From an optimization exercise on the open Yosys and OpenROAD flow, aimed at small area, a short achievable clock period and few clock cycles per item; shortcuts taken in it are not production practice.
Only simulation tests tie the RTL to the original design; equivalence was not proved.
Not every run is shown, and edits may drop behaviour that the tests do not exercise.

[config.mk]
export PLATFORM = sky130hd
export DESIGN_NAME = sha256d_miner
export DESIGN_NICKNAME = sha256d_miner
export VERILOG_FILES = /design/flow/design.v
export SDC_FILE = /design/flow/constraint.sdc
export NUM_CORES = 4
export LEC_CHECK = 0
export CAP_MARGIN = 20
export CORE_MARGIN = 2
export CORE_UTILIZATION = 40
export SLEW_MARGIN = 20
[constraint.sdc]
create_clock -name core_clock -period 12.0 [get_ports {clk}]
set_input_delay 2.4000 -clock core_clock [delete_from_list [all_inputs] [get_ports {clk}]]
set_output_delay 2.4000 -clock core_clock [all_outputs]
set_load 0.01 [all_outputs]
[design.v]
module k_rom_ip (
	input  [5:0]  address,
	input         clken,
	input         clock,
	output reg [31:0] q
);
reg [5:0] addr_r;
reg [31:0] k;
always @ (*)
	case (addr_r)
	6'd0: k = 32'h428A2F98;
	6'd1: k = 32'h71374491;
	6'd2: k = 32'hB5C0FBCF;
	6'd3: k = 32'hE9B5DBA5;
	6'd4: k = 32'h3956C25B;
	6'd5: k = 32'h59F111F1;
	6'd6: k = 32'h923F82A4;
	6'd7: k = 32'hAB1C5ED5;
	6'd8: k = 32'hD807AA98;
	6'd9: k = 32'h12835B01;
	6'd10: k = 32'h243185BE;
	6'd11: k = 32'h550C7DC3;
	6'd12: k = 32'h72BE5D74;
	6'd13: k = 32'h80DEB1FE;
	6'd14: k = 32'h9BDC06A7;
	6'd15: k = 32'hC19BF174;
	6'd16: k = 32'hE49B69C1;
	6'd17: k = 32'hEFBE4786;
	6'd18: k = 32'h0FC19DC6;
	6'd19: k = 32'h240CA1CC;
	6'd20: k = 32'h2DE92C6F;
	6'd21: k = 32'h4A7484AA;
	6'd22: k = 32'h5CB0A9DC;
	6'd23: k = 32'h76F988DA;
	6'd24: k = 32'h983E5152;
	6'd25: k = 32'hA831C66D;
	6'd26: k = 32'hB00327C8;
	6'd27: k = 32'hBF597FC7;
	6'd28: k = 32'hC6E00BF3;
	6'd29: k = 32'hD5A79147;
	6'd30: k = 32'h06CA6351;
	6'd31: k = 32'h14292967;
	6'd32: k = 32'h27B70A85;
	6'd33: k = 32'h2E1B2138;
	6'd34: k = 32'h4D2C6DFC;
	6'd35: k = 32'h53380D13;
	6'd36: k = 32'h650A7354;
	6'd37: k = 32'h766A0ABB;
	6'd38: k = 32'h81C2C92E;
	6'd39: k = 32'h92722C85;
	6'd40: k = 32'hA2BFE8A1;
	6'd41: k = 32'hA81A664B;
	6'd42: k = 32'hC24B8B70;
	6'd43: k = 32'hC76C51A3;
	6'd44: k = 32'hD192E819;
	6'd45: k = 32'hD6990624;
	6'd46: k = 32'hF40E3585;
	6'd47: k = 32'h106AA070;
	6'd48: k = 32'h19A4C116;
	6'd49: k = 32'h1E376C08;
	6'd50: k = 32'h2748774C;
	6'd51: k = 32'h34B0BCB5;
	6'd52: k = 32'h391C0CB3;
	6'd53: k = 32'h4ED8AA4A;
	6'd54: k = 32'h5B9CCA4F;
	6'd55: k = 32'h682E6FF3;
	6'd56: k = 32'h748F82EE;
	6'd57: k = 32'h78A5636F;
	6'd58: k = 32'h84C87814;
	6'd59: k = 32'h8CC70208;
	6'd60: k = 32'h90BEFFFA;
	6'd61: k = 32'hA4506CEB;
	6'd62: k = 32'hBEF9A3F7;
	6'd63: k = 32'hC67178F2;
	default: k = 32'h0;
	endcase
always @ (posedge clock)
	if (clken)
		begin
			addr_r <= address;
			q <= k;
		end
endmodule
module ram_abc_ip (
	input  [3:0]  address_a,
	input  [3:0]  address_b,
	input         clock,
	input  [31:0] data_a,
	input  [31:0] data_b,
	input         enable,
	input         wren_a,
	input         wren_b,
	output reg [31:0] q_a,
	output reg [31:0] q_b
);
always @ (posedge clock)
	if (enable)
		begin
			if (wren_a)
				q_a <= data_a;
			if (wren_b)
				q_b <= data_b;
		end
endmodule
module m1_header_ram_ip (
	input  [4:0]  address_a,
	input  [4:0]  address_b,
	input         clock,
	input  [31:0] data_a,
	input  [31:0] data_b,
	input         enable,
	input         wren_a,
	input         wren_b,
	output reg [31:0] q_a,
	output reg [31:0] q_b
);
reg [31:0] mem [0:11];
reg [31:0] rd_a, rd_b;
function [31:0] rd;
	input [4:0] addr;
	begin
		if (addr < 5'd12)
			rd = mem[addr[3:0]];
		else if (addr == 5'd12)
			rd = 32'h80000000;
		else if (addr == 5'd23)
			rd = 32'h00000280;
		else
			rd = 32'h0;
	end
endfunction
always @ (posedge clock)
	if (enable)
		begin
			if (wren_a && address_a < 5'd12)
				mem[address_a[3:0]] <= data_a;
			if (wren_b && address_b < 5'd12)
				mem[address_b[3:0]] <= data_b;
			rd_a <= (wren_a && address_a < 5'd12) ? data_a : rd(address_a);
			rd_b <= (wren_b && address_b < 5'd12) ? data_b : rd(address_b);
			q_a <= rd_a;
			q_b <= rd_b;
		end
endmodule
module m2_header_ram_ip (
	input  [3:0]  address_a,
	input  [3:0]  address_b,
	input         clock,
	input  [31:0] data_a,
	input  [31:0] data_b,
	input         enable,
	input         wren_a,
	input         wren_b,
	output reg [31:0] q_a,
	output reg [31:0] q_b
);
reg [31:0] mem [0:7];
reg [31:0] rd_a, rd_b;
function [31:0] rd;
	input [3:0] addr;
	begin
		if (!addr[3])
			rd = mem[addr[2:0]];
		else if (addr == 4'd8)
			rd = 32'h80000000;
		else if (addr == 4'd15)
			rd = 32'h00000100;
		else
			rd = 32'h0;
	end
endfunction
always @ (posedge clock)
	if (enable)
		begin
			if (wren_a && !address_a[3])
				mem[address_a[2:0]] <= data_a;
			if (wren_b && !address_b[3])
				mem[address_b[2:0]] <= data_b;
			rd_a <= (wren_a && !address_a[3]) ? data_a : rd(address_a);
			rd_b <= (wren_b && !address_b[3]) ? data_b : rd(address_b);
			q_a <= rd_a;
			q_b <= rd_b;
		end
endmodule
module m1_comby (
input wire [31:0]	a,
input wire [31:0]	b,
input wire [31:0]	c,
input wire [31:0]	d,
input wire [31:0]	e,
input wire [31:0]	f,
input wire [31:0]	g,
input wire [31:0]	h,
input wire [31:0]	k,
input wire [31:0]	wt_in,
output wire [31:0] t1t2,
output wire [31:0] dt1
);
wire [31:0]	t1;
wire [31:0]	t2;
wire [31:0]	big_sigma0;
wire [31:0]	big_sigma1;
wire [31:0]	ch;
wire [31:0]	maj;
assign t1 = h + big_sigma1 + ch + k + wt_in;
assign t2 = big_sigma0 + maj;
assign t1t2 = t1 + t2;
assign dt1 = d + t1;
assign big_sigma0 = {a[1:0],a[31:2]} ^ {a[12:0],a[31:13]} ^ {a[21:0],a[31:22]};
assign big_sigma1 = {e[5:0],e[31:6]} ^ {e[10:0],e[31:11]} ^ {e[24:0],e[31:25]};
assign ch = (e & f) ^ (~e & g);
assign maj = (a & b) ^ (a & c) ^ (b & c);
endmodule
module m1_wt_reg
(
	input clk_h, 
	input m1_wt_reg_en,
	input [31:0] 	w_in,
	output reg 	[31:0] 	w14_t_2,
	output reg 	[31:0] 	w9_t_7,	
	output reg	[31:0] 	w1_t_15,						
	output reg	[31:0] 	w0_t_16
);
reg [31:0]		w15;
reg [31:0]		w13;
reg [31:0]		w12;
reg [31:0]		w11;
reg [31:0]		w10;
reg [31:0]		w8;
reg [31:0]		w7;
reg [31:0]		w6;
reg [31:0]		w5;
reg [31:0]		w4;
reg [31:0]		w3;
reg [31:0]		w2;
always @ (posedge clk_h)
				if (m1_wt_reg_en)
					begin
						w15 <= w_in;
						w14_t_2 <= w15;
						w13 <= w14_t_2;
						w12 <= w13;
						w11 <= w12;
						w10 <= w11;
					end
always @ (posedge clk_h)
				if (m1_wt_reg_en)
				begin
						w9_t_7 <= w10;
						w8 <= w9_t_7;
						w7 <= w8;
						w6 <= w7;
						w5 <= w6;
						w4 <= w5;
						w3 <= w4;
						w2 <= w3;
						w1_t_15 <= w2;
						w0_t_16 <= w1_t_15;
				end
endmodule
module m1_abc_reg (
		input clk_h, 
		input clk_h_en,
		input	[31:0]		m1_abc_data_in,
		input [31:0]		m1_e_data_in,
		input		wire			m1_abc_en,
output wire [31:0]	a,
output wire [31:0]	b,
output wire [31:0]	c,
output wire [31:0]	d,
output wire [31:0]	e,
output wire [31:0]	f,
output wire [31:0]	g,
output wire [31:0]	h
);
ram_abc_ip	ram_abc_ip_ab (
	.address_a ( 4'b0000 ),
	.address_b ( 4'b0001 ),
	.clock ( clk_h ),
	.data_a ( m1_abc_data_in ),
	.data_b ( a ),
	.enable ( 1'b1 ), 
	.wren_a ( m1_abc_en ),
	.wren_b ( m1_abc_en ),
	.q_a ( a ),
	.q_b ( b )
	);
ram_abc_ip	ram_abc_ip_cd (
	.address_a ( 4'b0000 ),
	.address_b ( 4'b0001 ),
	.clock ( clk_h ),
	.data_a ( b ),
	.data_b ( c),
	.enable ( 1'b1 ), 
	.wren_a ( m1_abc_en ),
	.wren_b ( m1_abc_en ),
	.q_a ( c ),
	.q_b ( d )
	);
ram_abc_ip	ram_abc_ip_ef (
	.address_a ( 4'b0000 ),
	.address_b ( 4'b0001 ),
	.clock ( clk_h ),
	.data_a ( m1_e_data_in ),
	.data_b ( e ),
	.enable ( 1'b1 ), 
	.wren_a ( m1_abc_en ),
	.wren_b ( m1_abc_en ),
	.q_a ( e ),
	.q_b ( f )
	);
ram_abc_ip	ram_abc_ip_gh (
	.address_a ( 4'b0000 ),
	.address_b ( 4'b0001 ),
	.clock ( clk_h ),
	.data_a ( f ),
	.data_b ( g ),
	.enable ( 1'b1 ), 
	.wren_a ( m1_abc_en ),
	.wren_b ( m1_abc_en ),
	.q_a ( g ),
	.q_b ( h )
	);
endmodule
module m1 (
		input 		clk_h, 
		input [31:0]	m1_next_nonce,
		input 		m1_wr_nonce,		
		input [4:0] 	m1_header_ram_addr_a,
		input [4:0] 	m1_header_ram_addr_b,
		input [31:0]	data_from_host,
		input				m1_header_ram_wren_a,
		input					m1_abc_en,
		input 				m1_abc_load,
		input 				m1_wt_reg_en,		
		input 				m1_wt_sw,
		input [5:0] 	m1_k_rom_address,
		input 			m1_k_rom_clkh_en,	
output wire [31:0]	m1_h_0_3,
output wire [31:0]	m1_h_4_7		
			);		
wire [31:0]			m1_header_ram_outa;
wire [31:0]			m1_header_ram_outb;
wire [31:0]			m1_abc_data_in;
wire [31:0]			m1_e_data_in;
wire [31:0]			a;
wire [31:0]			b;
wire [31:0]			c;
wire [31:0]			d;
wire [31:0]			e;
wire [31:0]			f;
wire [31:0]			g;
wire [31:0]			h;
wire [31:0]			wt_in_wire;
wire [31:0]			wt_in;
wire [31:0]			sigma0;
wire [31:0]			sigma1;
wire 	[31:0] 	w14_t_2;
wire 	[31:0] 	w9_t_7;
wire	[31:0] 	w1_t_15;					
wire	[31:0] 	w0_t_16;
wire [31:0] k;
wire [31:0] t1t2;
wire [31:0] dt1;
m1_header_ram_ip	m1_header_ram_ip (
	.address_a ( m1_header_ram_addr_a ),
	.address_b ( m1_header_ram_addr_b ),
	.clock ( clk_h ),	
	.data_a ( data_from_host ),
	.data_b ( m1_next_nonce ),	
	.enable ( 1'b1 ),	
	.wren_a ( m1_header_ram_wren_a ),
	.wren_b ( m1_wr_nonce ),
	.q_a ( m1_header_ram_outa ),
	.q_b ( m1_header_ram_outb )	
	);
assign m1_h_0_3 = m1_header_ram_outa + a;
assign m1_h_4_7 = m1_header_ram_outb + e;
m1_abc_reg m1_abc_reg  (
		.clk_h(clk_h), 
		.clk_h_en(m1_abc_en),
		.m1_abc_data_in(m1_abc_data_in),
		.m1_e_data_in(m1_e_data_in),
		.m1_abc_en(m1_abc_en),
		.a(a),
		.b(b),
		.c(c),
		.d(d),
		.e(e),
		.f(f),
		.g(g),
		.h(h)
);
assign m1_abc_data_in = m1_abc_load ? m1_header_ram_outa : t1t2;
assign m1_e_data_in  = m1_abc_load ?  m1_header_ram_outb : dt1;
m1_wt_reg 	m1_wt_reg (
	.clk_h(clk_h), 
	.m1_wt_reg_en(m1_wt_reg_en),
	.w_in(wt_in),
	.w14_t_2(w14_t_2),
	.w9_t_7(w9_t_7),	
	.w1_t_15(w1_t_15),						
	.w0_t_16(w0_t_16)
							);
assign sigma0 = {w1_t_15[6:0],w1_t_15[31:7]} ^ {w1_t_15[17:0],w1_t_15[31:18]} ^ {3'b000,w1_t_15[31:3]};
assign sigma1 = {w14_t_2[16:0],w14_t_2[31:17]} ^ {w14_t_2[18:0],w14_t_2[31:19]} ^ {10'b00_0000_0000,w14_t_2[31:10]};
assign wt_in_wire = sigma1 + w9_t_7 + sigma0 +  w0_t_16;
assign wt_in = m1_wt_sw ? wt_in_wire : m1_header_ram_outa;														
k_rom_ip	k_rom_ip (
	.address ( m1_k_rom_address ),
	.clken ( m1_k_rom_clkh_en ),
	.clock ( clk_h ),
	.q ( k )
	);
m1_comby m1_comby(
					.a(a),
					.b(b),
					.c(c),
					.d(d),
					.e(e),
					.f(f),
					.g(g),
					.h(h),
					.k(k),
					.wt_in(wt_in),
					.t1t2(t1t2),
					.dt1(dt1)
							);	
endmodule							
module m2_abc_reg (
		input clk_h, 
		input clk_h_en,
		input m2_abc_load,
		input	[31:0]		m2_abc_data_in,
		input [31:0]		m2_e_data_in,
output reg [31:0]	a,
output reg [31:0]	b,
output reg [31:0]	c,
output reg [31:0]	d,
output reg [31:0]	e,
output reg [31:0]	f,
output reg [31:0]	g,
output reg [31:0]	h
);
always @ (posedge clk_h)
			begin
					if (m2_abc_load)
						begin
								a <= 32'h6a09e667; 
								b <= 32'hbb67ae85; 
								c <= 32'h3c6ef372; 
								d <= 32'ha54ff53a; 
								e <= 32'h510e527f; 
								f <= 32'h9b05688c; 
								g <= 32'h1f83d9ab; 
								h <= 32'h5be0cd19; 
						end
					else if (clk_h_en)
						begin
								a <= m2_abc_data_in;
								b <= a;
								c <= b;
								d <= c;
								e <= m2_e_data_in;
								f <= e;
								g <= f;
								h <= g;
						end
			end
endmodule	
module m2 (
		input 	clk_h,  
		input	[31:0]	data_from_host,
		input 			target_en,
		input [3:0] 	m2_header_ram_addr_a,
		input [3:0] 	m2_header_ram_addr_b,
		input [31:0]	m1_h_0_3,
		input [31:0]	m1_h_4_7,	
		input				m2_header_ram_wren,
		input				m2_abc_en,
		input 			m2_abc_load,
		input				m2_wt_reg_en,
		input				m2_wt_sw,
		input [5:0] 	m2_k_rom_address,
		input 			m2_k_rom_clkh_en,
		input 			catch_bits,
		input 			host_break,		
output reg 			m2_ticket2moon
			);
wire [31:0]			m2_header_ram_outa;
wire [31:0]			m2_header_ram_outb;
wire [31:0]			m2_abc_data_in;
wire [31:0]			m2_e_data_in;
wire [31:0]			a;
wire [31:0]			b;
wire [31:0]			c;
wire [31:0]			d;
wire [31:0]			e;
wire [31:0]			f;
wire [31:0]			g;
wire [31:0]			h;
wire [31:0] 	m2_init_a;
wire [31:0] 	m2_init_b;
wire [31:0]			wt_in_wire;
wire [31:0]			wt_in;
wire [31:0]			sigma0;
wire [31:0]			sigma1;
wire 	[31:0] 	w14_t_2;
wire 	[31:0] 	w9_t_7;
wire	[31:0] 	w1_t_15;					
wire	[31:0] 	w0_t_16;
wire [31:0] k;
wire [31:0] t1t2;
wire [31:0] dt1;			
reg [31:0]	hash0, hash1,hash2,hash3,hash4,hash5,hash6,hash7;
reg 			catch_bits_r;
reg [255:0] target;
always @ (posedge clk_h)
	begin
		if (target_en)
			begin	
				target[31:0] <= data_from_host;
				target[63:32] <= target[31:0];
				target[95:64] <= target[63:32];
				target[127:96] <= target[95:64];
				target[159:128] <= target[127:96];
				target[191:160] <= target[159:128];
				target[223:192] <= target[191:160];
				target[255:224] <= target[223:192];
			end
	end
m2_header_ram_ip 	m2_header_ram_ip (
							.address_a ( m2_header_ram_addr_a ),
							.address_b ( m2_header_ram_addr_b ),
							.clock ( clk_h ),
							.data_a ( m1_h_0_3 ),
							.data_b ( m1_h_4_7 ),
							.enable ( 1'b1 ),
							.wren_a ( m2_header_ram_wren ),
							.wren_b ( m2_header_ram_wren ),
							.q_a ( m2_header_ram_outa ),
							.q_b ( m2_header_ram_outb )
							);
m2_abc_reg m2_abc_reg  (
		.clk_h(clk_h), 
		.clk_h_en(m2_abc_en),
		.m2_abc_load(m2_abc_load),
		.m2_abc_data_in(m2_abc_data_in),
		.m2_e_data_in(m2_e_data_in),
		.a(a),
		.b(b),
		.c(c),
		.d(d),
		.e(e),
		.f(f),
		.g(g),
		.h(h)
);
assign m2_abc_data_in =  t1t2; 
assign m2_e_data_in  =  dt1; 
m1_wt_reg 	m2_wt_reg (
	.clk_h(clk_h), 
	.m1_wt_reg_en(m2_wt_reg_en),
	.w_in(wt_in),
	.w14_t_2(w14_t_2),
	.w9_t_7(w9_t_7),	
	.w1_t_15(w1_t_15),						
	.w0_t_16(w0_t_16)
							);
assign sigma0 = {w1_t_15[6:0],w1_t_15[31:7]} ^ {w1_t_15[17:0],w1_t_15[31:18]} ^ {3'b000,w1_t_15[31:3]};
assign sigma1 = {w14_t_2[16:0],w14_t_2[31:17]} ^ {w14_t_2[18:0],w14_t_2[31:19]} ^ {10'b00_0000_0000,w14_t_2[31:10]};
assign wt_in_wire = sigma1 + w9_t_7 + sigma0 +  w0_t_16;
assign wt_in = m2_wt_sw ? wt_in_wire : m2_header_ram_outa;	
k_rom_ip	m2_k_rom_ip (
	.address ( m2_k_rom_address ),
	.clken ( m2_k_rom_clkh_en ),
	.clock ( clk_h ),
	.q ( k )
	);						
m1_comby m2_comby(
					.a(a),
					.b(b),
					.c(c),
					.d(d),
					.e(e),
					.f(f),
					.g(g),
					.h(h),
					.k(k),
					.wt_in(wt_in),
					.t1t2(t1t2),
					.dt1(dt1)
							);	
		always @ (posedge clk_h)
				catch_bits_r <= catch_bits;
		always @ (posedge clk_h)
			if (catch_bits)
				begin
					hash0 <= a + 32'h6a09e667; 
					hash1 <= b + 32'hbb67ae85; 
					hash2 <= c + 32'h3c6ef372; 
					hash3 <= d + 32'ha54ff53a; 
					hash4 <= e + 32'h510e527f; 
					hash5 <= f + 32'h9b05688c; 
					hash6 <= g + 32'h1f83d9ab; 
					hash7 <= h + 32'h5be0cd19; 
				end
		always @ (posedge clk_h)
			 if (catch_bits_r)
				m2_ticket2moon <= {hash7,hash6,hash5,hash4,hash3,hash2,hash1,hash0} <= target; 
			else	
				m2_ticket2moon <= 1'b0;
endmodule							
 module m1m2 (		
		input clk_h, 		 
		input [31:0]	m1_next_nonce,
		input 			m1_wr_nonce,		
		input [4:0] 	m1_header_ram_addr_a,
		input [4:0] 	m1_header_ram_addr_b,
		input [31:0]	data_from_host,
		input				m1_header_ram_wren_a,
		input					m1_abc_en,
		input 				m1_abc_load,
		input 				m1_wt_reg_en,		
		input 				m1_wt_sw,
		input [5:0] 	m1_k_rom_address,
		input 			m1_k_rom_clkh_en,	
		input				m2_target_en_t0,
		input [3:0] 	m2_header_ram_addr_a,
		input [3:0] 	m2_header_ram_addr_b,
		input				m2_header_ram_wren,
		input				m2_abc_en,
		input 			m2_abc_load,
		input				m2_wt_reg_en,
		input				m2_wt_sw,
		input [5:0] 	m2_k_rom_address,
		input 			m2_k_rom_clkh_en,
		input 			catch_bits,
		input 			host_break,
		output wire m2_ticket2moon
					);
wire [31:0]	m1_h_0_3;
wire [31:0]	m1_h_4_7;
wire [31:0]	m2_h_0_3;
wire [31:0]	m2_h_4_7;
m1 m1 (
		.clk_h(clk_h), 
		.m1_next_nonce(m1_next_nonce),
		.m1_wr_nonce(m1_wr_nonce),		
		.m1_header_ram_addr_a(m1_header_ram_addr_a),
		.m1_header_ram_addr_b(m1_header_ram_addr_b),
		.data_from_host(data_from_host),
		.m1_header_ram_wren_a(m1_header_ram_wren_a),
		.m1_abc_en(m1_abc_en),
		.m1_abc_load(m1_abc_load),
		.m1_wt_reg_en(m1_wt_reg_en),		
		.m1_wt_sw(m1_wt_sw),
		.m1_k_rom_address(m1_k_rom_address),
		.m1_k_rom_clkh_en(m1_k_rom_clkh_en),	
		.m1_h_0_3(m1_h_0_3),
		.m1_h_4_7(m1_h_4_7)	
							);
m2 m2 (
					.clk_h(clk_h),  
					.data_from_host(data_from_host),
					.target_en(m2_target_en_t0),
					.m2_header_ram_addr_a(m2_header_ram_addr_a),
					.m2_header_ram_addr_b(m2_header_ram_addr_b),
					.m1_h_0_3(m1_h_0_3),
					.m1_h_4_7(m1_h_4_7),	
					.m2_header_ram_wren(m2_header_ram_wren),
					.m2_abc_en(m2_abc_en),
					.m2_abc_load(m2_abc_load),
					.m2_wt_reg_en(m2_wt_reg_en),
					.m2_wt_sw(m2_wt_sw),
					.m2_k_rom_address(m2_k_rom_address),
					.m2_k_rom_clkh_en(m2_k_rom_clkh_en),
			.catch_bits(catch_bits),
			.host_break(host_break),
			.m2_ticket2moon(m2_ticket2moon)
							);
endmodule
module m1_sm (
		input clk_h, 
		input host_break,
		input lock,
		input	block_data_en,
		input header_rdy,
		input start_stop,
output reg		m1_header_ram_wren_a,
output reg		load_bits,
output reg		m1_abc_load_r,
output reg		m1_abc_en_r,
output reg		m1_wt_reg_en,
output reg		m1_wt_sw,
output reg		m1_wr_nonce,
output reg	[4:0] 	m1_header_ram_addr_a,
output reg	[4:0] 	m1_header_ram_addr_b,
output reg	[5:0] 	m1_k_rom_address,
output reg				m1_k_rom_clkh_en,
output reg 			go_m2
);
 localparam		M1_IDLE			 				= 4'b0000,
					M1_LOAD_HEADER_RDHOST		= 4'b0001,
					M1_LOAD_HEADER_BITS			= 4'b0010,
					M1_LOAD_HEADER_NONCE			= 4'b0011,
					M1_LOAD_HEADER_WRHDR			= 4'b0100,
					M1_INIT_M1		   			= 4'b0101,
					M1_INIT_K		   			= 4'b0110,
					M1_INIT_ABC						= 4'b0111,				
					M1_FIRST16			   = 4'b1000,
					M1_READ_HEADER_HASHS	= 4'b1001,
					M1_CALC_HASHS			= 4'b1010,
					M1_FINISH            = 4'b1011,
					M1_WAIT_INIT_M1		= 4'b1100;
reg [4:0]	load_num;
reg			load_num_en;
reg			time2k;
reg			time2abc;
reg			time2wt_sw;
reg			time2finish;
reg 			m1_time2rd_hashs;
reg 			round_abc_wt_one_shoot;
reg [6:0]	round_abc_wt;
reg			round_abc_wt_en;
reg			round_abc_wt_res;
(* keep *) reg [3:0]	hash_state;
(* keep *) reg [3:0]	hash_next_state;
reg 			header_loded;
reg			read_header;
reg				k_res;
reg				go_m2_r;
reg		m1_abc_load;
reg		m1_abc_en;
reg		time2loadnonce;
always @ (posedge clk_h)
begin
	if (host_break )
	hash_state <= M1_IDLE;
	else
	hash_state <= hash_next_state;
end
always @ (posedge clk_h)
begin
	m1_abc_load_r <= m1_abc_load;
	m1_abc_en_r <= m1_abc_en;
	go_m2 <= go_m2_r;
end
always @ (*)
begin
	load_num_en <= 1'b0;
	m1_header_ram_wren_a <= 1'b0;
	load_bits <= 1'b0;
	round_abc_wt_one_shoot <= 1'b0;
	round_abc_wt_en <= 1'b0;
	read_header <= 1'b0;
	m1_wr_nonce <= 1'b0;
	m1_abc_load <= 1'b0;
	m1_abc_en <= 1'b0;
	m1_wt_reg_en <= 1'b0;
	read_header <= 1'b0;		
	m1_k_rom_clkh_en <= 1'b0; 
	k_res <= 1'b0;
	m1_wt_sw <= 1'b0;
	go_m2_r <= 1'b0;
	time2loadnonce <= 1'b0;
	round_abc_wt_res <= 1'b0;
	case (hash_state)
			M1_IDLE: begin 
									if (block_data_en)
										begin
											hash_next_state <= M1_LOAD_HEADER_RDHOST; 
										end
									else 				
										begin
											hash_next_state <= M1_IDLE; 				
										end
						end
			M1_LOAD_HEADER_RDHOST: begin 	 
											m1_header_ram_wren_a <= 1'b1;
											load_num_en <= 1'b1;
											hash_next_state <= M1_LOAD_HEADER_BITS;
								end
			M1_LOAD_HEADER_BITS: begin  
											if (block_data_en)
												begin
													load_num_en <= 1'b1;
													m1_header_ram_wren_a <= 1'b1;
													hash_next_state <= M1_LOAD_HEADER_BITS;
												end
											else if (start_stop)  
														begin
															hash_next_state <= M1_INIT_M1;
														end
											else if (host_break)
															hash_next_state <= M1_IDLE;
											else 
															hash_next_state <= M1_LOAD_HEADER_BITS;
								end
			M1_LOAD_HEADER_NONCE: begin  
											load_num_en <= 1'b1;
											m1_header_ram_wren_a <= 1'b0; 
											hash_next_state <= M1_LOAD_HEADER_WRHDR;	
								end					
			M1_LOAD_HEADER_WRHDR: begin  
											load_num_en <= 1'b1;
											m1_header_ram_wren_a <= 1'b1;
											if (header_loded)
												begin	
													round_abc_wt_one_shoot <= 1'b1;
													round_abc_wt_en <= 1'b1;
													hash_next_state <= M1_INIT_M1;
												end
											else 
													hash_next_state <= M1_LOAD_HEADER_WRHDR;
								end
			M1_INIT_M1: begin  
											m1_abc_load <= 1'b1;
											m1_abc_en <= 1'b1;
											round_abc_wt_en <= 1'b1;
											read_header <= 1'b1;
											k_res <= 1'b1;
											hash_next_state <= M1_INIT_K;
								end
			M1_INIT_K: begin  
											round_abc_wt_en <= 1'b1;
											read_header <= 1'b1;
											m1_abc_load <= 1'b1;
											m1_abc_en <= 1'b1;
											if (time2k)
											begin 
											m1_k_rom_clkh_en <= 1'b1;
											m1_wt_reg_en <= 1'b1;
											hash_next_state <= M1_INIT_ABC;
											end
											else 
											hash_next_state <= M1_INIT_K;		
							end
			M1_INIT_ABC: begin  
											round_abc_wt_en <= 1'b1;
											read_header <= 1'b1;
											m1_abc_load <= 1'b1;
											m1_abc_en <= 1'b1;
											m1_k_rom_clkh_en <= 1'b1;
											m1_wt_reg_en <= 1'b1;
									if (time2abc)	begin
											m1_abc_load <= 1'b0;
											time2loadnonce <= 1'b1;
											hash_next_state <= M1_FIRST16;
														end
									else 				begin
											hash_next_state <= M1_INIT_ABC; 
														end
							end
			M1_FIRST16: begin  
											round_abc_wt_en <= 1'b1;
											read_header <= 1'b1;
											m1_abc_en <= 1'b1;
											m1_k_rom_clkh_en <= 1'b1;
											m1_wt_reg_en <= 1'b1;
											time2loadnonce <= 1'b1;
											if (time2wt_sw)
												begin
													m1_wr_nonce <= 1'b1;
													m1_wt_sw <= 1'b1;
													hash_next_state <= M1_READ_HEADER_HASHS;
												end
											else
											hash_next_state <= M1_FIRST16;
							end
			M1_READ_HEADER_HASHS: begin  
											round_abc_wt_en <= 1'b1;
											m1_abc_en <= 1'b1;
											m1_k_rom_clkh_en <= 1'b1;
											m1_wt_reg_en <= 1'b1;
											m1_wt_sw <= 1'b1;
											if (m1_time2rd_hashs)
											begin
											go_m2_r <= 1'b1;	
											hash_next_state <= M1_CALC_HASHS;
											end
											else
											hash_next_state <= M1_READ_HEADER_HASHS;
							end
			M1_CALC_HASHS: begin  
											round_abc_wt_en <= 1'b1;
											m1_abc_en <= 1'b1;
											m1_k_rom_clkh_en <= 1'b1;
											m1_wt_reg_en <= 1'b1;
											m1_wt_sw <= 1'b1;
											read_header <= 1'b1;
											if (time2finish)
												begin
												round_abc_wt_res <= 1'b1;
												read_header <= 1'b0;
												round_abc_wt_one_shoot <= 1'b1;
												round_abc_wt_en <= 1'b1;
												hash_next_state <= M1_FINISH;
												end
											else
													hash_next_state <= M1_CALC_HASHS;	
							end
			M1_FINISH	: begin  
										if (start_stop)
											begin
													round_abc_wt_en <= 1'b1;
													m1_abc_en <= 1'b1;
													m1_k_rom_clkh_en <= 1'b1;
													m1_wt_reg_en <= 1'b1;
													m1_wt_sw <= 1'b1;
													hash_next_state <= M1_INIT_M1;
											end
										else 
												hash_next_state <= M1_IDLE;
								end
			M1_WAIT_INIT_M1: begin 
													round_abc_wt_one_shoot <= 1'b1;
													round_abc_wt_en <= 1'b1;
													hash_next_state <= M1_INIT_M1;
							end
	default: 	begin 	hash_next_state <= M1_IDLE; end
	endcase
end
	always @ (posedge clk_h)
		begin		
				if (host_break)
							m1_header_ram_addr_a <= 5'b0;
				else if (round_abc_wt_one_shoot | m1_time2rd_hashs)
							m1_header_ram_addr_a <= 5'b00100;
				else if (read_header)
						m1_header_ram_addr_a <= m1_header_ram_addr_a + 5'b1;
				else if (m1_header_ram_wren_a | m1_wr_nonce)
							m1_header_ram_addr_a <= m1_header_ram_addr_a + 5'b1;			
		end
	always @ (posedge clk_h)
		begin		
				if (host_break | time2abc | time2loadnonce)
					m1_header_ram_addr_b <= 5'hb;
				else if (round_abc_wt_one_shoot | m1_time2rd_hashs)
							m1_header_ram_addr_b <= 5'b0;
				else if (read_header)
						m1_header_ram_addr_b <= m1_header_ram_addr_b + 5'b1;
		end						
	always @ (posedge clk_h)
				if (k_res)
					m1_k_rom_address <= 6'b0;
				else if (m1_k_rom_clkh_en)
					m1_k_rom_address <= m1_k_rom_address + 6'b000001;	
	always @ (posedge clk_h)
	begin
		if (host_break | ~load_num_en)
			load_num <= 5'b0;
		else if (load_num_en)
			load_num <= load_num + 5'b1;
	end
	always @ (posedge clk_h)
	begin				
		header_loded <= load_num == 5'h18; 
	end
	always @ (posedge clk_h)
	begin
		if (host_break | round_abc_wt_res)
				round_abc_wt <= 7'b0;
		else if (round_abc_wt_en )
				round_abc_wt <= round_abc_wt + 7'b1;
	end	
	always @ (posedge clk_h)
	begin
			time2k <= round_abc_wt == 7'h4; 
			time2abc <= round_abc_wt == 7'h5; 
			time2wt_sw <= round_abc_wt == 7'h16; 
			m1_time2rd_hashs <= round_abc_wt == 7'h40; 
			time2finish <= round_abc_wt == 7'h45; 
	end
endmodule
module m2_sm (
		input clk_h, 
		input host_break,
		input start_stop,
		input go_m2,
output reg		m2_header_ram_wren_a,
output reg		m2_abc_load,
output reg		m2_abc_en,
output reg		m2_wt_reg_en,
output reg		m2_wt_sw,
output reg	[3:0] 	m2_header_ram_addr_a,
output reg	[3:0] 	m2_header_ram_addr_b,
output reg	[5:0] 	m2_k_rom_address,
output reg				m2_k_rom_clkh_en,
output reg				catch_bits
);
 localparam		M2_IDLE			 				= 4'b0000,
					M2_LOAD_HEADER_WRHDR			= 4'b0001,
					M2_INIT_M2		   			= 4'b0010,
					M2_INIT_K		   			= 4'b0011,
					M2_INIT_K1						= 4'b0100,
					M2_INIT_ABC						= 4'b0101, 
					M2_FIRST16			   		= 4'b0110,
					M2_READ_HEADER_HASHS			= 4'b0111,
					M2_CALC_HASHS 					= 4'b1000;
reg		 	load_one_shoot_start;
reg [24:0]	load_num;
reg			load_num_en;
reg			read_header;
reg			time2k;
reg			time2wt_sw;
reg 			round_abc_wt_one_shoot;
reg [4:0]	round_abc_wt;
reg			round_abc_wt_en;
reg			round_abc_wt_res;
reg [3:0]	hash_state;
reg [3:0]	hash_next_state;
reg				k_res;
always @ (posedge clk_h)
begin
	if (host_break | ~start_stop)
	hash_state <= M2_IDLE;
	else
	hash_state <= hash_next_state;
end
always @ (*)
begin
	load_one_shoot_start <= 1'b0;
	load_num_en <= 1'b0;
	m2_header_ram_wren_a <= 1'b0;
	round_abc_wt_one_shoot <= 1'b0;
	round_abc_wt_en <= 1'b0;
	read_header <= 1'b0;
	m2_k_rom_clkh_en <= 1'b0;
	m2_abc_load <= 1'b0;
	m2_abc_en <= 1'b0;
	m2_wt_reg_en <= 1'b0;
	k_res <= 1'b0;
	m2_wt_sw <= 1'b0;
	catch_bits <= 1'b0;
	case (hash_state)
			M2_IDLE: begin 
									if (go_m2) 
										begin
											hash_next_state <= M2_LOAD_HEADER_WRHDR; 
										end
									else 				
										begin
											hash_next_state <= M2_IDLE; 				
										end
						end
			M2_LOAD_HEADER_WRHDR: begin  
												begin
													round_abc_wt_one_shoot <= 1'b1;
													round_abc_wt_en <= 1'b1;
													hash_next_state <= M2_INIT_M2;
												round_abc_wt_en <= 1'b1;
												m2_k_rom_clkh_en <= 1'b1;
												m2_wt_sw <= 1'b1;
												end		
								end
			M2_INIT_M2: begin  
											round_abc_wt_en <= 1'b1;
											m2_header_ram_wren_a <= 1'b1;
											k_res <= 1'b1;
												round_abc_wt_en <= 1'b1;
												m2_k_rom_clkh_en <= 1'b1;
												m2_wt_sw <= 1'b1;
											catch_bits <= 1'b1;
											hash_next_state <= M2_INIT_K;
								end
			M2_INIT_K: begin  
											m2_header_ram_wren_a <= 1'b1;
											round_abc_wt_en <= 1'b1;
											if (time2k)
											begin
											m2_k_rom_clkh_en <= 1'b1;
											read_header <= 1'b1;
											m2_header_ram_wren_a <= 1'b1;
											hash_next_state <= M2_INIT_K1;
											end
											else 
											hash_next_state <= M2_INIT_K;		
							end
			M2_INIT_K1: begin  
											round_abc_wt_en <= 1'b1;
											m2_abc_load <= 1'b1;
											m2_abc_en <= 1'b1;
											m2_k_rom_clkh_en <= 1'b1;
											read_header <= 1'b1;
											m2_wt_reg_en <= 1'b1;
											hash_next_state <= M2_INIT_ABC;
							end
			M2_INIT_ABC: begin  
												round_abc_wt_en <= 1'b1;
												read_header <= 1'b1;
												m2_abc_en <= 1'b1;
												m2_k_rom_clkh_en <= 1'b1;
												m2_wt_reg_en <= 1'b1;
												hash_next_state <= M2_FIRST16;
								end
			M2_FIRST16: begin  
												round_abc_wt_en <= 1'b1;
												read_header <= 1'b1;
												m2_abc_en <= 1'b1;
												m2_k_rom_clkh_en <= 1'b1;
												m2_wt_reg_en <= 1'b1;
												if (time2wt_sw)
													begin 
															m2_wt_sw <= 1'b1;
															hash_next_state <= M2_CALC_HASHS;
													end
												else
												hash_next_state <= M2_FIRST16;	
							end
			M2_CALC_HASHS: begin  
												m2_abc_en <= 1'b1;
												m2_wt_reg_en <= 1'b1;
												m2_k_rom_clkh_en <= 1'b1;
												m2_wt_sw <= 1'b1;	
												if (go_m2)
												begin
												m2_abc_en <= 1'b0;
												m2_wt_reg_en <= 1'b1;
												m2_k_rom_clkh_en <= 1'b1;
												m2_wt_sw <= 1'b1;	
												hash_next_state <= M2_LOAD_HEADER_WRHDR;
												end
											else
												hash_next_state <= M2_CALC_HASHS;
								end
									default: 	begin 	hash_next_state <= M2_IDLE; end
	endcase
end
	always @ (posedge clk_h)
		begin		
				if (host_break)
					begin
							m2_header_ram_addr_a <= 4'b0011;
							m2_header_ram_addr_b <= 4'b0111;
					end
				else if (round_abc_wt_one_shoot)
					begin
							m2_header_ram_addr_a <= 4'b0011;
							m2_header_ram_addr_b <= 4'b0111;
					end
							else if (read_header)
					begin
						m2_header_ram_addr_a <= m2_header_ram_addr_a + 1'b1;
						m2_header_ram_addr_b <= m2_header_ram_addr_b + 1'b1;
					end	
				else if (m2_header_ram_wren_a )
					begin
							m2_header_ram_addr_a <= m2_header_ram_addr_a - 1'b1;
							m2_header_ram_addr_b <= m2_header_ram_addr_b - 1'b1;
					end					
		end
	always @ (posedge clk_h)
				if (k_res)
					m2_k_rom_address <= 6'b0;
				else if (m2_k_rom_clkh_en)
					m2_k_rom_address <= m2_k_rom_address + 6'b000001;	
	always @ (posedge clk_h)
	begin
		if (load_num_en)
		begin
			load_num[24:1] <= load_num[23:0];
			load_num[0] <= load_one_shoot_start;
		end
	end
	always @ (posedge clk_h)
	begin
		if (host_break | round_abc_wt_res)
				round_abc_wt <= 5'b0;
		else if (round_abc_wt_en )
				round_abc_wt <= round_abc_wt + 5'b1;
	end	
	always @ (posedge clk_h)
	begin
			time2k <= round_abc_wt == 5'h3; 
			time2wt_sw <= round_abc_wt == 5'h15; 
			round_abc_wt_res <= round_abc_wt == 5'h17; 
	end	
	endmodule
module sha256d_miner (
	input             clk,
	input             rst,         
	input             run,         
	input             wr_blk,      
	input             wr_tgt,      
	input             wr_nonce,    
	input      [31:0] wdata,
	output reg        found,
	output reg [31:0] found_nonce
);
wire host_break = rst;
wire start_stop = run;
reg  [31:0] data_from_host;
reg         block_data_en;
reg         target_en;
reg         wr_start_nonce;
always @ (posedge clk)
	begin
		if (wr_blk | wr_tgt | wr_nonce)
			data_from_host <= wdata;
		block_data_en <= wr_blk;
		target_en <= wr_tgt;
		wr_start_nonce <= wr_nonce;
	end
reg [31:0]			m1_next_nonce_t0;
reg 					m1_wr_nonce_t0;
reg [4:0]			m1_header_ram_addr_a_t0;
reg [4:0]			m1_header_ram_addr_b_t0;
reg [31:0]			data_from_host_t0;
reg 					m1_header_ram_wren_a_t0;
reg 					m1_abc_en_t0;
reg 					m1_abc_load_t0;
reg 					m1_wt_reg_en_t0;
reg 					m1_wt_sw_t0;
reg [5:0]			m1_k_rom_address_t0;
reg 					m1_k_rom_clkh_en_t0;
reg [3:0]			m2_header_ram_addr_a_t0;
reg [3:0]			m2_header_ram_addr_b_t0;
reg 					m2_header_ram_wren_a_t0;
reg 					m2_abc_en_t0;
reg 					m2_abc_load_t0;
reg 					m2_wt_reg_en_t0;
reg 					m2_wt_sw_t0;
reg [5:0]			m2_k_rom_address_t0;
reg 					m2_k_rom_clkh_en_t0;
reg 					catch_bits_t0;
reg					m2_target_en_t0;
wire					m2_ticket2moon_t0;
wire 			m1_wr_nonce;
wire 			load_bits;
wire			go_m2;
wire [4:0] 		m1_header_ram_addr_a;
wire [4:0] 		m1_header_ram_addr_b;
wire			m1_header_ram_wren_a;
wire			m1_abc_en;
wire	 		m1_abc_load;
wire 			m1_wt_reg_en;
wire 			m1_wt_sw;
wire [5:0] 		m1_k_rom_address;
wire 			m1_k_rom_clkh_en;
wire [3:0] 		m2_header_ram_addr_a;
wire [3:0] 		m2_header_ram_addr_b;
wire			m2_header_ram_wren_a;
wire			m2_abc_en;
wire			m2_abc_load;
wire			m2_wt_reg_en;
wire			m2_wt_sw;
wire [5:0] 		m2_k_rom_address;
wire 			m2_k_rom_clkh_en;
wire 			catch_bits;
	m1_sm m1_sm(
					.clk_h(clk),
					.host_break(host_break),
					.lock(1'b1),
					.block_data_en(block_data_en),
					.header_rdy(block_data_en),
					.start_stop(start_stop),
					.m1_header_ram_wren_a(m1_header_ram_wren_a),
					.load_bits(load_bits),
					.m1_abc_load_r(m1_abc_load),
					.m1_abc_en_r(m1_abc_en),
					.m1_wt_reg_en(m1_wt_reg_en),
					.m1_wt_sw(m1_wt_sw),
					.m1_wr_nonce(m1_wr_nonce),
					.m1_header_ram_addr_a(m1_header_ram_addr_a),
					.m1_header_ram_addr_b(m1_header_ram_addr_b),
					.m1_k_rom_address(m1_k_rom_address),
					.m1_k_rom_clkh_en(m1_k_rom_clkh_en),
					.go_m2(go_m2)
					);
	m2_sm m2_sm(
					.clk_h(clk),
					.host_break(host_break),
					.start_stop(start_stop),
					.go_m2(go_m2),
					.m2_header_ram_wren_a(m2_header_ram_wren_a),
					.m2_abc_load(m2_abc_load),
					.m2_abc_en(m2_abc_en),
					.m2_wt_reg_en(m2_wt_reg_en),
					.m2_wt_sw(m2_wt_sw),
					.m2_header_ram_addr_a(m2_header_ram_addr_a),
					.m2_header_ram_addr_b(m2_header_ram_addr_b),
					.m2_k_rom_address(m2_k_rom_address),
					.m2_k_rom_clkh_en(m2_k_rom_clkh_en),
					.catch_bits(catch_bits)
					);
always @ (posedge clk)
		if (wr_start_nonce)
			m1_next_nonce_t0 <= {data_from_host[7:0],data_from_host[15:8],data_from_host[23:16],data_from_host[31:24]};
		else if (m1_wr_nonce_t0)
			m1_next_nonce_t0 <= m1_next_nonce_t0 + 32'h1;
always @ (posedge clk)
	begin
		m1_wr_nonce_t0 <= m1_wr_nonce;
		data_from_host_t0 <= {data_from_host[7:0],data_from_host[15:8],data_from_host[23:16],data_from_host[31:24]};
		m1_header_ram_addr_a_t0 <= m1_header_ram_addr_a;
		m1_header_ram_addr_b_t0 <= m1_header_ram_addr_b;
		m1_header_ram_wren_a_t0 <= m1_header_ram_wren_a;
		m1_abc_en_t0 <= m1_abc_en;
		m1_abc_load_t0 <= m1_abc_load;
		m1_wt_reg_en_t0 <= m1_wt_reg_en;
		m1_wt_sw_t0 <= m1_wt_sw;
		m1_k_rom_address_t0 <= m1_k_rom_address;
		m1_k_rom_clkh_en_t0 <= m1_k_rom_clkh_en;
		m2_target_en_t0 <= target_en;
		m2_header_ram_addr_a_t0 <= m2_header_ram_addr_a;
		m2_header_ram_addr_b_t0 <= m2_header_ram_addr_b;
		m2_header_ram_wren_a_t0 <= m2_header_ram_wren_a;
		m2_abc_en_t0 <= m2_abc_en;
		m2_abc_load_t0 <= m2_abc_load;
		m2_wt_reg_en_t0 <= m2_wt_reg_en;
		m2_wt_sw_t0 <= m2_wt_sw;
		m2_k_rom_address_t0 <= m2_k_rom_address;
		m2_k_rom_clkh_en_t0 <= m2_k_rom_clkh_en;
		catch_bits_t0 <= catch_bits;
	end
	m1m2 m1m2_t0 (
		.clk_h(clk),
		.m1_next_nonce(m1_next_nonce_t0),
		.m1_wr_nonce(m1_wr_nonce_t0),
		.m1_header_ram_addr_a(m1_header_ram_addr_a_t0),
		.m1_header_ram_addr_b(m1_header_ram_addr_b_t0),
		.data_from_host(data_from_host_t0),
		.m1_header_ram_wren_a(m1_header_ram_wren_a_t0),
		.m1_abc_en(m1_abc_en_t0),
		.m1_abc_load(m1_abc_load_t0),
		.m1_wt_reg_en(m1_wt_reg_en_t0),
		.m1_wt_sw(m1_wt_sw_t0),
		.m1_k_rom_address(m1_k_rom_address_t0),
		.m1_k_rom_clkh_en(m1_k_rom_clkh_en_t0),
		.m2_target_en_t0(m2_target_en_t0),
		.m2_header_ram_addr_a(m2_header_ram_addr_a_t0),
		.m2_header_ram_addr_b(m2_header_ram_addr_b_t0),
		.m2_header_ram_wren(m2_header_ram_wren_a_t0),
		.m2_abc_en(m2_abc_en_t0),
		.m2_abc_load(m2_abc_load_t0),
		.m2_wt_reg_en(m2_wt_reg_en_t0),
		.m2_wt_sw(m2_wt_sw_t0),
		.m2_k_rom_address(m2_k_rom_address_t0),
		.m2_k_rom_clkh_en(m2_k_rom_clkh_en_t0),
		.catch_bits(catch_bits_t0),
		.host_break(host_break),
		.m2_ticket2moon(m2_ticket2moon_t0)
				);
reg [1:0] catch_cnt;
always @ (posedge clk)
	if (host_break | ~start_stop)
		catch_cnt <= 2'd0;
	else if (catch_bits_t0 & (catch_cnt != 2'd3))
		catch_cnt <= catch_cnt + 2'd1;
always @ (posedge clk)
	begin
		found <= m2_ticket2moon_t0 & (catch_cnt == 2'd3);
		if (m2_ticket2moon_t0)
			found_nonce <= m1_next_nonce_t0 - 32'd3;
	end
endmodule
[run.sh]
#!/bin/bash
# synth_recipe.tcl (not shown) runs the flow's synth.tcl, then flattens the netlist and writes it again
# the make line also repeats each setting of config.mk as NAME=value (left out here)
make -C /OpenROAD-flow-scripts/flow DESIGN_CONFIG=/design/flow/config.mk WORK_HOME=/design/flow/orfs CLKGATE_MAP_FILE= SYNTH_SCRIPT=/design/flow/synth_recipe.tcl finish
==> metrics.md, run 1 <==
| Metric | Value |
|---|---|
| Root buf cell | `clkbuf_16` |
| Setup TNS | `0 ps` |
| R2R Setup Slk | `between 1000 and 1500 ps` |
| Seq cells | `3203` |
| Multi-input gates | `8064` |
| Final hold vios | `0` |
| CP max stage delay | `710 ps` |
| Vias | `102600` |
| R2R cell count | `37` |
| GRT Overall Usage | `around 22%` |
| Asr flop ratio synth | `0%` |
| Multi-input gate share of total cell area | `37.04%` |
| Final Cell Area | `180200 um^2` |
| Seq/total area | `approximately half` |
| Clk slew on worst S/H paths | `about 70 ps` |
| Worst slew pin tran | `~1200 ps` |
| Synth unique cells | `100` |
| Yosys warns | `10` |
| Invs w/o clock | `approximately 720` |
| Max reg flops | `about 380` |
| Chip width | `approximately 640 um` |
| # diodes | `14` |
| Layout cells sized above 1 | `12.37%` |
| CTS Hold Bufs | `0` |
| # port buffers | `70` |
| Period Utilization, post-route | `around nine tenths` |
| Critical Path Slowest Stage Cell | `o311ai_0` |
| ANT nets after route | `0` |
| CTS Buf Count | `about 340` |
| Htree depth | `5` |
| Clock latency at the later pin of the worst-skew pair | `between 900 and 1000 ps` |
| Vias in the first global route | `97520` |
| Stages on the worst setup path | `37` |
| Io pins | `roughly 70` |
| Non-filler instance count after layout | `roughly 18000` |
| First-pass GRT wire length | `roughly 680 mm` |
| Remaining DRCs | `0` |
| Tmin final | `10750 ps` |
| Iteration-0 DRC count of the detailed router | `11640` |
| CP dominant cell by count | `fa_1` |
| CP arrival | `11630 ps` |
| Biggest Area Class | `sequential cells` |
| Overflow after GRT | `0` |
| Ranking of synthesized cells by area | `edfxtp_1, dfxtp_1, ha_1, fa_1, xnor2_1` |
| Count leader, synth | `edfxtp_1` |
| Worst Setup Start Kind | `register` |
| Final Setup Violations | `0` |
| Signal buf overhead | `1.239%` |
| Clk buf depth | `4` |
| WP buf/inv | `3` |
| Synth cell count leaders | `edfxtp_1, nand2_1, xnor2_1, inv_1, o21ai_0` |
| DIE AREA | `between 400000 and 500000 um^2` |
| Worst Path Required | `between 10000 and 15000 ps` |
| CP top delay family | `compound AO/OA/AOI/OAI gates` |
| Dpl ws | `~1500 ps` |
| WS Path Type | `register to register` |
| Outcome | `complete, no violations` |
| FMAX | `92.98 MHz` |
| Multi-input logic area | `66740 um^2` |
| DRT Wirelength | `roughly 470 mm` |
| Core area | `between 400000 and 500000 um^2` |
| Tapcell count | `about 5400` |
| Worst hold slack | `approximately 310 ps` |
| Post-DP HPWL | `around 330 mm` |
| Hold Path Class | `register to register` |
| Largest net degree at the start of global routing | `around 180` |
| Gr busiest metal | `met2` |
| EDFF count, synth | `roughly 2600` |
| Die Height | `between 600 and 700 um` |
| Initial Util | `between 40% and 50%` |
| Synth Flop Type | `edfxtp_1` |
Testbench counts for the RTL of run 1, summed over its fixed seeds: cycles 131,506, items 1,790.
-- run 1: cell families after synthesis --
| logic type | after synthesis | synth area share [%] |
|---|---|---|
| compound gates | 2379 | 9.397 |
| xor+xnor | 1059 | 5.774 |
| fa+ha+maj | 1032 | 9.692 |
| buf+inv | 1385 | 3.218 |
| flops | 3203 | 55.76 |
| mux | 1138 | 9.179 |
| simple gates | 2456 | 6.975 |
-- run 1: path summary, 6_finish.rpt --
check / start / end
max: m1m2_t0.m2.m2_wt_reg.w1_t_15[8] / m1m2_t0.m2.m2_abc_reg.a[31]
min: m1m2_t0.m2.m2_header_ram_ip.rd_a[11] / m1m2_t0.m2.m2_header_ram_ip.q_a[11]
max reg2reg: m1m2_t0.m2.m2_wt_reg.w1_t_15[8] / m1m2_t0.m2.m2_abc_reg.a[31]
min reg2reg: m1m2_t0.m2.m2_header_ram_ip.rd_a[11] / m1m2_t0.m2.m2_header_ram_ip.q_a[11]
-- run 1: layer usage --
layer	wire length, um	vias to the layer above
met4	14730	8
met2	204800	4283
met1	211100	51290
met5	44	-
li1	-	46260
met3	37430	740
Run 1, the metal 2 layer:
Scale: 1 px per um. Cells faint in the background.
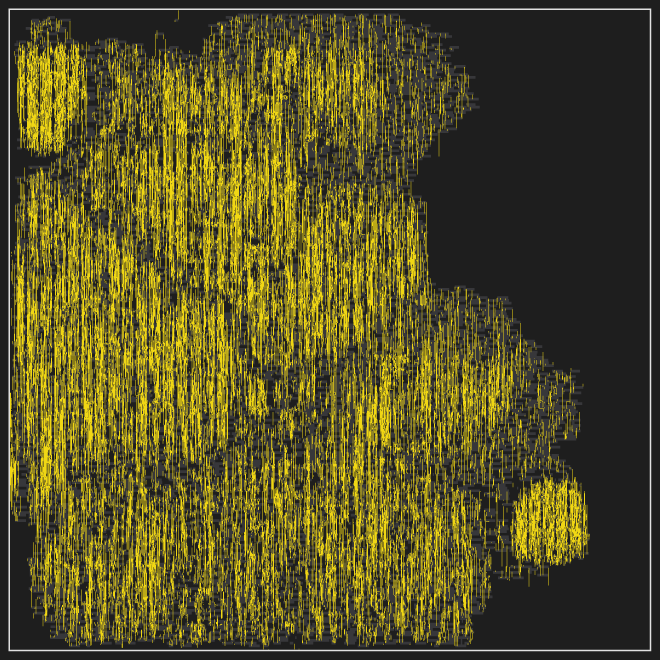
longest straight run	192 um
share of all routed wire	44%

Run 1, wiring by layer:
Scale: 1 px per um.
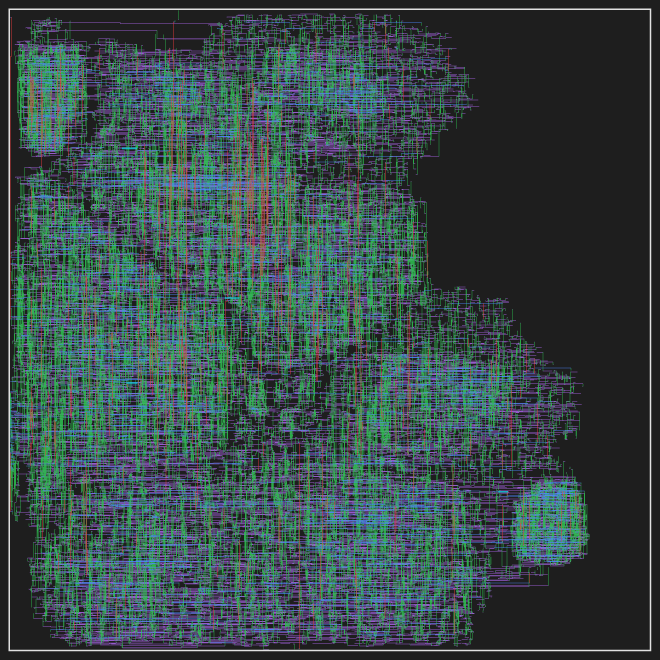
color	layer	wire length
red	met4	14700 um
blue	met3	37.4 mm
green	met2	205 mm
purple	met1	211 mm
cyan	met5	44.2 um

Run 1, clock wires, drivers and flops:
Scale: 1 px per um.
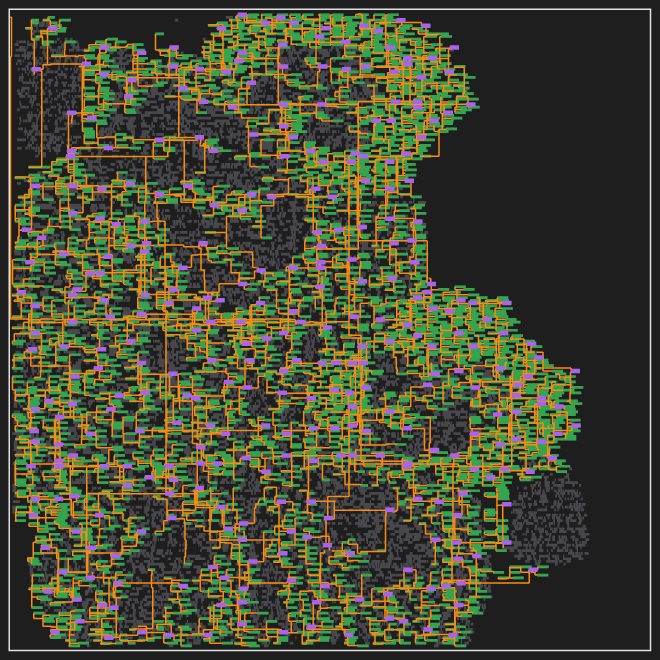
[purple] cells driving clock nets | count: 341
[green] flip-flops | count: 3203
[orange] clock wires | length: 41.2 mm
routed clock nets	342

==> run 2: a larger rewrite; changed files in full <==
==> design.v <==
module sha256d_miner (
	input             clk,
	input             rst,
	input             run,
	input             wr_blk,
	input             wr_tgt,
	input             wr_nonce,
	input      [31:0] wdata,
	output reg        found,
	output reg [31:0] found_nonce
);
localparam [31:0] IV0 = 32'h6a09e667, IV1 = 32'hbb67ae85, IV2 = 32'h3c6ef372, IV3 = 32'ha54ff53a,
                  IV4 = 32'h510e527f, IV5 = 32'h9b05688c, IV6 = 32'h1f83d9ab, IV7 = 32'h5be0cd19;
localparam [31:0] CA = 32'hb97e58b5, CE = 32'h9cbf5a55;
wire [31:0] wd = {wdata[7:0], wdata[15:8], wdata[23:16], wdata[31:24]};
reg [255:0] mid;           
reg [31:0]  mrk, tim, bts;
always @(posedge clk)
	if (wr_blk) begin
		mid <= {mid[223:0], mrk};
		mrk <= tim;
		tim <= bts;
		bts <= wd;
	end
reg [255:0] q;
always @(posedge clk)
	if (wr_tgt | run)
		q <= {q[223:0], run ? q[255:224] : wd};
reg [5:0]  cyc;
reg [1:0]  vcnt;
reg [31:0] nonce;
always @(posedge clk) begin
	if (rst | ~run)
		cyc <= 6'd47;
	else
		cyc <= cyc + 6'd1;
	if (rst | ~run)
		vcnt <= 2'd0;
	else if (cyc == 6'd9 && vcnt != 2'd2)
		vcnt <= vcnt + 2'd1;
	if (wr_nonce)
		nonce <= wd;
	else if (run && cyc == 6'd50)
		nonce <= nonce + 32'd1;
end
reg [31:0] ins1;
always @(*)
	case (cyc)
	6'd47: ins1 = mrk;
	6'd48: ins1 = tim;
	6'd49: ins1 = bts;
	6'd50: ins1 = nonce;
	6'd51: ins1 = 32'h80000000;
	6'd62: ins1 = 32'h00000280;
	default: ins1 = 32'h0;
	endcase
wire ins1_en = (cyc >= 6'd47) && (cyc <= 6'd62);
wire st1 = (cyc == 6'd63);
wire [31:0] a1, b1, c1, e1, f1, g1, an1, en1;
sha_core #(.ENG(1)) u1 (
	.clk(clk),
	.k(kfun(cyc + 6'd1)),
	.hsrc_ovr(st1), .hsrc_v(mid[255:224]), .dsrc_v(mid[127:96]),
	.ld(st1), .ld_a(mid[31:0]), .ld_b(mid[63:32]), .ld_c(mid[95:64]),
	.ld_e(mid[159:128]), .ld_f(mid[191:160]), .ld_g(mid[223:192]),
	.ld_hkw(1'b0),
	.ins_en(ins1_en), .ins_v(ins1),
	.wl(1'b0), .wl_v(256'h0), .corr(32'h0),
	.a(a1), .b(b1), .c(c1), .e(e1), .f(f1), .g(g1), .an(an1), .en(en1)
);
wire [5:0] h2 = cyc - 6'd9;
reg [31:0] ins2;
always @(*)
	case (h2)
	6'd55: ins2 = 32'h80000000;
	6'd62: ins2 = 32'h00000100;
	default: ins2 = 32'h0;
	endcase
wire ins2_en = (h2 >= 6'd55) && (h2 <= 6'd62);
wire [2:0] cj = cyc[2:0] - 3'd6;
wire corr_en = (cyc >= 6'd6) && (cyc <= 6'd13);
wire [31:0] corr = corr_en ? mid[32*cj +: 32] : 32'h0;
wire h2_63 = (h2 == 6'd63);
wire h2_0 = (h2 == 6'd0);
wire [31:0] a2, b2, c2, e2, f2, g2, an2, en2;
sha_core #(.ENG(2)) u2 (
	.clk(clk),
	.k(kfun(h2 + 6'd1)),
	.hsrc_ovr(h2_63 | h2_0), .hsrc_v(h2_63 ? CA : IV6), .dsrc_v(h2_63 ? CE : IV2),
	.ld(h2_0), .ld_a(32'h0), .ld_b(IV0), .ld_c(IV1), .ld_e(32'h0), .ld_f(IV4), .ld_g(IV5),
	.ld_hkw(1'b1),
	.ins_en(ins2_en), .ins_v(ins2),
	.wl(st1), .wl_v({g1, f1, e1, en1, c1, b1, a1, an1}), .corr(corr),
	.a(a2), .b(b2), .c(c2), .e(e2), .f(f2), .g(g2), .an(an2), .en(en2)
);
reg [31:0] ivh, ivl;
always @(*)
	case (cyc[1:0])
	2'd2: begin ivh = IV7; ivl = IV3; end    
	2'd3: begin ivh = IV6; ivl = IV2; end    
	2'd0: begin ivh = IV5; ivl = IV1; end    
	default: begin ivh = IV4; ivl = IV0; end  
	endcase
wire [31:0] xh = e2 + ivh;
wire [31:0] xl = a2 + ivl;
wire [31:0] th = q[223:192];
wire [31:0] tl = q[95:64];
wire lt_h = xh < th, eq_h = xh == th;
wire lt_l = xl < tl, eq_l = xl == tl;
reg  acc_lth, acc_eqh, acc_ltl, acc_eql;
wire first = (cyc == 6'd6);
wire nlt_h = first ? lt_h : (acc_lth | (acc_eqh & lt_h));
wire neq_h = (first | acc_eqh) & eq_h;
wire nlt_l = first ? lt_l : (acc_ltl | (acc_eql & lt_l));
wire neq_l = (first | acc_eql) & eq_l;
wire win = nlt_h | (neq_h & (nlt_l | neq_l));
always @(posedge clk) begin
	acc_lth <= nlt_h;
	acc_eqh <= neq_h;
	acc_ltl <= nlt_l;
	acc_eql <= neq_l;
	found <= run & ~rst & (cyc == 6'd9) & (vcnt == 2'd2) & win;
	found_nonce <= nonce - 32'd3;
end
function [31:0] kfun(input [5:0] i);
	case (i)
	6'd0: kfun = 32'h428a2f98; 6'd1: kfun = 32'h71374491; 6'd2: kfun = 32'hb5c0fbcf; 6'd3: kfun = 32'he9b5dba5;
	6'd4: kfun = 32'h3956c25b; 6'd5: kfun = 32'h59f111f1; 6'd6: kfun = 32'h923f82a4; 6'd7: kfun = 32'hab1c5ed5;
	6'd8: kfun = 32'hd807aa98; 6'd9: kfun = 32'h12835b01; 6'd10: kfun = 32'h243185be; 6'd11: kfun = 32'h550c7dc3;
	6'd12: kfun = 32'h72be5d74; 6'd13: kfun = 32'h80deb1fe; 6'd14: kfun = 32'h9bdc06a7; 6'd15: kfun = 32'hc19bf174;
	6'd16: kfun = 32'he49b69c1; 6'd17: kfun = 32'hefbe4786; 6'd18: kfun = 32'h0fc19dc6; 6'd19: kfun = 32'h240ca1cc;
	6'd20: kfun = 32'h2de92c6f; 6'd21: kfun = 32'h4a7484aa; 6'd22: kfun = 32'h5cb0a9dc; 6'd23: kfun = 32'h76f988da;
	6'd24: kfun = 32'h983e5152; 6'd25: kfun = 32'ha831c66d; 6'd26: kfun = 32'hb00327c8; 6'd27: kfun = 32'hbf597fc7;
	6'd28: kfun = 32'hc6e00bf3; 6'd29: kfun = 32'hd5a79147; 6'd30: kfun = 32'h06ca6351; 6'd31: kfun = 32'h14292967;
	6'd32: kfun = 32'h27b70a85; 6'd33: kfun = 32'h2e1b2138; 6'd34: kfun = 32'h4d2c6dfc; 6'd35: kfun = 32'h53380d13;
	6'd36: kfun = 32'h650a7354; 6'd37: kfun = 32'h766a0abb; 6'd38: kfun = 32'h81c2c92e; 6'd39: kfun = 32'h92722c85;
	6'd40: kfun = 32'ha2bfe8a1; 6'd41: kfun = 32'ha81a664b; 6'd42: kfun = 32'hc24b8b70; 6'd43: kfun = 32'hc76c51a3;
	6'd44: kfun = 32'hd192e819; 6'd45: kfun = 32'hd6990624; 6'd46: kfun = 32'hf40e3585; 6'd47: kfun = 32'h106aa070;
	6'd48: kfun = 32'h19a4c116; 6'd49: kfun = 32'h1e376c08; 6'd50: kfun = 32'h2748774c; 6'd51: kfun = 32'h34b0bcb5;
	6'd52: kfun = 32'h391c0cb3; 6'd53: kfun = 32'h4ed8aa4a; 6'd54: kfun = 32'h5b9cca4f; 6'd55: kfun = 32'h682e6ff3;
	6'd56: kfun = 32'h748f82ee; 6'd57: kfun = 32'h78a5636f; 6'd58: kfun = 32'h84c87814; 6'd59: kfun = 32'h8cc70208;
	6'd60: kfun = 32'h90befffa; 6'd61: kfun = 32'ha4506ceb; 6'd62: kfun = 32'hbef9a3f7; default: kfun = 32'hc67178f2;
	endcase
endfunction
endmodule
module sha_core #(parameter ENG = 1) (
	input             clk,
	input      [31:0] k,          
	input             hsrc_ovr,   
	input      [31:0] hsrc_v,
	input      [31:0] dsrc_v,
	input             ld,         
	input      [31:0] ld_a, ld_b, ld_c, ld_e, ld_f, ld_g,
	input             ld_hkw,     
	input             ins_en,     
	input      [31:0] ins_v,
	input             wl,         
	input     [255:0] wl_v,
	input      [31:0] corr,       
	output reg [31:0] a, b, c, e, f, g,
	output     [31:0] an, en
);
reg [31:0] hkw, dhkw;
reg [511:0] w;    
function [31:0] rotr(input [31:0] x, input integer n);
	rotr = (x >> n) | (x << (32 - n));
endfunction
wire [31:0] s1 = rotr(e, 6) ^ rotr(e, 11) ^ rotr(e, 25);
wire [31:0] ch = (e & f) ^ (~e & g);
wire [31:0] s0 = rotr(a, 2) ^ rotr(a, 13) ^ rotr(a, 22);
wire [31:0] mj = (a & b) ^ (a & c) ^ (b & c);
wire [31:0] p1 = hkw ^ s1 ^ ch;
wire [31:0] q1 = ((hkw & s1) | (hkw & ch) | (s1 & ch)) << 1;
wire [31:0] p2 = s0 ^ mj ^ p1;
wire [31:0] q2 = ((s0 & mj) | (s0 & p1) | (mj & p1)) << 1;
wire [31:0] p3 = q1 ^ p2 ^ q2;
wire [31:0] q3 = ((q1 & p2) | (q1 & q2) | (p2 & q2)) << 1;
assign an = p3 + q3;
wire [31:0] pe = dhkw ^ s1 ^ ch;
wire [31:0] qe = ((dhkw & s1) | (dhkw & ch) | (s1 & ch)) << 1;
assign en = pe + qe;
always @(posedge clk)
	if (ld) begin
		a <= ld_hkw ? hkw : ld_a;
		b <= ld_b;
		c <= ld_c;
		e <= ld_hkw ? dhkw : ld_e;
		f <= ld_f;
		g <= ld_g;
	end else begin
		a <= an;
		b <= a;
		c <= b;
		e <= en;
		f <= e;
		g <= f;
	end
wire [31:0] hs = hsrc_ovr ? hsrc_v : g;
wire [31:0] ds = hsrc_ovr ? dsrc_v : c;
wire [31:0] w0 = w[31:0];
wire [31:0] ph = hs ^ k ^ w0;
wire [31:0] qh = ((hs & k) | (hs & w0) | (k & w0)) << 1;
wire [31:0] pd = ds ^ ph ^ qh;
wire [31:0] qd = ((ds & ph) | (ds & qh) | (ph & qh)) << 1;
always @(posedge clk) begin
	hkw <= ph + qh;
	dhkw <= pd + qd;
end
wire [31:0] w1 = w[63:32], w9 = w[319:288], w14 = w[479:448];
wire [31:0] g0 = rotr(w1, 7) ^ rotr(w1, 18) ^ (w1 >> 3);
wire [31:0] g1 = rotr(w14, 17) ^ rotr(w14, 19) ^ (w14 >> 10);
wire [31:0] m1 = g1 ^ w9 ^ g0;
wire [31:0] n1 = ((g1 & w9) | (g1 & g0) | (w9 & g0)) << 1;
wire [31:0] m2 = m1 ^ n1 ^ w0;
wire [31:0] n2 = ((m1 & n1) | (m1 & w0) | (n1 & w0)) << 1;
wire [31:0] wnew = ins_en ? ins_v : (m2 + n2);
wire [31:0] w2c = (ENG == 2) ? (w[95:64] + corr) : w[95:64];
always @(posedge clk) begin
	w[31:0] <= w[63:32];
	w[63:32] <= w2c;
	w[255:64] <= w[287:96];
	if (wl)
		w[511:256] <= wl_v;
	else
		w[511:256] <= {wnew, w[511:288]};
end
endmodule
==> metrics.md, run 2 <==
| Metric | Value |
|---|---|
| Outcome | `complete, no violations` |
| Ranking of synthesized cells by area | `dfxtp_1, edfxtp_1, fa_1, nand2_1, xnor2_1` |
| # diodes | `7` |
| CP arrival | `9740 ps` |
| Hold Path Class | `register to register` |
| Die Height | `roughly 520 um` |
| Overflow after GRT | `0` |
| Layout cells sized above 1 | `~6.4%` |
| CTS Hold Bufs | `0` |
| Iteration-0 DRC count of the detailed router | `approximately 8000` |
| Wire length on met2 | `approximately 160 mm` |
| Vias in the first global route | `~74000` |
| WS Path Type | `register to register` |
| Tmin final | `between 8000 and 9000 ps` |
| Post-DP HPWL | `about 290 mm` |
| Gr busiest metal | `met2` |
| CP top delay family | `compound AO/OA/AOI/OAI gates` |
| Io pins | `71` |
| Clk slew on worst S/H paths | `roughly 60 ps` |
| Final hold vios | `0` |
| Final Setup Violations | `0` |
| Top sig layer | `met5` |
| Worst slew pin tran | `approximately 1200 ps` |
| Multi-input logic area | `~53000 um^2` |
| Synth cell count leaders | `nand2_1, dfxtp_1, inv_1, xnor2_1, edfxtp_1` |
| EDFF count, synth | `640` |
| Post-cts resize count | `0` |
| ANT nets after route | `0` |
| WL met1 | `~170 mm` |
| # port buffers | `70` |
| FMAX | `~110 MHz` |
| Met3 Wirelength | `26.99 mm` |
| First-pass GRT wire length | `~530 mm` |
| Initial Util | `roughly two fifths` |
| Asr flop ratio synth | `0%` |
| Remaining DRCs | `0` |
| Biggest Area Class | `multi-input gates` |
| Core area | `between 200000 and 300000 um^2` |
| Largest net degree at the start of global routing | `a little under 200` |
| Seq/total area | `42.32%` |
| Clk buf depth | `4` |
| DIE AREA | `~270000 um^2` |
| Count leader, synth | `nand2_1` |
| Clk cell area share | `6.363%` |
| Worst Path Required | `12800 ps` |
| Most frequent cells in the layout | `nand2_1, dfxtp_1, inv_1` |
| Worst Setup Start Kind | `register` |
| Final Cell Area | `~120000 um^2` |
| Period Utilization, post-route | `approximately 74%` |
| Synth unique cells | `90` |
| Setup TNS | `0 ps` |
| CP dominant cell by count | `inv_1` |
| Multi-input gates | `roughly 7000` |
| Chip width | `about 520 um` |
| Invs w/o clock | `806` |
Testbench counts for the RTL of run 2, summed over its fixed seeds: cycles 117,704, items 1,790.
run 2: cells by family after synthesis:
family | count (synthesis) | share of synthesized area, %
buf+inv | 1310 | 4.569
flops | 2221 | 47.04
mux | 259 | 3.287
xor+xnor | 946 | 7.675
fa+ha+maj | 987 | 14.93
compound gates | 1883 | 11.07
simple gates | 2855 | 11.43
run 2: worst paths after layout:
check,start,to,slack (ps),depth (start not counted)
hold / removal,u1.w[382],u1.w[350],290,0
hold reg to reg,u1.w[382],u1.w[350],290,0
setup reg to reg,cyc[1],u2.dhkw[30],3070,26
setup / recovery,cyc[1],u2.dhkw[30],3070,26
run 2: metrics by stage:
stage / setup WS [ps] / hold WS [ps] / util [%] / std cells
3_3_place_gp: 3247 / 309.6 / 41.93 / 13690
2_1_floorplan: 4246 / 309.6 / - / 10460
3_5_place_dp: 3246 / 312.1 / 41.93 / 13690
6_report: 3066 / 285.6 / 44.79 / 14130
4_1_cts: 3266 / 278.9 / 44.78 / 14120
5_1_grt: 2508 / 278.1 / 44.79 / 14120
Run 2, clock tree branches:
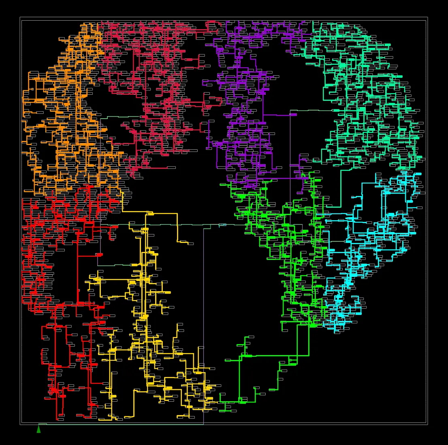
Seq cells: 2221
htree depth: 4
root buf cell: clkbuf_16
CTS sink cnt: 2221
CTS Buf Count: 235

Run 2, wiring by layer:
Scale: 1 px per um.
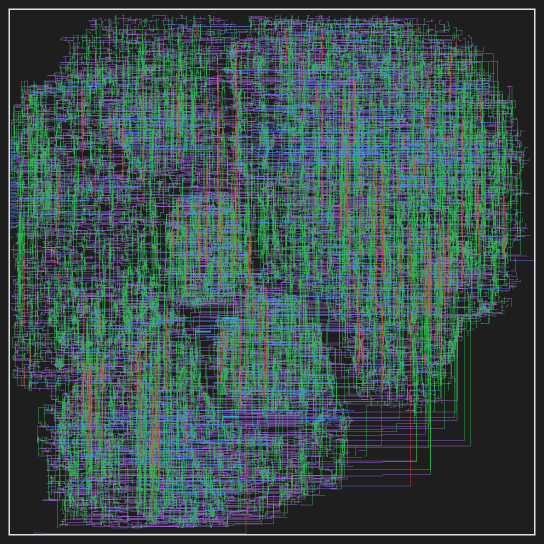
color	layer	wire length
blue	met3	27.0 mm
cyan	met5	41.4 um
red	met4	14300 um
purple	met1	169 mm
green	met2	162 mm

Run 2, clock wires, drivers and flops:
Scale: 1 px per um.
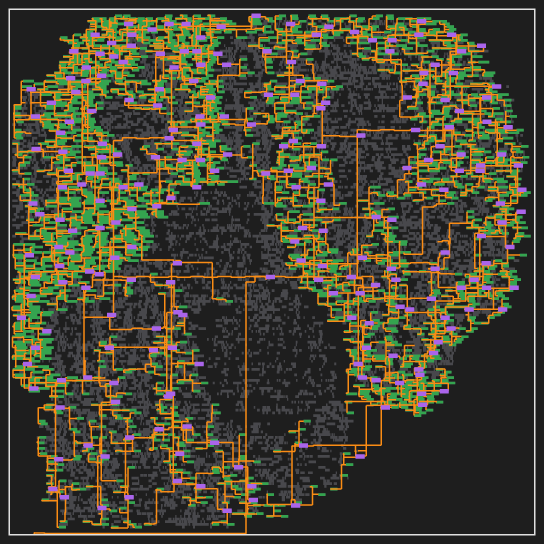
clock latency at the later pin of the worst-skew pair: 930 ps
Setup Skew: 104.0 ps

Run 2, the metal 2 layer:
Scale: 1 px per um. Cells faint in the background.
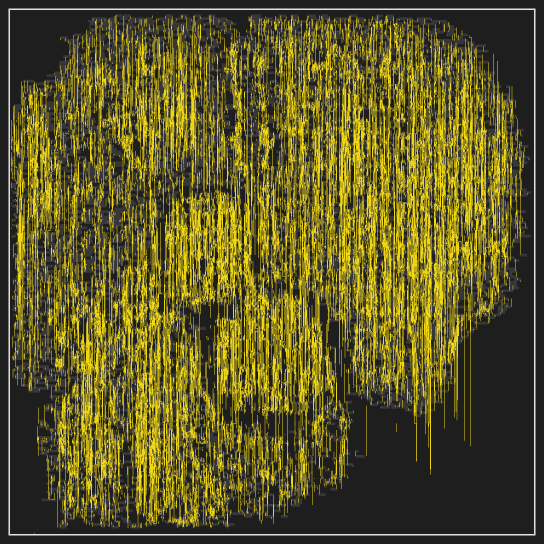
met2 usage: 40.54%
vias: 76570
DRT Wirelength: 371.7 mm

==> run 3, diff against run 2 <==
--- a/design.v
+++ b/design.v
@@ -30,35 +30,45 @@
 reg [1:0]  vcnt;
 reg [31:0] nonce;
-always @(posedge clk) begin
-	if (rst | ~run)
-		cyc <= 6'd47;
-	else
-		cyc <= cyc + 6'd1;
+reg [31:0] k1, k2;         
+wire [5:0] cn = (rst | ~run) ? 6'd47 : cyc + 6'd1;
+reg st1, i_mrk, i_tim, i_bts, i_non, i_80, i_280, ins1_en;
+reg ins2_en, i2_80, i2_100, h2_63, h2_0, cmp_first, cmp_last, n_inc;
+reg [7:0] csel;
+always @(posedge clk) begin
+	cyc <= cn;
+	st1 <= cn == 6'd63;
+	i_mrk <= cn == 6'd47;
+	i_tim <= cn == 6'd48;
+	i_bts <= cn == 6'd49;
+	i_non <= cn == 6'd50;
+	i_80 <= cn == 6'd51;
+	i_280 <= cn == 6'd62;
+	ins1_en <= (cn >= 6'd47) && (cn <= 6'd62);
+	ins2_en <= cn <= 6'd7;
+	i2_80 <= cn == 6'd0;
+	i2_100 <= cn == 6'd7;
+	h2_63 <= cn == 6'd8;
+	h2_0 <= cn == 6'd9;
+	cmp_first <= cn == 6'd6;
+	cmp_last <= cn == 6'd9;
+	n_inc <= cn == 6'd50;
+	csel <= (cn >= 6'd6 && cn <= 6'd13) ? (8'd1 << (cn[2:0] - 3'd6)) : 8'd0;
+	k1 <= kfun(cn + 6'd1);
+	k2 <= kfun(cn - 6'd8);
 	if (rst | ~run)
 		vcnt <= 2'd0;
-	else if (cyc == 6'd9 && vcnt != 2'd2)
+	else if (cmp_last && vcnt != 2'd2)
 		vcnt <= vcnt + 2'd1;
 	if (wr_nonce)
 		nonce <= wd;
-	else if (run && cyc == 6'd50)
+	else if (run && n_inc)
 		nonce <= nonce + 32'd1;
 end
-reg [31:0] ins1;
-always @(*)
-	case (cyc)
-	6'd47: ins1 = mrk;
-	6'd48: ins1 = tim;
-	6'd49: ins1 = bts;
-	6'd50: ins1 = nonce;
-	6'd51: ins1 = 32'h80000000;
-	6'd62: ins1 = 32'h00000280;
-	default: ins1 = 32'h0;
-	endcase
-wire ins1_en = (cyc >= 6'd47) && (cyc <= 6'd62);
-wire st1 = (cyc == 6'd63);
+wire [31:0] ins1 = ({32{i_mrk}} & mrk) | ({32{i_tim}} & tim) | ({32{i_bts}} & bts) |
+                   ({32{i_non}} & nonce) | {i_80, 21'h0, i_280, 1'b0, i_280, 7'h0};
 wire [31:0] a1, b1, c1, e1, f1, g1, an1, en1;
 sha_core #(.ENG(1)) u1 (
 	.clk(clk),
-	.k(kfun(cyc + 6'd1)),
+	.k(k1),
 	.hsrc_ovr(st1), .hsrc_v(mid[255:224]), .dsrc_v(mid[127:96]),
 	.ld(st1), .ld_a(mid[31:0]), .ld_b(mid[63:32]), .ld_c(mid[95:64]),
@@ -69,22 +79,16 @@
 	.a(a1), .b(b1), .c(c1), .e(e1), .f(f1), .g(g1), .an(an1), .en(en1)
 );
-wire [5:0] h2 = cyc - 6'd9;
-reg [31:0] ins2;
-always @(*)
-	case (h2)
-	6'd55: ins2 = 32'h80000000;
-	6'd62: ins2 = 32'h00000100;
-	default: ins2 = 32'h0;
-	endcase
-wire ins2_en = (h2 >= 6'd55) && (h2 <= 6'd62);
-wire [2:0] cj = cyc[2:0] - 3'd6;
-wire corr_en = (cyc >= 6'd6) && (cyc <= 6'd13);
-wire [31:0] corr = corr_en ? mid[32*cj +: 32] : 32'h0;
-wire h2_63 = (h2 == 6'd63);
-wire h2_0 = (h2 == 6'd0);
+wire [31:0] ins2 = {i2_80, 22'h0, i2_100, 8'h0};
+reg [31:0] corr;
+integer j;
+always @(*) begin
+	corr = 32'h0;
+	for (j = 0; j < 8; j = j + 1)
+		corr = corr | ({32{csel[j]}} & mid[32*j +: 32]);
+end
 wire [31:0] a2, b2, c2, e2, f2, g2, an2, en2;
 sha_core #(.ENG(2)) u2 (
 	.clk(clk),
-	.k(kfun(h2 + 6'd1)),
+	.k(k2),
 	.hsrc_ovr(h2_63 | h2_0), .hsrc_v(h2_63 ? CA : IV6), .dsrc_v(h2_63 ? CE : IV2),
 	.ld(h2_0), .ld_a(32'h0), .ld_b(IV0), .ld_c(IV1), .ld_e(32'h0), .ld_f(IV4), .ld_g(IV5),
@@ -102,12 +106,12 @@
 	default: begin ivh = IV4; ivl = IV0; end  
 	endcase
-wire [31:0] xh = e2 + ivh;
-wire [31:0] xl = a2 + ivl;
+wire [31:0] xh = add_bk(e2, ivh);
+wire [31:0] xl = add_bk(a2, ivl);
 wire [31:0] th = q[223:192];
 wire [31:0] tl = q[95:64];
-wire lt_h = xh < th, eq_h = xh == th;
-wire lt_l = xl < tl, eq_l = xl == tl;
+wire lt_h = lt_tree(xh, th), eq_h = xh == th;
+wire lt_l = lt_tree(xl, tl), eq_l = xl == tl;
 reg  acc_lth, acc_eqh, acc_ltl, acc_eql;
-wire first = (cyc == 6'd6);
+wire first = cmp_first;
 wire nlt_h = first ? lt_h : (acc_lth | (acc_eqh & lt_h));
 wire neq_h = (first | acc_eqh) & eq_h;
@@ -120,7 +124,40 @@
 	acc_ltl <= nlt_l;
 	acc_eql <= neq_l;
-	found <= run & ~rst & (cyc == 6'd9) & (vcnt == 2'd2) & win;
+	found <= run & ~rst & cmp_last & (vcnt == 2'd2) & win;
 	found_nonce <= nonce - 32'd3;
 end
+function [31:0] add_bk(input [31:0] x, input [31:0] y);
+	reg [31:0] G, P;
+	integer l, i;
+	begin
+		G = x & y;
+		P = x ^ y;
+		for (l = 0; l < 5; l = l + 1)
+			for (i = (2 << l) - 1; i < 32; i = i + (2 << l)) begin
+				G[i] = G[i] | (P[i] & G[i - (1 << l)]);
+				P[i] = P[i] & P[i - (1 << l)];
+			end
+		for (l = 3; l >= 0; l = l - 1)
+			for (i = (3 << l) - 1; i < 32; i = i + (2 << l)) begin
+				G[i] = G[i] | (P[i] & G[i - (1 << l)]);
+				P[i] = P[i] & P[i - (1 << l)];
+			end
+		add_bk = (x ^ y) ^ {G[30:0], 1'b0};
+	end
+endfunction
+function lt_tree(input [31:0] x, input [31:0] t);
+	reg [31:0] G, P;
+	integer l, i;
+	begin
+		G = t & ~x;
+		P = t | ~x;
+		for (l = 0; l < 5; l = l + 1)
+			for (i = (2 << l) - 1; i < 32; i = i + (2 << l)) begin
+				G[i] = G[i] | (P[i] & G[i - (1 << l)]);
+				P[i] = P[i] & P[i - (1 << l)];
+			end
+		lt_tree = G[31];
+	end
+endfunction
 function [31:0] kfun(input [5:0] i);
 	case (i)
@@ -163,4 +200,23 @@
 reg [31:0] hkw, dhkw;
 reg [511:0] w;    
+function [31:0] add_bk(input [31:0] x, input [31:0] y);
+	reg [31:0] G, P;
+	integer l, i;
+	begin
+		G = x & y;
+		P = x ^ y;
+		for (l = 0; l < 5; l = l + 1)
+			for (i = (2 << l) - 1; i < 32; i = i + (2 << l)) begin
+				G[i] = G[i] | (P[i] & G[i - (1 << l)]);
+				P[i] = P[i] & P[i - (1 << l)];
+			end
+		for (l = 3; l >= 0; l = l - 1)
+			for (i = (3 << l) - 1; i < 32; i = i + (2 << l)) begin
+				G[i] = G[i] | (P[i] & G[i - (1 << l)]);
+				P[i] = P[i] & P[i - (1 << l)];
+			end
+		add_bk = (x ^ y) ^ {G[30:0], 1'b0};
+	end
+endfunction
 function [31:0] rotr(input [31:0] x, input integer n);
 	rotr = (x >> n) | (x << (32 - n));
@@ -204,6 +260,6 @@
 wire [31:0] qd = ((ds & ph) | (ds & qh) | (ph & qh)) << 1;
 always @(posedge clk) begin
-	hkw <= ph + qh;
-	dhkw <= pd + qd;
+	hkw <= add_bk(ph, qh);
+	dhkw <= add_bk(pd, qd);
 end
 wire [31:0] w1 = w[63:32], w9 = w[319:288], w14 = w[479:448];
@@ -214,6 +270,6 @@
 wire [31:0] m2 = m1 ^ n1 ^ w0;
 wire [31:0] n2 = ((m1 & n1) | (m1 & w0) | (n1 & w0)) << 1;
-wire [31:0] wnew = ins_en ? ins_v : (m2 + n2);
-wire [31:0] w2c = (ENG == 2) ? (w[95:64] + corr) : w[95:64];
+wire [31:0] wnew = ins_en ? ins_v : add_bk(m2, n2);
+wire [31:0] w2c = (ENG == 2) ? add_bk(w[95:64], corr) : w[95:64];
 always @(posedge clk) begin
 	w[31:0] <= w[63:32];
==> metrics.md, run 3 <==
| Metric | Value |
|---|---|
| Ranking of synthesized cells by area | `dfxtp_1, edfxtp_1, fa_1, ha_1, xnor2_1` |
| EDFF count, synth | `640` |
| CP startpoint | `st1` |
| Critical Path Slowest Stage Cell | `dfxtp_4` |
| FMAX | `129.9 MHz` |
| Floorplan row count | `191` |
| GPL Wtd Cong | `approximately 1` |
| Final Setup Violations | `0` |
| Post-Place Cell Area | `113700 um^2` |
| Largest net degree at the start of global routing | `approximately 150` |
| Remaining DRCs | `0` |
| Yosys top cell area share | `between 30% and 40%` |
| Asr flop ratio synth | `0%` |
| Layout cells sized above 1 | `between 10% and 20%` |
| Vias in the first global route | `71660` |
| # port buffers | `70` |
| Commonest non-fill, non-tap cell in the layout | `dfxtp_1` |
| Worst hold slack | `~230 ps` |
| WS Path Type | `register to register` |
| Overflow after GRT | `0` |
| Worst slew pin tran | `around 1200 ps` |
| Max FO, Critical Path | `between 60 and 70` |
| Most frequent cells in the layout | `dfxtp_1, inv_1, edfxtp_1` |
| Count leader, synth | `dfxtp_1` |
| CP Capture Type | `register` |
| Htree depth | `4` |
| Fin util | `between 40% and 50%` |
| Drt first pass iters | `8` |
| Largest family of logic cells by synthesized area | `adder cells` |
| Post-DP HPWL | `~290 mm` |
| Worst r2r src | `st1` |
| Synth unique cells | `84` |
| Post-Syn Area | `~110000 um^2` |
| Complex-gate fraction of the synthesized area | `10.44%` |
| Initial Util | `roughly 40%` |
| Clk buf depth | `4` |
| Maxcap violations | `0` |
| GRT Overall Usage | `approximately a quarter` |
| Chip width | `~530 um` |
| R2R cell count | `20` |
| Hold Path Class | `register to register` |
| Postcts setup bufs | `0` |
| Post-Synth Adder-Cell Area | `between 15 and 20%` |
| Syn Area/Cell | `~11 um^2` |
| Mapped Cells | `between 9000 and 10000` |
| Setup TNS | `0 ps` |
| Synth Flop Type | `dfxtp_1` |
| Clk slew on worst S/H paths | `roughly 70 ps` |
| CTS Hold Bufs | `0` |
| Setup Skew | `around 110 ps` |
| WL/cell | `27.95 um` |
| CP arrival | `8560 ps` |
| CP max stage delay | `roughly 880 ps` |
| Pins Over Slew Limit | `0` |
| ANT nets after route | `0` |
| Dpl cells | `12830` |
| Simple-gate share of the synthesized area | `under 10%` |
| Worst Path Required | `~13000 ps` |
| Synth Area in XOR/XNOR | `between 6 and 7%` |
| Period Utilization, post-route | `between 60% and 70%` |
| Root buf cell | `clkbuf_16` |
| Yosys warns | `3` |
| Outcome | `complete, no violations` |
| Final setup margin | `approximately 4300 ps` |
| Largest area contributor in the netlist | `dfxtp_1` |
| Core area | `271000 um^2` |
| Dpl ws | `4288 ps` |
| WP buf/inv | `3` |
| RSZ-0062 raised after global routing | `false` |
| # nets final | `between 10000 and 15000` |
| Syn Nets | `~11000` |
| Beginning of the worst hold path | `u2.w[104]` |
| Multiplexer share of the synthesized area | `under 10%` |
| Critical path, cell by cell | `buf_4 > mux2_2 > fa_1 > inv_1 > fa_1 > inv_1 > ha_1 > a211oi_1 > o21ai_0 > and2_1 > o31a_1 > a31o_2 > o31a_1 > a221o_1 > a21boi_0 > o21ai_0 > fa_1 > xnor2_1 > xnor2_1 > xnor2_1` |
| CP top delay family | `compound AO/OA/AOI/OAI gates` |
| Post-cts resize count | `0` |
| DR vias/cell | `~5.4` |
| Io pins | `71` |
| Initial antenna violation count | `26` |
| Worst Setup Start Kind | `register` |
| Post-synthesis sequential area ratio | `48.24%` |
| Final hold vios | `0` |
| CTS tree | `yes` |
| Iteration-0 DRC count of the detailed router | `7278` |
| Stages on the worst setup path | `20` |
| Non-filler instance count after layout | `roughly 13000` |
| Synth cell count leaders | `dfxtp_1, inv_1, edfxtp_1, fa_1, xnor2_1` |
| Max_slew headroom | `21.91%` |
| First-pass GRT wire length | `around 530 mm` |
| Tmin final | `~7700 ps` |
| DRT Wirelength | `~370 mm` |
| Final Cell Area | `between 100000 and 150000 um^2` |
| Worst Hold Depth | `0` |
| DIE AREA | `276700 um^2` |
| Area growth from synthesis to layout | `11.83%` |
| Clock latency at the later pin of the worst-skew pair | `~940 ps` |
| Die Height | `526.1 um` |
| Post-synthesis register bit count | `2307` |
| Vias | `~70000` |
Testbench counts for the RTL of run 3, summed over its fixed seeds: cycles 117,704, items 1,790.
run 3: path summary, 6_finish.rpt:
path / endpoint / slack, ps
max: u1.dhkw[31] / 4300
min: u2.w[72] / 230
max reg2reg: u1.dhkw[31] / 4300
min reg2reg: u2.w[72] / 230
run 3: per-layer routing:
| metal | GRT usage (%) | part of all wire [%] | vias up |
|---|---|---|---|
| met1 | 35.69 | 42 | 36250 |
| met4 | 13.41 | 6.0 | 8 |
| met3 | 4.414 | 7.3 | 719 |
| li1 | - | - | 32220 |
| met2 | 40.51 | 44 | 2927 |
| met5 | 0 | 0.015 | - |
run 3: cell type report:
cell class	count	area (um^2)
inverter	1078	4046
multi-input combinational	5671	50890
fill	24970	149100
tap	3570	4467
clock inverter	116	1194
antenna	16	40.04
sequential	2307	52620
timing repair buffer	200	1697
clock buffer	327	6960
Run 3, wiring by layer:
Scale: 1 px per um.
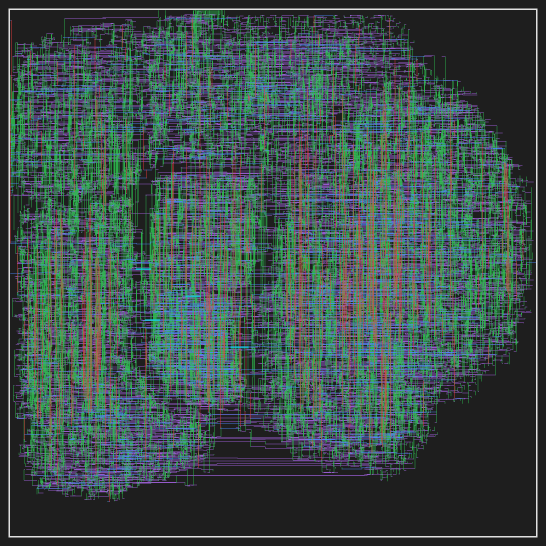
color	layer	wire length
green	met2	164 mm
cyan	met5	58.0 um
red	met4	22.3 mm
purple	met1	158 mm
blue	met3	26.9 mm

Run 3, clock wires, drivers and flops:
Scale: 1 px per um.
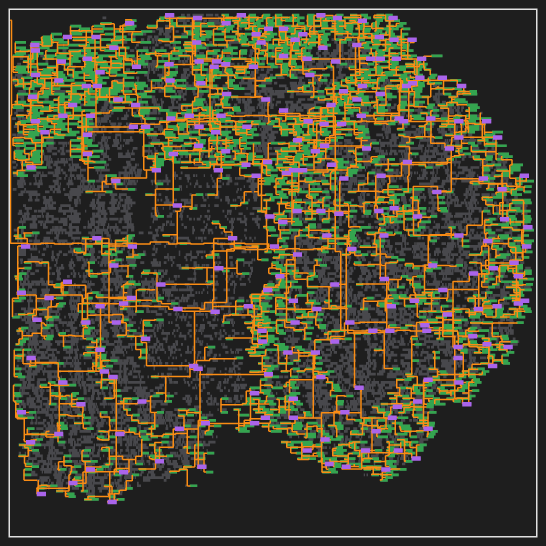
[purple] cells driving clock nets | count: 240
[orange] clock wires | length: 28.7 mm
[green] flip-flops | count: 2307
routed clock nets	241

Run 3, the metal 2 layer:
Scale: 1 px per um. Cells faint in the background.
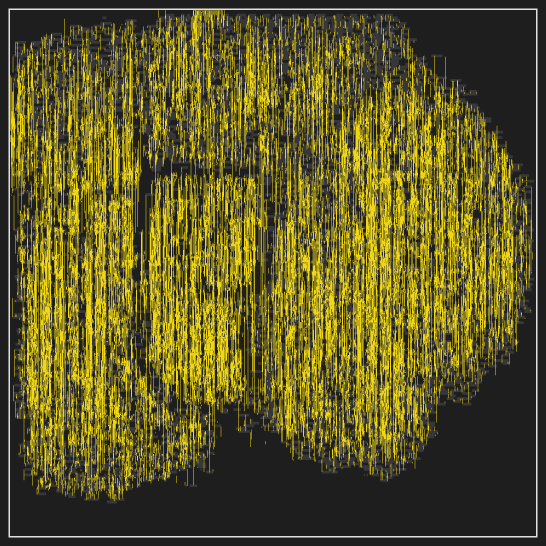
share of all routed wire	44%
longest straight run	183 um
main direction	vertical
wire length on this layer	164 mm
nets with wire on the layer	8966

Run 3, clock tree branches:
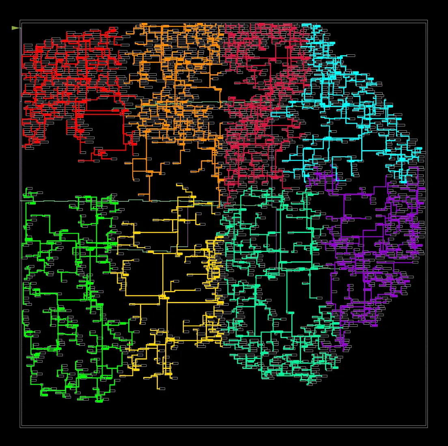
CTS Buf Count: 240
CTS sink cnt: 2307

==> run 4, diff against run 3 <==
--- a/config.mk
+++ b/config.mk
@@ -8,4 +8,5 @@
 export CAP_MARGIN = 20
 export CORE_MARGIN = 2
-export CORE_UTILIZATION = 40
+export CORE_UTILIZATION = 65
+export PLACE_DENSITY_LB_ADDON = 0.1
 export SLEW_MARGIN = 20
==> metrics.md, run 4 <==
| Metric | Value |
|---|---|
| Outcome | `complete, no violations` |
| First-pass GRT wire length | `523.7 mm` |
| Final hold vios | `0` |
| Floorplan row count | `150` |
| RSZ-0062 raised after global routing | `false` |
| DIE AREA | `between 150000 and 200000 um^2` |
| Initial Util | `about 65%` |
| Gr busiest metal | `met2` |
| Postcts setup bufs | `0` |
| Worst Setup Start Kind | `register` |
| CTS Hold Bufs | `0` |
| Max_slew headroom | `7.572%` |
| Met2 usage | `between 60 and 70%` |
| Largest net degree at the start of global routing | `~140` |
| CTS tree | `yes` |
| CP top delay family | `compound AO/OA/AOI/OAI gates` |
| Final Cell Area | `119800 um^2` |
| WL/cell | `just over 30 um` |
| Biggest Area Class | `sequential cells` |
| CP arrival | `slightly above 8000 ps` |
| Post-DP HPWL | `about 270 mm` |
| Fillers | `approximately 11000` |
| Layout cells sized above 1 | `~11%` |
| Wire length on met2 | `roughly 160 mm` |
| Ranking of synthesized cells by area | `dfxtp_1, edfxtp_1, fa_1, ha_1, xnor2_1` |
| FMAX | `roughly 140 MHz` |
| Final Setup Violations | `0` |
| CP Capture Type | `register` |
| Pins Over Slew Limit | `0` |
| Post-Syn Area | `between 100000 and 150000 um^2` |
| Remaining DRCs | `0` |
| Fin util | `71.82%` |
| Worst slew pin tran | `1383 ps` |
| Chip width | `slightly above 400 um` |
| Maxcap violations | `0` |
| Overflow after GRT | `0` |
| Multi-input logic area | `around 51000 um^2` |
| Drt first pass iters | `9` |
| Syn Area/Cell | `roughly 11 um^2` |
| # clk buffers | `~290` |
| Initial antenna violation count | `17` |
| Invs w/o clock | `about 1100` |
| Met1 usage | `between 50% and 60%` |
| DR vias/cell | `roughly 6.3` |
| Area growth from synthesis to layout | `9.910%` |
| Register area | `52610 um^2` |
| Setup Skew | `~78 ps` |
| Critical path, cell by cell | `buf_4 > mux2_2 > fa_1 > inv_1 > fa_1 > inv_1 > ha_1 > a211oi_1 > o21ai_0 > and2_1 > o31a_1 > a31o_2 > o31a_1 > a221o_1 > a21boi_0 > o21ai_0 > fa_1 > xnor2_1 > xnor2_1 > xnor2_1` |
| Post-Place Cell Area | `111900 um^2` |
| Worst Path Required | `12820 ps` |
| Largest area contributor in the netlist | `dfxtp_1` |
| Iteration-0 DRC count of the detailed router | `9000` |
| Yosys top cell area share | `between 30% and 40%` |
| Setup TNS | `0 ps` |
| Die Height | `413.5 um` |
| Tmin final | `7365 ps` |
| Root buf cell | `clkbuf_16` |
| Multi-input gate share of total cell area | `roughly 42%` |
| Count leader, synth | `dfxtp_1` |
| Critical Path Slowest Stage Cell | `buf_4` |
| Synth Flop Type | `dfxtp_1` |
| Synth cell count leaders | `dfxtp_1, inv_1, edfxtp_1, fa_1, xnor2_1` |
| Non-clock buffer count | `approximately 190` |
| Hold Path Class | `register to register` |
| Met3 Wirelength | `about 39 mm` |
| CTS sink cnt | `2307` |
| Vias in the first global route | `75340` |
| Seq/total area | `43.91%` |
| Tapcell count | `approximately 2200` |
| Period Utilization, post-route | `between 60% and 70%` |
| WS Path Type | `register to register` |
| ANT nets after route | `0` |
| Vias | `around 75000` |
| DRT Wirelength | `369.0 mm` |
| Post-synthesis register bit count | `2307` |
| Clk slew on worst S/H paths | `about 70 ps` |
| Max FO, Critical Path | `about 70` |
| Multi-input gates | `roughly 5700` |
| Met3 GRT Util | `around a tenth` |
| GPL Wtd Cong | `1.050` |
| Worst hold slack | `around 270 ps` |
| CP max stage delay | `780 ps` |
| Post-cts resize count | `0` |
| Commonest non-fill, non-tap cell in the layout | `dfxtp_1` |
| WP buf/inv | `3` |
| Clk buf depth | `3` |
| Clock latency at the later pin of the worst-skew pair | `~900 ps` |
| Signal buf overhead | `approximately 1.4%` |
| Clk cell area share | `6.572%` |
| # nets final | `about 11000` |
| Synth unique cells | `84` |
| Mapped Cells | `9492` |
| Syn Nets | `roughly 11000` |
| Io pins | `71` |
| Asr flop ratio synth | `0%` |
| Top sig layer | `met5` |
| Post-synthesis sequential area ratio | `48.24%` |
| Most frequent cells in the layout | `dfxtp_1, inv_1, edfxtp_1` |
| Yosys warns | `3` |
| WL met1 | `134.8 mm` |
| GRT Overall Usage | `42.99%` |
| Htree depth | `4` |
| EDFF count, synth | `640` |
| Core area | `166800 um^2` |
| # port buffers | `70` |
| # diodes | `7` |
## run 4: cell families (layout without fill, tap and decap cells)
logic type / count (synthesis) / after routing / share of synthesized area (%)
xor+xnor: 826 / 826 / 6.636
buf+inv: 1514 / 1692 / 5.241
compound gates: 1744 / 1744 / 10.44
other cells: 0 / 7 / 0
flops: 2307 / 2307 / 48.24
mux: 546 / 546 / 5.563
fa+ha+maj: 1176 / 1176 / 17.81
simple gates: 1379 / 1379 / 6.072
## run 4: path summary, 6_finish.rpt
path	startpoint	end	slack [ps]	cells past startpoint
worst max register to register	st1	u1.dhkw[31]	4640	20
worst min register to register	u1.w[487]	u1.w[455]	270	0
worst max-delay path	st1	u1.dhkw[31]	4640	20
worst min-delay path	u1.w[487]	u1.w[455]	270	0
## run 4: per-stage QoR
stage          instances  setup WS (ps)
3_5_place_dp       11450           4417
2_1_floorplan       9492           5436
3_3_place_gp       11450           4458
6_report           11880           4635
5_1_grt            11870           4364
4_1_cts            11870           4793
Run 4, gate-type map:
Scale: 1.5 px per um.
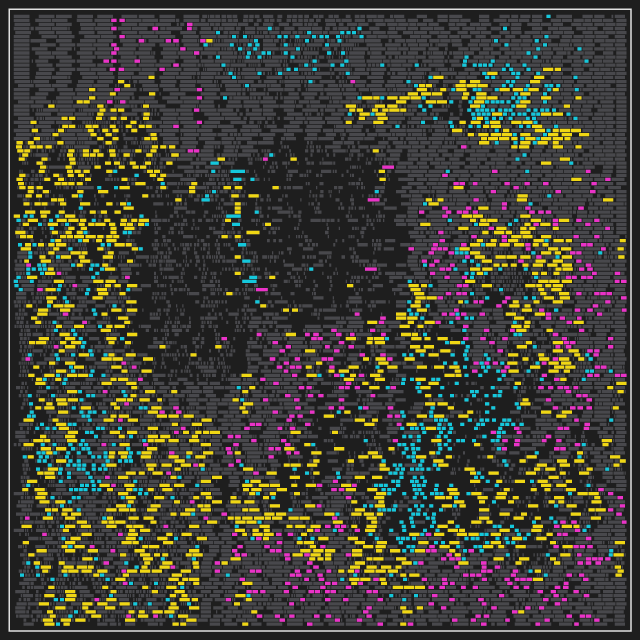
color	family	cells	most used	where
yellow	adder and majority cells	1176	fa_1	all over the die
cyan	XOR/XNOR gates	826	xnor2_1	all over the die
magenta	multiplexers	546	mux2_2	all over the die

Run 4, clock tree branches:
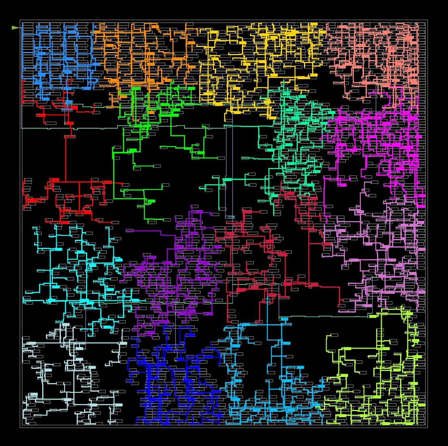
Seq cells: 2307
CTS Buf Count: 222

Run 4, wiring by layer:
Scale: 1.5 px per um.
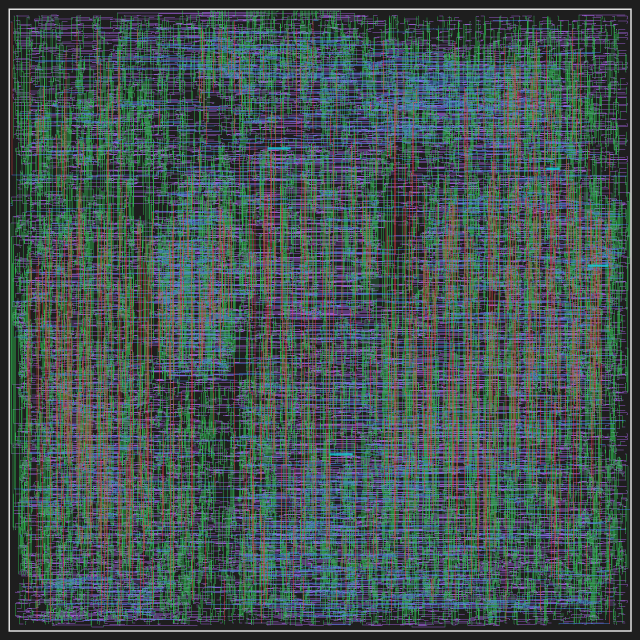
color	layer	wire length
cyan	met5	46.9 um
red	met4	34.2 mm
purple	met1	135 mm
green	met2	161 mm
blue	met3	38.5 mm

Run 4, the metal 2 layer:
Scale: 1 px per um. Cells faint in the background.
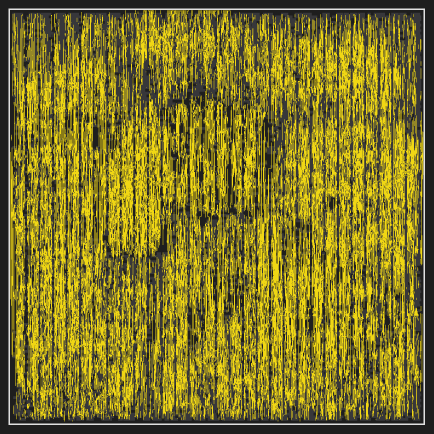
longest straight run	147 um
nets with wire on the layer	9277
share of all routed wire	44%

==> run 5, diff against run 4 <==
--- a/design.v
+++ b/design.v
@@ -32,4 +32,6 @@
 reg [31:0] k1, k2;         
 wire [5:0] cn = (rst | ~run) ? 6'd47 : cyc + 6'd1;
+(* keep *) reg st1h;
+(* keep *) reg st1w;
 reg st1, i_mrk, i_tim, i_bts, i_non, i_80, i_280, ins1_en;
 reg ins2_en, i2_80, i2_100, h2_63, h2_0, cmp_first, cmp_last, n_inc;
@@ -38,4 +40,6 @@
 	cyc <= cn;
 	st1 <= cn == 6'd63;
+	st1h <= cn == 6'd63;
+	st1w <= cn == 6'd63;
 	i_mrk <= cn == 6'd47;
 	i_tim <= cn == 6'd48;
@@ -63,20 +67,8 @@
 		nonce <= wd;
 	else if (run && n_inc)
-		nonce <= nonce + 32'd1;
+		nonce <= nonce + 32'd2;
 end
-wire [31:0] ins1 = ({32{i_mrk}} & mrk) | ({32{i_tim}} & tim) | ({32{i_bts}} & bts) |
-                   ({32{i_non}} & nonce) | {i_80, 21'h0, i_280, 1'b0, i_280, 7'h0};
-wire [31:0] a1, b1, c1, e1, f1, g1, an1, en1;
-sha_core #(.ENG(1)) u1 (
-	.clk(clk),
-	.k(k1),
-	.hsrc_ovr(st1), .hsrc_v(mid[255:224]), .dsrc_v(mid[127:96]),
-	.ld(st1), .ld_a(mid[31:0]), .ld_b(mid[63:32]), .ld_c(mid[95:64]),
-	.ld_e(mid[159:128]), .ld_f(mid[191:160]), .ld_g(mid[223:192]),
-	.ld_hkw(1'b0),
-	.ins_en(ins1_en), .ins_v(ins1),
-	.wl(1'b0), .wl_v(256'h0), .corr(32'h0),
-	.a(a1), .b(b1), .c(c1), .e(e1), .f(f1), .g(g1), .an(an1), .en(en1)
-);
+wire [31:0] ins1c = ({32{i_mrk}} & mrk) | ({32{i_tim}} & tim) | ({32{i_bts}} & bts) |
+                    {i_80, 21'h0, i_280, 1'b0, i_280, 7'h0};
 wire [31:0] ins2 = {i2_80, 22'h0, i2_100, 8'h0};
 reg [31:0] corr;
@@ -87,15 +79,4 @@
 		corr = corr | ({32{csel[j]}} & mid[32*j +: 32]);
 end
-wire [31:0] a2, b2, c2, e2, f2, g2, an2, en2;
-sha_core #(.ENG(2)) u2 (
-	.clk(clk),
-	.k(k2),
-	.hsrc_ovr(h2_63 | h2_0), .hsrc_v(h2_63 ? CA : IV6), .dsrc_v(h2_63 ? CE : IV2),
-	.ld(h2_0), .ld_a(32'h0), .ld_b(IV0), .ld_c(IV1), .ld_e(32'h0), .ld_f(IV4), .ld_g(IV5),
-	.ld_hkw(1'b1),
-	.ins_en(ins2_en), .ins_v(ins2),
-	.wl(st1), .wl_v({g1, f1, e1, en1, c1, b1, a1, an1}), .corr(corr),
-	.a(a2), .b(b2), .c(c2), .e(e2), .f(f2), .g(g2), .an(an2), .en(en2)
-);
 reg [31:0] ivh, ivl;
 always @(*)
@@ -106,24 +87,62 @@
 	default: begin ivh = IV4; ivl = IV0; end  
 	endcase
-wire [31:0] xh = add_bk(e2, ivh);
-wire [31:0] xl = add_bk(a2, ivl);
 wire [31:0] th = q[223:192];
 wire [31:0] tl = q[95:64];
-wire lt_h = lt_tree(xh, th), eq_h = xh == th;
-wire lt_l = lt_tree(xl, tl), eq_l = xl == tl;
-reg  acc_lth, acc_eqh, acc_ltl, acc_eql;
-wire first = cmp_first;
-wire nlt_h = first ? lt_h : (acc_lth | (acc_eqh & lt_h));
-wire neq_h = (first | acc_eqh) & eq_h;
-wire nlt_l = first ? lt_l : (acc_ltl | (acc_eql & lt_l));
-wire neq_l = (first | acc_eql) & eq_l;
-wire win = nlt_h | (neq_h & (nlt_l | neq_l));
+wire [1:0] wins;
+wire [31:0] a1_0, b1_0, c1_0, e1_0, f1_0, g1_0, an1_0, en1_0;
+sha_core #(.ENG(1)) u1_0 (
+	.clk(clk),
+	.k(k1),
+	.hsrc_ovr(st1h), .hsrc_v(mid[255:224]), .dsrc_v(mid[127:96]),
+	.ld(st1), .ld_a(mid[31:0]), .ld_b(mid[63:32]), .ld_c(mid[95:64]),
+	.ld_e(mid[159:128]), .ld_f(mid[191:160]), .ld_g(mid[223:192]),
+	.ld_hkw(1'b0),
+	.ins_en(ins1_en), .ins_v(ins1c | ({32{i_non}} & nonce)),
+	.wl(1'b0), .wl_v(256'h0), .corr(32'h0),
+	.a(a1_0), .b(b1_0), .c(c1_0), .e(e1_0), .f(f1_0), .g(g1_0), .an(an1_0), .en(en1_0)
+);
+wire [31:0] a2_0, b2_0, c2_0, e2_0, f2_0, g2_0, an2_0, en2_0;
+sha_core #(.ENG(2)) u2_0 (
+	.clk(clk),
+	.k(k2),
+	.hsrc_ovr(h2_63 | h2_0), .hsrc_v(h2_63 ? CA : IV6), .dsrc_v(h2_63 ? CE : IV2),
+	.ld(h2_0), .ld_a(32'h0), .ld_b(IV0), .ld_c(IV1), .ld_e(32'h0), .ld_f(IV4), .ld_g(IV5),
+	.ld_hkw(1'b1),
+	.ins_en(ins2_en), .ins_v(ins2),
+	.wl(st1w), .wl_v({g1_0, f1_0, e1_0, en1_0, c1_0, b1_0, a1_0, an1_0}), .corr(corr),
+	.a(a2_0), .b(b2_0), .c(c2_0), .e(e2_0), .f(f2_0), .g(g2_0), .an(an2_0), .en(en2_0)
+);
+cmp_unit cu_0 (.clk(clk), .first(cmp_first), .xe(e2_0), .xa(a2_0), .ivh(ivh), .ivl(ivl),
+	.th(th), .tl(tl), .win(wins[0]));
+wire [31:0] a1_1, b1_1, c1_1, e1_1, f1_1, g1_1, an1_1, en1_1;
+sha_core #(.ENG(1)) u1_1 (
+	.clk(clk),
+	.k(k1),
+	.hsrc_ovr(st1h), .hsrc_v(mid[255:224]), .dsrc_v(mid[127:96]),
+	.ld(st1), .ld_a(mid[31:0]), .ld_b(mid[63:32]), .ld_c(mid[95:64]),
+	.ld_e(mid[159:128]), .ld_f(mid[191:160]), .ld_g(mid[223:192]),
+	.ld_hkw(1'b0),
+	.ins_en(ins1_en), .ins_v(ins1c | ({32{i_non}} & (nonce + 32'd1))),
+	.wl(1'b0), .wl_v(256'h0), .corr(32'h0),
+	.a(a1_1), .b(b1_1), .c(c1_1), .e(e1_1), .f(f1_1), .g(g1_1), .an(an1_1), .en(en1_1)
+);
+wire [31:0] a2_1, b2_1, c2_1, e2_1, f2_1, g2_1, an2_1, en2_1;
+sha_core #(.ENG(2)) u2_1 (
+	.clk(clk),
+	.k(k2),
+	.hsrc_ovr(h2_63 | h2_0), .hsrc_v(h2_63 ? CA : IV6), .dsrc_v(h2_63 ? CE : IV2),
+	.ld(h2_0), .ld_a(32'h0), .ld_b(IV0), .ld_c(IV1), .ld_e(32'h0), .ld_f(IV4), .ld_g(IV5),
+	.ld_hkw(1'b1),
+	.ins_en(ins2_en), .ins_v(ins2),
+	.wl(st1w), .wl_v({g1_1, f1_1, e1_1, en1_1, c1_1, b1_1, a1_1, an1_1}), .corr(corr),
+	.a(a2_1), .b(b2_1), .c(c2_1), .e(e2_1), .f(f2_1), .g(g2_1), .an(an2_1), .en(en2_1)
+);
+cmp_unit cu_1 (.clk(clk), .first(cmp_first), .xe(e2_1), .xa(a2_1), .ivh(ivh), .ivl(ivl),
+	.th(th), .tl(tl), .win(wins[1]));
+reg [0:0] pend;
 always @(posedge clk) begin
-	acc_lth <= nlt_h;
-	acc_eqh <= neq_h;
-	acc_ltl <= nlt_l;
-	acc_eql <= neq_l;
-	found <= run & ~rst & cmp_last & (vcnt == 2'd2) & win;
-	found_nonce <= nonce - 32'd3;
+	pend <= cmp_last ? (wins[1:1] & {1{vcnt == 2'd2}}) : (pend >> 1);
+	found <= run & ~rst & (cmp_last ? ((vcnt == 2'd2) & wins[0]) : pend[0]);
+	found_nonce <= nonce + {26'h0, cyc} - 32'd15;
 end
 function [31:0] add_bk(input [31:0] x, input [31:0] y);
@@ -181,4 +200,60 @@
 endfunction
 endmodule
+module cmp_unit (
+	input         clk,
+	input         first,
+	input  [31:0] xe, xa, ivh, ivl, th, tl,
+	output        win
+);
+wire [31:0] xh = xe + ivh;
+wire [31:0] xl = xa + ivl;
+wire lt_h = lt_tree(xh, th), eq_h = xh == th;
+wire lt_l = lt_tree(xl, tl), eq_l = xl == tl;
+reg  acc_lth, acc_eqh, acc_ltl, acc_eql;
+wire nlt_h = first ? lt_h : (acc_lth | (acc_eqh & lt_h));
+wire neq_h = (first | acc_eqh) & eq_h;
+wire nlt_l = first ? lt_l : (acc_ltl | (acc_eql & lt_l));
+wire neq_l = (first | acc_eql) & eq_l;
+assign win = nlt_h | (neq_h & (nlt_l | neq_l));
+always @(posedge clk) begin
+	acc_lth <= nlt_h;
+	acc_eqh <= neq_h;
+	acc_ltl <= nlt_l;
+	acc_eql <= neq_l;
+end
+function [31:0] add_bk(input [31:0] x, input [31:0] y);
+	reg [31:0] G, P;
+	integer l, i;
+	begin
+		G = x & y;
+		P = x ^ y;
+		for (l = 0; l < 5; l = l + 1)
+			for (i = (2 << l) - 1; i < 32; i = i + (2 << l)) begin
+				G[i] = G[i] | (P[i] & G[i - (1 << l)]);
+				P[i] = P[i] & P[i - (1 << l)];
+			end
+		for (l = 3; l >= 0; l = l - 1)
+			for (i = (3 << l) - 1; i < 32; i = i + (2 << l)) begin
+				G[i] = G[i] | (P[i] & G[i - (1 << l)]);
+				P[i] = P[i] & P[i - (1 << l)];
+			end
+		add_bk = (x ^ y) ^ {G[30:0], 1'b0};
+	end
+endfunction
+function lt_tree(input [31:0] x, input [31:0] t);
+	reg [31:0] G, P;
+	integer l, i;
+	begin
+		G = t & ~x;
+		P = t | ~x;
+		for (l = 0; l < 5; l = l + 1)
+			for (i = (2 << l) - 1; i < 32; i = i + (2 << l)) begin
+				G[i] = G[i] | (P[i] & G[i - (1 << l)]);
+				P[i] = P[i] & P[i - (1 << l)];
+			end
+		lt_tree = G[31];
+	end
+endfunction
+endmodule
 module sha_core #(parameter ENG = 1) (
 	input             clk,
@@ -260,6 +335,6 @@
 wire [31:0] qd = ((ds & ph) | (ds & qh) | (ph & qh)) << 1;
 always @(posedge clk) begin
-	hkw <= add_bk(ph, qh);
-	dhkw <= add_bk(pd, qd);
+	hkw <= ph + qh;
+	dhkw <= pd + qd;
 end
 wire [31:0] w1 = w[63:32], w9 = w[319:288], w14 = w[479:448];
@@ -270,6 +345,6 @@
 wire [31:0] m2 = m1 ^ n1 ^ w0;
 wire [31:0] n2 = ((m1 & n1) | (m1 & w0) | (n1 & w0)) << 1;
-wire [31:0] wnew = ins_en ? ins_v : add_bk(m2, n2);
-wire [31:0] w2c = (ENG == 2) ? add_bk(w[95:64], corr) : w[95:64];
+wire [31:0] wnew = ins_en ? ins_v : (m2 + n2);
+wire [31:0] w2c = (ENG == 2) ? (w[95:64] + corr) : w[95:64];
 always @(posedge clk) begin
 	w[31:0] <= w[63:32];
==> metrics.md, run 5 <==
| Metric | Value |
|---|---|
| Post-cts resize count | `0` |
| Clk buf depth | `4` |
| ANT nets after route | `0` |
| Area growth from synthesis to layout | `9.594%` |
| Yosys warns | `4` |
| Final hold vios | `0` |
| Floorplan row count | `about 200` |
| Vias in the first global route | `139600` |
| WS Path Type | `register to register` |
| WP buf/inv | `3` |
| GPL Wtd Cong | `1.096` |
| Final setup margin | `between 4000 and 5000 ps` |
| Outcome | `complete, no violations` |
| Worst Setup Start Kind | `register` |
| CP startpoint | `cyc[1]` |
| Layout cells sized above 1 | `about 9.0%` |
| Mapped Cells | `18130` |
| Postcts setup bufs | `0` |
| CP arrival | `between 8000 and 9000 ps` |
| Period Utilization, post-route | `between 50% and 60%` |
| Worst Setup EP | `pend` |
| CP dominant cell by count | `o21bai_1` |
| Chip width | `approximately 540 um` |
| Post-Place Cell Area | `~190000 um^2` |
| Met3 Wirelength | `109.8 mm` |
| Wire length on met2 | `approximately 300 mm` |
| First-pass GRT wire length | `1037 mm` |
| R2R cell count | `29` |
| Worst reg2reg path endpoint | `pend` |
| Die Height | `around 540 um` |
| Initial antenna violation count | `109` |
| Hold Path Class | `register to register` |
| Root buf cell | `clkbuf_16` |
| CP top delay family | `compound AO/OA/AOI/OAI gates` |
| Io pins | `71` |
| DIE AREA | `between 200000 and 300000 um^2` |
| R2R Setup Slk | `4850 ps` |
| CTS Hold Bufs | `0` |
| WL/cell | `33.54 um` |
| Hold endpoint | `u1_0.w[339]` |
| Post-Syn Area | `189900 um^2` |
| Pins Over Slew Limit | `0` |
| Overflow after GRT | `0` |
| Tmin final | `about 7200 ps` |
| Most frequent cells in the layout | `dfxtp_1, inv_1, xnor2_1` |
| CP max stage delay | `between 600 and 700 ps` |
| RSZ-0062 raised after global routing | `false` |
| Worst r2r src | `cyc[1]` |
| Final Setup Violations | `0` |
| Stages on the worst setup path | `29` |
| Dpl cells | `between 20000 and 25000` |
| Setup TNS | `0 ps` |
| Iteration-0 DRC count of the detailed router | `22790` |
| Setup Skew | `139.3 ps` |
| Beginning of the worst hold path | `u1_0.w[371]` |
| Maxcap violations | `0` |
| Syn Area/Cell | `around 10 um^2` |
| Core area | `between 200000 and 300000 um^2` |
| Critical Path Slowest Stage Cell | `ha_1` |
| FMAX | `about 140 MHz` |
| Commonest non-fill, non-tap cell in the layout | `dfxtp_1` |
| Dpl ws | `4166 ps` |
| CP Capture Type | `register` |
| Gr busiest metal | `met2` |
| DR vias/cell | `approximately 6.4` |
| CTS tree | `yes` |
| Fin util | `~72%` |
| Post-DP HPWL | `566.5 mm` |
| WL met1 | `~260 mm` |
| Drt first pass iters | `13` |
| GRT Overall Usage | `about half` |
| Met1 usage | `between 60 and 70%` |
| Clk slew on worst S/H paths | `70 ps` |
| Max FO, Critical Path | `16` |
| Worst hold slack | `~260 ps` |
| # nets final | `about 20000` |
| Final Cell Area | `~210000 um^2` |
| Worst Hold Depth | `0` |
| Non-filler instance count after layout | `around 22000` |
| Worst slew pin tran | `about 1300 ps` |
| Worst Path Required | `12860 ps` |
| Remaining DRCs | `0` |
| Largest net degree at the start of global routing | `approximately 210` |
| Clock latency at the later pin of the worst-skew pair | `1050 ps` |
| Max_slew headroom | `10.40%` |
| Initial Util | `between 60% and 70%` |
| Top sig layer | `met5` |
| Syn Nets | `20280` |
| Met3 GRT Util | `between 20% and 30%` |
| # port buffers | `70` |
Testbench counts for the RTL of run 5, summed over its fixed seeds: cycles 60,820, items 1,790.
-- run 5: cell types whose count changed in the layout (fill, tap and decap cells not counted), sizes merged, moves of 380 or more --
| cell | before | now |
|---|---|---|
| xnor2 | 575 | 1469 |
| o21ai | 396 | 1115 |
| nand2 | 447 | 1123 |
| fa | 628 | 1008 |
| inv | 1100 | 2207 |
| ha | 544 | 1109 |
| a21oi | 376 | 885 |
| dfxtp | 1667 | 3208 |
-- run 5: cell type report --
type,instances,area [um^2]
clock buffers,500,10610
clock inverters,197,2745
flip-flops and latches,3848,83460
well taps,3900,4880
repair buffers,247,2167
multi-input cells,11410,95870
inverters,2182,8195
fillers,19840,82730
diodes,74,185.2
-- run 5: worst register-to-register path, delay by kind of cell (launching register included) --
family | cells | cell delay [ps]
AO/OA/AOI/OAI | 20 | 3970
adder cells (fa/ha/maj) | 4 | 1650
buffers and inverters | 3 | 870
flip-flops | 1 | 300
XOR/XNOR | 1 | 160
AND/OR/NAND/NOR | 1 | 120
Run 5, clock tree branches:
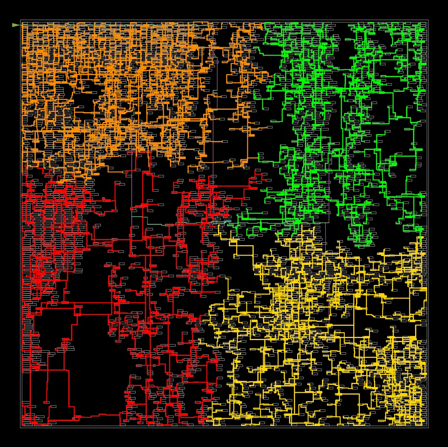
CTS sink cnt: 3848
CTS Buf Count: 376
Seq cells: 3848
htree depth: 5

Run 5, wiring by layer:
Scale: 1 px per um.
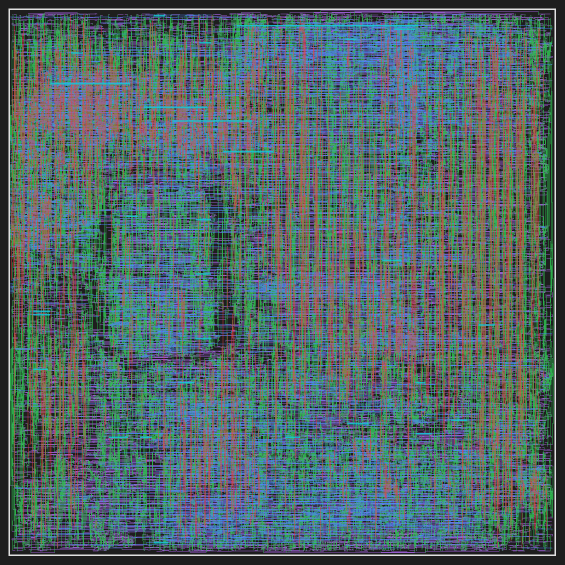
color	layer	wire length
cyan	met5	757 um
blue	met3	110 mm
red	met4	76.4 mm
purple	met1	263 mm
green	met2	301 mm

Run 5, clock wires, drivers and flops:
Scale: 1 px per um.
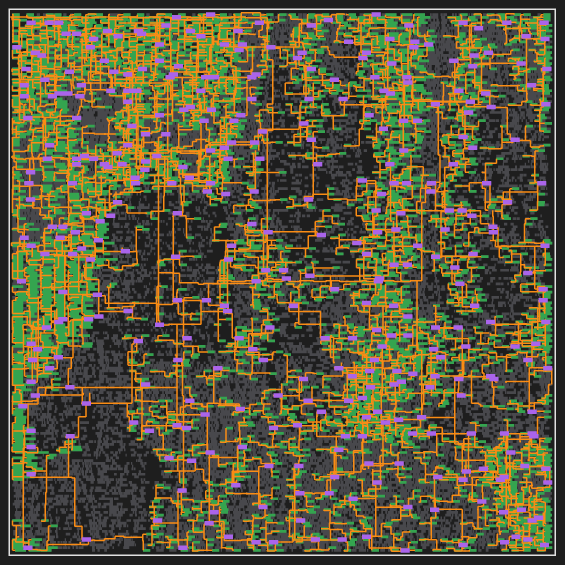
[orange] clock wires | length: 46.1 mm
[green] flip-flops | count: 3848
[purple] cells driving clock nets | count: 376
flops lie	all over the die
routed clock nets	377

Run 5, the metal 2 layer:
Scale: 1 px per um. Cells faint in the background.
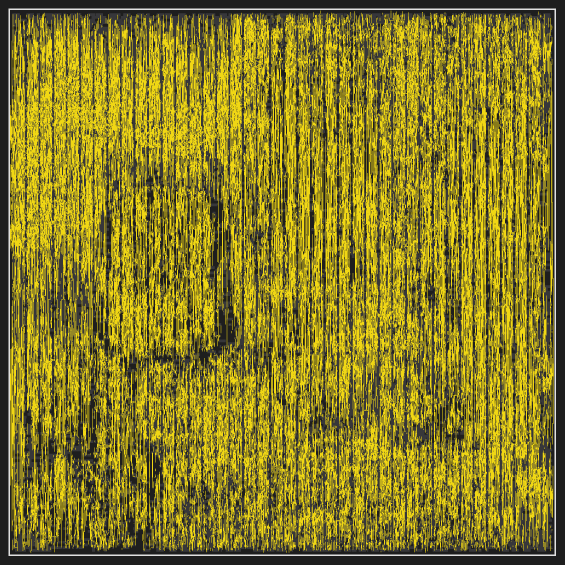
met2 usage: 69.37%
DRT Wirelength: 750.1 mm
vias: 144200

==> run 6, diff against run 5 <==
--- a/config.mk
+++ b/config.mk
@@ -10,3 +10,4 @@
 export CORE_UTILIZATION = 65
 export PLACE_DENSITY_LB_ADDON = 0.1
+export SETUP_SLACK_MARGIN = 5
 export SLEW_MARGIN = 20
==> metrics.md, run 6 <==
| Metric | Value |
|---|---|
| Signal buf overhead | `around 1.0%` |
| Max FO, Critical Path | `36` |
| Seq cells | `3848` |
| Area growth from synthesis to layout | `9.635%` |
| GPL Wtd Cong | `~1.1` |
| Worst Hold Depth | `0` |
| Final Setup Violations | `0` |
| Hold endpoint | `u1_0.w[339]` |
| CP max stage delay | `880 ps` |
| Outcome | `complete, no violations` |
| Tmin final | `roughly 6800 ps` |
| Final setup margin | `about 5200 ps` |
| Non-clock buffer count | `~250` |
| FMAX | `between 100 and 150 MHz` |
| WL/cell | `approximately 34 um` |
| Clk buf depth | `4` |
| DR vias/cell | `between 6 and 7` |
| Maxcap violations | `0` |
| Worst slew pin tran | `between 1000 and 1500 ps` |
| DIE AREA | `a little under 300000 um^2` |
| DRT Wirelength | `around 750 mm` |
| Critical path, cell by cell | `buf_4 > or2_2 > buf_4 > nor2_1 > fa_1 > inv_1 > fa_1 > ha_1 > inv_1 > fa_1 > nor2b_1 > o21ai_1 > a21boi_1 > o21ai_1 > a21boi_1 > o211a_1 > a311o_1 > o21ai_1 > o41ai_1 > a221oi_1 > xnor2_1` |
| WS Path Type | `register to register` |
| Post-Syn Area | `roughly 190000 um^2` |
| Biggest Area Class | `multi-input gates` |
| Clock latency at the later pin of the worst-skew pair | `around 1100 ps` |
| Yosys warns | `4` |
| Commonest non-fill, non-tap cell in the layout | `dfxtp_1` |
| Largest net degree at the start of global routing | `between 200 and 250` |
| Vias | `between 100k and 150k` |
| ANT nets after route | `0` |
| # clk buffers | `500` |
| Core area | `between 200000 and 300000 um^2` |
| Iteration-0 DRC count of the detailed router | `22400` |
| Most frequent cells in the layout | `dfxtp_1, inv_1, xnor2_1` |
| Initial Util | `approximately two thirds` |
| Fillers | `a little under 20000` |
| Syn Nets | `20280` |
| Setup TNS | `0 ps` |
| Dpl cells | `between 20000 and 25000` |
| Beginning of the worst hold path | `u1_0.w[371]` |
| R2R cell count | `21` |
| Dpl ws | `around 4200 ps` |
| # port buffers | `70` |
| Post-Place Cell Area | `194500 um^2` |
| CP Capture Type | `register` |
| Layout cells sized above 1 | `8.984%` |
| GRT Overall Usage | `between 50% and 60%` |
| Multi-input logic area | `95900 um^2` |
| Worst Setup EP | `u2_0.dhkw[31]` |
| Worst hold slack | `~260 ps` |
| Worst r2r src | `h2_63` |
| Clk slew on worst S/H paths | `~80 ps` |
| Vias in the first global route | `139600` |
| # diodes | `between 90 and 100` |
| Overflow after GRT | `0` |
| Max_slew headroom | `around 8.7%` |
| Top sig layer | `met5` |
| Io pins | `71` |
| Die Height | `544.5 um` |
| Floorplan row count | `a little under 200` |
| Setup Skew | `approximately 140 ps` |
| Pins Over Slew Limit | `0` |
| Worst Setup Start Kind | `register` |
| Final Cell Area | `about 210000 um^2` |
| Mapped Cells | `around 18000` |
| Initial antenna violation count | `109` |
| Seq/total area | `40.09%` |
| Remaining DRCs | `0` |
| Period Utilization, post-route | `56.45%` |
| WL met1 | `~260 mm` |
| CTS tree | `yes` |
| Syn Area/Cell | `10.48 um^2` |
| CP startpoint | `h2_63` |
| Drt first pass iters | `15` |
| R2R Setup Slk | `between 5000 and 6000 ps` |
| Invs w/o clock | `2182` |
| Post-DP HPWL | `between 500 and 600 mm` |
| CTS sink cnt | `3848` |
| RSZ-0062 raised after global routing | `false` |
| CTS Hold Bufs | `0` |
| Multi-input gates | `around 11000` |
| Hold Path Class | `register to register` |
| Root buf cell | `clkbuf_16` |
| Critical Path Slowest Stage Cell | `o41ai_1` |
| CTS Buf Count | `roughly 380` |
| Met3 Wirelength | `~110 mm` |
| Multi-input gate share of total cell area | `roughly 46%` |
| Non-filler instance count after layout | `around 22000` |
| First-pass GRT wire length | `about 1000 mm` |
| Tapcell count | `about 4000` |
| Htree depth | `5` |
| Register area | `83470 um^2` |
| Worst Path Required | `between 10000 and 15000 ps` |
| Worst reg2reg path endpoint | `u2_0.dhkw[31]` |
| Wire length on met2 | `301.2 mm` |
| # nets final | `approximately 20000` |
| Chip width | `544.5 um` |
| Final hold vios | `0` |
| CP arrival | `7630 ps` |
| Clk cell area share | `about 6.4%` |
## run 6: routing by layer
| layer | GRT usage [%] | vias up |
|---|---|---|
| li1 | - | 60390 |
| met3 | 20.81 | 3210 |
| met4 | 40.74 | 60 |
| met2 | 69.36 | 11430 |
| met5 | 1.769 | - |
| met1 | 60.74 | 69520 |
## run 6: worst max-delay path, delay by kind of cell, from the launching register on
family	cells	cell delay [ps]
compound gates	9	2990
fa+ha+maj	4	1240
buf+inv	4	1200
simple gates	3	690
flops	1	310
xor+xnor	1	170
## run 6: timing repair
| item | CTS | global route |
|---|---|---|
| setup endpoints to repair | 1 | 7 |
| buffers inserted | 0 | 0 |
| gates resized for setup | 2 | 9 |
## run 6: stage by stage
stage / util (%)
2_1_floorplan: -
3_3_place_gp: 66.86
3_5_place_dp: 66.86
4_1_cts: 71.46
5_1_grt: 71.51
6_report: 71.58
Run 6, wiring by layer:
Scale: 1 px per um.
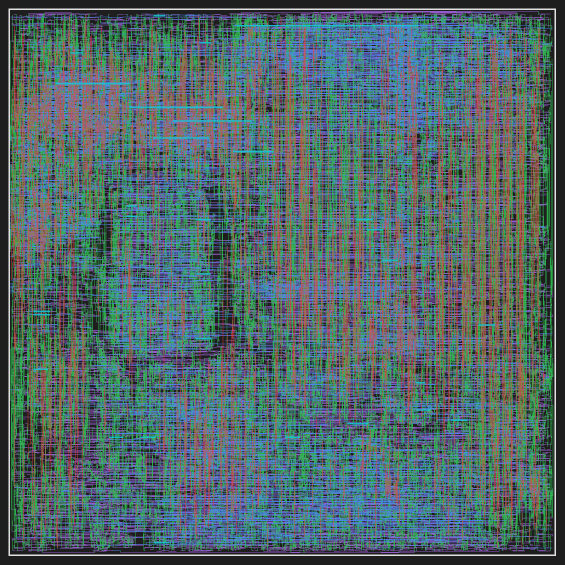
color	layer	wire length
red	met4	75.5 mm
purple	met1	263 mm
cyan	met5	820 um
green	met2	301 mm
blue	met3	109 mm

Run 6, clock tree branches:
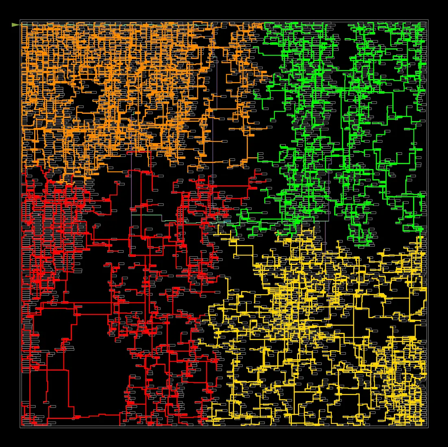

Run 6, clock wires, drivers and flops:
Scale: 1 px per um.
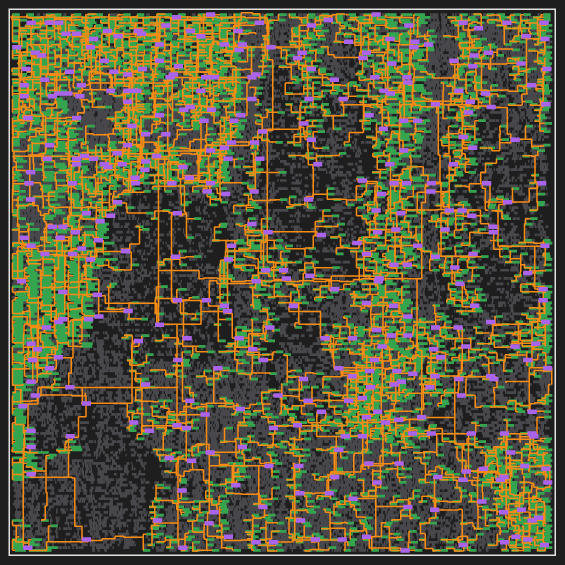
[green] flip-flops | count: 3848
[orange] clock wires | length: 46.0 mm
[purple] cells driving clock nets | count: 376
routed clock nets	377
flops lie	all over the die

Run 6, the metal 2 layer:
Scale: 1 px per um. Cells faint in the background.
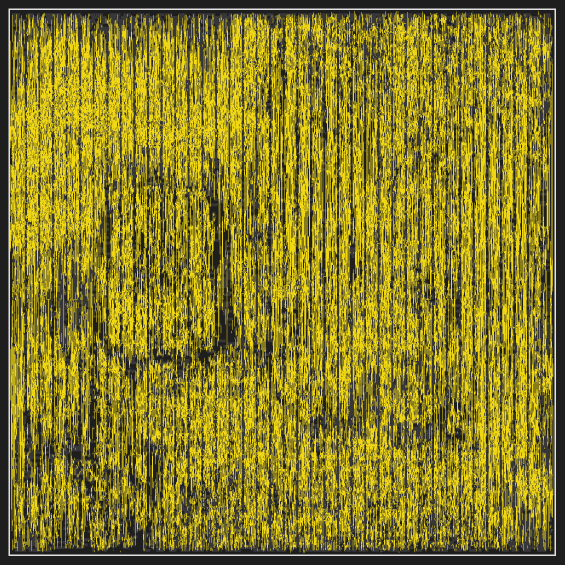
longest straight run	227 um
nets with wire on the layer	17541
main direction	vertical

==> run 7, diff against run 6 <==
--- a/design.v
+++ b/design.v
@@ -23,13 +23,31 @@
 		bts <= wd;
 	end
-reg [255:0] q;
-always @(posedge clk)
-	if (wr_tgt | run)
-		q <= {q[223:0], run ? q[255:224] : wd};
+reg [263:0] q;
+reg [2:0]   tcnt;
+reg [31:0]  ivt;
+always @(*)
+	case (tcnt)
+	3'd0: ivt = IV7; 3'd1: ivt = IV6; 3'd2: ivt = IV5; 3'd3: ivt = IV4;
+	3'd4: ivt = IV3; 3'd5: ivt = IV2; 3'd6: ivt = IV1; default: ivt = IV0;
+	endcase
+reg [31:0]  wt;
+reg         wt_v, run_r;
+wire [32:0] tsub = {1'b0, wt} - {1'b0, ivt};
+always @(posedge clk) begin
+	wt <= wd;
+	wt_v <= wr_tgt & ~rst;
+	run_r <= run & ~rst;
+	if (rst)
+		tcnt <= 3'd0;
+	else if (wt_v)
+		tcnt <= tcnt + 3'd1;
+	if (wt_v | run_r)
+		q <= {q[230:0], run_r ? q[263:231] : tsub};
+end
 reg [5:0]  cyc;
 reg [1:0]  vcnt;
 reg [31:0] nonce;
 reg [31:0] k1, k2;         
-wire [5:0] cn = (rst | ~run) ? 6'd47 : cyc + 6'd1;
+wire [5:0] cn = run_r ? cyc + 6'd1 : 6'd47;
 (* keep *) reg st1h;
 (* keep *) reg st1w;
@@ -60,5 +78,5 @@
 	k1 <= kfun(cn + 6'd1);
 	k2 <= kfun(cn - 6'd8);
-	if (rst | ~run)
+	if (~run_r)
 		vcnt <= 2'd0;
 	else if (cmp_last && vcnt != 2'd2)
@@ -66,5 +84,5 @@
 	if (wr_nonce)
 		nonce <= wd;
-	else if (run && n_inc)
+	else if (run_r && n_inc)
 		nonce <= nonce + 32'd2;
 end
@@ -87,6 +105,6 @@
 	default: begin ivh = IV4; ivl = IV0; end  
 	endcase
-wire [31:0] th = q[223:192];
-wire [31:0] tl = q[95:64];
+wire [32:0] th = q[230:198];
+wire [32:0] tl = q[98:66];
 wire [1:0] wins;
 wire [31:0] a1_0, b1_0, c1_0, e1_0, f1_0, g1_0, an1_0, en1_0;
@@ -114,5 +132,5 @@
 );
 cmp_unit cu_0 (.clk(clk), .first(cmp_first), .xe(e2_0), .xa(a2_0), .ivh(ivh), .ivl(ivl),
-	.th(th), .tl(tl), .win(wins[0]));
+	.th(th[31:0]), .bh(th[32]), .tl(tl[31:0]), .bl(tl[32]), .win(wins[0]));
 wire [31:0] a1_1, b1_1, c1_1, e1_1, f1_1, g1_1, an1_1, en1_1;
 sha_core #(.ENG(1)) u1_1 (
@@ -139,5 +157,5 @@
 );
 cmp_unit cu_1 (.clk(clk), .first(cmp_first), .xe(e2_1), .xa(a2_1), .ivh(ivh), .ivl(ivl),
-	.th(th), .tl(tl), .win(wins[1]));
+	.th(th[31:0]), .bh(th[32]), .tl(tl[31:0]), .bl(tl[32]), .win(wins[1]));
 reg [0:0] pend;
 always @(posedge clk) begin
@@ -179,4 +197,18 @@
 	end
 endfunction
+function cy_tree(input [31:0] x, input [31:0] c);
+	reg [31:0] G, P;
+	integer l, i;
+	begin
+		G = x & c;
+		P = x | c;
+		for (l = 0; l < 5; l = l + 1)
+			for (i = (2 << l) - 1; i < 32; i = i + (2 << l)) begin
+				G[i] = G[i] | (P[i] & G[i - (1 << l)]);
+				P[i] = P[i] & P[i - (1 << l)];
+			end
+		cy_tree = G[31];
+	end
+endfunction
 function [31:0] kfun(input [5:0] i);
 	case (i)
@@ -204,10 +236,10 @@
 	input         first,
 	input  [31:0] xe, xa, ivh, ivl, th, tl,
+	input         bh, bl,
 	output        win
 );
-wire [31:0] xh = xe + ivh;
-wire [31:0] xl = xa + ivl;
-wire lt_h = lt_tree(xh, th), eq_h = xh == th;
-wire lt_l = lt_tree(xl, tl), eq_l = xl == tl;
+wire ovh = cy_tree(xe, ivh), ovl = cy_tree(xa, ivl);
+wire lt_h = (ovh == bh) ? lt_tree(xe, th) : ovh, eq_h = xe == th;
+wire lt_l = (ovl == bl) ? lt_tree(xa, tl) : ovl, eq_l = xa == tl;
 reg  acc_lth, acc_eqh, acc_ltl, acc_eql;
 wire nlt_h = first ? lt_h : (acc_lth | (acc_eqh & lt_h));
@@ -255,4 +287,18 @@
 	end
 endfunction
+function cy_tree(input [31:0] x, input [31:0] c);
+	reg [31:0] G, P;
+	integer l, i;
+	begin
+		G = x & c;
+		P = x | c;
+		for (l = 0; l < 5; l = l + 1)
+			for (i = (2 << l) - 1; i < 32; i = i + (2 << l)) begin
+				G[i] = G[i] | (P[i] & G[i - (1 << l)]);
+				P[i] = P[i] & P[i - (1 << l)];
+			end
+		cy_tree = G[31];
+	end
+endfunction
 endmodule
 module sha_core #(parameter ENG = 1) (
@@ -308,6 +354,10 @@
 wire [31:0] q3 = ((q1 & p2) | (q1 & q2) | (p2 & q2)) << 1;
 assign an = p3 + q3;
-wire [31:0] pe = dhkw ^ s1 ^ ch;
-wire [31:0] qe = ((dhkw & s1) | (dhkw & ch) | (s1 & ch)) << 1;
+reg [31:0] d;
+always @(posedge clk)
+	d <= ld ? dsrc_v : c;
+wire [31:0] pe = (ENG == 1) ? (p1 ^ q1 ^ d) : (dhkw ^ s1 ^ ch);
+wire [31:0] qe = (ENG == 1) ? (((p1 & q1) | (p1 & d) | (q1 & d)) << 1) :
+                              (((dhkw & s1) | (dhkw & ch) | (s1 & ch)) << 1);
 assign en = pe + qe;
 always @(posedge clk)
--- a/config.mk
+++ b/config.mk
@@ -6,8 +6,8 @@
 export NUM_CORES = 4
 export LEC_CHECK = 0
+export ABC_AREA = 1
 export CAP_MARGIN = 20
 export CORE_MARGIN = 2
-export CORE_UTILIZATION = 65
+export CORE_UTILIZATION = 55
 export PLACE_DENSITY_LB_ADDON = 0.1
-export SETUP_SLACK_MARGIN = 5
 export SLEW_MARGIN = 20
==> metrics.md, run 7 <==
| Metric | Value |
|---|---|
| Final Setup Violations | `0` |
| Fillers | `roughly 28000` |
| Pins Over Slew Limit | `2` |
| WS Path Type | `register to register` |
| Max FO, Critical Path | `29` |
| Invs w/o clock | `around 3300` |
| Biggest Area Class | `multi-input gates` |
| Root buf cell | `clkbuf_16` |
| Worst reg2reg path endpoint | `k1[13]` |
| Beginning of the worst hold path | `u1_0.w[234]` |
| WP buf/inv | `8` |
| CTS Hold Bufs | `0` |
| Vias | `154500` |
| R2R Setup Slk | `just over 6000 ps` |
| Worst Setup Start Kind | `register` |
| DIE AREA | `346300 um^2` |
| Signal buf overhead | `under 10%` |
| Chip width | `approximately 590 um` |
| Seq/total area | `around 41%` |
| Tapcell count | `~4500` |
| Worst Hold Depth | `0` |
| Worst Path Required | `12930 ps` |
| Multi-input logic area | `roughly 90000 um^2` |
| # diodes | `slightly above 100` |
| Multi-input gates | `12890` |
| Remaining DRCs | `0` |
| Io pins | `71` |
| Post-cts resize count | `0` |
| # port buffers | `70` |
| Floorplan row count | `around 210` |
| FMAX | `169.4 MHz` |
| Yosys warns | `4` |
| R2R cell count | `18` |
| Maxcap violations | `1` |
| Area growth from synthesis to layout | `10.32%` |
| GPL Wtd Cong | `around 1.1` |
| Layout cells sized above 1 | `roughly 5.2%` |
| Htree depth | `5` |
| DRT Wirelength | `roughly 850 mm` |
| CP top delay family | `buffers and inverters` |
| Outcome | `complete, but fails checks` |
| GRT Overall Usage | `48.15%` |
| First-pass GRT wire length | `1154 mm` |
| Most frequent cells in the layout | `nand2_1, inv_1, dfxtp_1` |
| CP dominant cell by count | `inv_1` |
| Clk cell area share | `roughly 6.6%` |
| Period Utilization, post-route | `49.18%` |
| RSZ-0062 raised after global routing | `false` |
| Tmin final | `just under 6000 ps` |
| Commonest non-fill, non-tap cell in the layout | `nand2_1` |
| DR vias/cell | `approximately 6` |
| Post-DP HPWL | `approximately 700 mm` |
| Die Height | `588.5 um` |
| CP max stage delay | `a little over 700 ps` |
| Hold Path Class | `register to register` |
| Fail Reasons | `capacitance limit, slew limit` |
| Syn Area/Cell | `slightly above 9 um^2` |
| Multi-input gate share of total cell area | `a little over two fifths` |
| Final hold vios | `0` |
Testbench counts for the RTL of run 7, summed over its fixed seeds: cycles 60,844, items 1,790.
run 7: worst max-delay path by stage:
stage / startpoint / endpoint / depth (start not counted)
6_report: cyc[0] / k1[13] / 18
5_1_grt: cyc[0] / k1[13] / 18
4_1_cts: cyc[0] / k1[20] / 17
3_5_place_dp: cyc[0] / k1[20] / 17
3_3_place_gp: u2_0.e[8] / u2_0.a[26] / 25
2_1_floorplan: run_r / q[0] / 4
run 7: per-stage QoR:
| step | hold slack [ps] | setup WS, ps | cell area [um^2] | util [%] | instances |
|---|---|---|---|---|---|
| global route | 297.8 | 5704 | 207100 | 60.94 | 25630 |
| CTS | 280.0 | 6238 | 206900 | 60.89 | 25610 |
| detailed placement | 312.1 | 6263 | 193200 | 56.85 | 24880 |
| floorplan | 309.6 | 4867 | 187900 | - | 20750 |
| finish | 298.4 | 6098 | 207300 | 61.00 | 25720 |
| global placement | 309.5 | 6492 | 193200 | 56.85 | 24880 |
run 7: metal layers:
layer	track usage, %	vias up	share of wire (%)
li1	-	66380	-
met1	59.22	74080	37
met2	66.60	11080	40
met3	18.37	2841	14
met4	39.93	64	10
met5	0.6705	-	0.072
Run 7, the metal 2 layer:
Scale: 1 px per um. Cells faint in the background.
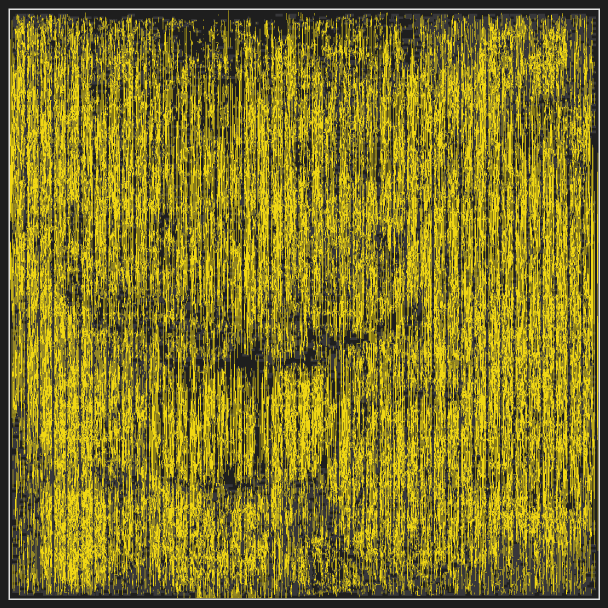
longest straight run	245 um
nets with wire on the layer	19143
main direction	vertical
wire length on this layer	337 mm

Run 7, clock wires, drivers and flops:
Scale: 1 px per um.
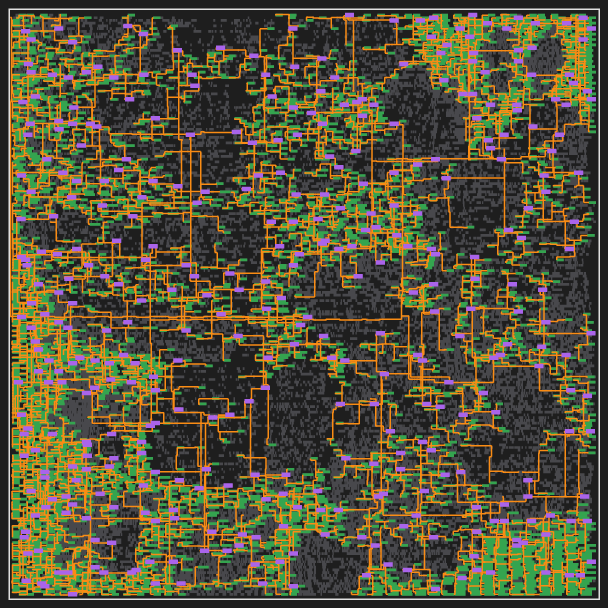
clock latency at the later pin of the worst-skew pair: 1040 ps
Setup Skew: 122.4 ps

Run 7, clock tree branches:
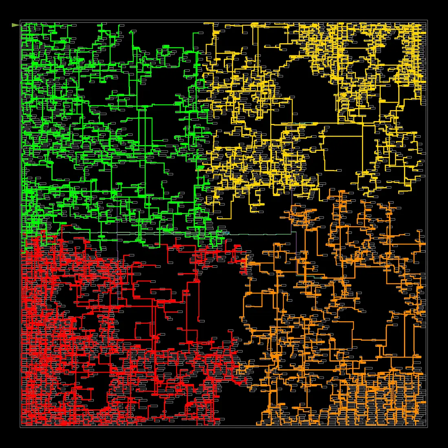
CTS sink cnt: 3893
Seq cells: 3893

Run 7, wiring by layer:
Scale: 1 px per um.
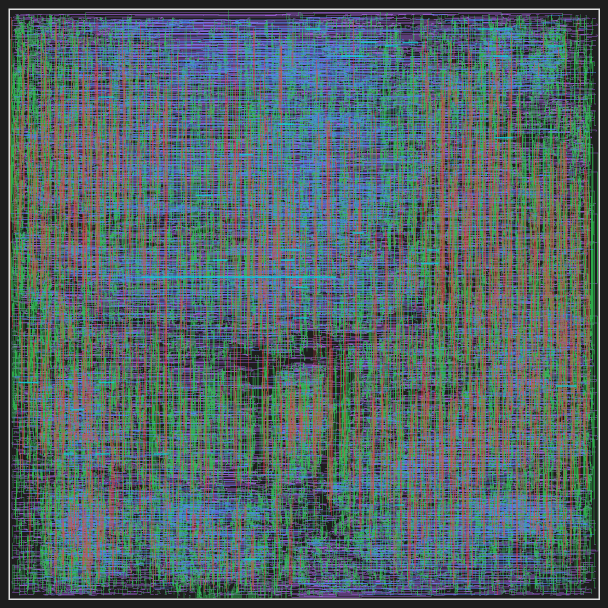
color	layer	wire length
green	met2	337 mm
blue	met3	116 mm
cyan	met5	617 um
purple	met1	312 mm
red	met4	85.8 mm

==> run 8, diff against run 7 <==
--- a/design.v
+++ b/design.v
@@ -49,15 +49,17 @@
 reg [31:0] nonce;
 reg [31:0] k1, k2;         
+reg [5:0]  ka1, ka2;       
 wire [5:0] cn = run_r ? cyc + 6'd1 : 6'd47;
-(* keep *) reg st1h;
-(* keep *) reg st1w;
+reg st1h, st1w;    
 reg st1, i_mrk, i_tim, i_bts, i_non, i_80, i_280, ins1_en;
 reg ins2_en, i2_80, i2_100, h2_63, h2_0, cmp_first, cmp_last, n_inc;
-reg [7:0] csel;
+reg [31:0] corr;    
+wire [2:0] cj_n = cn[2:0] - 3'd6;
+integer j;
 always @(posedge clk) begin
 	cyc <= cn;
 	st1 <= cn == 6'd63;
-	st1h <= cn == 6'd63;
-	st1w <= cn == 6'd63;
+	st1h <= i_280 & run_r;
+	st1w <= i_280;
 	i_mrk <= cn == 6'd47;
 	i_tim <= cn == 6'd48;
@@ -75,7 +77,12 @@
 	cmp_last <= cn == 6'd9;
 	n_inc <= cn == 6'd50;
-	csel <= (cn >= 6'd6 && cn <= 6'd13) ? (8'd1 << (cn[2:0] - 3'd6)) : 8'd0;
-	k1 <= kfun(cn + 6'd1);
-	k2 <= kfun(cn - 6'd8);
+	corr <= 32'h0;
+	for (j = 0; j < 8; j = j + 1)
+		if (cn >= 6'd6 && cn <= 6'd13 && cj_n == j)
+			corr <= mid[32*j +: 32];
+	ka1 <= cn + 6'd2;
+	ka2 <= cn - 6'd7;
+	k1 <= kfun(ka1);
+	k2 <= kfun(ka2);
 	if (~run_r)
 		vcnt <= 2'd0;
@@ -90,11 +97,4 @@
                     {i_80, 21'h0, i_280, 1'b0, i_280, 7'h0};
 wire [31:0] ins2 = {i2_80, 22'h0, i2_100, 8'h0};
-reg [31:0] corr;
-integer j;
-always @(*) begin
-	corr = 32'h0;
-	for (j = 0; j < 8; j = j + 1)
-		corr = corr | ({32{csel[j]}} & mid[32*j +: 32]);
-end
 reg [31:0] ivh, ivl;
 always @(*)
@@ -349,9 +349,5 @@
 wire [31:0] p1 = hkw ^ s1 ^ ch;
 wire [31:0] q1 = ((hkw & s1) | (hkw & ch) | (s1 & ch)) << 1;
-wire [31:0] p2 = s0 ^ mj ^ p1;
-wire [31:0] q2 = ((s0 & mj) | (s0 & p1) | (mj & p1)) << 1;
-wire [31:0] p3 = q1 ^ p2 ^ q2;
-wire [31:0] q3 = ((q1 & p2) | (q1 & q2) | (p2 & q2)) << 1;
-assign an = p3 + q3;
+assign an = hkw + s1 + ch + s0 + mj;
 reg [31:0] d;
 always @(posedge clk)
--- a/config.mk
+++ b/config.mk
@@ -7,7 +7,7 @@
 export LEC_CHECK = 0
 export ABC_AREA = 1
-export CAP_MARGIN = 20
+export CAP_MARGIN = 40
 export CORE_MARGIN = 2
-export CORE_UTILIZATION = 55
-export PLACE_DENSITY_LB_ADDON = 0.1
-export SLEW_MARGIN = 20
+export CORE_UTILIZATION = 45
+export SETUP_SLACK_MARGIN = 5
+export SLEW_MARGIN = 40
==> metrics.md, run 8 <==
| Metric | Value |
|---|---|
| Beginning of the worst hold path | `u2_0.w[124]` |
| Critical Path Slowest Stage Cell | `ha_1` |
| CP Capture Type | `register` |
| Io pins | `slightly above 70` |
| Met3 GRT Util | `10.97%` |
| WL met1 | `about 370 mm` |
| Initial antenna violation count | `about 160` |
| Clk slew on worst S/H paths | `60 ps` |
| Register area | `85230 um^2` |
| Clk buf depth | `4` |
| Post-DP HPWL | `about 800 mm` |
| Max_slew headroom | `about a third` |
| # port buffers | `70` |
| Synth Flop Type | `dfxtp_1` |
| Met1 usage | `between 50% and 60%` |
| Hold Path Class | `register to register` |
| Ranking of synthesized cells by area | `dfxtp_1, fa_1, edfxtp_1, inv_1, ha_1` |
| Chip width | `around 660 um` |
| Non-clock buffer count | `281` |
| Signal buf overhead | `~1.2%` |
| Tmin final | `roughly 6500 ps` |
| Biggest Area Class | `multi-input gates` |
| EDFF count, synth | `~650` |
| Area growth from synthesis to layout | `11.68%` |
| Stages on the worst setup path | `17` |
| Outcome | `complete, no violations` |
| Maxcap violations | `0` |
| DIE AREA | `430700 um^2` |
| Max FO, Critical Path | `33` |
| Post-Synth Adder-Cell Area | `17.06%` |
| Die Height | `between 600 and 700 um` |
| Clock latency at the later pin of the worst-skew pair | `1070 ps` |
| Synth cell count leaders | `inv_1, nand2_1, dfxtp_1, o21ai_0, a21oi_1` |
| Postcts setup bufs | `0` |
| Largest family of logic cells by synthesized area | `adder cells` |
| Multi-input gates | `13080` |
| Dpl cells | `26510` |
| Overflow after GRT | `0` |
| Remaining DRCs | `0` |
| Layout cells sized above 1 | `5.607%` |
| Top sig layer | `met5` |
| Met2 usage | `around three fifths` |
| First-pass GRT wire length | `1246 mm` |
| WP buf/inv | `7` |
| DRT Wirelength | `~940 mm` |
| # nets final | `~23000` |
| Floorplan row count | `239` |
| CTS tree | `yes` |
| # clk buffers | `approximately 580` |
| RSZ-0062 raised after global routing | `false` |
| Post-synthesis register bit count | `around 3900` |
| GPL Wtd Cong | `roughly 1.1` |
| Final Setup Violations | `0` |
| Worst slew pin tran | `between 1000 and 1500 ps` |
| Largest area contributor in the netlist | `dfxtp_1` |
| Worst Setup Start Kind | `register` |
| ANT nets after route | `0` |
| Setup Skew | `115.4 ps` |
| Worst reg2reg path endpoint | `corr[23]` |
| CTS Hold Bufs | `0` |
| Final hold vios | `0` |
| CP startpoint | `ka1[0]` |
| Yosys top cell area share | `between 30% and 40%` |
| Commonest non-fill, non-tap cell in the layout | `inv_1` |
| Complex-gate fraction of the synthesized area | `11.12%` |
| Invs w/o clock | `3562` |
| Fillers | `40290` |
| DR vias/cell | `roughly 5.6` |
| R2R Setup Slk | `5460 ps` |
| CP top delay family | `buffers and inverters` |
| Post-cts resize count | `0` |
| Multi-input logic area | `roughly 91000 um^2` |
| Worst r2r src | `ka1[0]` |
| CP max stage delay | `920 ps` |
| Gr busiest metal | `met2` |
| CP dominant cell by count | `inv_1` |
| Syn Area/Cell | `around 9.0 um^2` |
| Worst Path Required | `around 13000 ps` |
| Multi-input gate share of total cell area | `42.42%` |
| Seq/total area | `39.87%` |
| Count leader, synth | `inv_1` |
| R2R cell count | `17` |
| Root buf cell | `clkbuf_16` |
| FMAX | `approximately 150 MHz` |
| Asr flop ratio synth | `0%` |
| Post-Syn Area | `~190000 um^2` |
| Vias | `approximately 160k` |
| Pins Over Slew Limit | `0` |
| Simple-gate share of the synthesized area | `12.42%` |
| Worst Setup EP | `corr[23]` |
| Hold endpoint | `u2_0.w[92]` |
| Met3 Wirelength | `between 90 and 100 mm` |
| Syn Nets | `around 23000` |
| Yosys warns | `4` |
| # diodes | `around 200` |
| Iteration-0 DRC count of the detailed router | `21120` |
| Largest net degree at the start of global routing | `approximately 160` |
| Htree depth | `5` |
| Drt first pass iters | `9` |
| Setup TNS | `0 ps` |
| Initial Util | `between 40% and 50%` |
| Post-synthesis sequential area ratio | `44.49%` |
| Core area | `423700 um^2` |
| Tapcell count | `~5700` |
| WL/cell | `roughly 34 um` |
| Period Utilization, post-route | `between 50% and 60%` |
| Worst Hold Depth | `0` |
| Vias in the first global route | `roughly 150k` |
| Critical path, cell by cell | `inv_1 > ha_1 > inv_1 > nand2_1 > ha_1 > inv_1 > o21ai_1 > o21a_4 > nand2_8 > nor3_4 > buf_4 > inv_1 > buf_4 > o21ai_0 > inv_1 > nand2_1 > nand2_1` |
| Synth Area in XOR/XNOR | `under 10%` |
| Clk cell area share | `between 6 and 7%` |
| Non-filler instance count after layout | `around 27000` |
| Multiplexer share of the synthesized area | `0%` |
| GRT Overall Usage | `42.50%` |
| WS Path Type | `register to register` |
| Mapped Cells | `about 21000` |
| Synth unique cells | `76` |
| Most frequent cells in the layout | `inv_1, nand2_1, dfxtp_1` |
| Wire length on met2 | `roughly 390 mm` |
| CP arrival | `between 7000 and 8000 ps` |
Testbench counts for the RTL of run 8, summed over its fixed seeds: cycles 60,844, items 1,790.
## run 8: cell count changes in the layout (fill, tap and decap cells not counted), sizes merged, moves of 37 or more
cell / delta
a21o: -41
diode: +95
nand2: -63
fa: +57
clkbuf: +67
a21oi: +115
inv: +246
nand3: +94
o21bai: -43
o21ai: -40
nor2: +51
dfxtp: +37
## run 8: kinds of logic (layout without fill, tap and decap cells)
family | after synthesis | after routing
AOI/OAI and AO/OA | 3911 | 3911
xor gates and xnor gates | 1424 | 1424
adders and majority gates | 2012 | 2012
buffers and inverters | 4260 | 4621
DFF | 3930 | 3930
other | 0 | 198
and+or+nand+nor | 5734 | 5734
## run 8: stage by stage
| step | worst slack [ps] | util (%) | area, um^2 | hold WS [ps] |
|---|---|---|---|---|
| after CTS | 5124 | 50.31 | 213200 | 287.6 |
| after global placement | 5363 | 46.79 | 198300 | 309.6 |
| after floorplan | 7384 | - | 191400 | 309.6 |
| after detailed placement | 5282 | 46.92 | 198800 | 312.1 |
| after global routing | 5302 | 50.43 | 213700 | 295.8 |
| final | 5465 | 50.46 | 213800 | 291.4 |
Run 8, clock wires, drivers and flops:
Scale: 1 px per um.
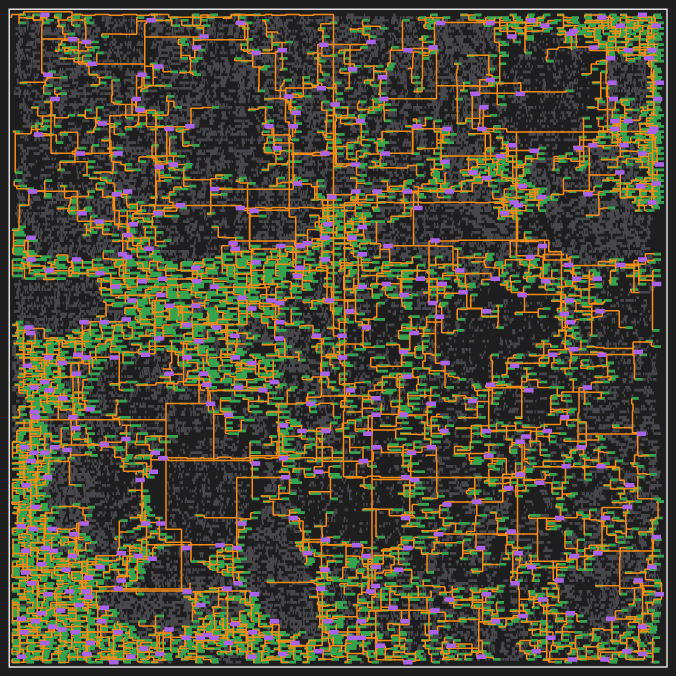
[green] flip-flops | count: 3930
[orange] clock wires | length: 50.5 mm
[purple] cells driving clock nets | count: 414
flops lie	all over the die
routed clock nets	415

Run 8, wiring by layer:
Scale: 1 px per um.
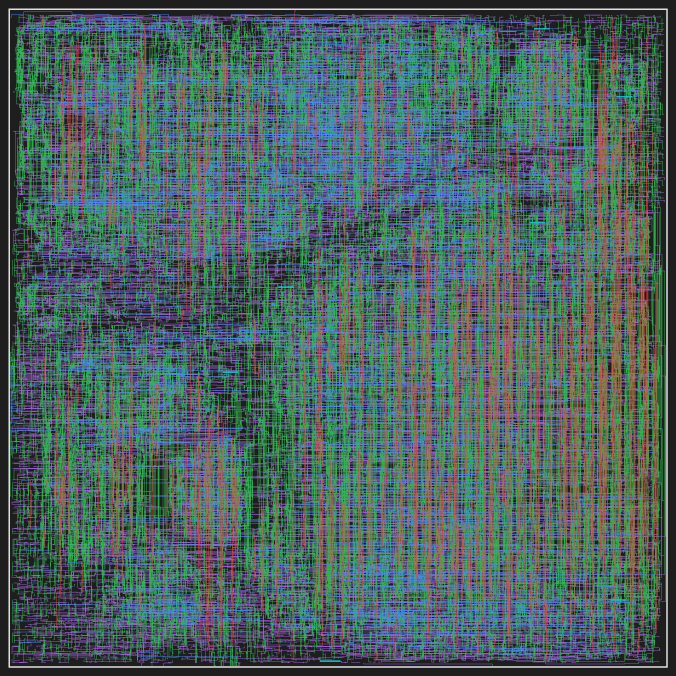
color	layer	wire length
blue	met3	98.9 mm
red	met4	82.0 mm
green	met2	387 mm
purple	met1	371 mm
cyan	met5	157 um

Run 8, the metal 2 layer:
Scale: 1 px per um. Cells faint in the background.
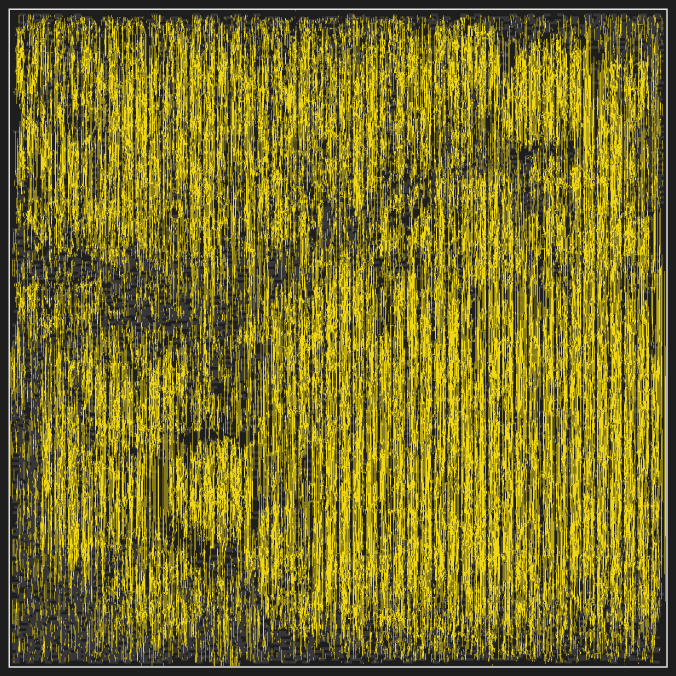
wire length on this layer	387 mm
longest straight run	314 um
share of all routed wire	41%

Run 8, clock tree branches:
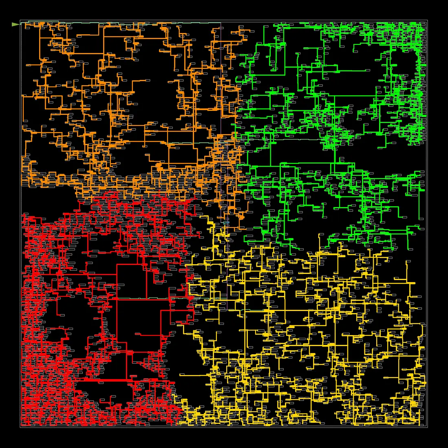
CTS sink cnt: 3930
CTS Buf Count: 414
Seq cells: 3930

==> run 9, diff against run 8 <==
--- a/design.v
+++ b/design.v
@@ -55,5 +55,6 @@
 reg ins2_en, i2_80, i2_100, h2_63, h2_0, cmp_first, cmp_last, n_inc;
 reg [31:0] corr;    
-wire [2:0] cj_n = cn[2:0] - 3'd6;
+wire [2:0] cj_n = cn[2:0] - 3'd5;    
+reg  [7:0] csel;                        
 integer j;
 always @(posedge clk) begin
@@ -77,7 +78,8 @@
 	cmp_last <= cn == 6'd9;
 	n_inc <= cn == 6'd50;
+	csel <= (cn >= 6'd5 && cn <= 6'd12) ? (8'd1 << cj_n) : 8'd0;
 	corr <= 32'h0;
 	for (j = 0; j < 8; j = j + 1)
-		if (cn >= 6'd6 && cn <= 6'd13 && cj_n == j)
+		if (csel[j])
 			corr <= mid[32*j +: 32];
 	ka1 <= cn + 6'd2;
--- a/config.mk
+++ b/config.mk
@@ -9,5 +9,5 @@
 export CAP_MARGIN = 40
 export CORE_MARGIN = 2
-export CORE_UTILIZATION = 45
+export CORE_UTILIZATION = 50
 export SETUP_SLACK_MARGIN = 5
 export SLEW_MARGIN = 40
==> metrics.md, run 9 <==
| Metric | Value |
|---|---|
| Outcome | `complete, no violations` |
| Signal buf overhead | `around 1.1%` |
| Yosys top cell area share | `34.51%` |
| Die Height | `621.8 um` |
| Pins Over Slew Limit | `0` |
| Post-Syn Area | `about 190000 um^2` |
| Worst slew pin tran | `roughly 1100 ps` |
| Critical Path Slowest Stage Cell | `dfxtp_1` |
| Met3 Wirelength | `approximately 100 mm` |
| First-pass GRT wire length | `1127 mm` |
| Multi-input gates | `around 13000` |
| Synth Area in XOR/XNOR | `roughly 6.7%` |
| Biggest Area Class | `multi-input gates` |
| Invs w/o clock | `between 3000 and 4000` |
| R2R cell count | `22` |
| Synth cell count leaders | `inv_1, dfxtp_1, nand2_1, o21ai_0, a21oi_1` |
| Vias in the first global route | `140700` |
| Clk cell area share | `6.473%` |
| Chip width | `slightly above 600 um` |
| Worst Setup EP | `u2_0.w[275]` |
| GPL Wtd Cong | `between 1 and 1.5` |
| Mapped Cells | `around 21000` |
| Setup Skew | `92.47 ps` |
| Largest family of logic cells by synthesized area | `adder cells` |
| Synth Flop Type | `dfxtp_1` |
| Post-Synth Adder-Cell Area | `~17%` |
| GRT Overall Usage | `42.12%` |
| DIE AREA | `slightly below 400000 um^2` |
| CTS Hold Bufs | `0` |
| # diodes | `about 120` |
| Wire length on met2 | `339.5 mm` |
| Simple-gate share of the synthesized area | `between 10 and 15%` |
| Yosys warns | `4` |
| # nets final | `around 23000` |
| Worst reg2reg path endpoint | `u2_0.w[275]` |
| # port buffers | `70` |
| Max_slew headroom | `roughly 29%` |
| Root buf cell | `clkbuf_16` |
| Syn Nets | `23060` |
| EDFF count, synth | `648` |
| Top sig layer | `met5` |
| Beginning of the worst hold path | `u2_1.w[204]` |
| CP startpoint | `u1_0.a[2]` |
| Clock latency at the later pin of the worst-skew pair | `between 1000 and 1500 ps` |
| Worst Setup Start Kind | `register` |
| Initial antenna violation count | `between 150 and 200` |
| Complex-gate fraction of the synthesized area | `11.68%` |
| Synth unique cells | `slightly above 80` |
| Hold endpoint | `u2_1.w[172]` |
| # clk buffers | `561` |
| WP buf/inv | `4` |
| Worst Hold Depth | `0` |
| Hold Path Class | `register to register` |
| DR vias/cell | `5.710` |
| Worst Path Required | `between 10000 and 15000 ps` |
| WL/cell | `between 30 and 40 um` |
| Largest area contributor in the netlist | `dfxtp_1` |
| CP arrival | `roughly 7200 ps` |
| Post-synthesis register bit count | `roughly 4000` |
| Multi-input gate share of total cell area | `a little over two fifths` |
| Area growth from synthesis to layout | `10.66%` |
| Io pins | `about 70` |
| Clk buf depth | `4` |
| Tapcell count | `5016` |
| Post-synthesis sequential area ratio | `~45%` |
| Most frequent cells in the layout | `inv_1, nand2_1, dfxtp_1` |
| Maxcap violations | `0` |
| Final hold vios | `0` |
| Final Setup Violations | `0` |
| Clk slew on worst S/H paths | `~60 ps` |
| CP max stage delay | `710 ps` |
| CP Capture Type | `register` |
| Worst r2r src | `u1_0.a[2]` |
| Multi-input logic area | `90290 um^2` |
| Iteration-0 DRC count of the detailed router | `approximately 21000` |
| CP top delay family | `adder cells` |
| Remaining DRCs | `0` |
| Post-DP HPWL | `686.0 mm` |
| Tmin final | `just over 6000 ps` |
| Postcts setup bufs | `0` |
| R2R Setup Slk | `around 5800 ps` |
| Max FO, Critical Path | `5` |
| Htree depth | `5` |
| Ranking of synthesized cells by area | `dfxtp_1, fa_1, edfxtp_1, ha_1, inv_1` |
| Layout cells sized above 1 | `roughly 5.4%` |
| Register area | `roughly 85000 um^2` |
| Count leader, synth | `inv_1` |
| CTS tree | `yes` |
| FMAX | `160.6 MHz` |
| ANT nets after route | `0` |
| Syn Area/Cell | `roughly 9.1 um^2` |
| Asr flop ratio synth | `0%` |
| Seq/total area | `between 40% and 50%` |
| Post-cts resize count | `0` |
| Core area | `~380000 um^2` |
| Non-clock buffer count | `270` |
| Setup TNS | `0 ps` |
| Overflow after GRT | `0` |
| CP dominant cell by count | `nand2_1` |
| Drt first pass iters | `8` |
| Fillers | `roughly 35000` |
| Initial Util | `around 50%` |
| Stages on the worst setup path | `22` |
| Critical path, cell by cell | `xnor2_1 > xor2_1 > fa_1 > inv_1 > fa_1 > inv_1 > fa_1 > inv_1 > ha_1 > inv_1 > fa_1 > o21ai_1 > nand2_1 > nand3_1 > nand2_1 > nand2_1 > a21oi_1 > o21ai_1 > a21oi_1 > xnor2_1 > nand2_1 > nand2_1` |
| RSZ-0062 raised after global routing | `false` |
| Period Utilization, post-route | `about half` |
| WL met1 | `~330 mm` |
| Multiplexer share of the synthesized area | `0%` |
| Floorplan row count | `226` |
| Largest net degree at the start of global routing | `196` |
| WS Path Type | `register to register` |
| Commonest non-fill, non-tap cell in the layout | `inv_1` |
Testbench counts for the RTL of run 9, summed over its fixed seeds: cycles 60,844, items 1,790.
run 9: through the flow:
step | hold slack [ps] | util [%] | setup slack, ps | std cells | instance area, um^2
4_1_cts | 287.0 | 55.53 | 5998 | 26340 | 210700
3_5_place_dp | 312.1 | 51.93 | 6028 | 25590 | 197100
6_report | 294.5 | 55.65 | 5773 | 26460 | 211200
3_3_place_gp | 309.5 | 51.85 | 5989 | 25590 | 196800
5_1_grt | 296.2 | 55.58 | 5692 | 26350 | 210900
2_1_floorplan | 309.6 | - | 7388 | 21010 | 190800
run 9: metal layers:
layer | up-vias | track usage [%]
li1 | 67070 | -
met1 | 73030 | 54.48
met2 | 8891 | 60.06
met3 | 1989 | 14.09
met4 | 78 | 27.29
met5 | - | 0
run 9: cell families after synthesis:
family	count (synthesis)
compound gates	4050
xor+xnor	1454
fa+ha+maj	2019
buf+inv	4127
flops	3938
simple gates	5419
Run 9, wiring by layer:
Scale: 1 px per um.
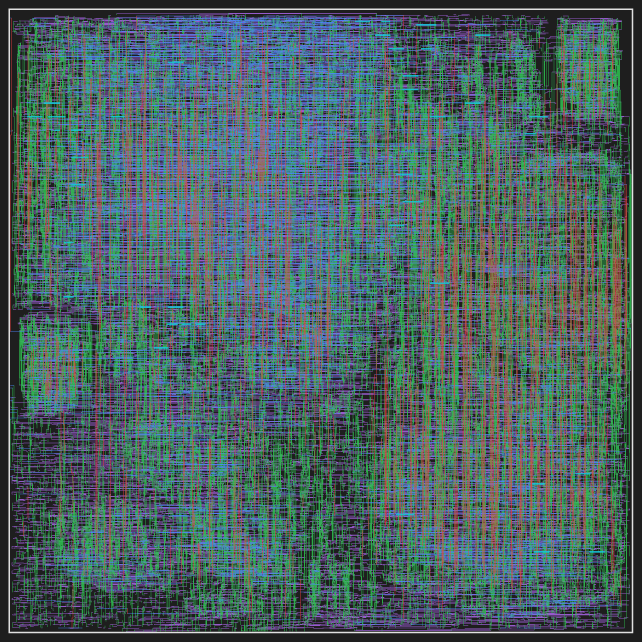
color	layer	wire length
cyan	met5	495 um
red	met4	65.9 mm
green	met2	340 mm
blue	met3	101 mm
purple	met1	328 mm

Run 9, clock tree branches:
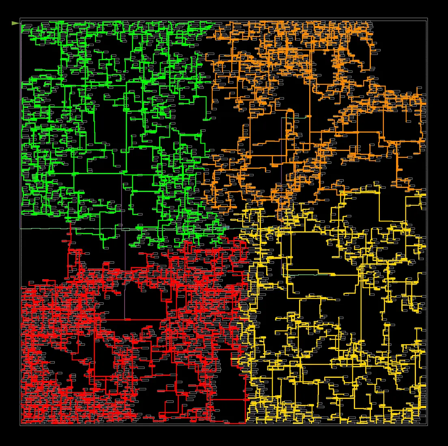
CTS Buf Count: 401
CTS sink cnt: 3938
Seq cells: 3938

Run 9, the metal 2 layer:
Scale: 1 px per um. Cells faint in the background.
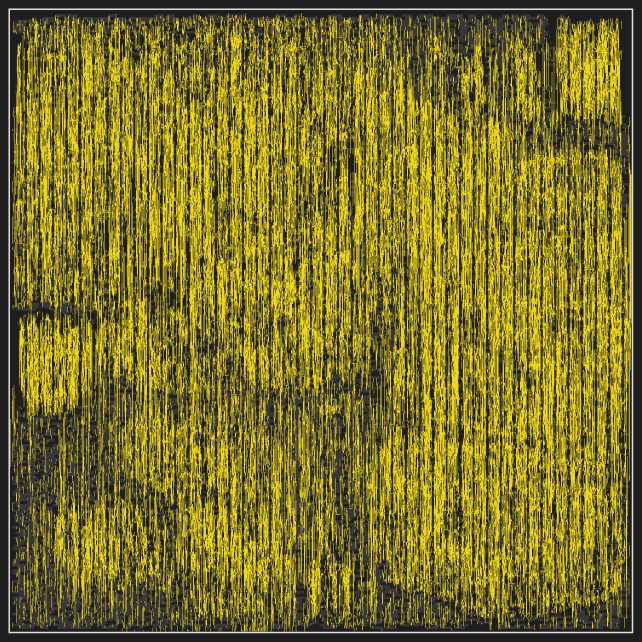
met2 usage: 60.06%
DRT Wirelength: 835.0 mm
vias: 151100

Run 9, clock wires, drivers and flops:
Scale: 1 px per um.
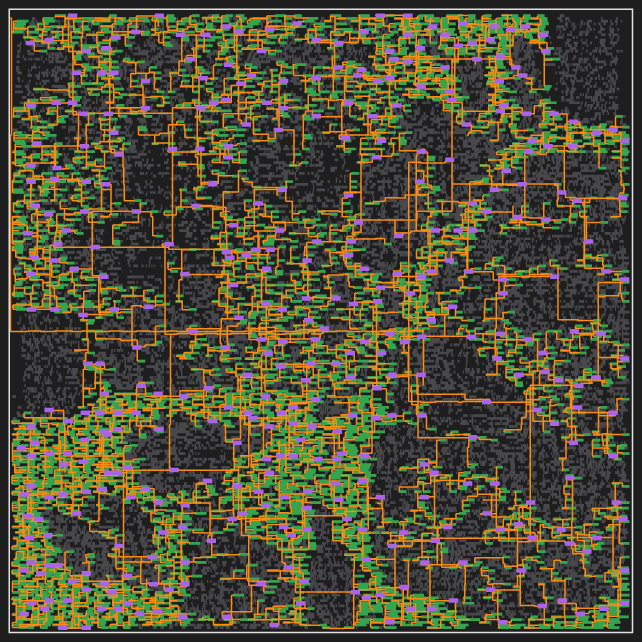
[orange] clock wires | length: 47.8 mm
[purple] cells driving clock nets | count: 401
[green] flip-flops | count: 3938
flops lie	all over the die
routed clock nets	402

==> run 10, diff against run 9 <==
--- a/config.mk
+++ b/config.mk
@@ -9,5 +9,5 @@
 export CAP_MARGIN = 40
 export CORE_MARGIN = 2
-export CORE_UTILIZATION = 50
+export CORE_UTILIZATION = 58
 export SETUP_SLACK_MARGIN = 5
 export SLEW_MARGIN = 40
==> metrics.md, run 10 <==
| Metric | Value |
|---|---|
| Yosys top cell area share | `about a third` |
| Final setup margin | `about 6100 ps` |
| # port buffers | `70` |
| Drt first pass iters | `10` |
| CP arrival | `6810 ps` |
| CTS Hold Bufs | `0` |
| Critical path, cell by cell | `xnor2_1 > xor2_1 > inv_1 > fa_1 > fa_1 > inv_1 > fa_1 > inv_1 > ha_1 > inv_1 > fa_1 > o21ai_1 > nand2_1 > nand3_1 > nand2_1 > nand2_2 > a21oi_1 > o21ai_1 > a21oi_1 > xnor2_1 > nand2_1 > nand2_1` |
| Htree depth | `5` |
| Core area | `approximately 330000 um^2` |
| Final Setup Violations | `0` |
| Tmin final | `~5900 ps` |
| GRT Overall Usage | `49.12%` |
| Largest family of logic cells by synthesized area | `adder cells` |
| Setup TNS | `0 ps` |
| Io pins | `approximately 70` |
| Post-DP HPWL | `a little under 700 mm` |
| Synth unique cells | `82` |
| Chip width | `between 500 and 600 um` |
| DRT Wirelength | `approximately 840 mm` |
| Most frequent cells in the layout | `inv_1, nand2_1, dfxtp_1` |
| Max FO, Critical Path | `5` |
| Clk slew on worst S/H paths | `around 70 ps` |
| Initial Util | `58.29%` |
| Largest area contributor in the netlist | `dfxtp_1` |
| Hold Path Class | `register to register` |
| Period Utilization, post-route | `between 40% and 50%` |
| Dpl cells | `roughly 25000` |
| CP max stage delay | `roughly 670 ps` |
| Worst hold slack | `approximately 270 ps` |
| Post-cts resize count | `0` |
| Pins Over Slew Limit | `0` |
| CP Capture Type | `register` |
| Post-Syn Area | `190800 um^2` |
| Worst r2r src | `u1_1.a[3]` |
| Final Cell Area | `209900 um^2` |
| Post-synthesis sequential area ratio | `between 40% and 50%` |
| RSZ-0062 raised after global routing | `false` |
| Post-Place Cell Area | `approximately 200000 um^2` |
| Worst Path Required | `roughly 13000 ps` |
| WL/cell | `32.46 um` |
| Remaining DRCs | `0` |
| Synth Flop Type | `dfxtp_1` |
| Syn Area/Cell | `about 9.1 um^2` |
| Worst Setup EP | `u1_1.a[19]` |
| Simple-gate share of the synthesized area | `around 12%` |
| Mapped Cells | `around 21000` |
| GPL Wtd Cong | `around 1.1` |
| Ranking of synthesized cells by area | `dfxtp_1, fa_1, edfxtp_1, ha_1, inv_1` |
| Root buf cell | `clkbuf_16` |
| Initial antenna violation count | `about 130` |
| Commonest non-fill, non-tap cell in the layout | `inv_1` |
| Largest net degree at the start of global routing | `175` |
| CTS sink cnt | `a little under 4000` |
| CTS tree | `yes` |
| Max_slew headroom | `between 20% and 30%` |
| CP top delay family | `adder cells` |
| R2R Setup Slk | `6090 ps` |
| WS Path Type | `register to register` |
| Non-filler instance count after layout | `approximately 26000` |
| Count leader, synth | `inv_1` |
| # nets final | `23000` |
| Overflow after GRT | `0` |
| Post-synthesis register bit count | `3938` |
| DIE AREA | `around 330000 um^2` |
| Final hold vios | `0` |
| Syn Nets | `23060` |
| EDFF count, synth | `~650` |
| Stages on the worst setup path | `22` |
| Vias | `156100` |
| CP startpoint | `u1_1.a[3]` |
| Synth Area in XOR/XNOR | `6.673%` |
| Area growth from synthesis to layout | `10.00%` |
| WP buf/inv | `4` |
| Worst slew pin tran | `~1200 ps` |
| Multiplexer share of the synthesized area | `0%` |
| Critical Path Slowest Stage Cell | `dfxtp_1` |
| Dpl ws | `about 6300 ps` |
| DR vias/cell | `about 6.1` |
| Outcome | `complete, no violations` |
| Vias in the first global route | `roughly 150k` |
| Yosys warns | `4` |
| Maxcap violations | `0` |
| Clk buf depth | `4` |
| Iteration-0 DRC count of the detailed router | `23710` |
| R2R cell count | `22` |
| Synth cell count leaders | `inv_1, dfxtp_1, nand2_1, o21ai_0, a21oi_1` |
| Die Height | `between 500 and 600 um` |
| Worst reg2reg path endpoint | `u1_1.a[19]` |
| Post-Synth Adder-Cell Area | `approximately 17%` |
| Complex-gate fraction of the synthesized area | `around an eighth` |
| FMAX | `about 170 MHz` |
| Floorplan row count | `210` |
| ANT nets after route | `0` |
| First-pass GRT wire length | `roughly 1100 mm` |
| Asr flop ratio synth | `0%` |
| Layout cells sized above 1 | `between 5 and 6%` |
| Postcts setup bufs | `0` |
| Worst Setup Start Kind | `register` |
| Fin util | `64.12%` |
-- run 10: cell counts after synthesis --
Identical to the previous run, type by type.
-- run 10: per-layer routing --
metal | up-vias | GRT usage (%) | wire length (um)
met5 | - | 0.5956 | 1034
met4 | 70 | 36.27 | 75910
met3 | 2818 | 21.07 | 124200
met2 | 11520 | 67.64 | 330100
met1 | 74630 | 60.95 | 304500
li1 | 67030 | - | -
-- run 10: worst min path at each step --
stage,from,to,slack [ps],cells past startpoint
5_1_grt,u1_1.w[174],u1_1.w[142],250,0
6_report,u1_1.w[174],u1_1.w[142],270,0
4_1_cts,u1_1.w[174],u1_1.w[142],270,0
3_5_place_dp,u1_0.w[135],u1_0.w[103],310,0
2_1_floorplan,u1_0.w[132],u1_0.w[100],310,0
3_3_place_gp,u2_1.w[191],u2_1.w[159],310,0
-- run 10: final cells by class --
class,count,area [um^2]
clock inverters,208,2421
flip-flops and latches,3938,85380
clock buffers,516,10930
multi-input cells,12940,90350
fillers,26870,117500
inverters,3427,12890
well taps,4346,5438
repair buffers,246,2191
diodes,129,322.8
Run 10, clock wires, drivers and flops:
Scale: 1 px per um.
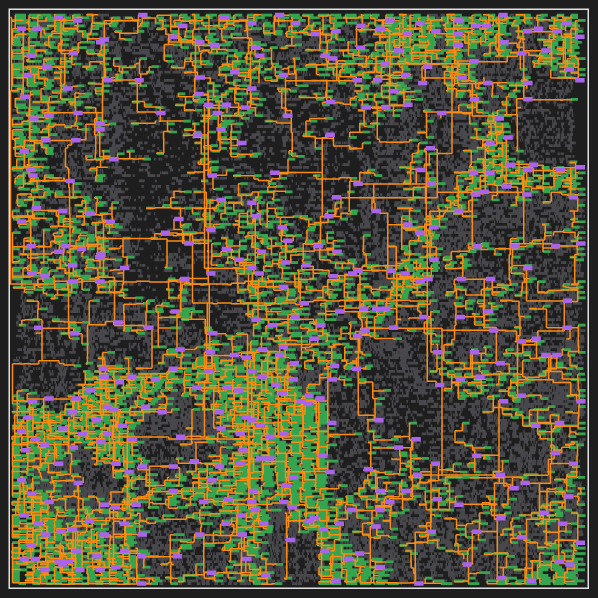
clock latency at the later pin of the worst-skew pair: 1050 ps
Setup Skew: 106.9 ps

Run 10, wiring by layer:
Scale: 1 px per um.
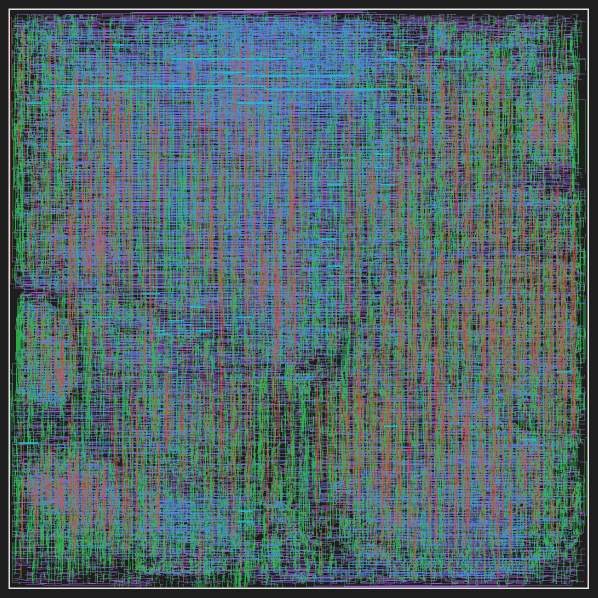
color	layer	wire length
blue	met3	124 mm
red	met4	75.9 mm
green	met2	330 mm
cyan	met5	1030 um
purple	met1	304 mm

Run 10, the metal 2 layer:
Scale: 1 px per um. Cells faint in the background.
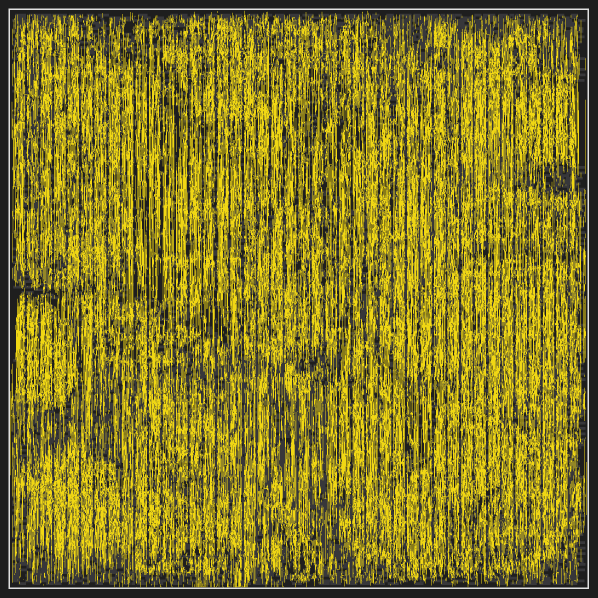
longest straight run	241 um
share of all routed wire	40%

Run 10, clock tree branches:
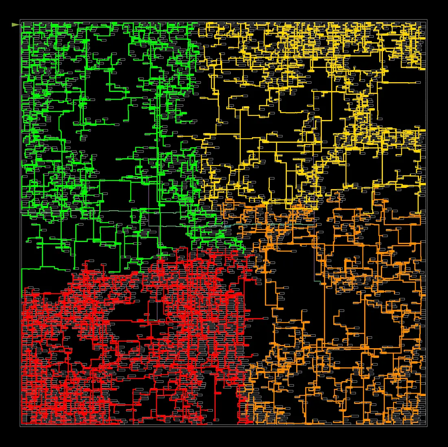
CTS Buf Count: 389

==> run 11, diff against run 10 <==
--- a/design.v
+++ b/design.v
@@ -94,5 +94,5 @@
 		nonce <= wd;
 	else if (run_r && n_inc)
-		nonce <= nonce + 32'd2;
+		nonce <= nonce + 32'd3;
 end
 wire [31:0] ins1c = ({32{i_mrk}} & mrk) | ({32{i_tim}} & tim) | ({32{i_bts}} & bts) |
@@ -109,5 +109,5 @@
 wire [32:0] th = q[230:198];
 wire [32:0] tl = q[98:66];
-wire [1:0] wins;
+wire [2:0] wins;
 wire [31:0] a1_0, b1_0, c1_0, e1_0, f1_0, g1_0, an1_0, en1_0;
 sha_core #(.ENG(1)) u1_0 (
@@ -160,9 +160,34 @@
 cmp_unit cu_1 (.clk(clk), .first(cmp_first), .xe(e2_1), .xa(a2_1), .ivh(ivh), .ivl(ivl),
 	.th(th[31:0]), .bh(th[32]), .tl(tl[31:0]), .bl(tl[32]), .win(wins[1]));
-reg [0:0] pend;
+wire [31:0] a1_2, b1_2, c1_2, e1_2, f1_2, g1_2, an1_2, en1_2;
+sha_core #(.ENG(1)) u1_2 (
+	.clk(clk),
+	.k(k1),
+	.hsrc_ovr(st1h), .hsrc_v(mid[255:224]), .dsrc_v(mid[127:96]),
+	.ld(st1), .ld_a(mid[31:0]), .ld_b(mid[63:32]), .ld_c(mid[95:64]),
+	.ld_e(mid[159:128]), .ld_f(mid[191:160]), .ld_g(mid[223:192]),
+	.ld_hkw(1'b0),
+	.ins_en(ins1_en), .ins_v(ins1c | ({32{i_non}} & (nonce + 32'd2))),
+	.wl(1'b0), .wl_v(256'h0), .corr(32'h0),
+	.a(a1_2), .b(b1_2), .c(c1_2), .e(e1_2), .f(f1_2), .g(g1_2), .an(an1_2), .en(en1_2)
+);
+wire [31:0] a2_2, b2_2, c2_2, e2_2, f2_2, g2_2, an2_2, en2_2;
+sha_core #(.ENG(2)) u2_2 (
+	.clk(clk),
+	.k(k2),
+	.hsrc_ovr(h2_63 | h2_0), .hsrc_v(h2_63 ? CA : IV6), .dsrc_v(h2_63 ? CE : IV2),
+	.ld(h2_0), .ld_a(32'h0), .ld_b(IV0), .ld_c(IV1), .ld_e(32'h0), .ld_f(IV4), .ld_g(IV5),
+	.ld_hkw(1'b1),
+	.ins_en(ins2_en), .ins_v(ins2),
+	.wl(st1w), .wl_v({g1_2, f1_2, e1_2, en1_2, c1_2, b1_2, a1_2, an1_2}), .corr(corr),
+	.a(a2_2), .b(b2_2), .c(c2_2), .e(e2_2), .f(f2_2), .g(g2_2), .an(an2_2), .en(en2_2)
+);
+cmp_unit cu_2 (.clk(clk), .first(cmp_first), .xe(e2_2), .xa(a2_2), .ivh(ivh), .ivl(ivl),
+	.th(th[31:0]), .bh(th[32]), .tl(tl[31:0]), .bl(tl[32]), .win(wins[2]));
+reg [1:0] pend;
 always @(posedge clk) begin
-	pend <= cmp_last ? (wins[1:1] & {1{vcnt == 2'd2}}) : (pend >> 1);
+	pend <= cmp_last ? (wins[2:1] & {2{vcnt == 2'd2}}) : (pend >> 1);
 	found <= run & ~rst & (cmp_last ? ((vcnt == 2'd2) & wins[0]) : pend[0]);
-	found_nonce <= nonce + {26'h0, cyc} - 32'd15;
+	found_nonce <= nonce + {26'h0, cyc} - 32'd18;
 end
 function [31:0] add_bk(input [31:0] x, input [31:0] y);
--- a/config.mk
+++ b/config.mk
@@ -9,5 +9,5 @@
 export CAP_MARGIN = 40
 export CORE_MARGIN = 2
-export CORE_UTILIZATION = 58
+export CORE_UTILIZATION = 45
 export SETUP_SLACK_MARGIN = 5
 export SLEW_MARGIN = 40
==> metrics.md, run 11 <==
| Metric | Value |
|---|---|
| Overflow after GRT | `0` |
| Non-clock buffer count | `roughly 400` |
| Top sig layer | `met5` |
| Met2 usage | `around 57%` |
| Vias | `213900` |
| Syn Nets | `roughly 33000` |
| WL/cell | `between 30 and 40 um` |
| Postcts setup bufs | `0` |
| Count leader, synth | `inv_1` |
| Setup TNS | `0 ps` |
| Worst Hold Depth | `0` |
| CP max stage delay | `roughly 620 ps` |
| Post-synthesis sequential area ratio | `between 40 and 50%` |
| Most frequent cells in the layout | `inv_1, dfxtp_1, nand2_1` |
| Hold Path Class | `register to register` |
| Post-Place Cell Area | `between 200000 and 300000 um^2` |
| Seq/total area | `approximately two fifths` |
| Multi-input logic area | `129700 um^2` |
| Floorplan row count | `between 200 and 300` |
| Max FO, Critical Path | `63` |
| WL met1 | `between 400 and 500 mm` |
| Clk buf depth | `4` |
| CTS Hold Bufs | `0` |
| DR vias/cell | `5.579` |
| Io pins | `71` |
| Post-Synth Adder-Cell Area | `18.01%` |
| Clk slew on worst S/H paths | `about 70 ps` |
| Die Height | `about 780 um` |
| # port buffers | `70` |
| Final Setup Violations | `0` |
| Stages on the worst setup path | `21` |
| Yosys top cell area share | `a little over a third` |
| Signal buf overhead | `1.178%` |
| WP buf/inv | `5` |
| Htree depth | `6` |
| CTS tree | `yes` |
| Invs w/o clock | `4943` |
| Chip width | `775.4 um` |
| Post-Syn Area | `between 200000 and 300000 um^2` |
| Simple-gate share of the synthesized area | `about an eighth` |
| Critical path, cell by cell | `buf_4 > nor2_1 > clkinv_2 > buf_12 > nor2_1 > fa_1 > inv_1 > fa_1 > ha_1 > inv_1 > fa_1 > o21ai_0 > a21boi_1 > o21ai_2 > nand3_1 > nand3_1 > nand3_1 > nand2_1 > nand3b_1 > nand2_1 > xnor2_1` |
| Largest area contributor in the netlist | `dfxtp_1` |
| Register area | `about 120000 um^2` |
| ANT nets after route | `0` |
| Drt first pass iters | `10` |
| Met1 usage | `roughly half` |
| DIE AREA | `between 600000 and 700000 um^2` |
| Synth Area in XOR/XNOR | `~6.9%` |
| Yosys warns | `4` |
| Pins Over Slew Limit | `0` |
| Met3 GRT Util | `between 10% and 20%` |
| Clock latency at the later pin of the worst-skew pair | `between 1000 and 1500 ps` |
| Multi-input gate share of total cell area | `43.42%` |
| Asr flop ratio synth | `0%` |
| Outcome | `complete, no violations` |
| GPL Wtd Cong | `1.086` |
| Worst Path Required | `13030 ps` |
| CP Capture Type | `register` |
| DRT Wirelength | `between 1000 and 1500 mm` |
| R2R cell count | `21` |
| # nets final | `between 30000 and 40000` |
| Ranking of synthesized cells by area | `dfxtp_1, fa_1, edfxtp_1, inv_1, ha_1` |
| FMAX | `approximately 160 MHz` |
| Root buf cell | `clkbuf_16` |
| Tmin final | `between 6000 and 7000 ps` |
| # clk buffers | `a little over 800` |
| Post-synthesis register bit count | `5479` |
| Setup Skew | `~90 ps` |
| # diodes | `roughly 200` |
| Final Cell Area | `298800 um^2` |
| Mapped Cells | `between 20000 and 30000` |
| Multi-input gates | `between 15000 and 20000` |
| Core area | `just under 600000 um^2` |
| Worst slew pin tran | `a little over 1000 ps` |
| Layout cells sized above 1 | `around 6.1%` |
| Post-DP HPWL | `1037 mm` |
| Maxcap violations | `0` |
| Fillers | `56120` |
| CP top delay family | `buffers and inverters` |
| Worst Setup Start Kind | `register` |
| Synth unique cells | `80` |
| Remaining DRCs | `0` |
| Clk cell area share | `between 6 and 7%` |
| Final hold vios | `0` |
| EDFF count, synth | `about 650` |
| Area growth from synthesis to layout | `11.57%` |
| Synth cell count leaders | `inv_1, dfxtp_1, nand2_1, o21ai_0, a21oi_1` |
| First-pass GRT wire length | `between 1500 and 2000 mm` |
| RSZ-0062 raised after global routing | `false` |
| Synth Flop Type | `dfxtp_1` |
| Largest family of logic cells by synthesized area | `adder cells` |
| Tapcell count | `a little under 8000` |
| Multiplexer share of the synthesized area | `0%` |
| Post-cts resize count | `0` |
| Syn Area/Cell | `8.992 um^2` |
| Max_slew headroom | `between 30% and 40%` |
| CP arrival | `~7400 ps` |
| Commonest non-fill, non-tap cell in the layout | `inv_1` |
| Period Utilization, post-route | `52.76%` |
| Initial antenna violation count | `between 150 and 200` |
| Wire length on met2 | `504.3 mm` |
| Vias in the first global route | `200800` |
| Initial Util | `45.12%` |
| Biggest Area Class | `multi-input gates` |
| Met3 Wirelength | `around 140 mm` |
| GRT Overall Usage | `40.43%` |
| Largest net degree at the start of global routing | `between 150 and 200` |
| Gr busiest metal | `met2` |
| WS Path Type | `register to register` |
| Critical Path Slowest Stage Cell | `clkinv_2` |
| Complex-gate fraction of the synthesized area | `between 10% and 20%` |
| Iteration-0 DRC count of the detailed router | `26810` |
Testbench counts for the RTL of run 11, summed over its fixed seeds: cycles 41,972, items 1,790.
==> run 11: cell count changes in the layout (fill, tap and decap cells not counted), moves of 265 or more <==
cell	previous run	this run
dfxtp_1	3257	4789
inv_1	3390	4879
nand2_1	3268	4553
o21ai_0	1741	2551
a21oi_1	1370	2016
fa_1	998	1495
ha_1	1020	1457
xor2_1	798	1194
nor2_1	1073	1397
xnor2_1	643	908
==> run 11: metrics by stage <==
stage / cells / utilization, % / setup WS [ps] / hold slack [ps]
floorplan: 29780 / - / 7497 / 309.6
global placement: 37050 / 46.71 / 5713 / 309.5
detailed placement: 37060 / 46.78 / 5657 / 312.1
CTS: 38130 / 50.22 / 5614 / 283.9
global route: 38200 / 50.29 / 5303 / 293.4
finish: 38340 / 50.35 / 5669 / 286.4
==> run 11: worst paths after layout <==
check	slack (ps)	to	from
max	5670	u2_0.dhkw[31]	h2_63
min	290	u1_0.w[40]	u1_0.w[72]
max reg2reg	5670	u2_0.dhkw[31]	h2_63
min reg2reg	290	u1_0.w[40]	u1_0.w[72]
Run 11, wiring by layer:
Scale: 1 px per um.
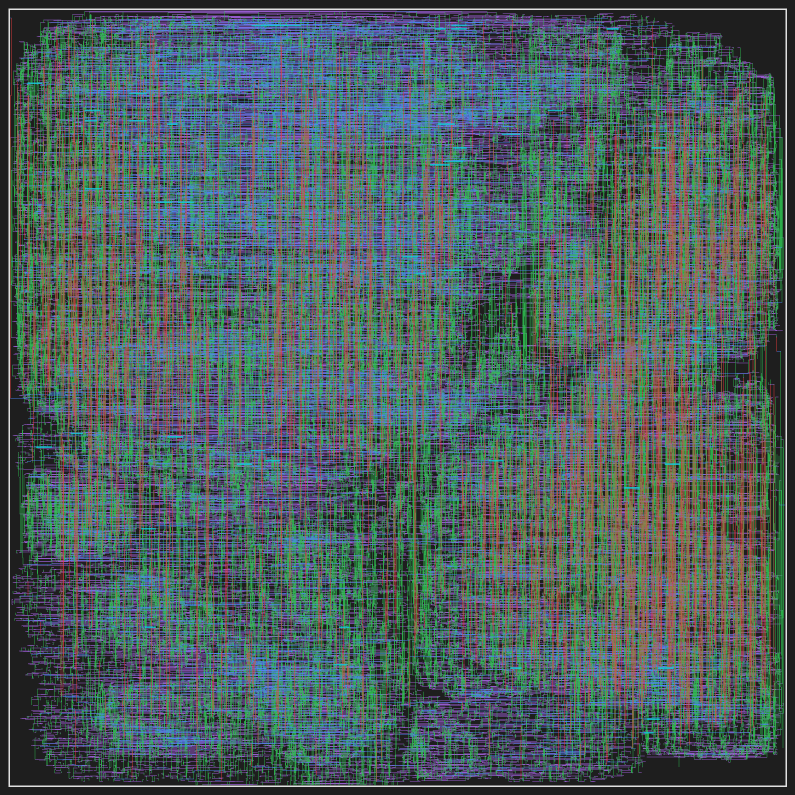
color	layer	wire length
green	met2	504 mm
red	met4	123 mm
blue	met3	136 mm
purple	met1	486 mm
cyan	met5	588 um

Run 11, the metal 2 layer:
Scale: 1 px per um. Cells faint in the background.
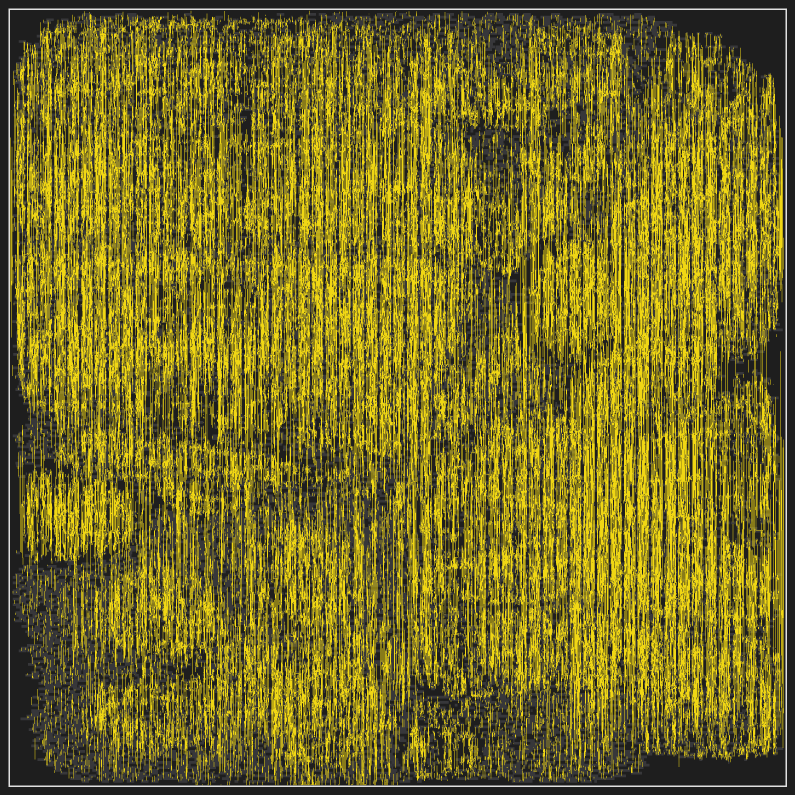
nets with wire on the layer	26952
share of all routed wire	40%

Run 11, clock tree branches:
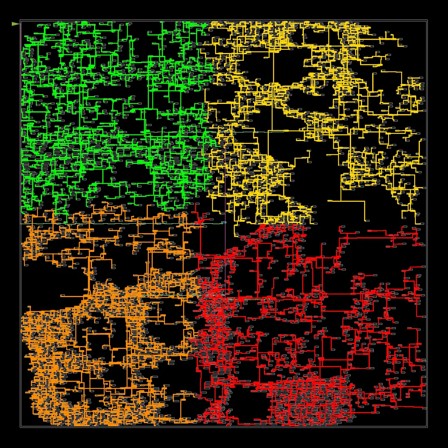
CTS sink cnt: 5479
CTS Buf Count: 593
Seq cells: 5479

Run 11, clock wires, drivers and flops:
Scale: 1 px per um.
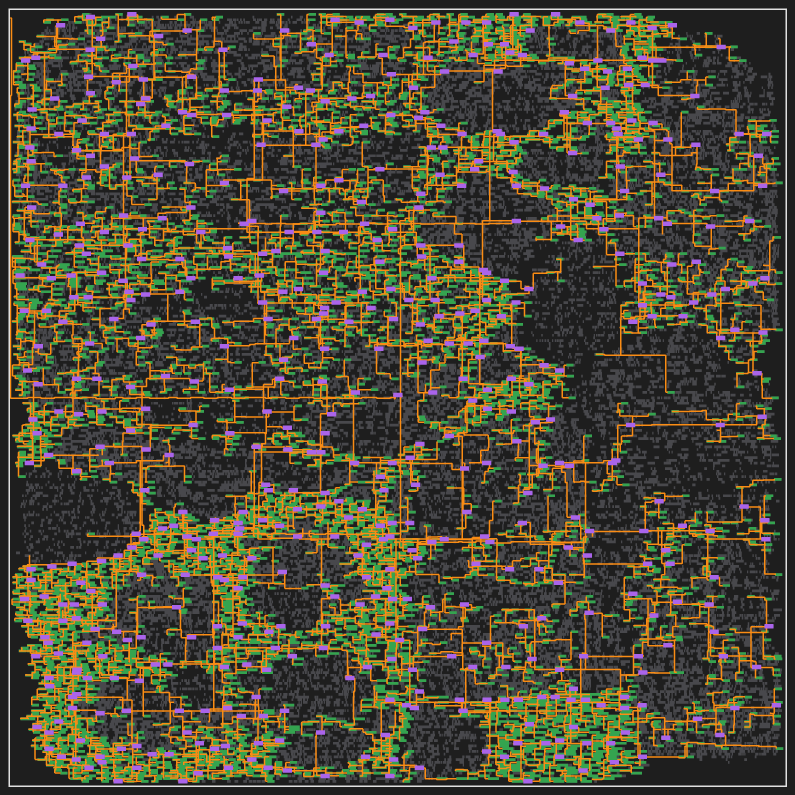
[purple] cells driving clock nets | count: 593
[green] flip-flops | count: 5479
[orange] clock wires | length: 69.9 mm
flops lie	all over the die

==> run 12, diff against run 11 <==
--- a/design.v
+++ b/design.v
@@ -55,6 +55,5 @@
 reg ins2_en, i2_80, i2_100, h2_63, h2_0, cmp_first, cmp_last, n_inc;
 reg [31:0] corr;    
-wire [2:0] cj_n = cn[2:0] - 3'd5;    
-reg  [7:0] csel;                        
+wire [2:0] cj_n = cn[2:0] - 3'd6;
 integer j;
 always @(posedge clk) begin
@@ -78,8 +77,7 @@
 	cmp_last <= cn == 6'd9;
 	n_inc <= cn == 6'd50;
-	csel <= (cn >= 6'd5 && cn <= 6'd12) ? (8'd1 << cj_n) : 8'd0;
 	corr <= 32'h0;
 	for (j = 0; j < 8; j = j + 1)
-		if (csel[j])
+		if (cn >= 6'd6 && cn <= 6'd13 && cj_n == j)
 			corr <= mid[32*j +: 32];
 	ka1 <= cn + 6'd2;
--- a/config.mk
+++ b/config.mk
@@ -9,5 +9,5 @@
 export CAP_MARGIN = 40
 export CORE_MARGIN = 2
-export CORE_UTILIZATION = 45
+export CORE_UTILIZATION = 42
 export SETUP_SLACK_MARGIN = 5
 export SLEW_MARGIN = 40
==> metrics.md, run 12 <==
| Metric | Value |
|---|---|
| Outcome | `complete, no violations` |
| Clk slew on worst S/H paths | `60 ps` |
| Tmin final | `6160 ps` |
| Synth cell count leaders | `inv_1, dfxtp_1, nand2_1, o21ai_0, a21oi_1` |
| Setup Skew | `between 80 and 90 ps` |
| Pins Over Slew Limit | `0` |
| Mapped Cells | `around 30000` |
| Chip width | `around 800 um` |
| EDFF count, synth | `648` |
| Synth Flop Type | `dfxtp_1` |
| Most frequent cells in the layout | `inv_1, dfxtp_1, nand2_1` |
| Met1 usage | `between 50 and 60%` |
| R2R cell count | `25` |
| # nets final | `approximately 33000` |
| CP top delay family | `adder cells` |
| CP startpoint | `u1_2.a[3]` |
| WP buf/inv | `4` |
| Final hold vios | `0` |
| Critical Path Slowest Stage Cell | `dfxtp_1` |
| Vias in the first global route | `around 200k` |
| Beginning of the worst hold path | `u1_2.w[84]` |
| Asr flop ratio synth | `0%` |
| CTS Hold Bufs | `0` |
| Max FO, Critical Path | `5` |
| Maxcap violations | `0` |
| Gr busiest metal | `met2` |
| Worst Setup Start Kind | `register` |
| Largest net degree at the start of global routing | `200` |
| FMAX | `between 150 and 200 MHz` |
| R2R Setup Slk | `approximately 5800 ps` |
| Register area | `116200 um^2` |
| Worst r2r src | `u1_2.a[3]` |
| DRT Wirelength | `~1300 mm` |
| Worst slew pin tran | `roughly 1200 ps` |
| Syn Nets | `approximately 33000` |
| Final setup margin | `5840 ps` |
| Io pins | `between 70 and 80` |
| Worst Setup EP | `u1_2.a[29]` |
| Clk buf depth | `4` |
| Drt first pass iters | `8` |
| Yosys top cell area share | `36.09%` |
| First-pass GRT wire length | `between 1500 and 2000 mm` |
| Hold Path Class | `register to register` |
| Post-synthesis sequential area ratio | `approximately 43%` |
| Hold endpoint | `u1_2.w[52]` |
| Post-synthesis register bit count | `roughly 5500` |
| WL/cell | `around 34 um` |
| Root buf cell | `clkbuf_16` |
| CTS tree | `yes` |
| Overflow after GRT | `0` |
| Post-DP HPWL | `roughly 1100 mm` |
| Vias | `~220k` |
| Initial antenna violation count | `about 160` |
| Postcts setup bufs | `0` |
| Commonest non-fill, non-tap cell in the layout | `inv_1` |
| Worst Hold Depth | `0` |
| Count leader, synth | `inv_1` |
| Die Height | `between 800 and 900 um` |
| Stages on the worst setup path | `25` |
| GPL Wtd Cong | `1.096` |
| Syn Area/Cell | `between 8 and 9 um^2` |
Testbench counts for the RTL of run 12, summed over its fixed seeds: cycles 41,972, items 1,790.
[run 12: per-layer routing]
| metal | wire, um | part of all wire [%] | vias to the layer above |
|---|---|---|---|
| li1 | - | - | 94950 |
| met1 | 529500 | 40 | 105600 |
| met2 | 523200 | 40 | 12360 |
| met3 | 150400 | 11 | 2639 |
| met4 | 116900 | 8.8 | 114 |
| met5 | 1164 | 0.088 | - |
[run 12: metrics by stage]
step / utilization, % / hold slack, ps / area, um^2 / cells
global placement: 43.64 / 309.6 / 277400 / 37670
CTS: 47.03 / 232.7 / 299000 / 38780
floorplan: - / 309.6 / 267500 / 29890
finish: 47.14 / 259.4 / 299700 / 38910
global route: 47.11 / 255.7 / 299400 / 38820
detailed placement: 43.74 / 312.1 / 278000 / 37680
Run 12, clock wires, drivers and flops:
Scale: 1 px per um.
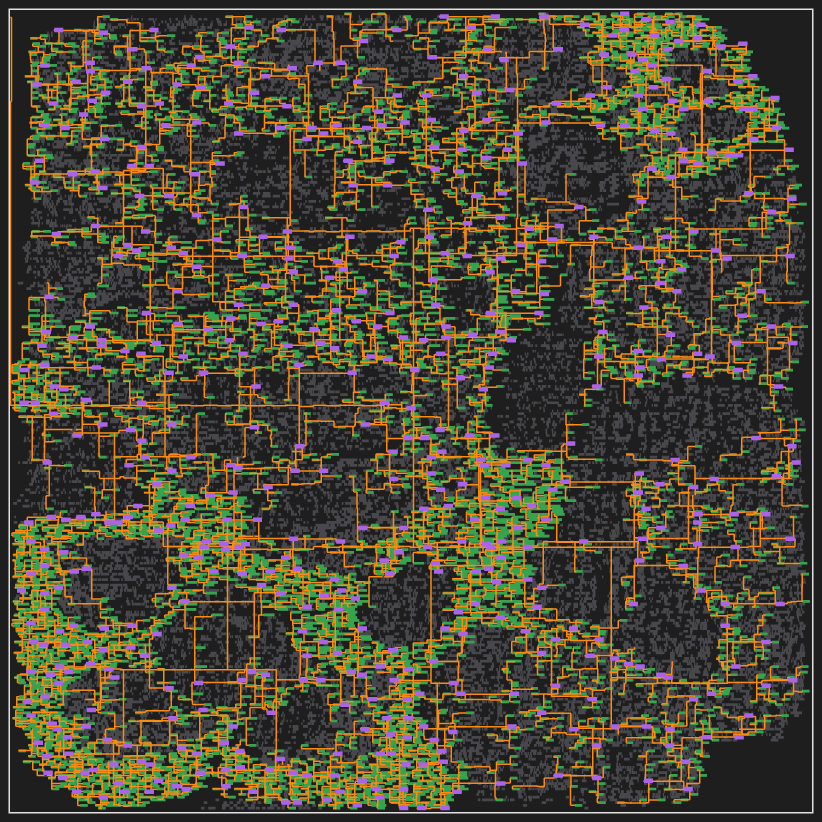
[green] flip-flops | count: 5471
[orange] clock wires | length: 72.3 mm
[purple] cells driving clock nets | count: 598
flops lie	all over the die
routed clock nets	599

Run 12, wiring by layer:
Scale: 1 px per um.
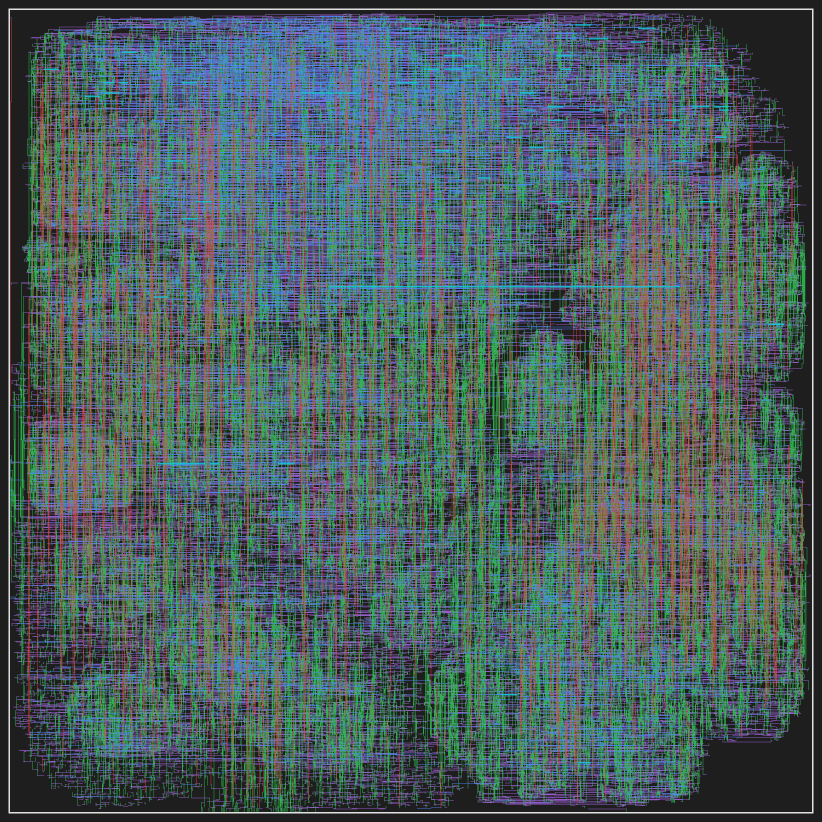
color	layer	wire length
purple	met1	530 mm
green	met2	523 mm
cyan	met5	1160 um
red	met4	117 mm
blue	met3	150 mm

Run 12, clock tree branches:
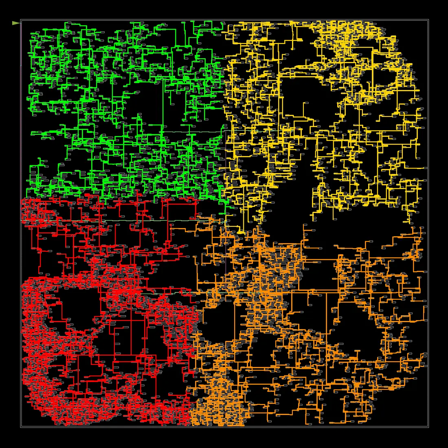
htree depth: 6
Seq cells: 5471
CTS Buf Count: 598
CTS sink cnt: 5471

Run 12, the metal 2 layer:
Scale: 1 px per um. Cells faint in the background.
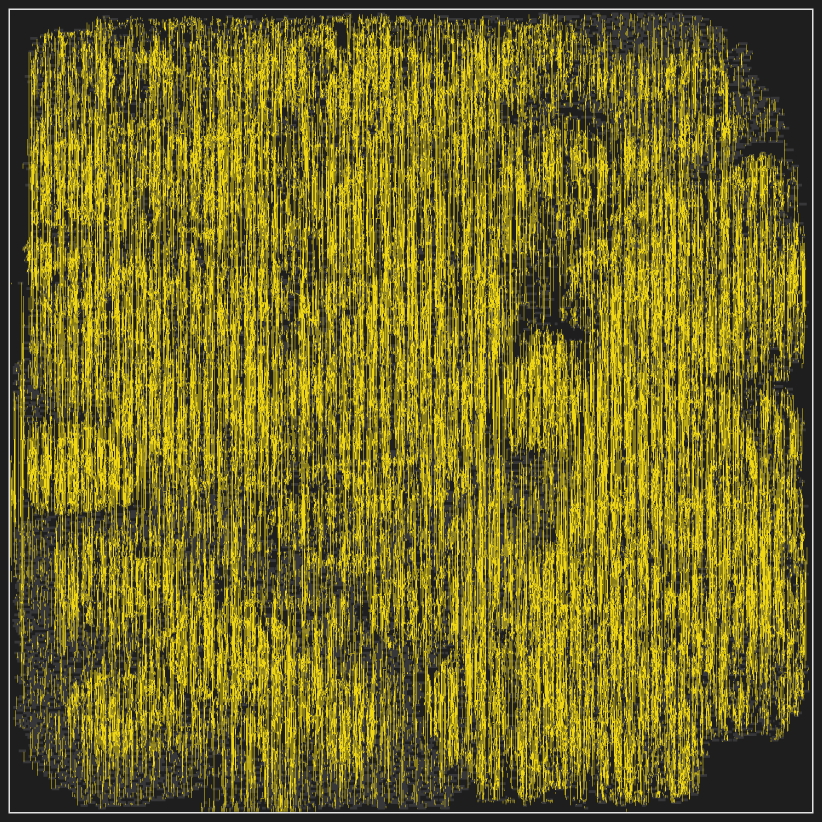
main direction	vertical
wire length on this layer	523 mm

-- re-timing with driven ports --
The flow's constraints put no driver on any port. The routed layouts listed below were extracted and timed again, unchanged, in two steps.
Step 1 assumes that a clkbuf_16 drives the clock port and a buf_2 every other input.
Step 2, shift: input delay + t, output delay - t, t = (earliest + latest rising clock arrival at the registers) / 2. This alone moves slack from input paths to output paths.
a / b / c = no drivers / after step 1 / after step 2; a / b = the first two.
run	t (ns)	setup slack, ns	latest minus earliest clock arrival (ns)	worst data-port slew with drivers (ns)	cell pins on the clock port's net
run 1	1.065	1.245 / 1.245 / 1.245	0.063 / 0.062	0.18	1
run 2	0.971	3.066 / 3.066 / 3.066	0.108 / 0.108	0.06	1
run 3	0.992	4.302 / 4.302 / 4.153	0.111 / 0.111	0.11	1
run 4	0.951	4.635 / 4.635 / 4.242	0.092 / 0.093	0.06	1
run 5	1.103	4.845 / 4.845 / 4.376	0.148 / 0.147	0.06	1
run 6	1.100	5.226 / 5.226 / 4.342	0.148 / 0.148	0.06	1
run 7	1.127	6.098 / 6.098 / 6.098	0.163 / 0.163	0.07	1
run 8	1.137	5.465 / 5.465 / 5.465	0.119 / 0.120	0.27	1
run 9	1.114	5.773 / 5.773 / 5.773	0.098 / 0.098	0.06	1
run 10	1.116	6.089 / 6.089 / 6.089	0.113 / 0.114	0.07	1
run 11	1.261	5.669 / 5.669 / 5.669	0.118 / 0.119	0.08	1
run 12	1.279	5.840 / 5.840 / 5.840	0.090 / 0.090	0.19	1
The setup slack of run 6, which loses most, moves by 0.000 ns with the drivers and by -0.884 ns with both steps.
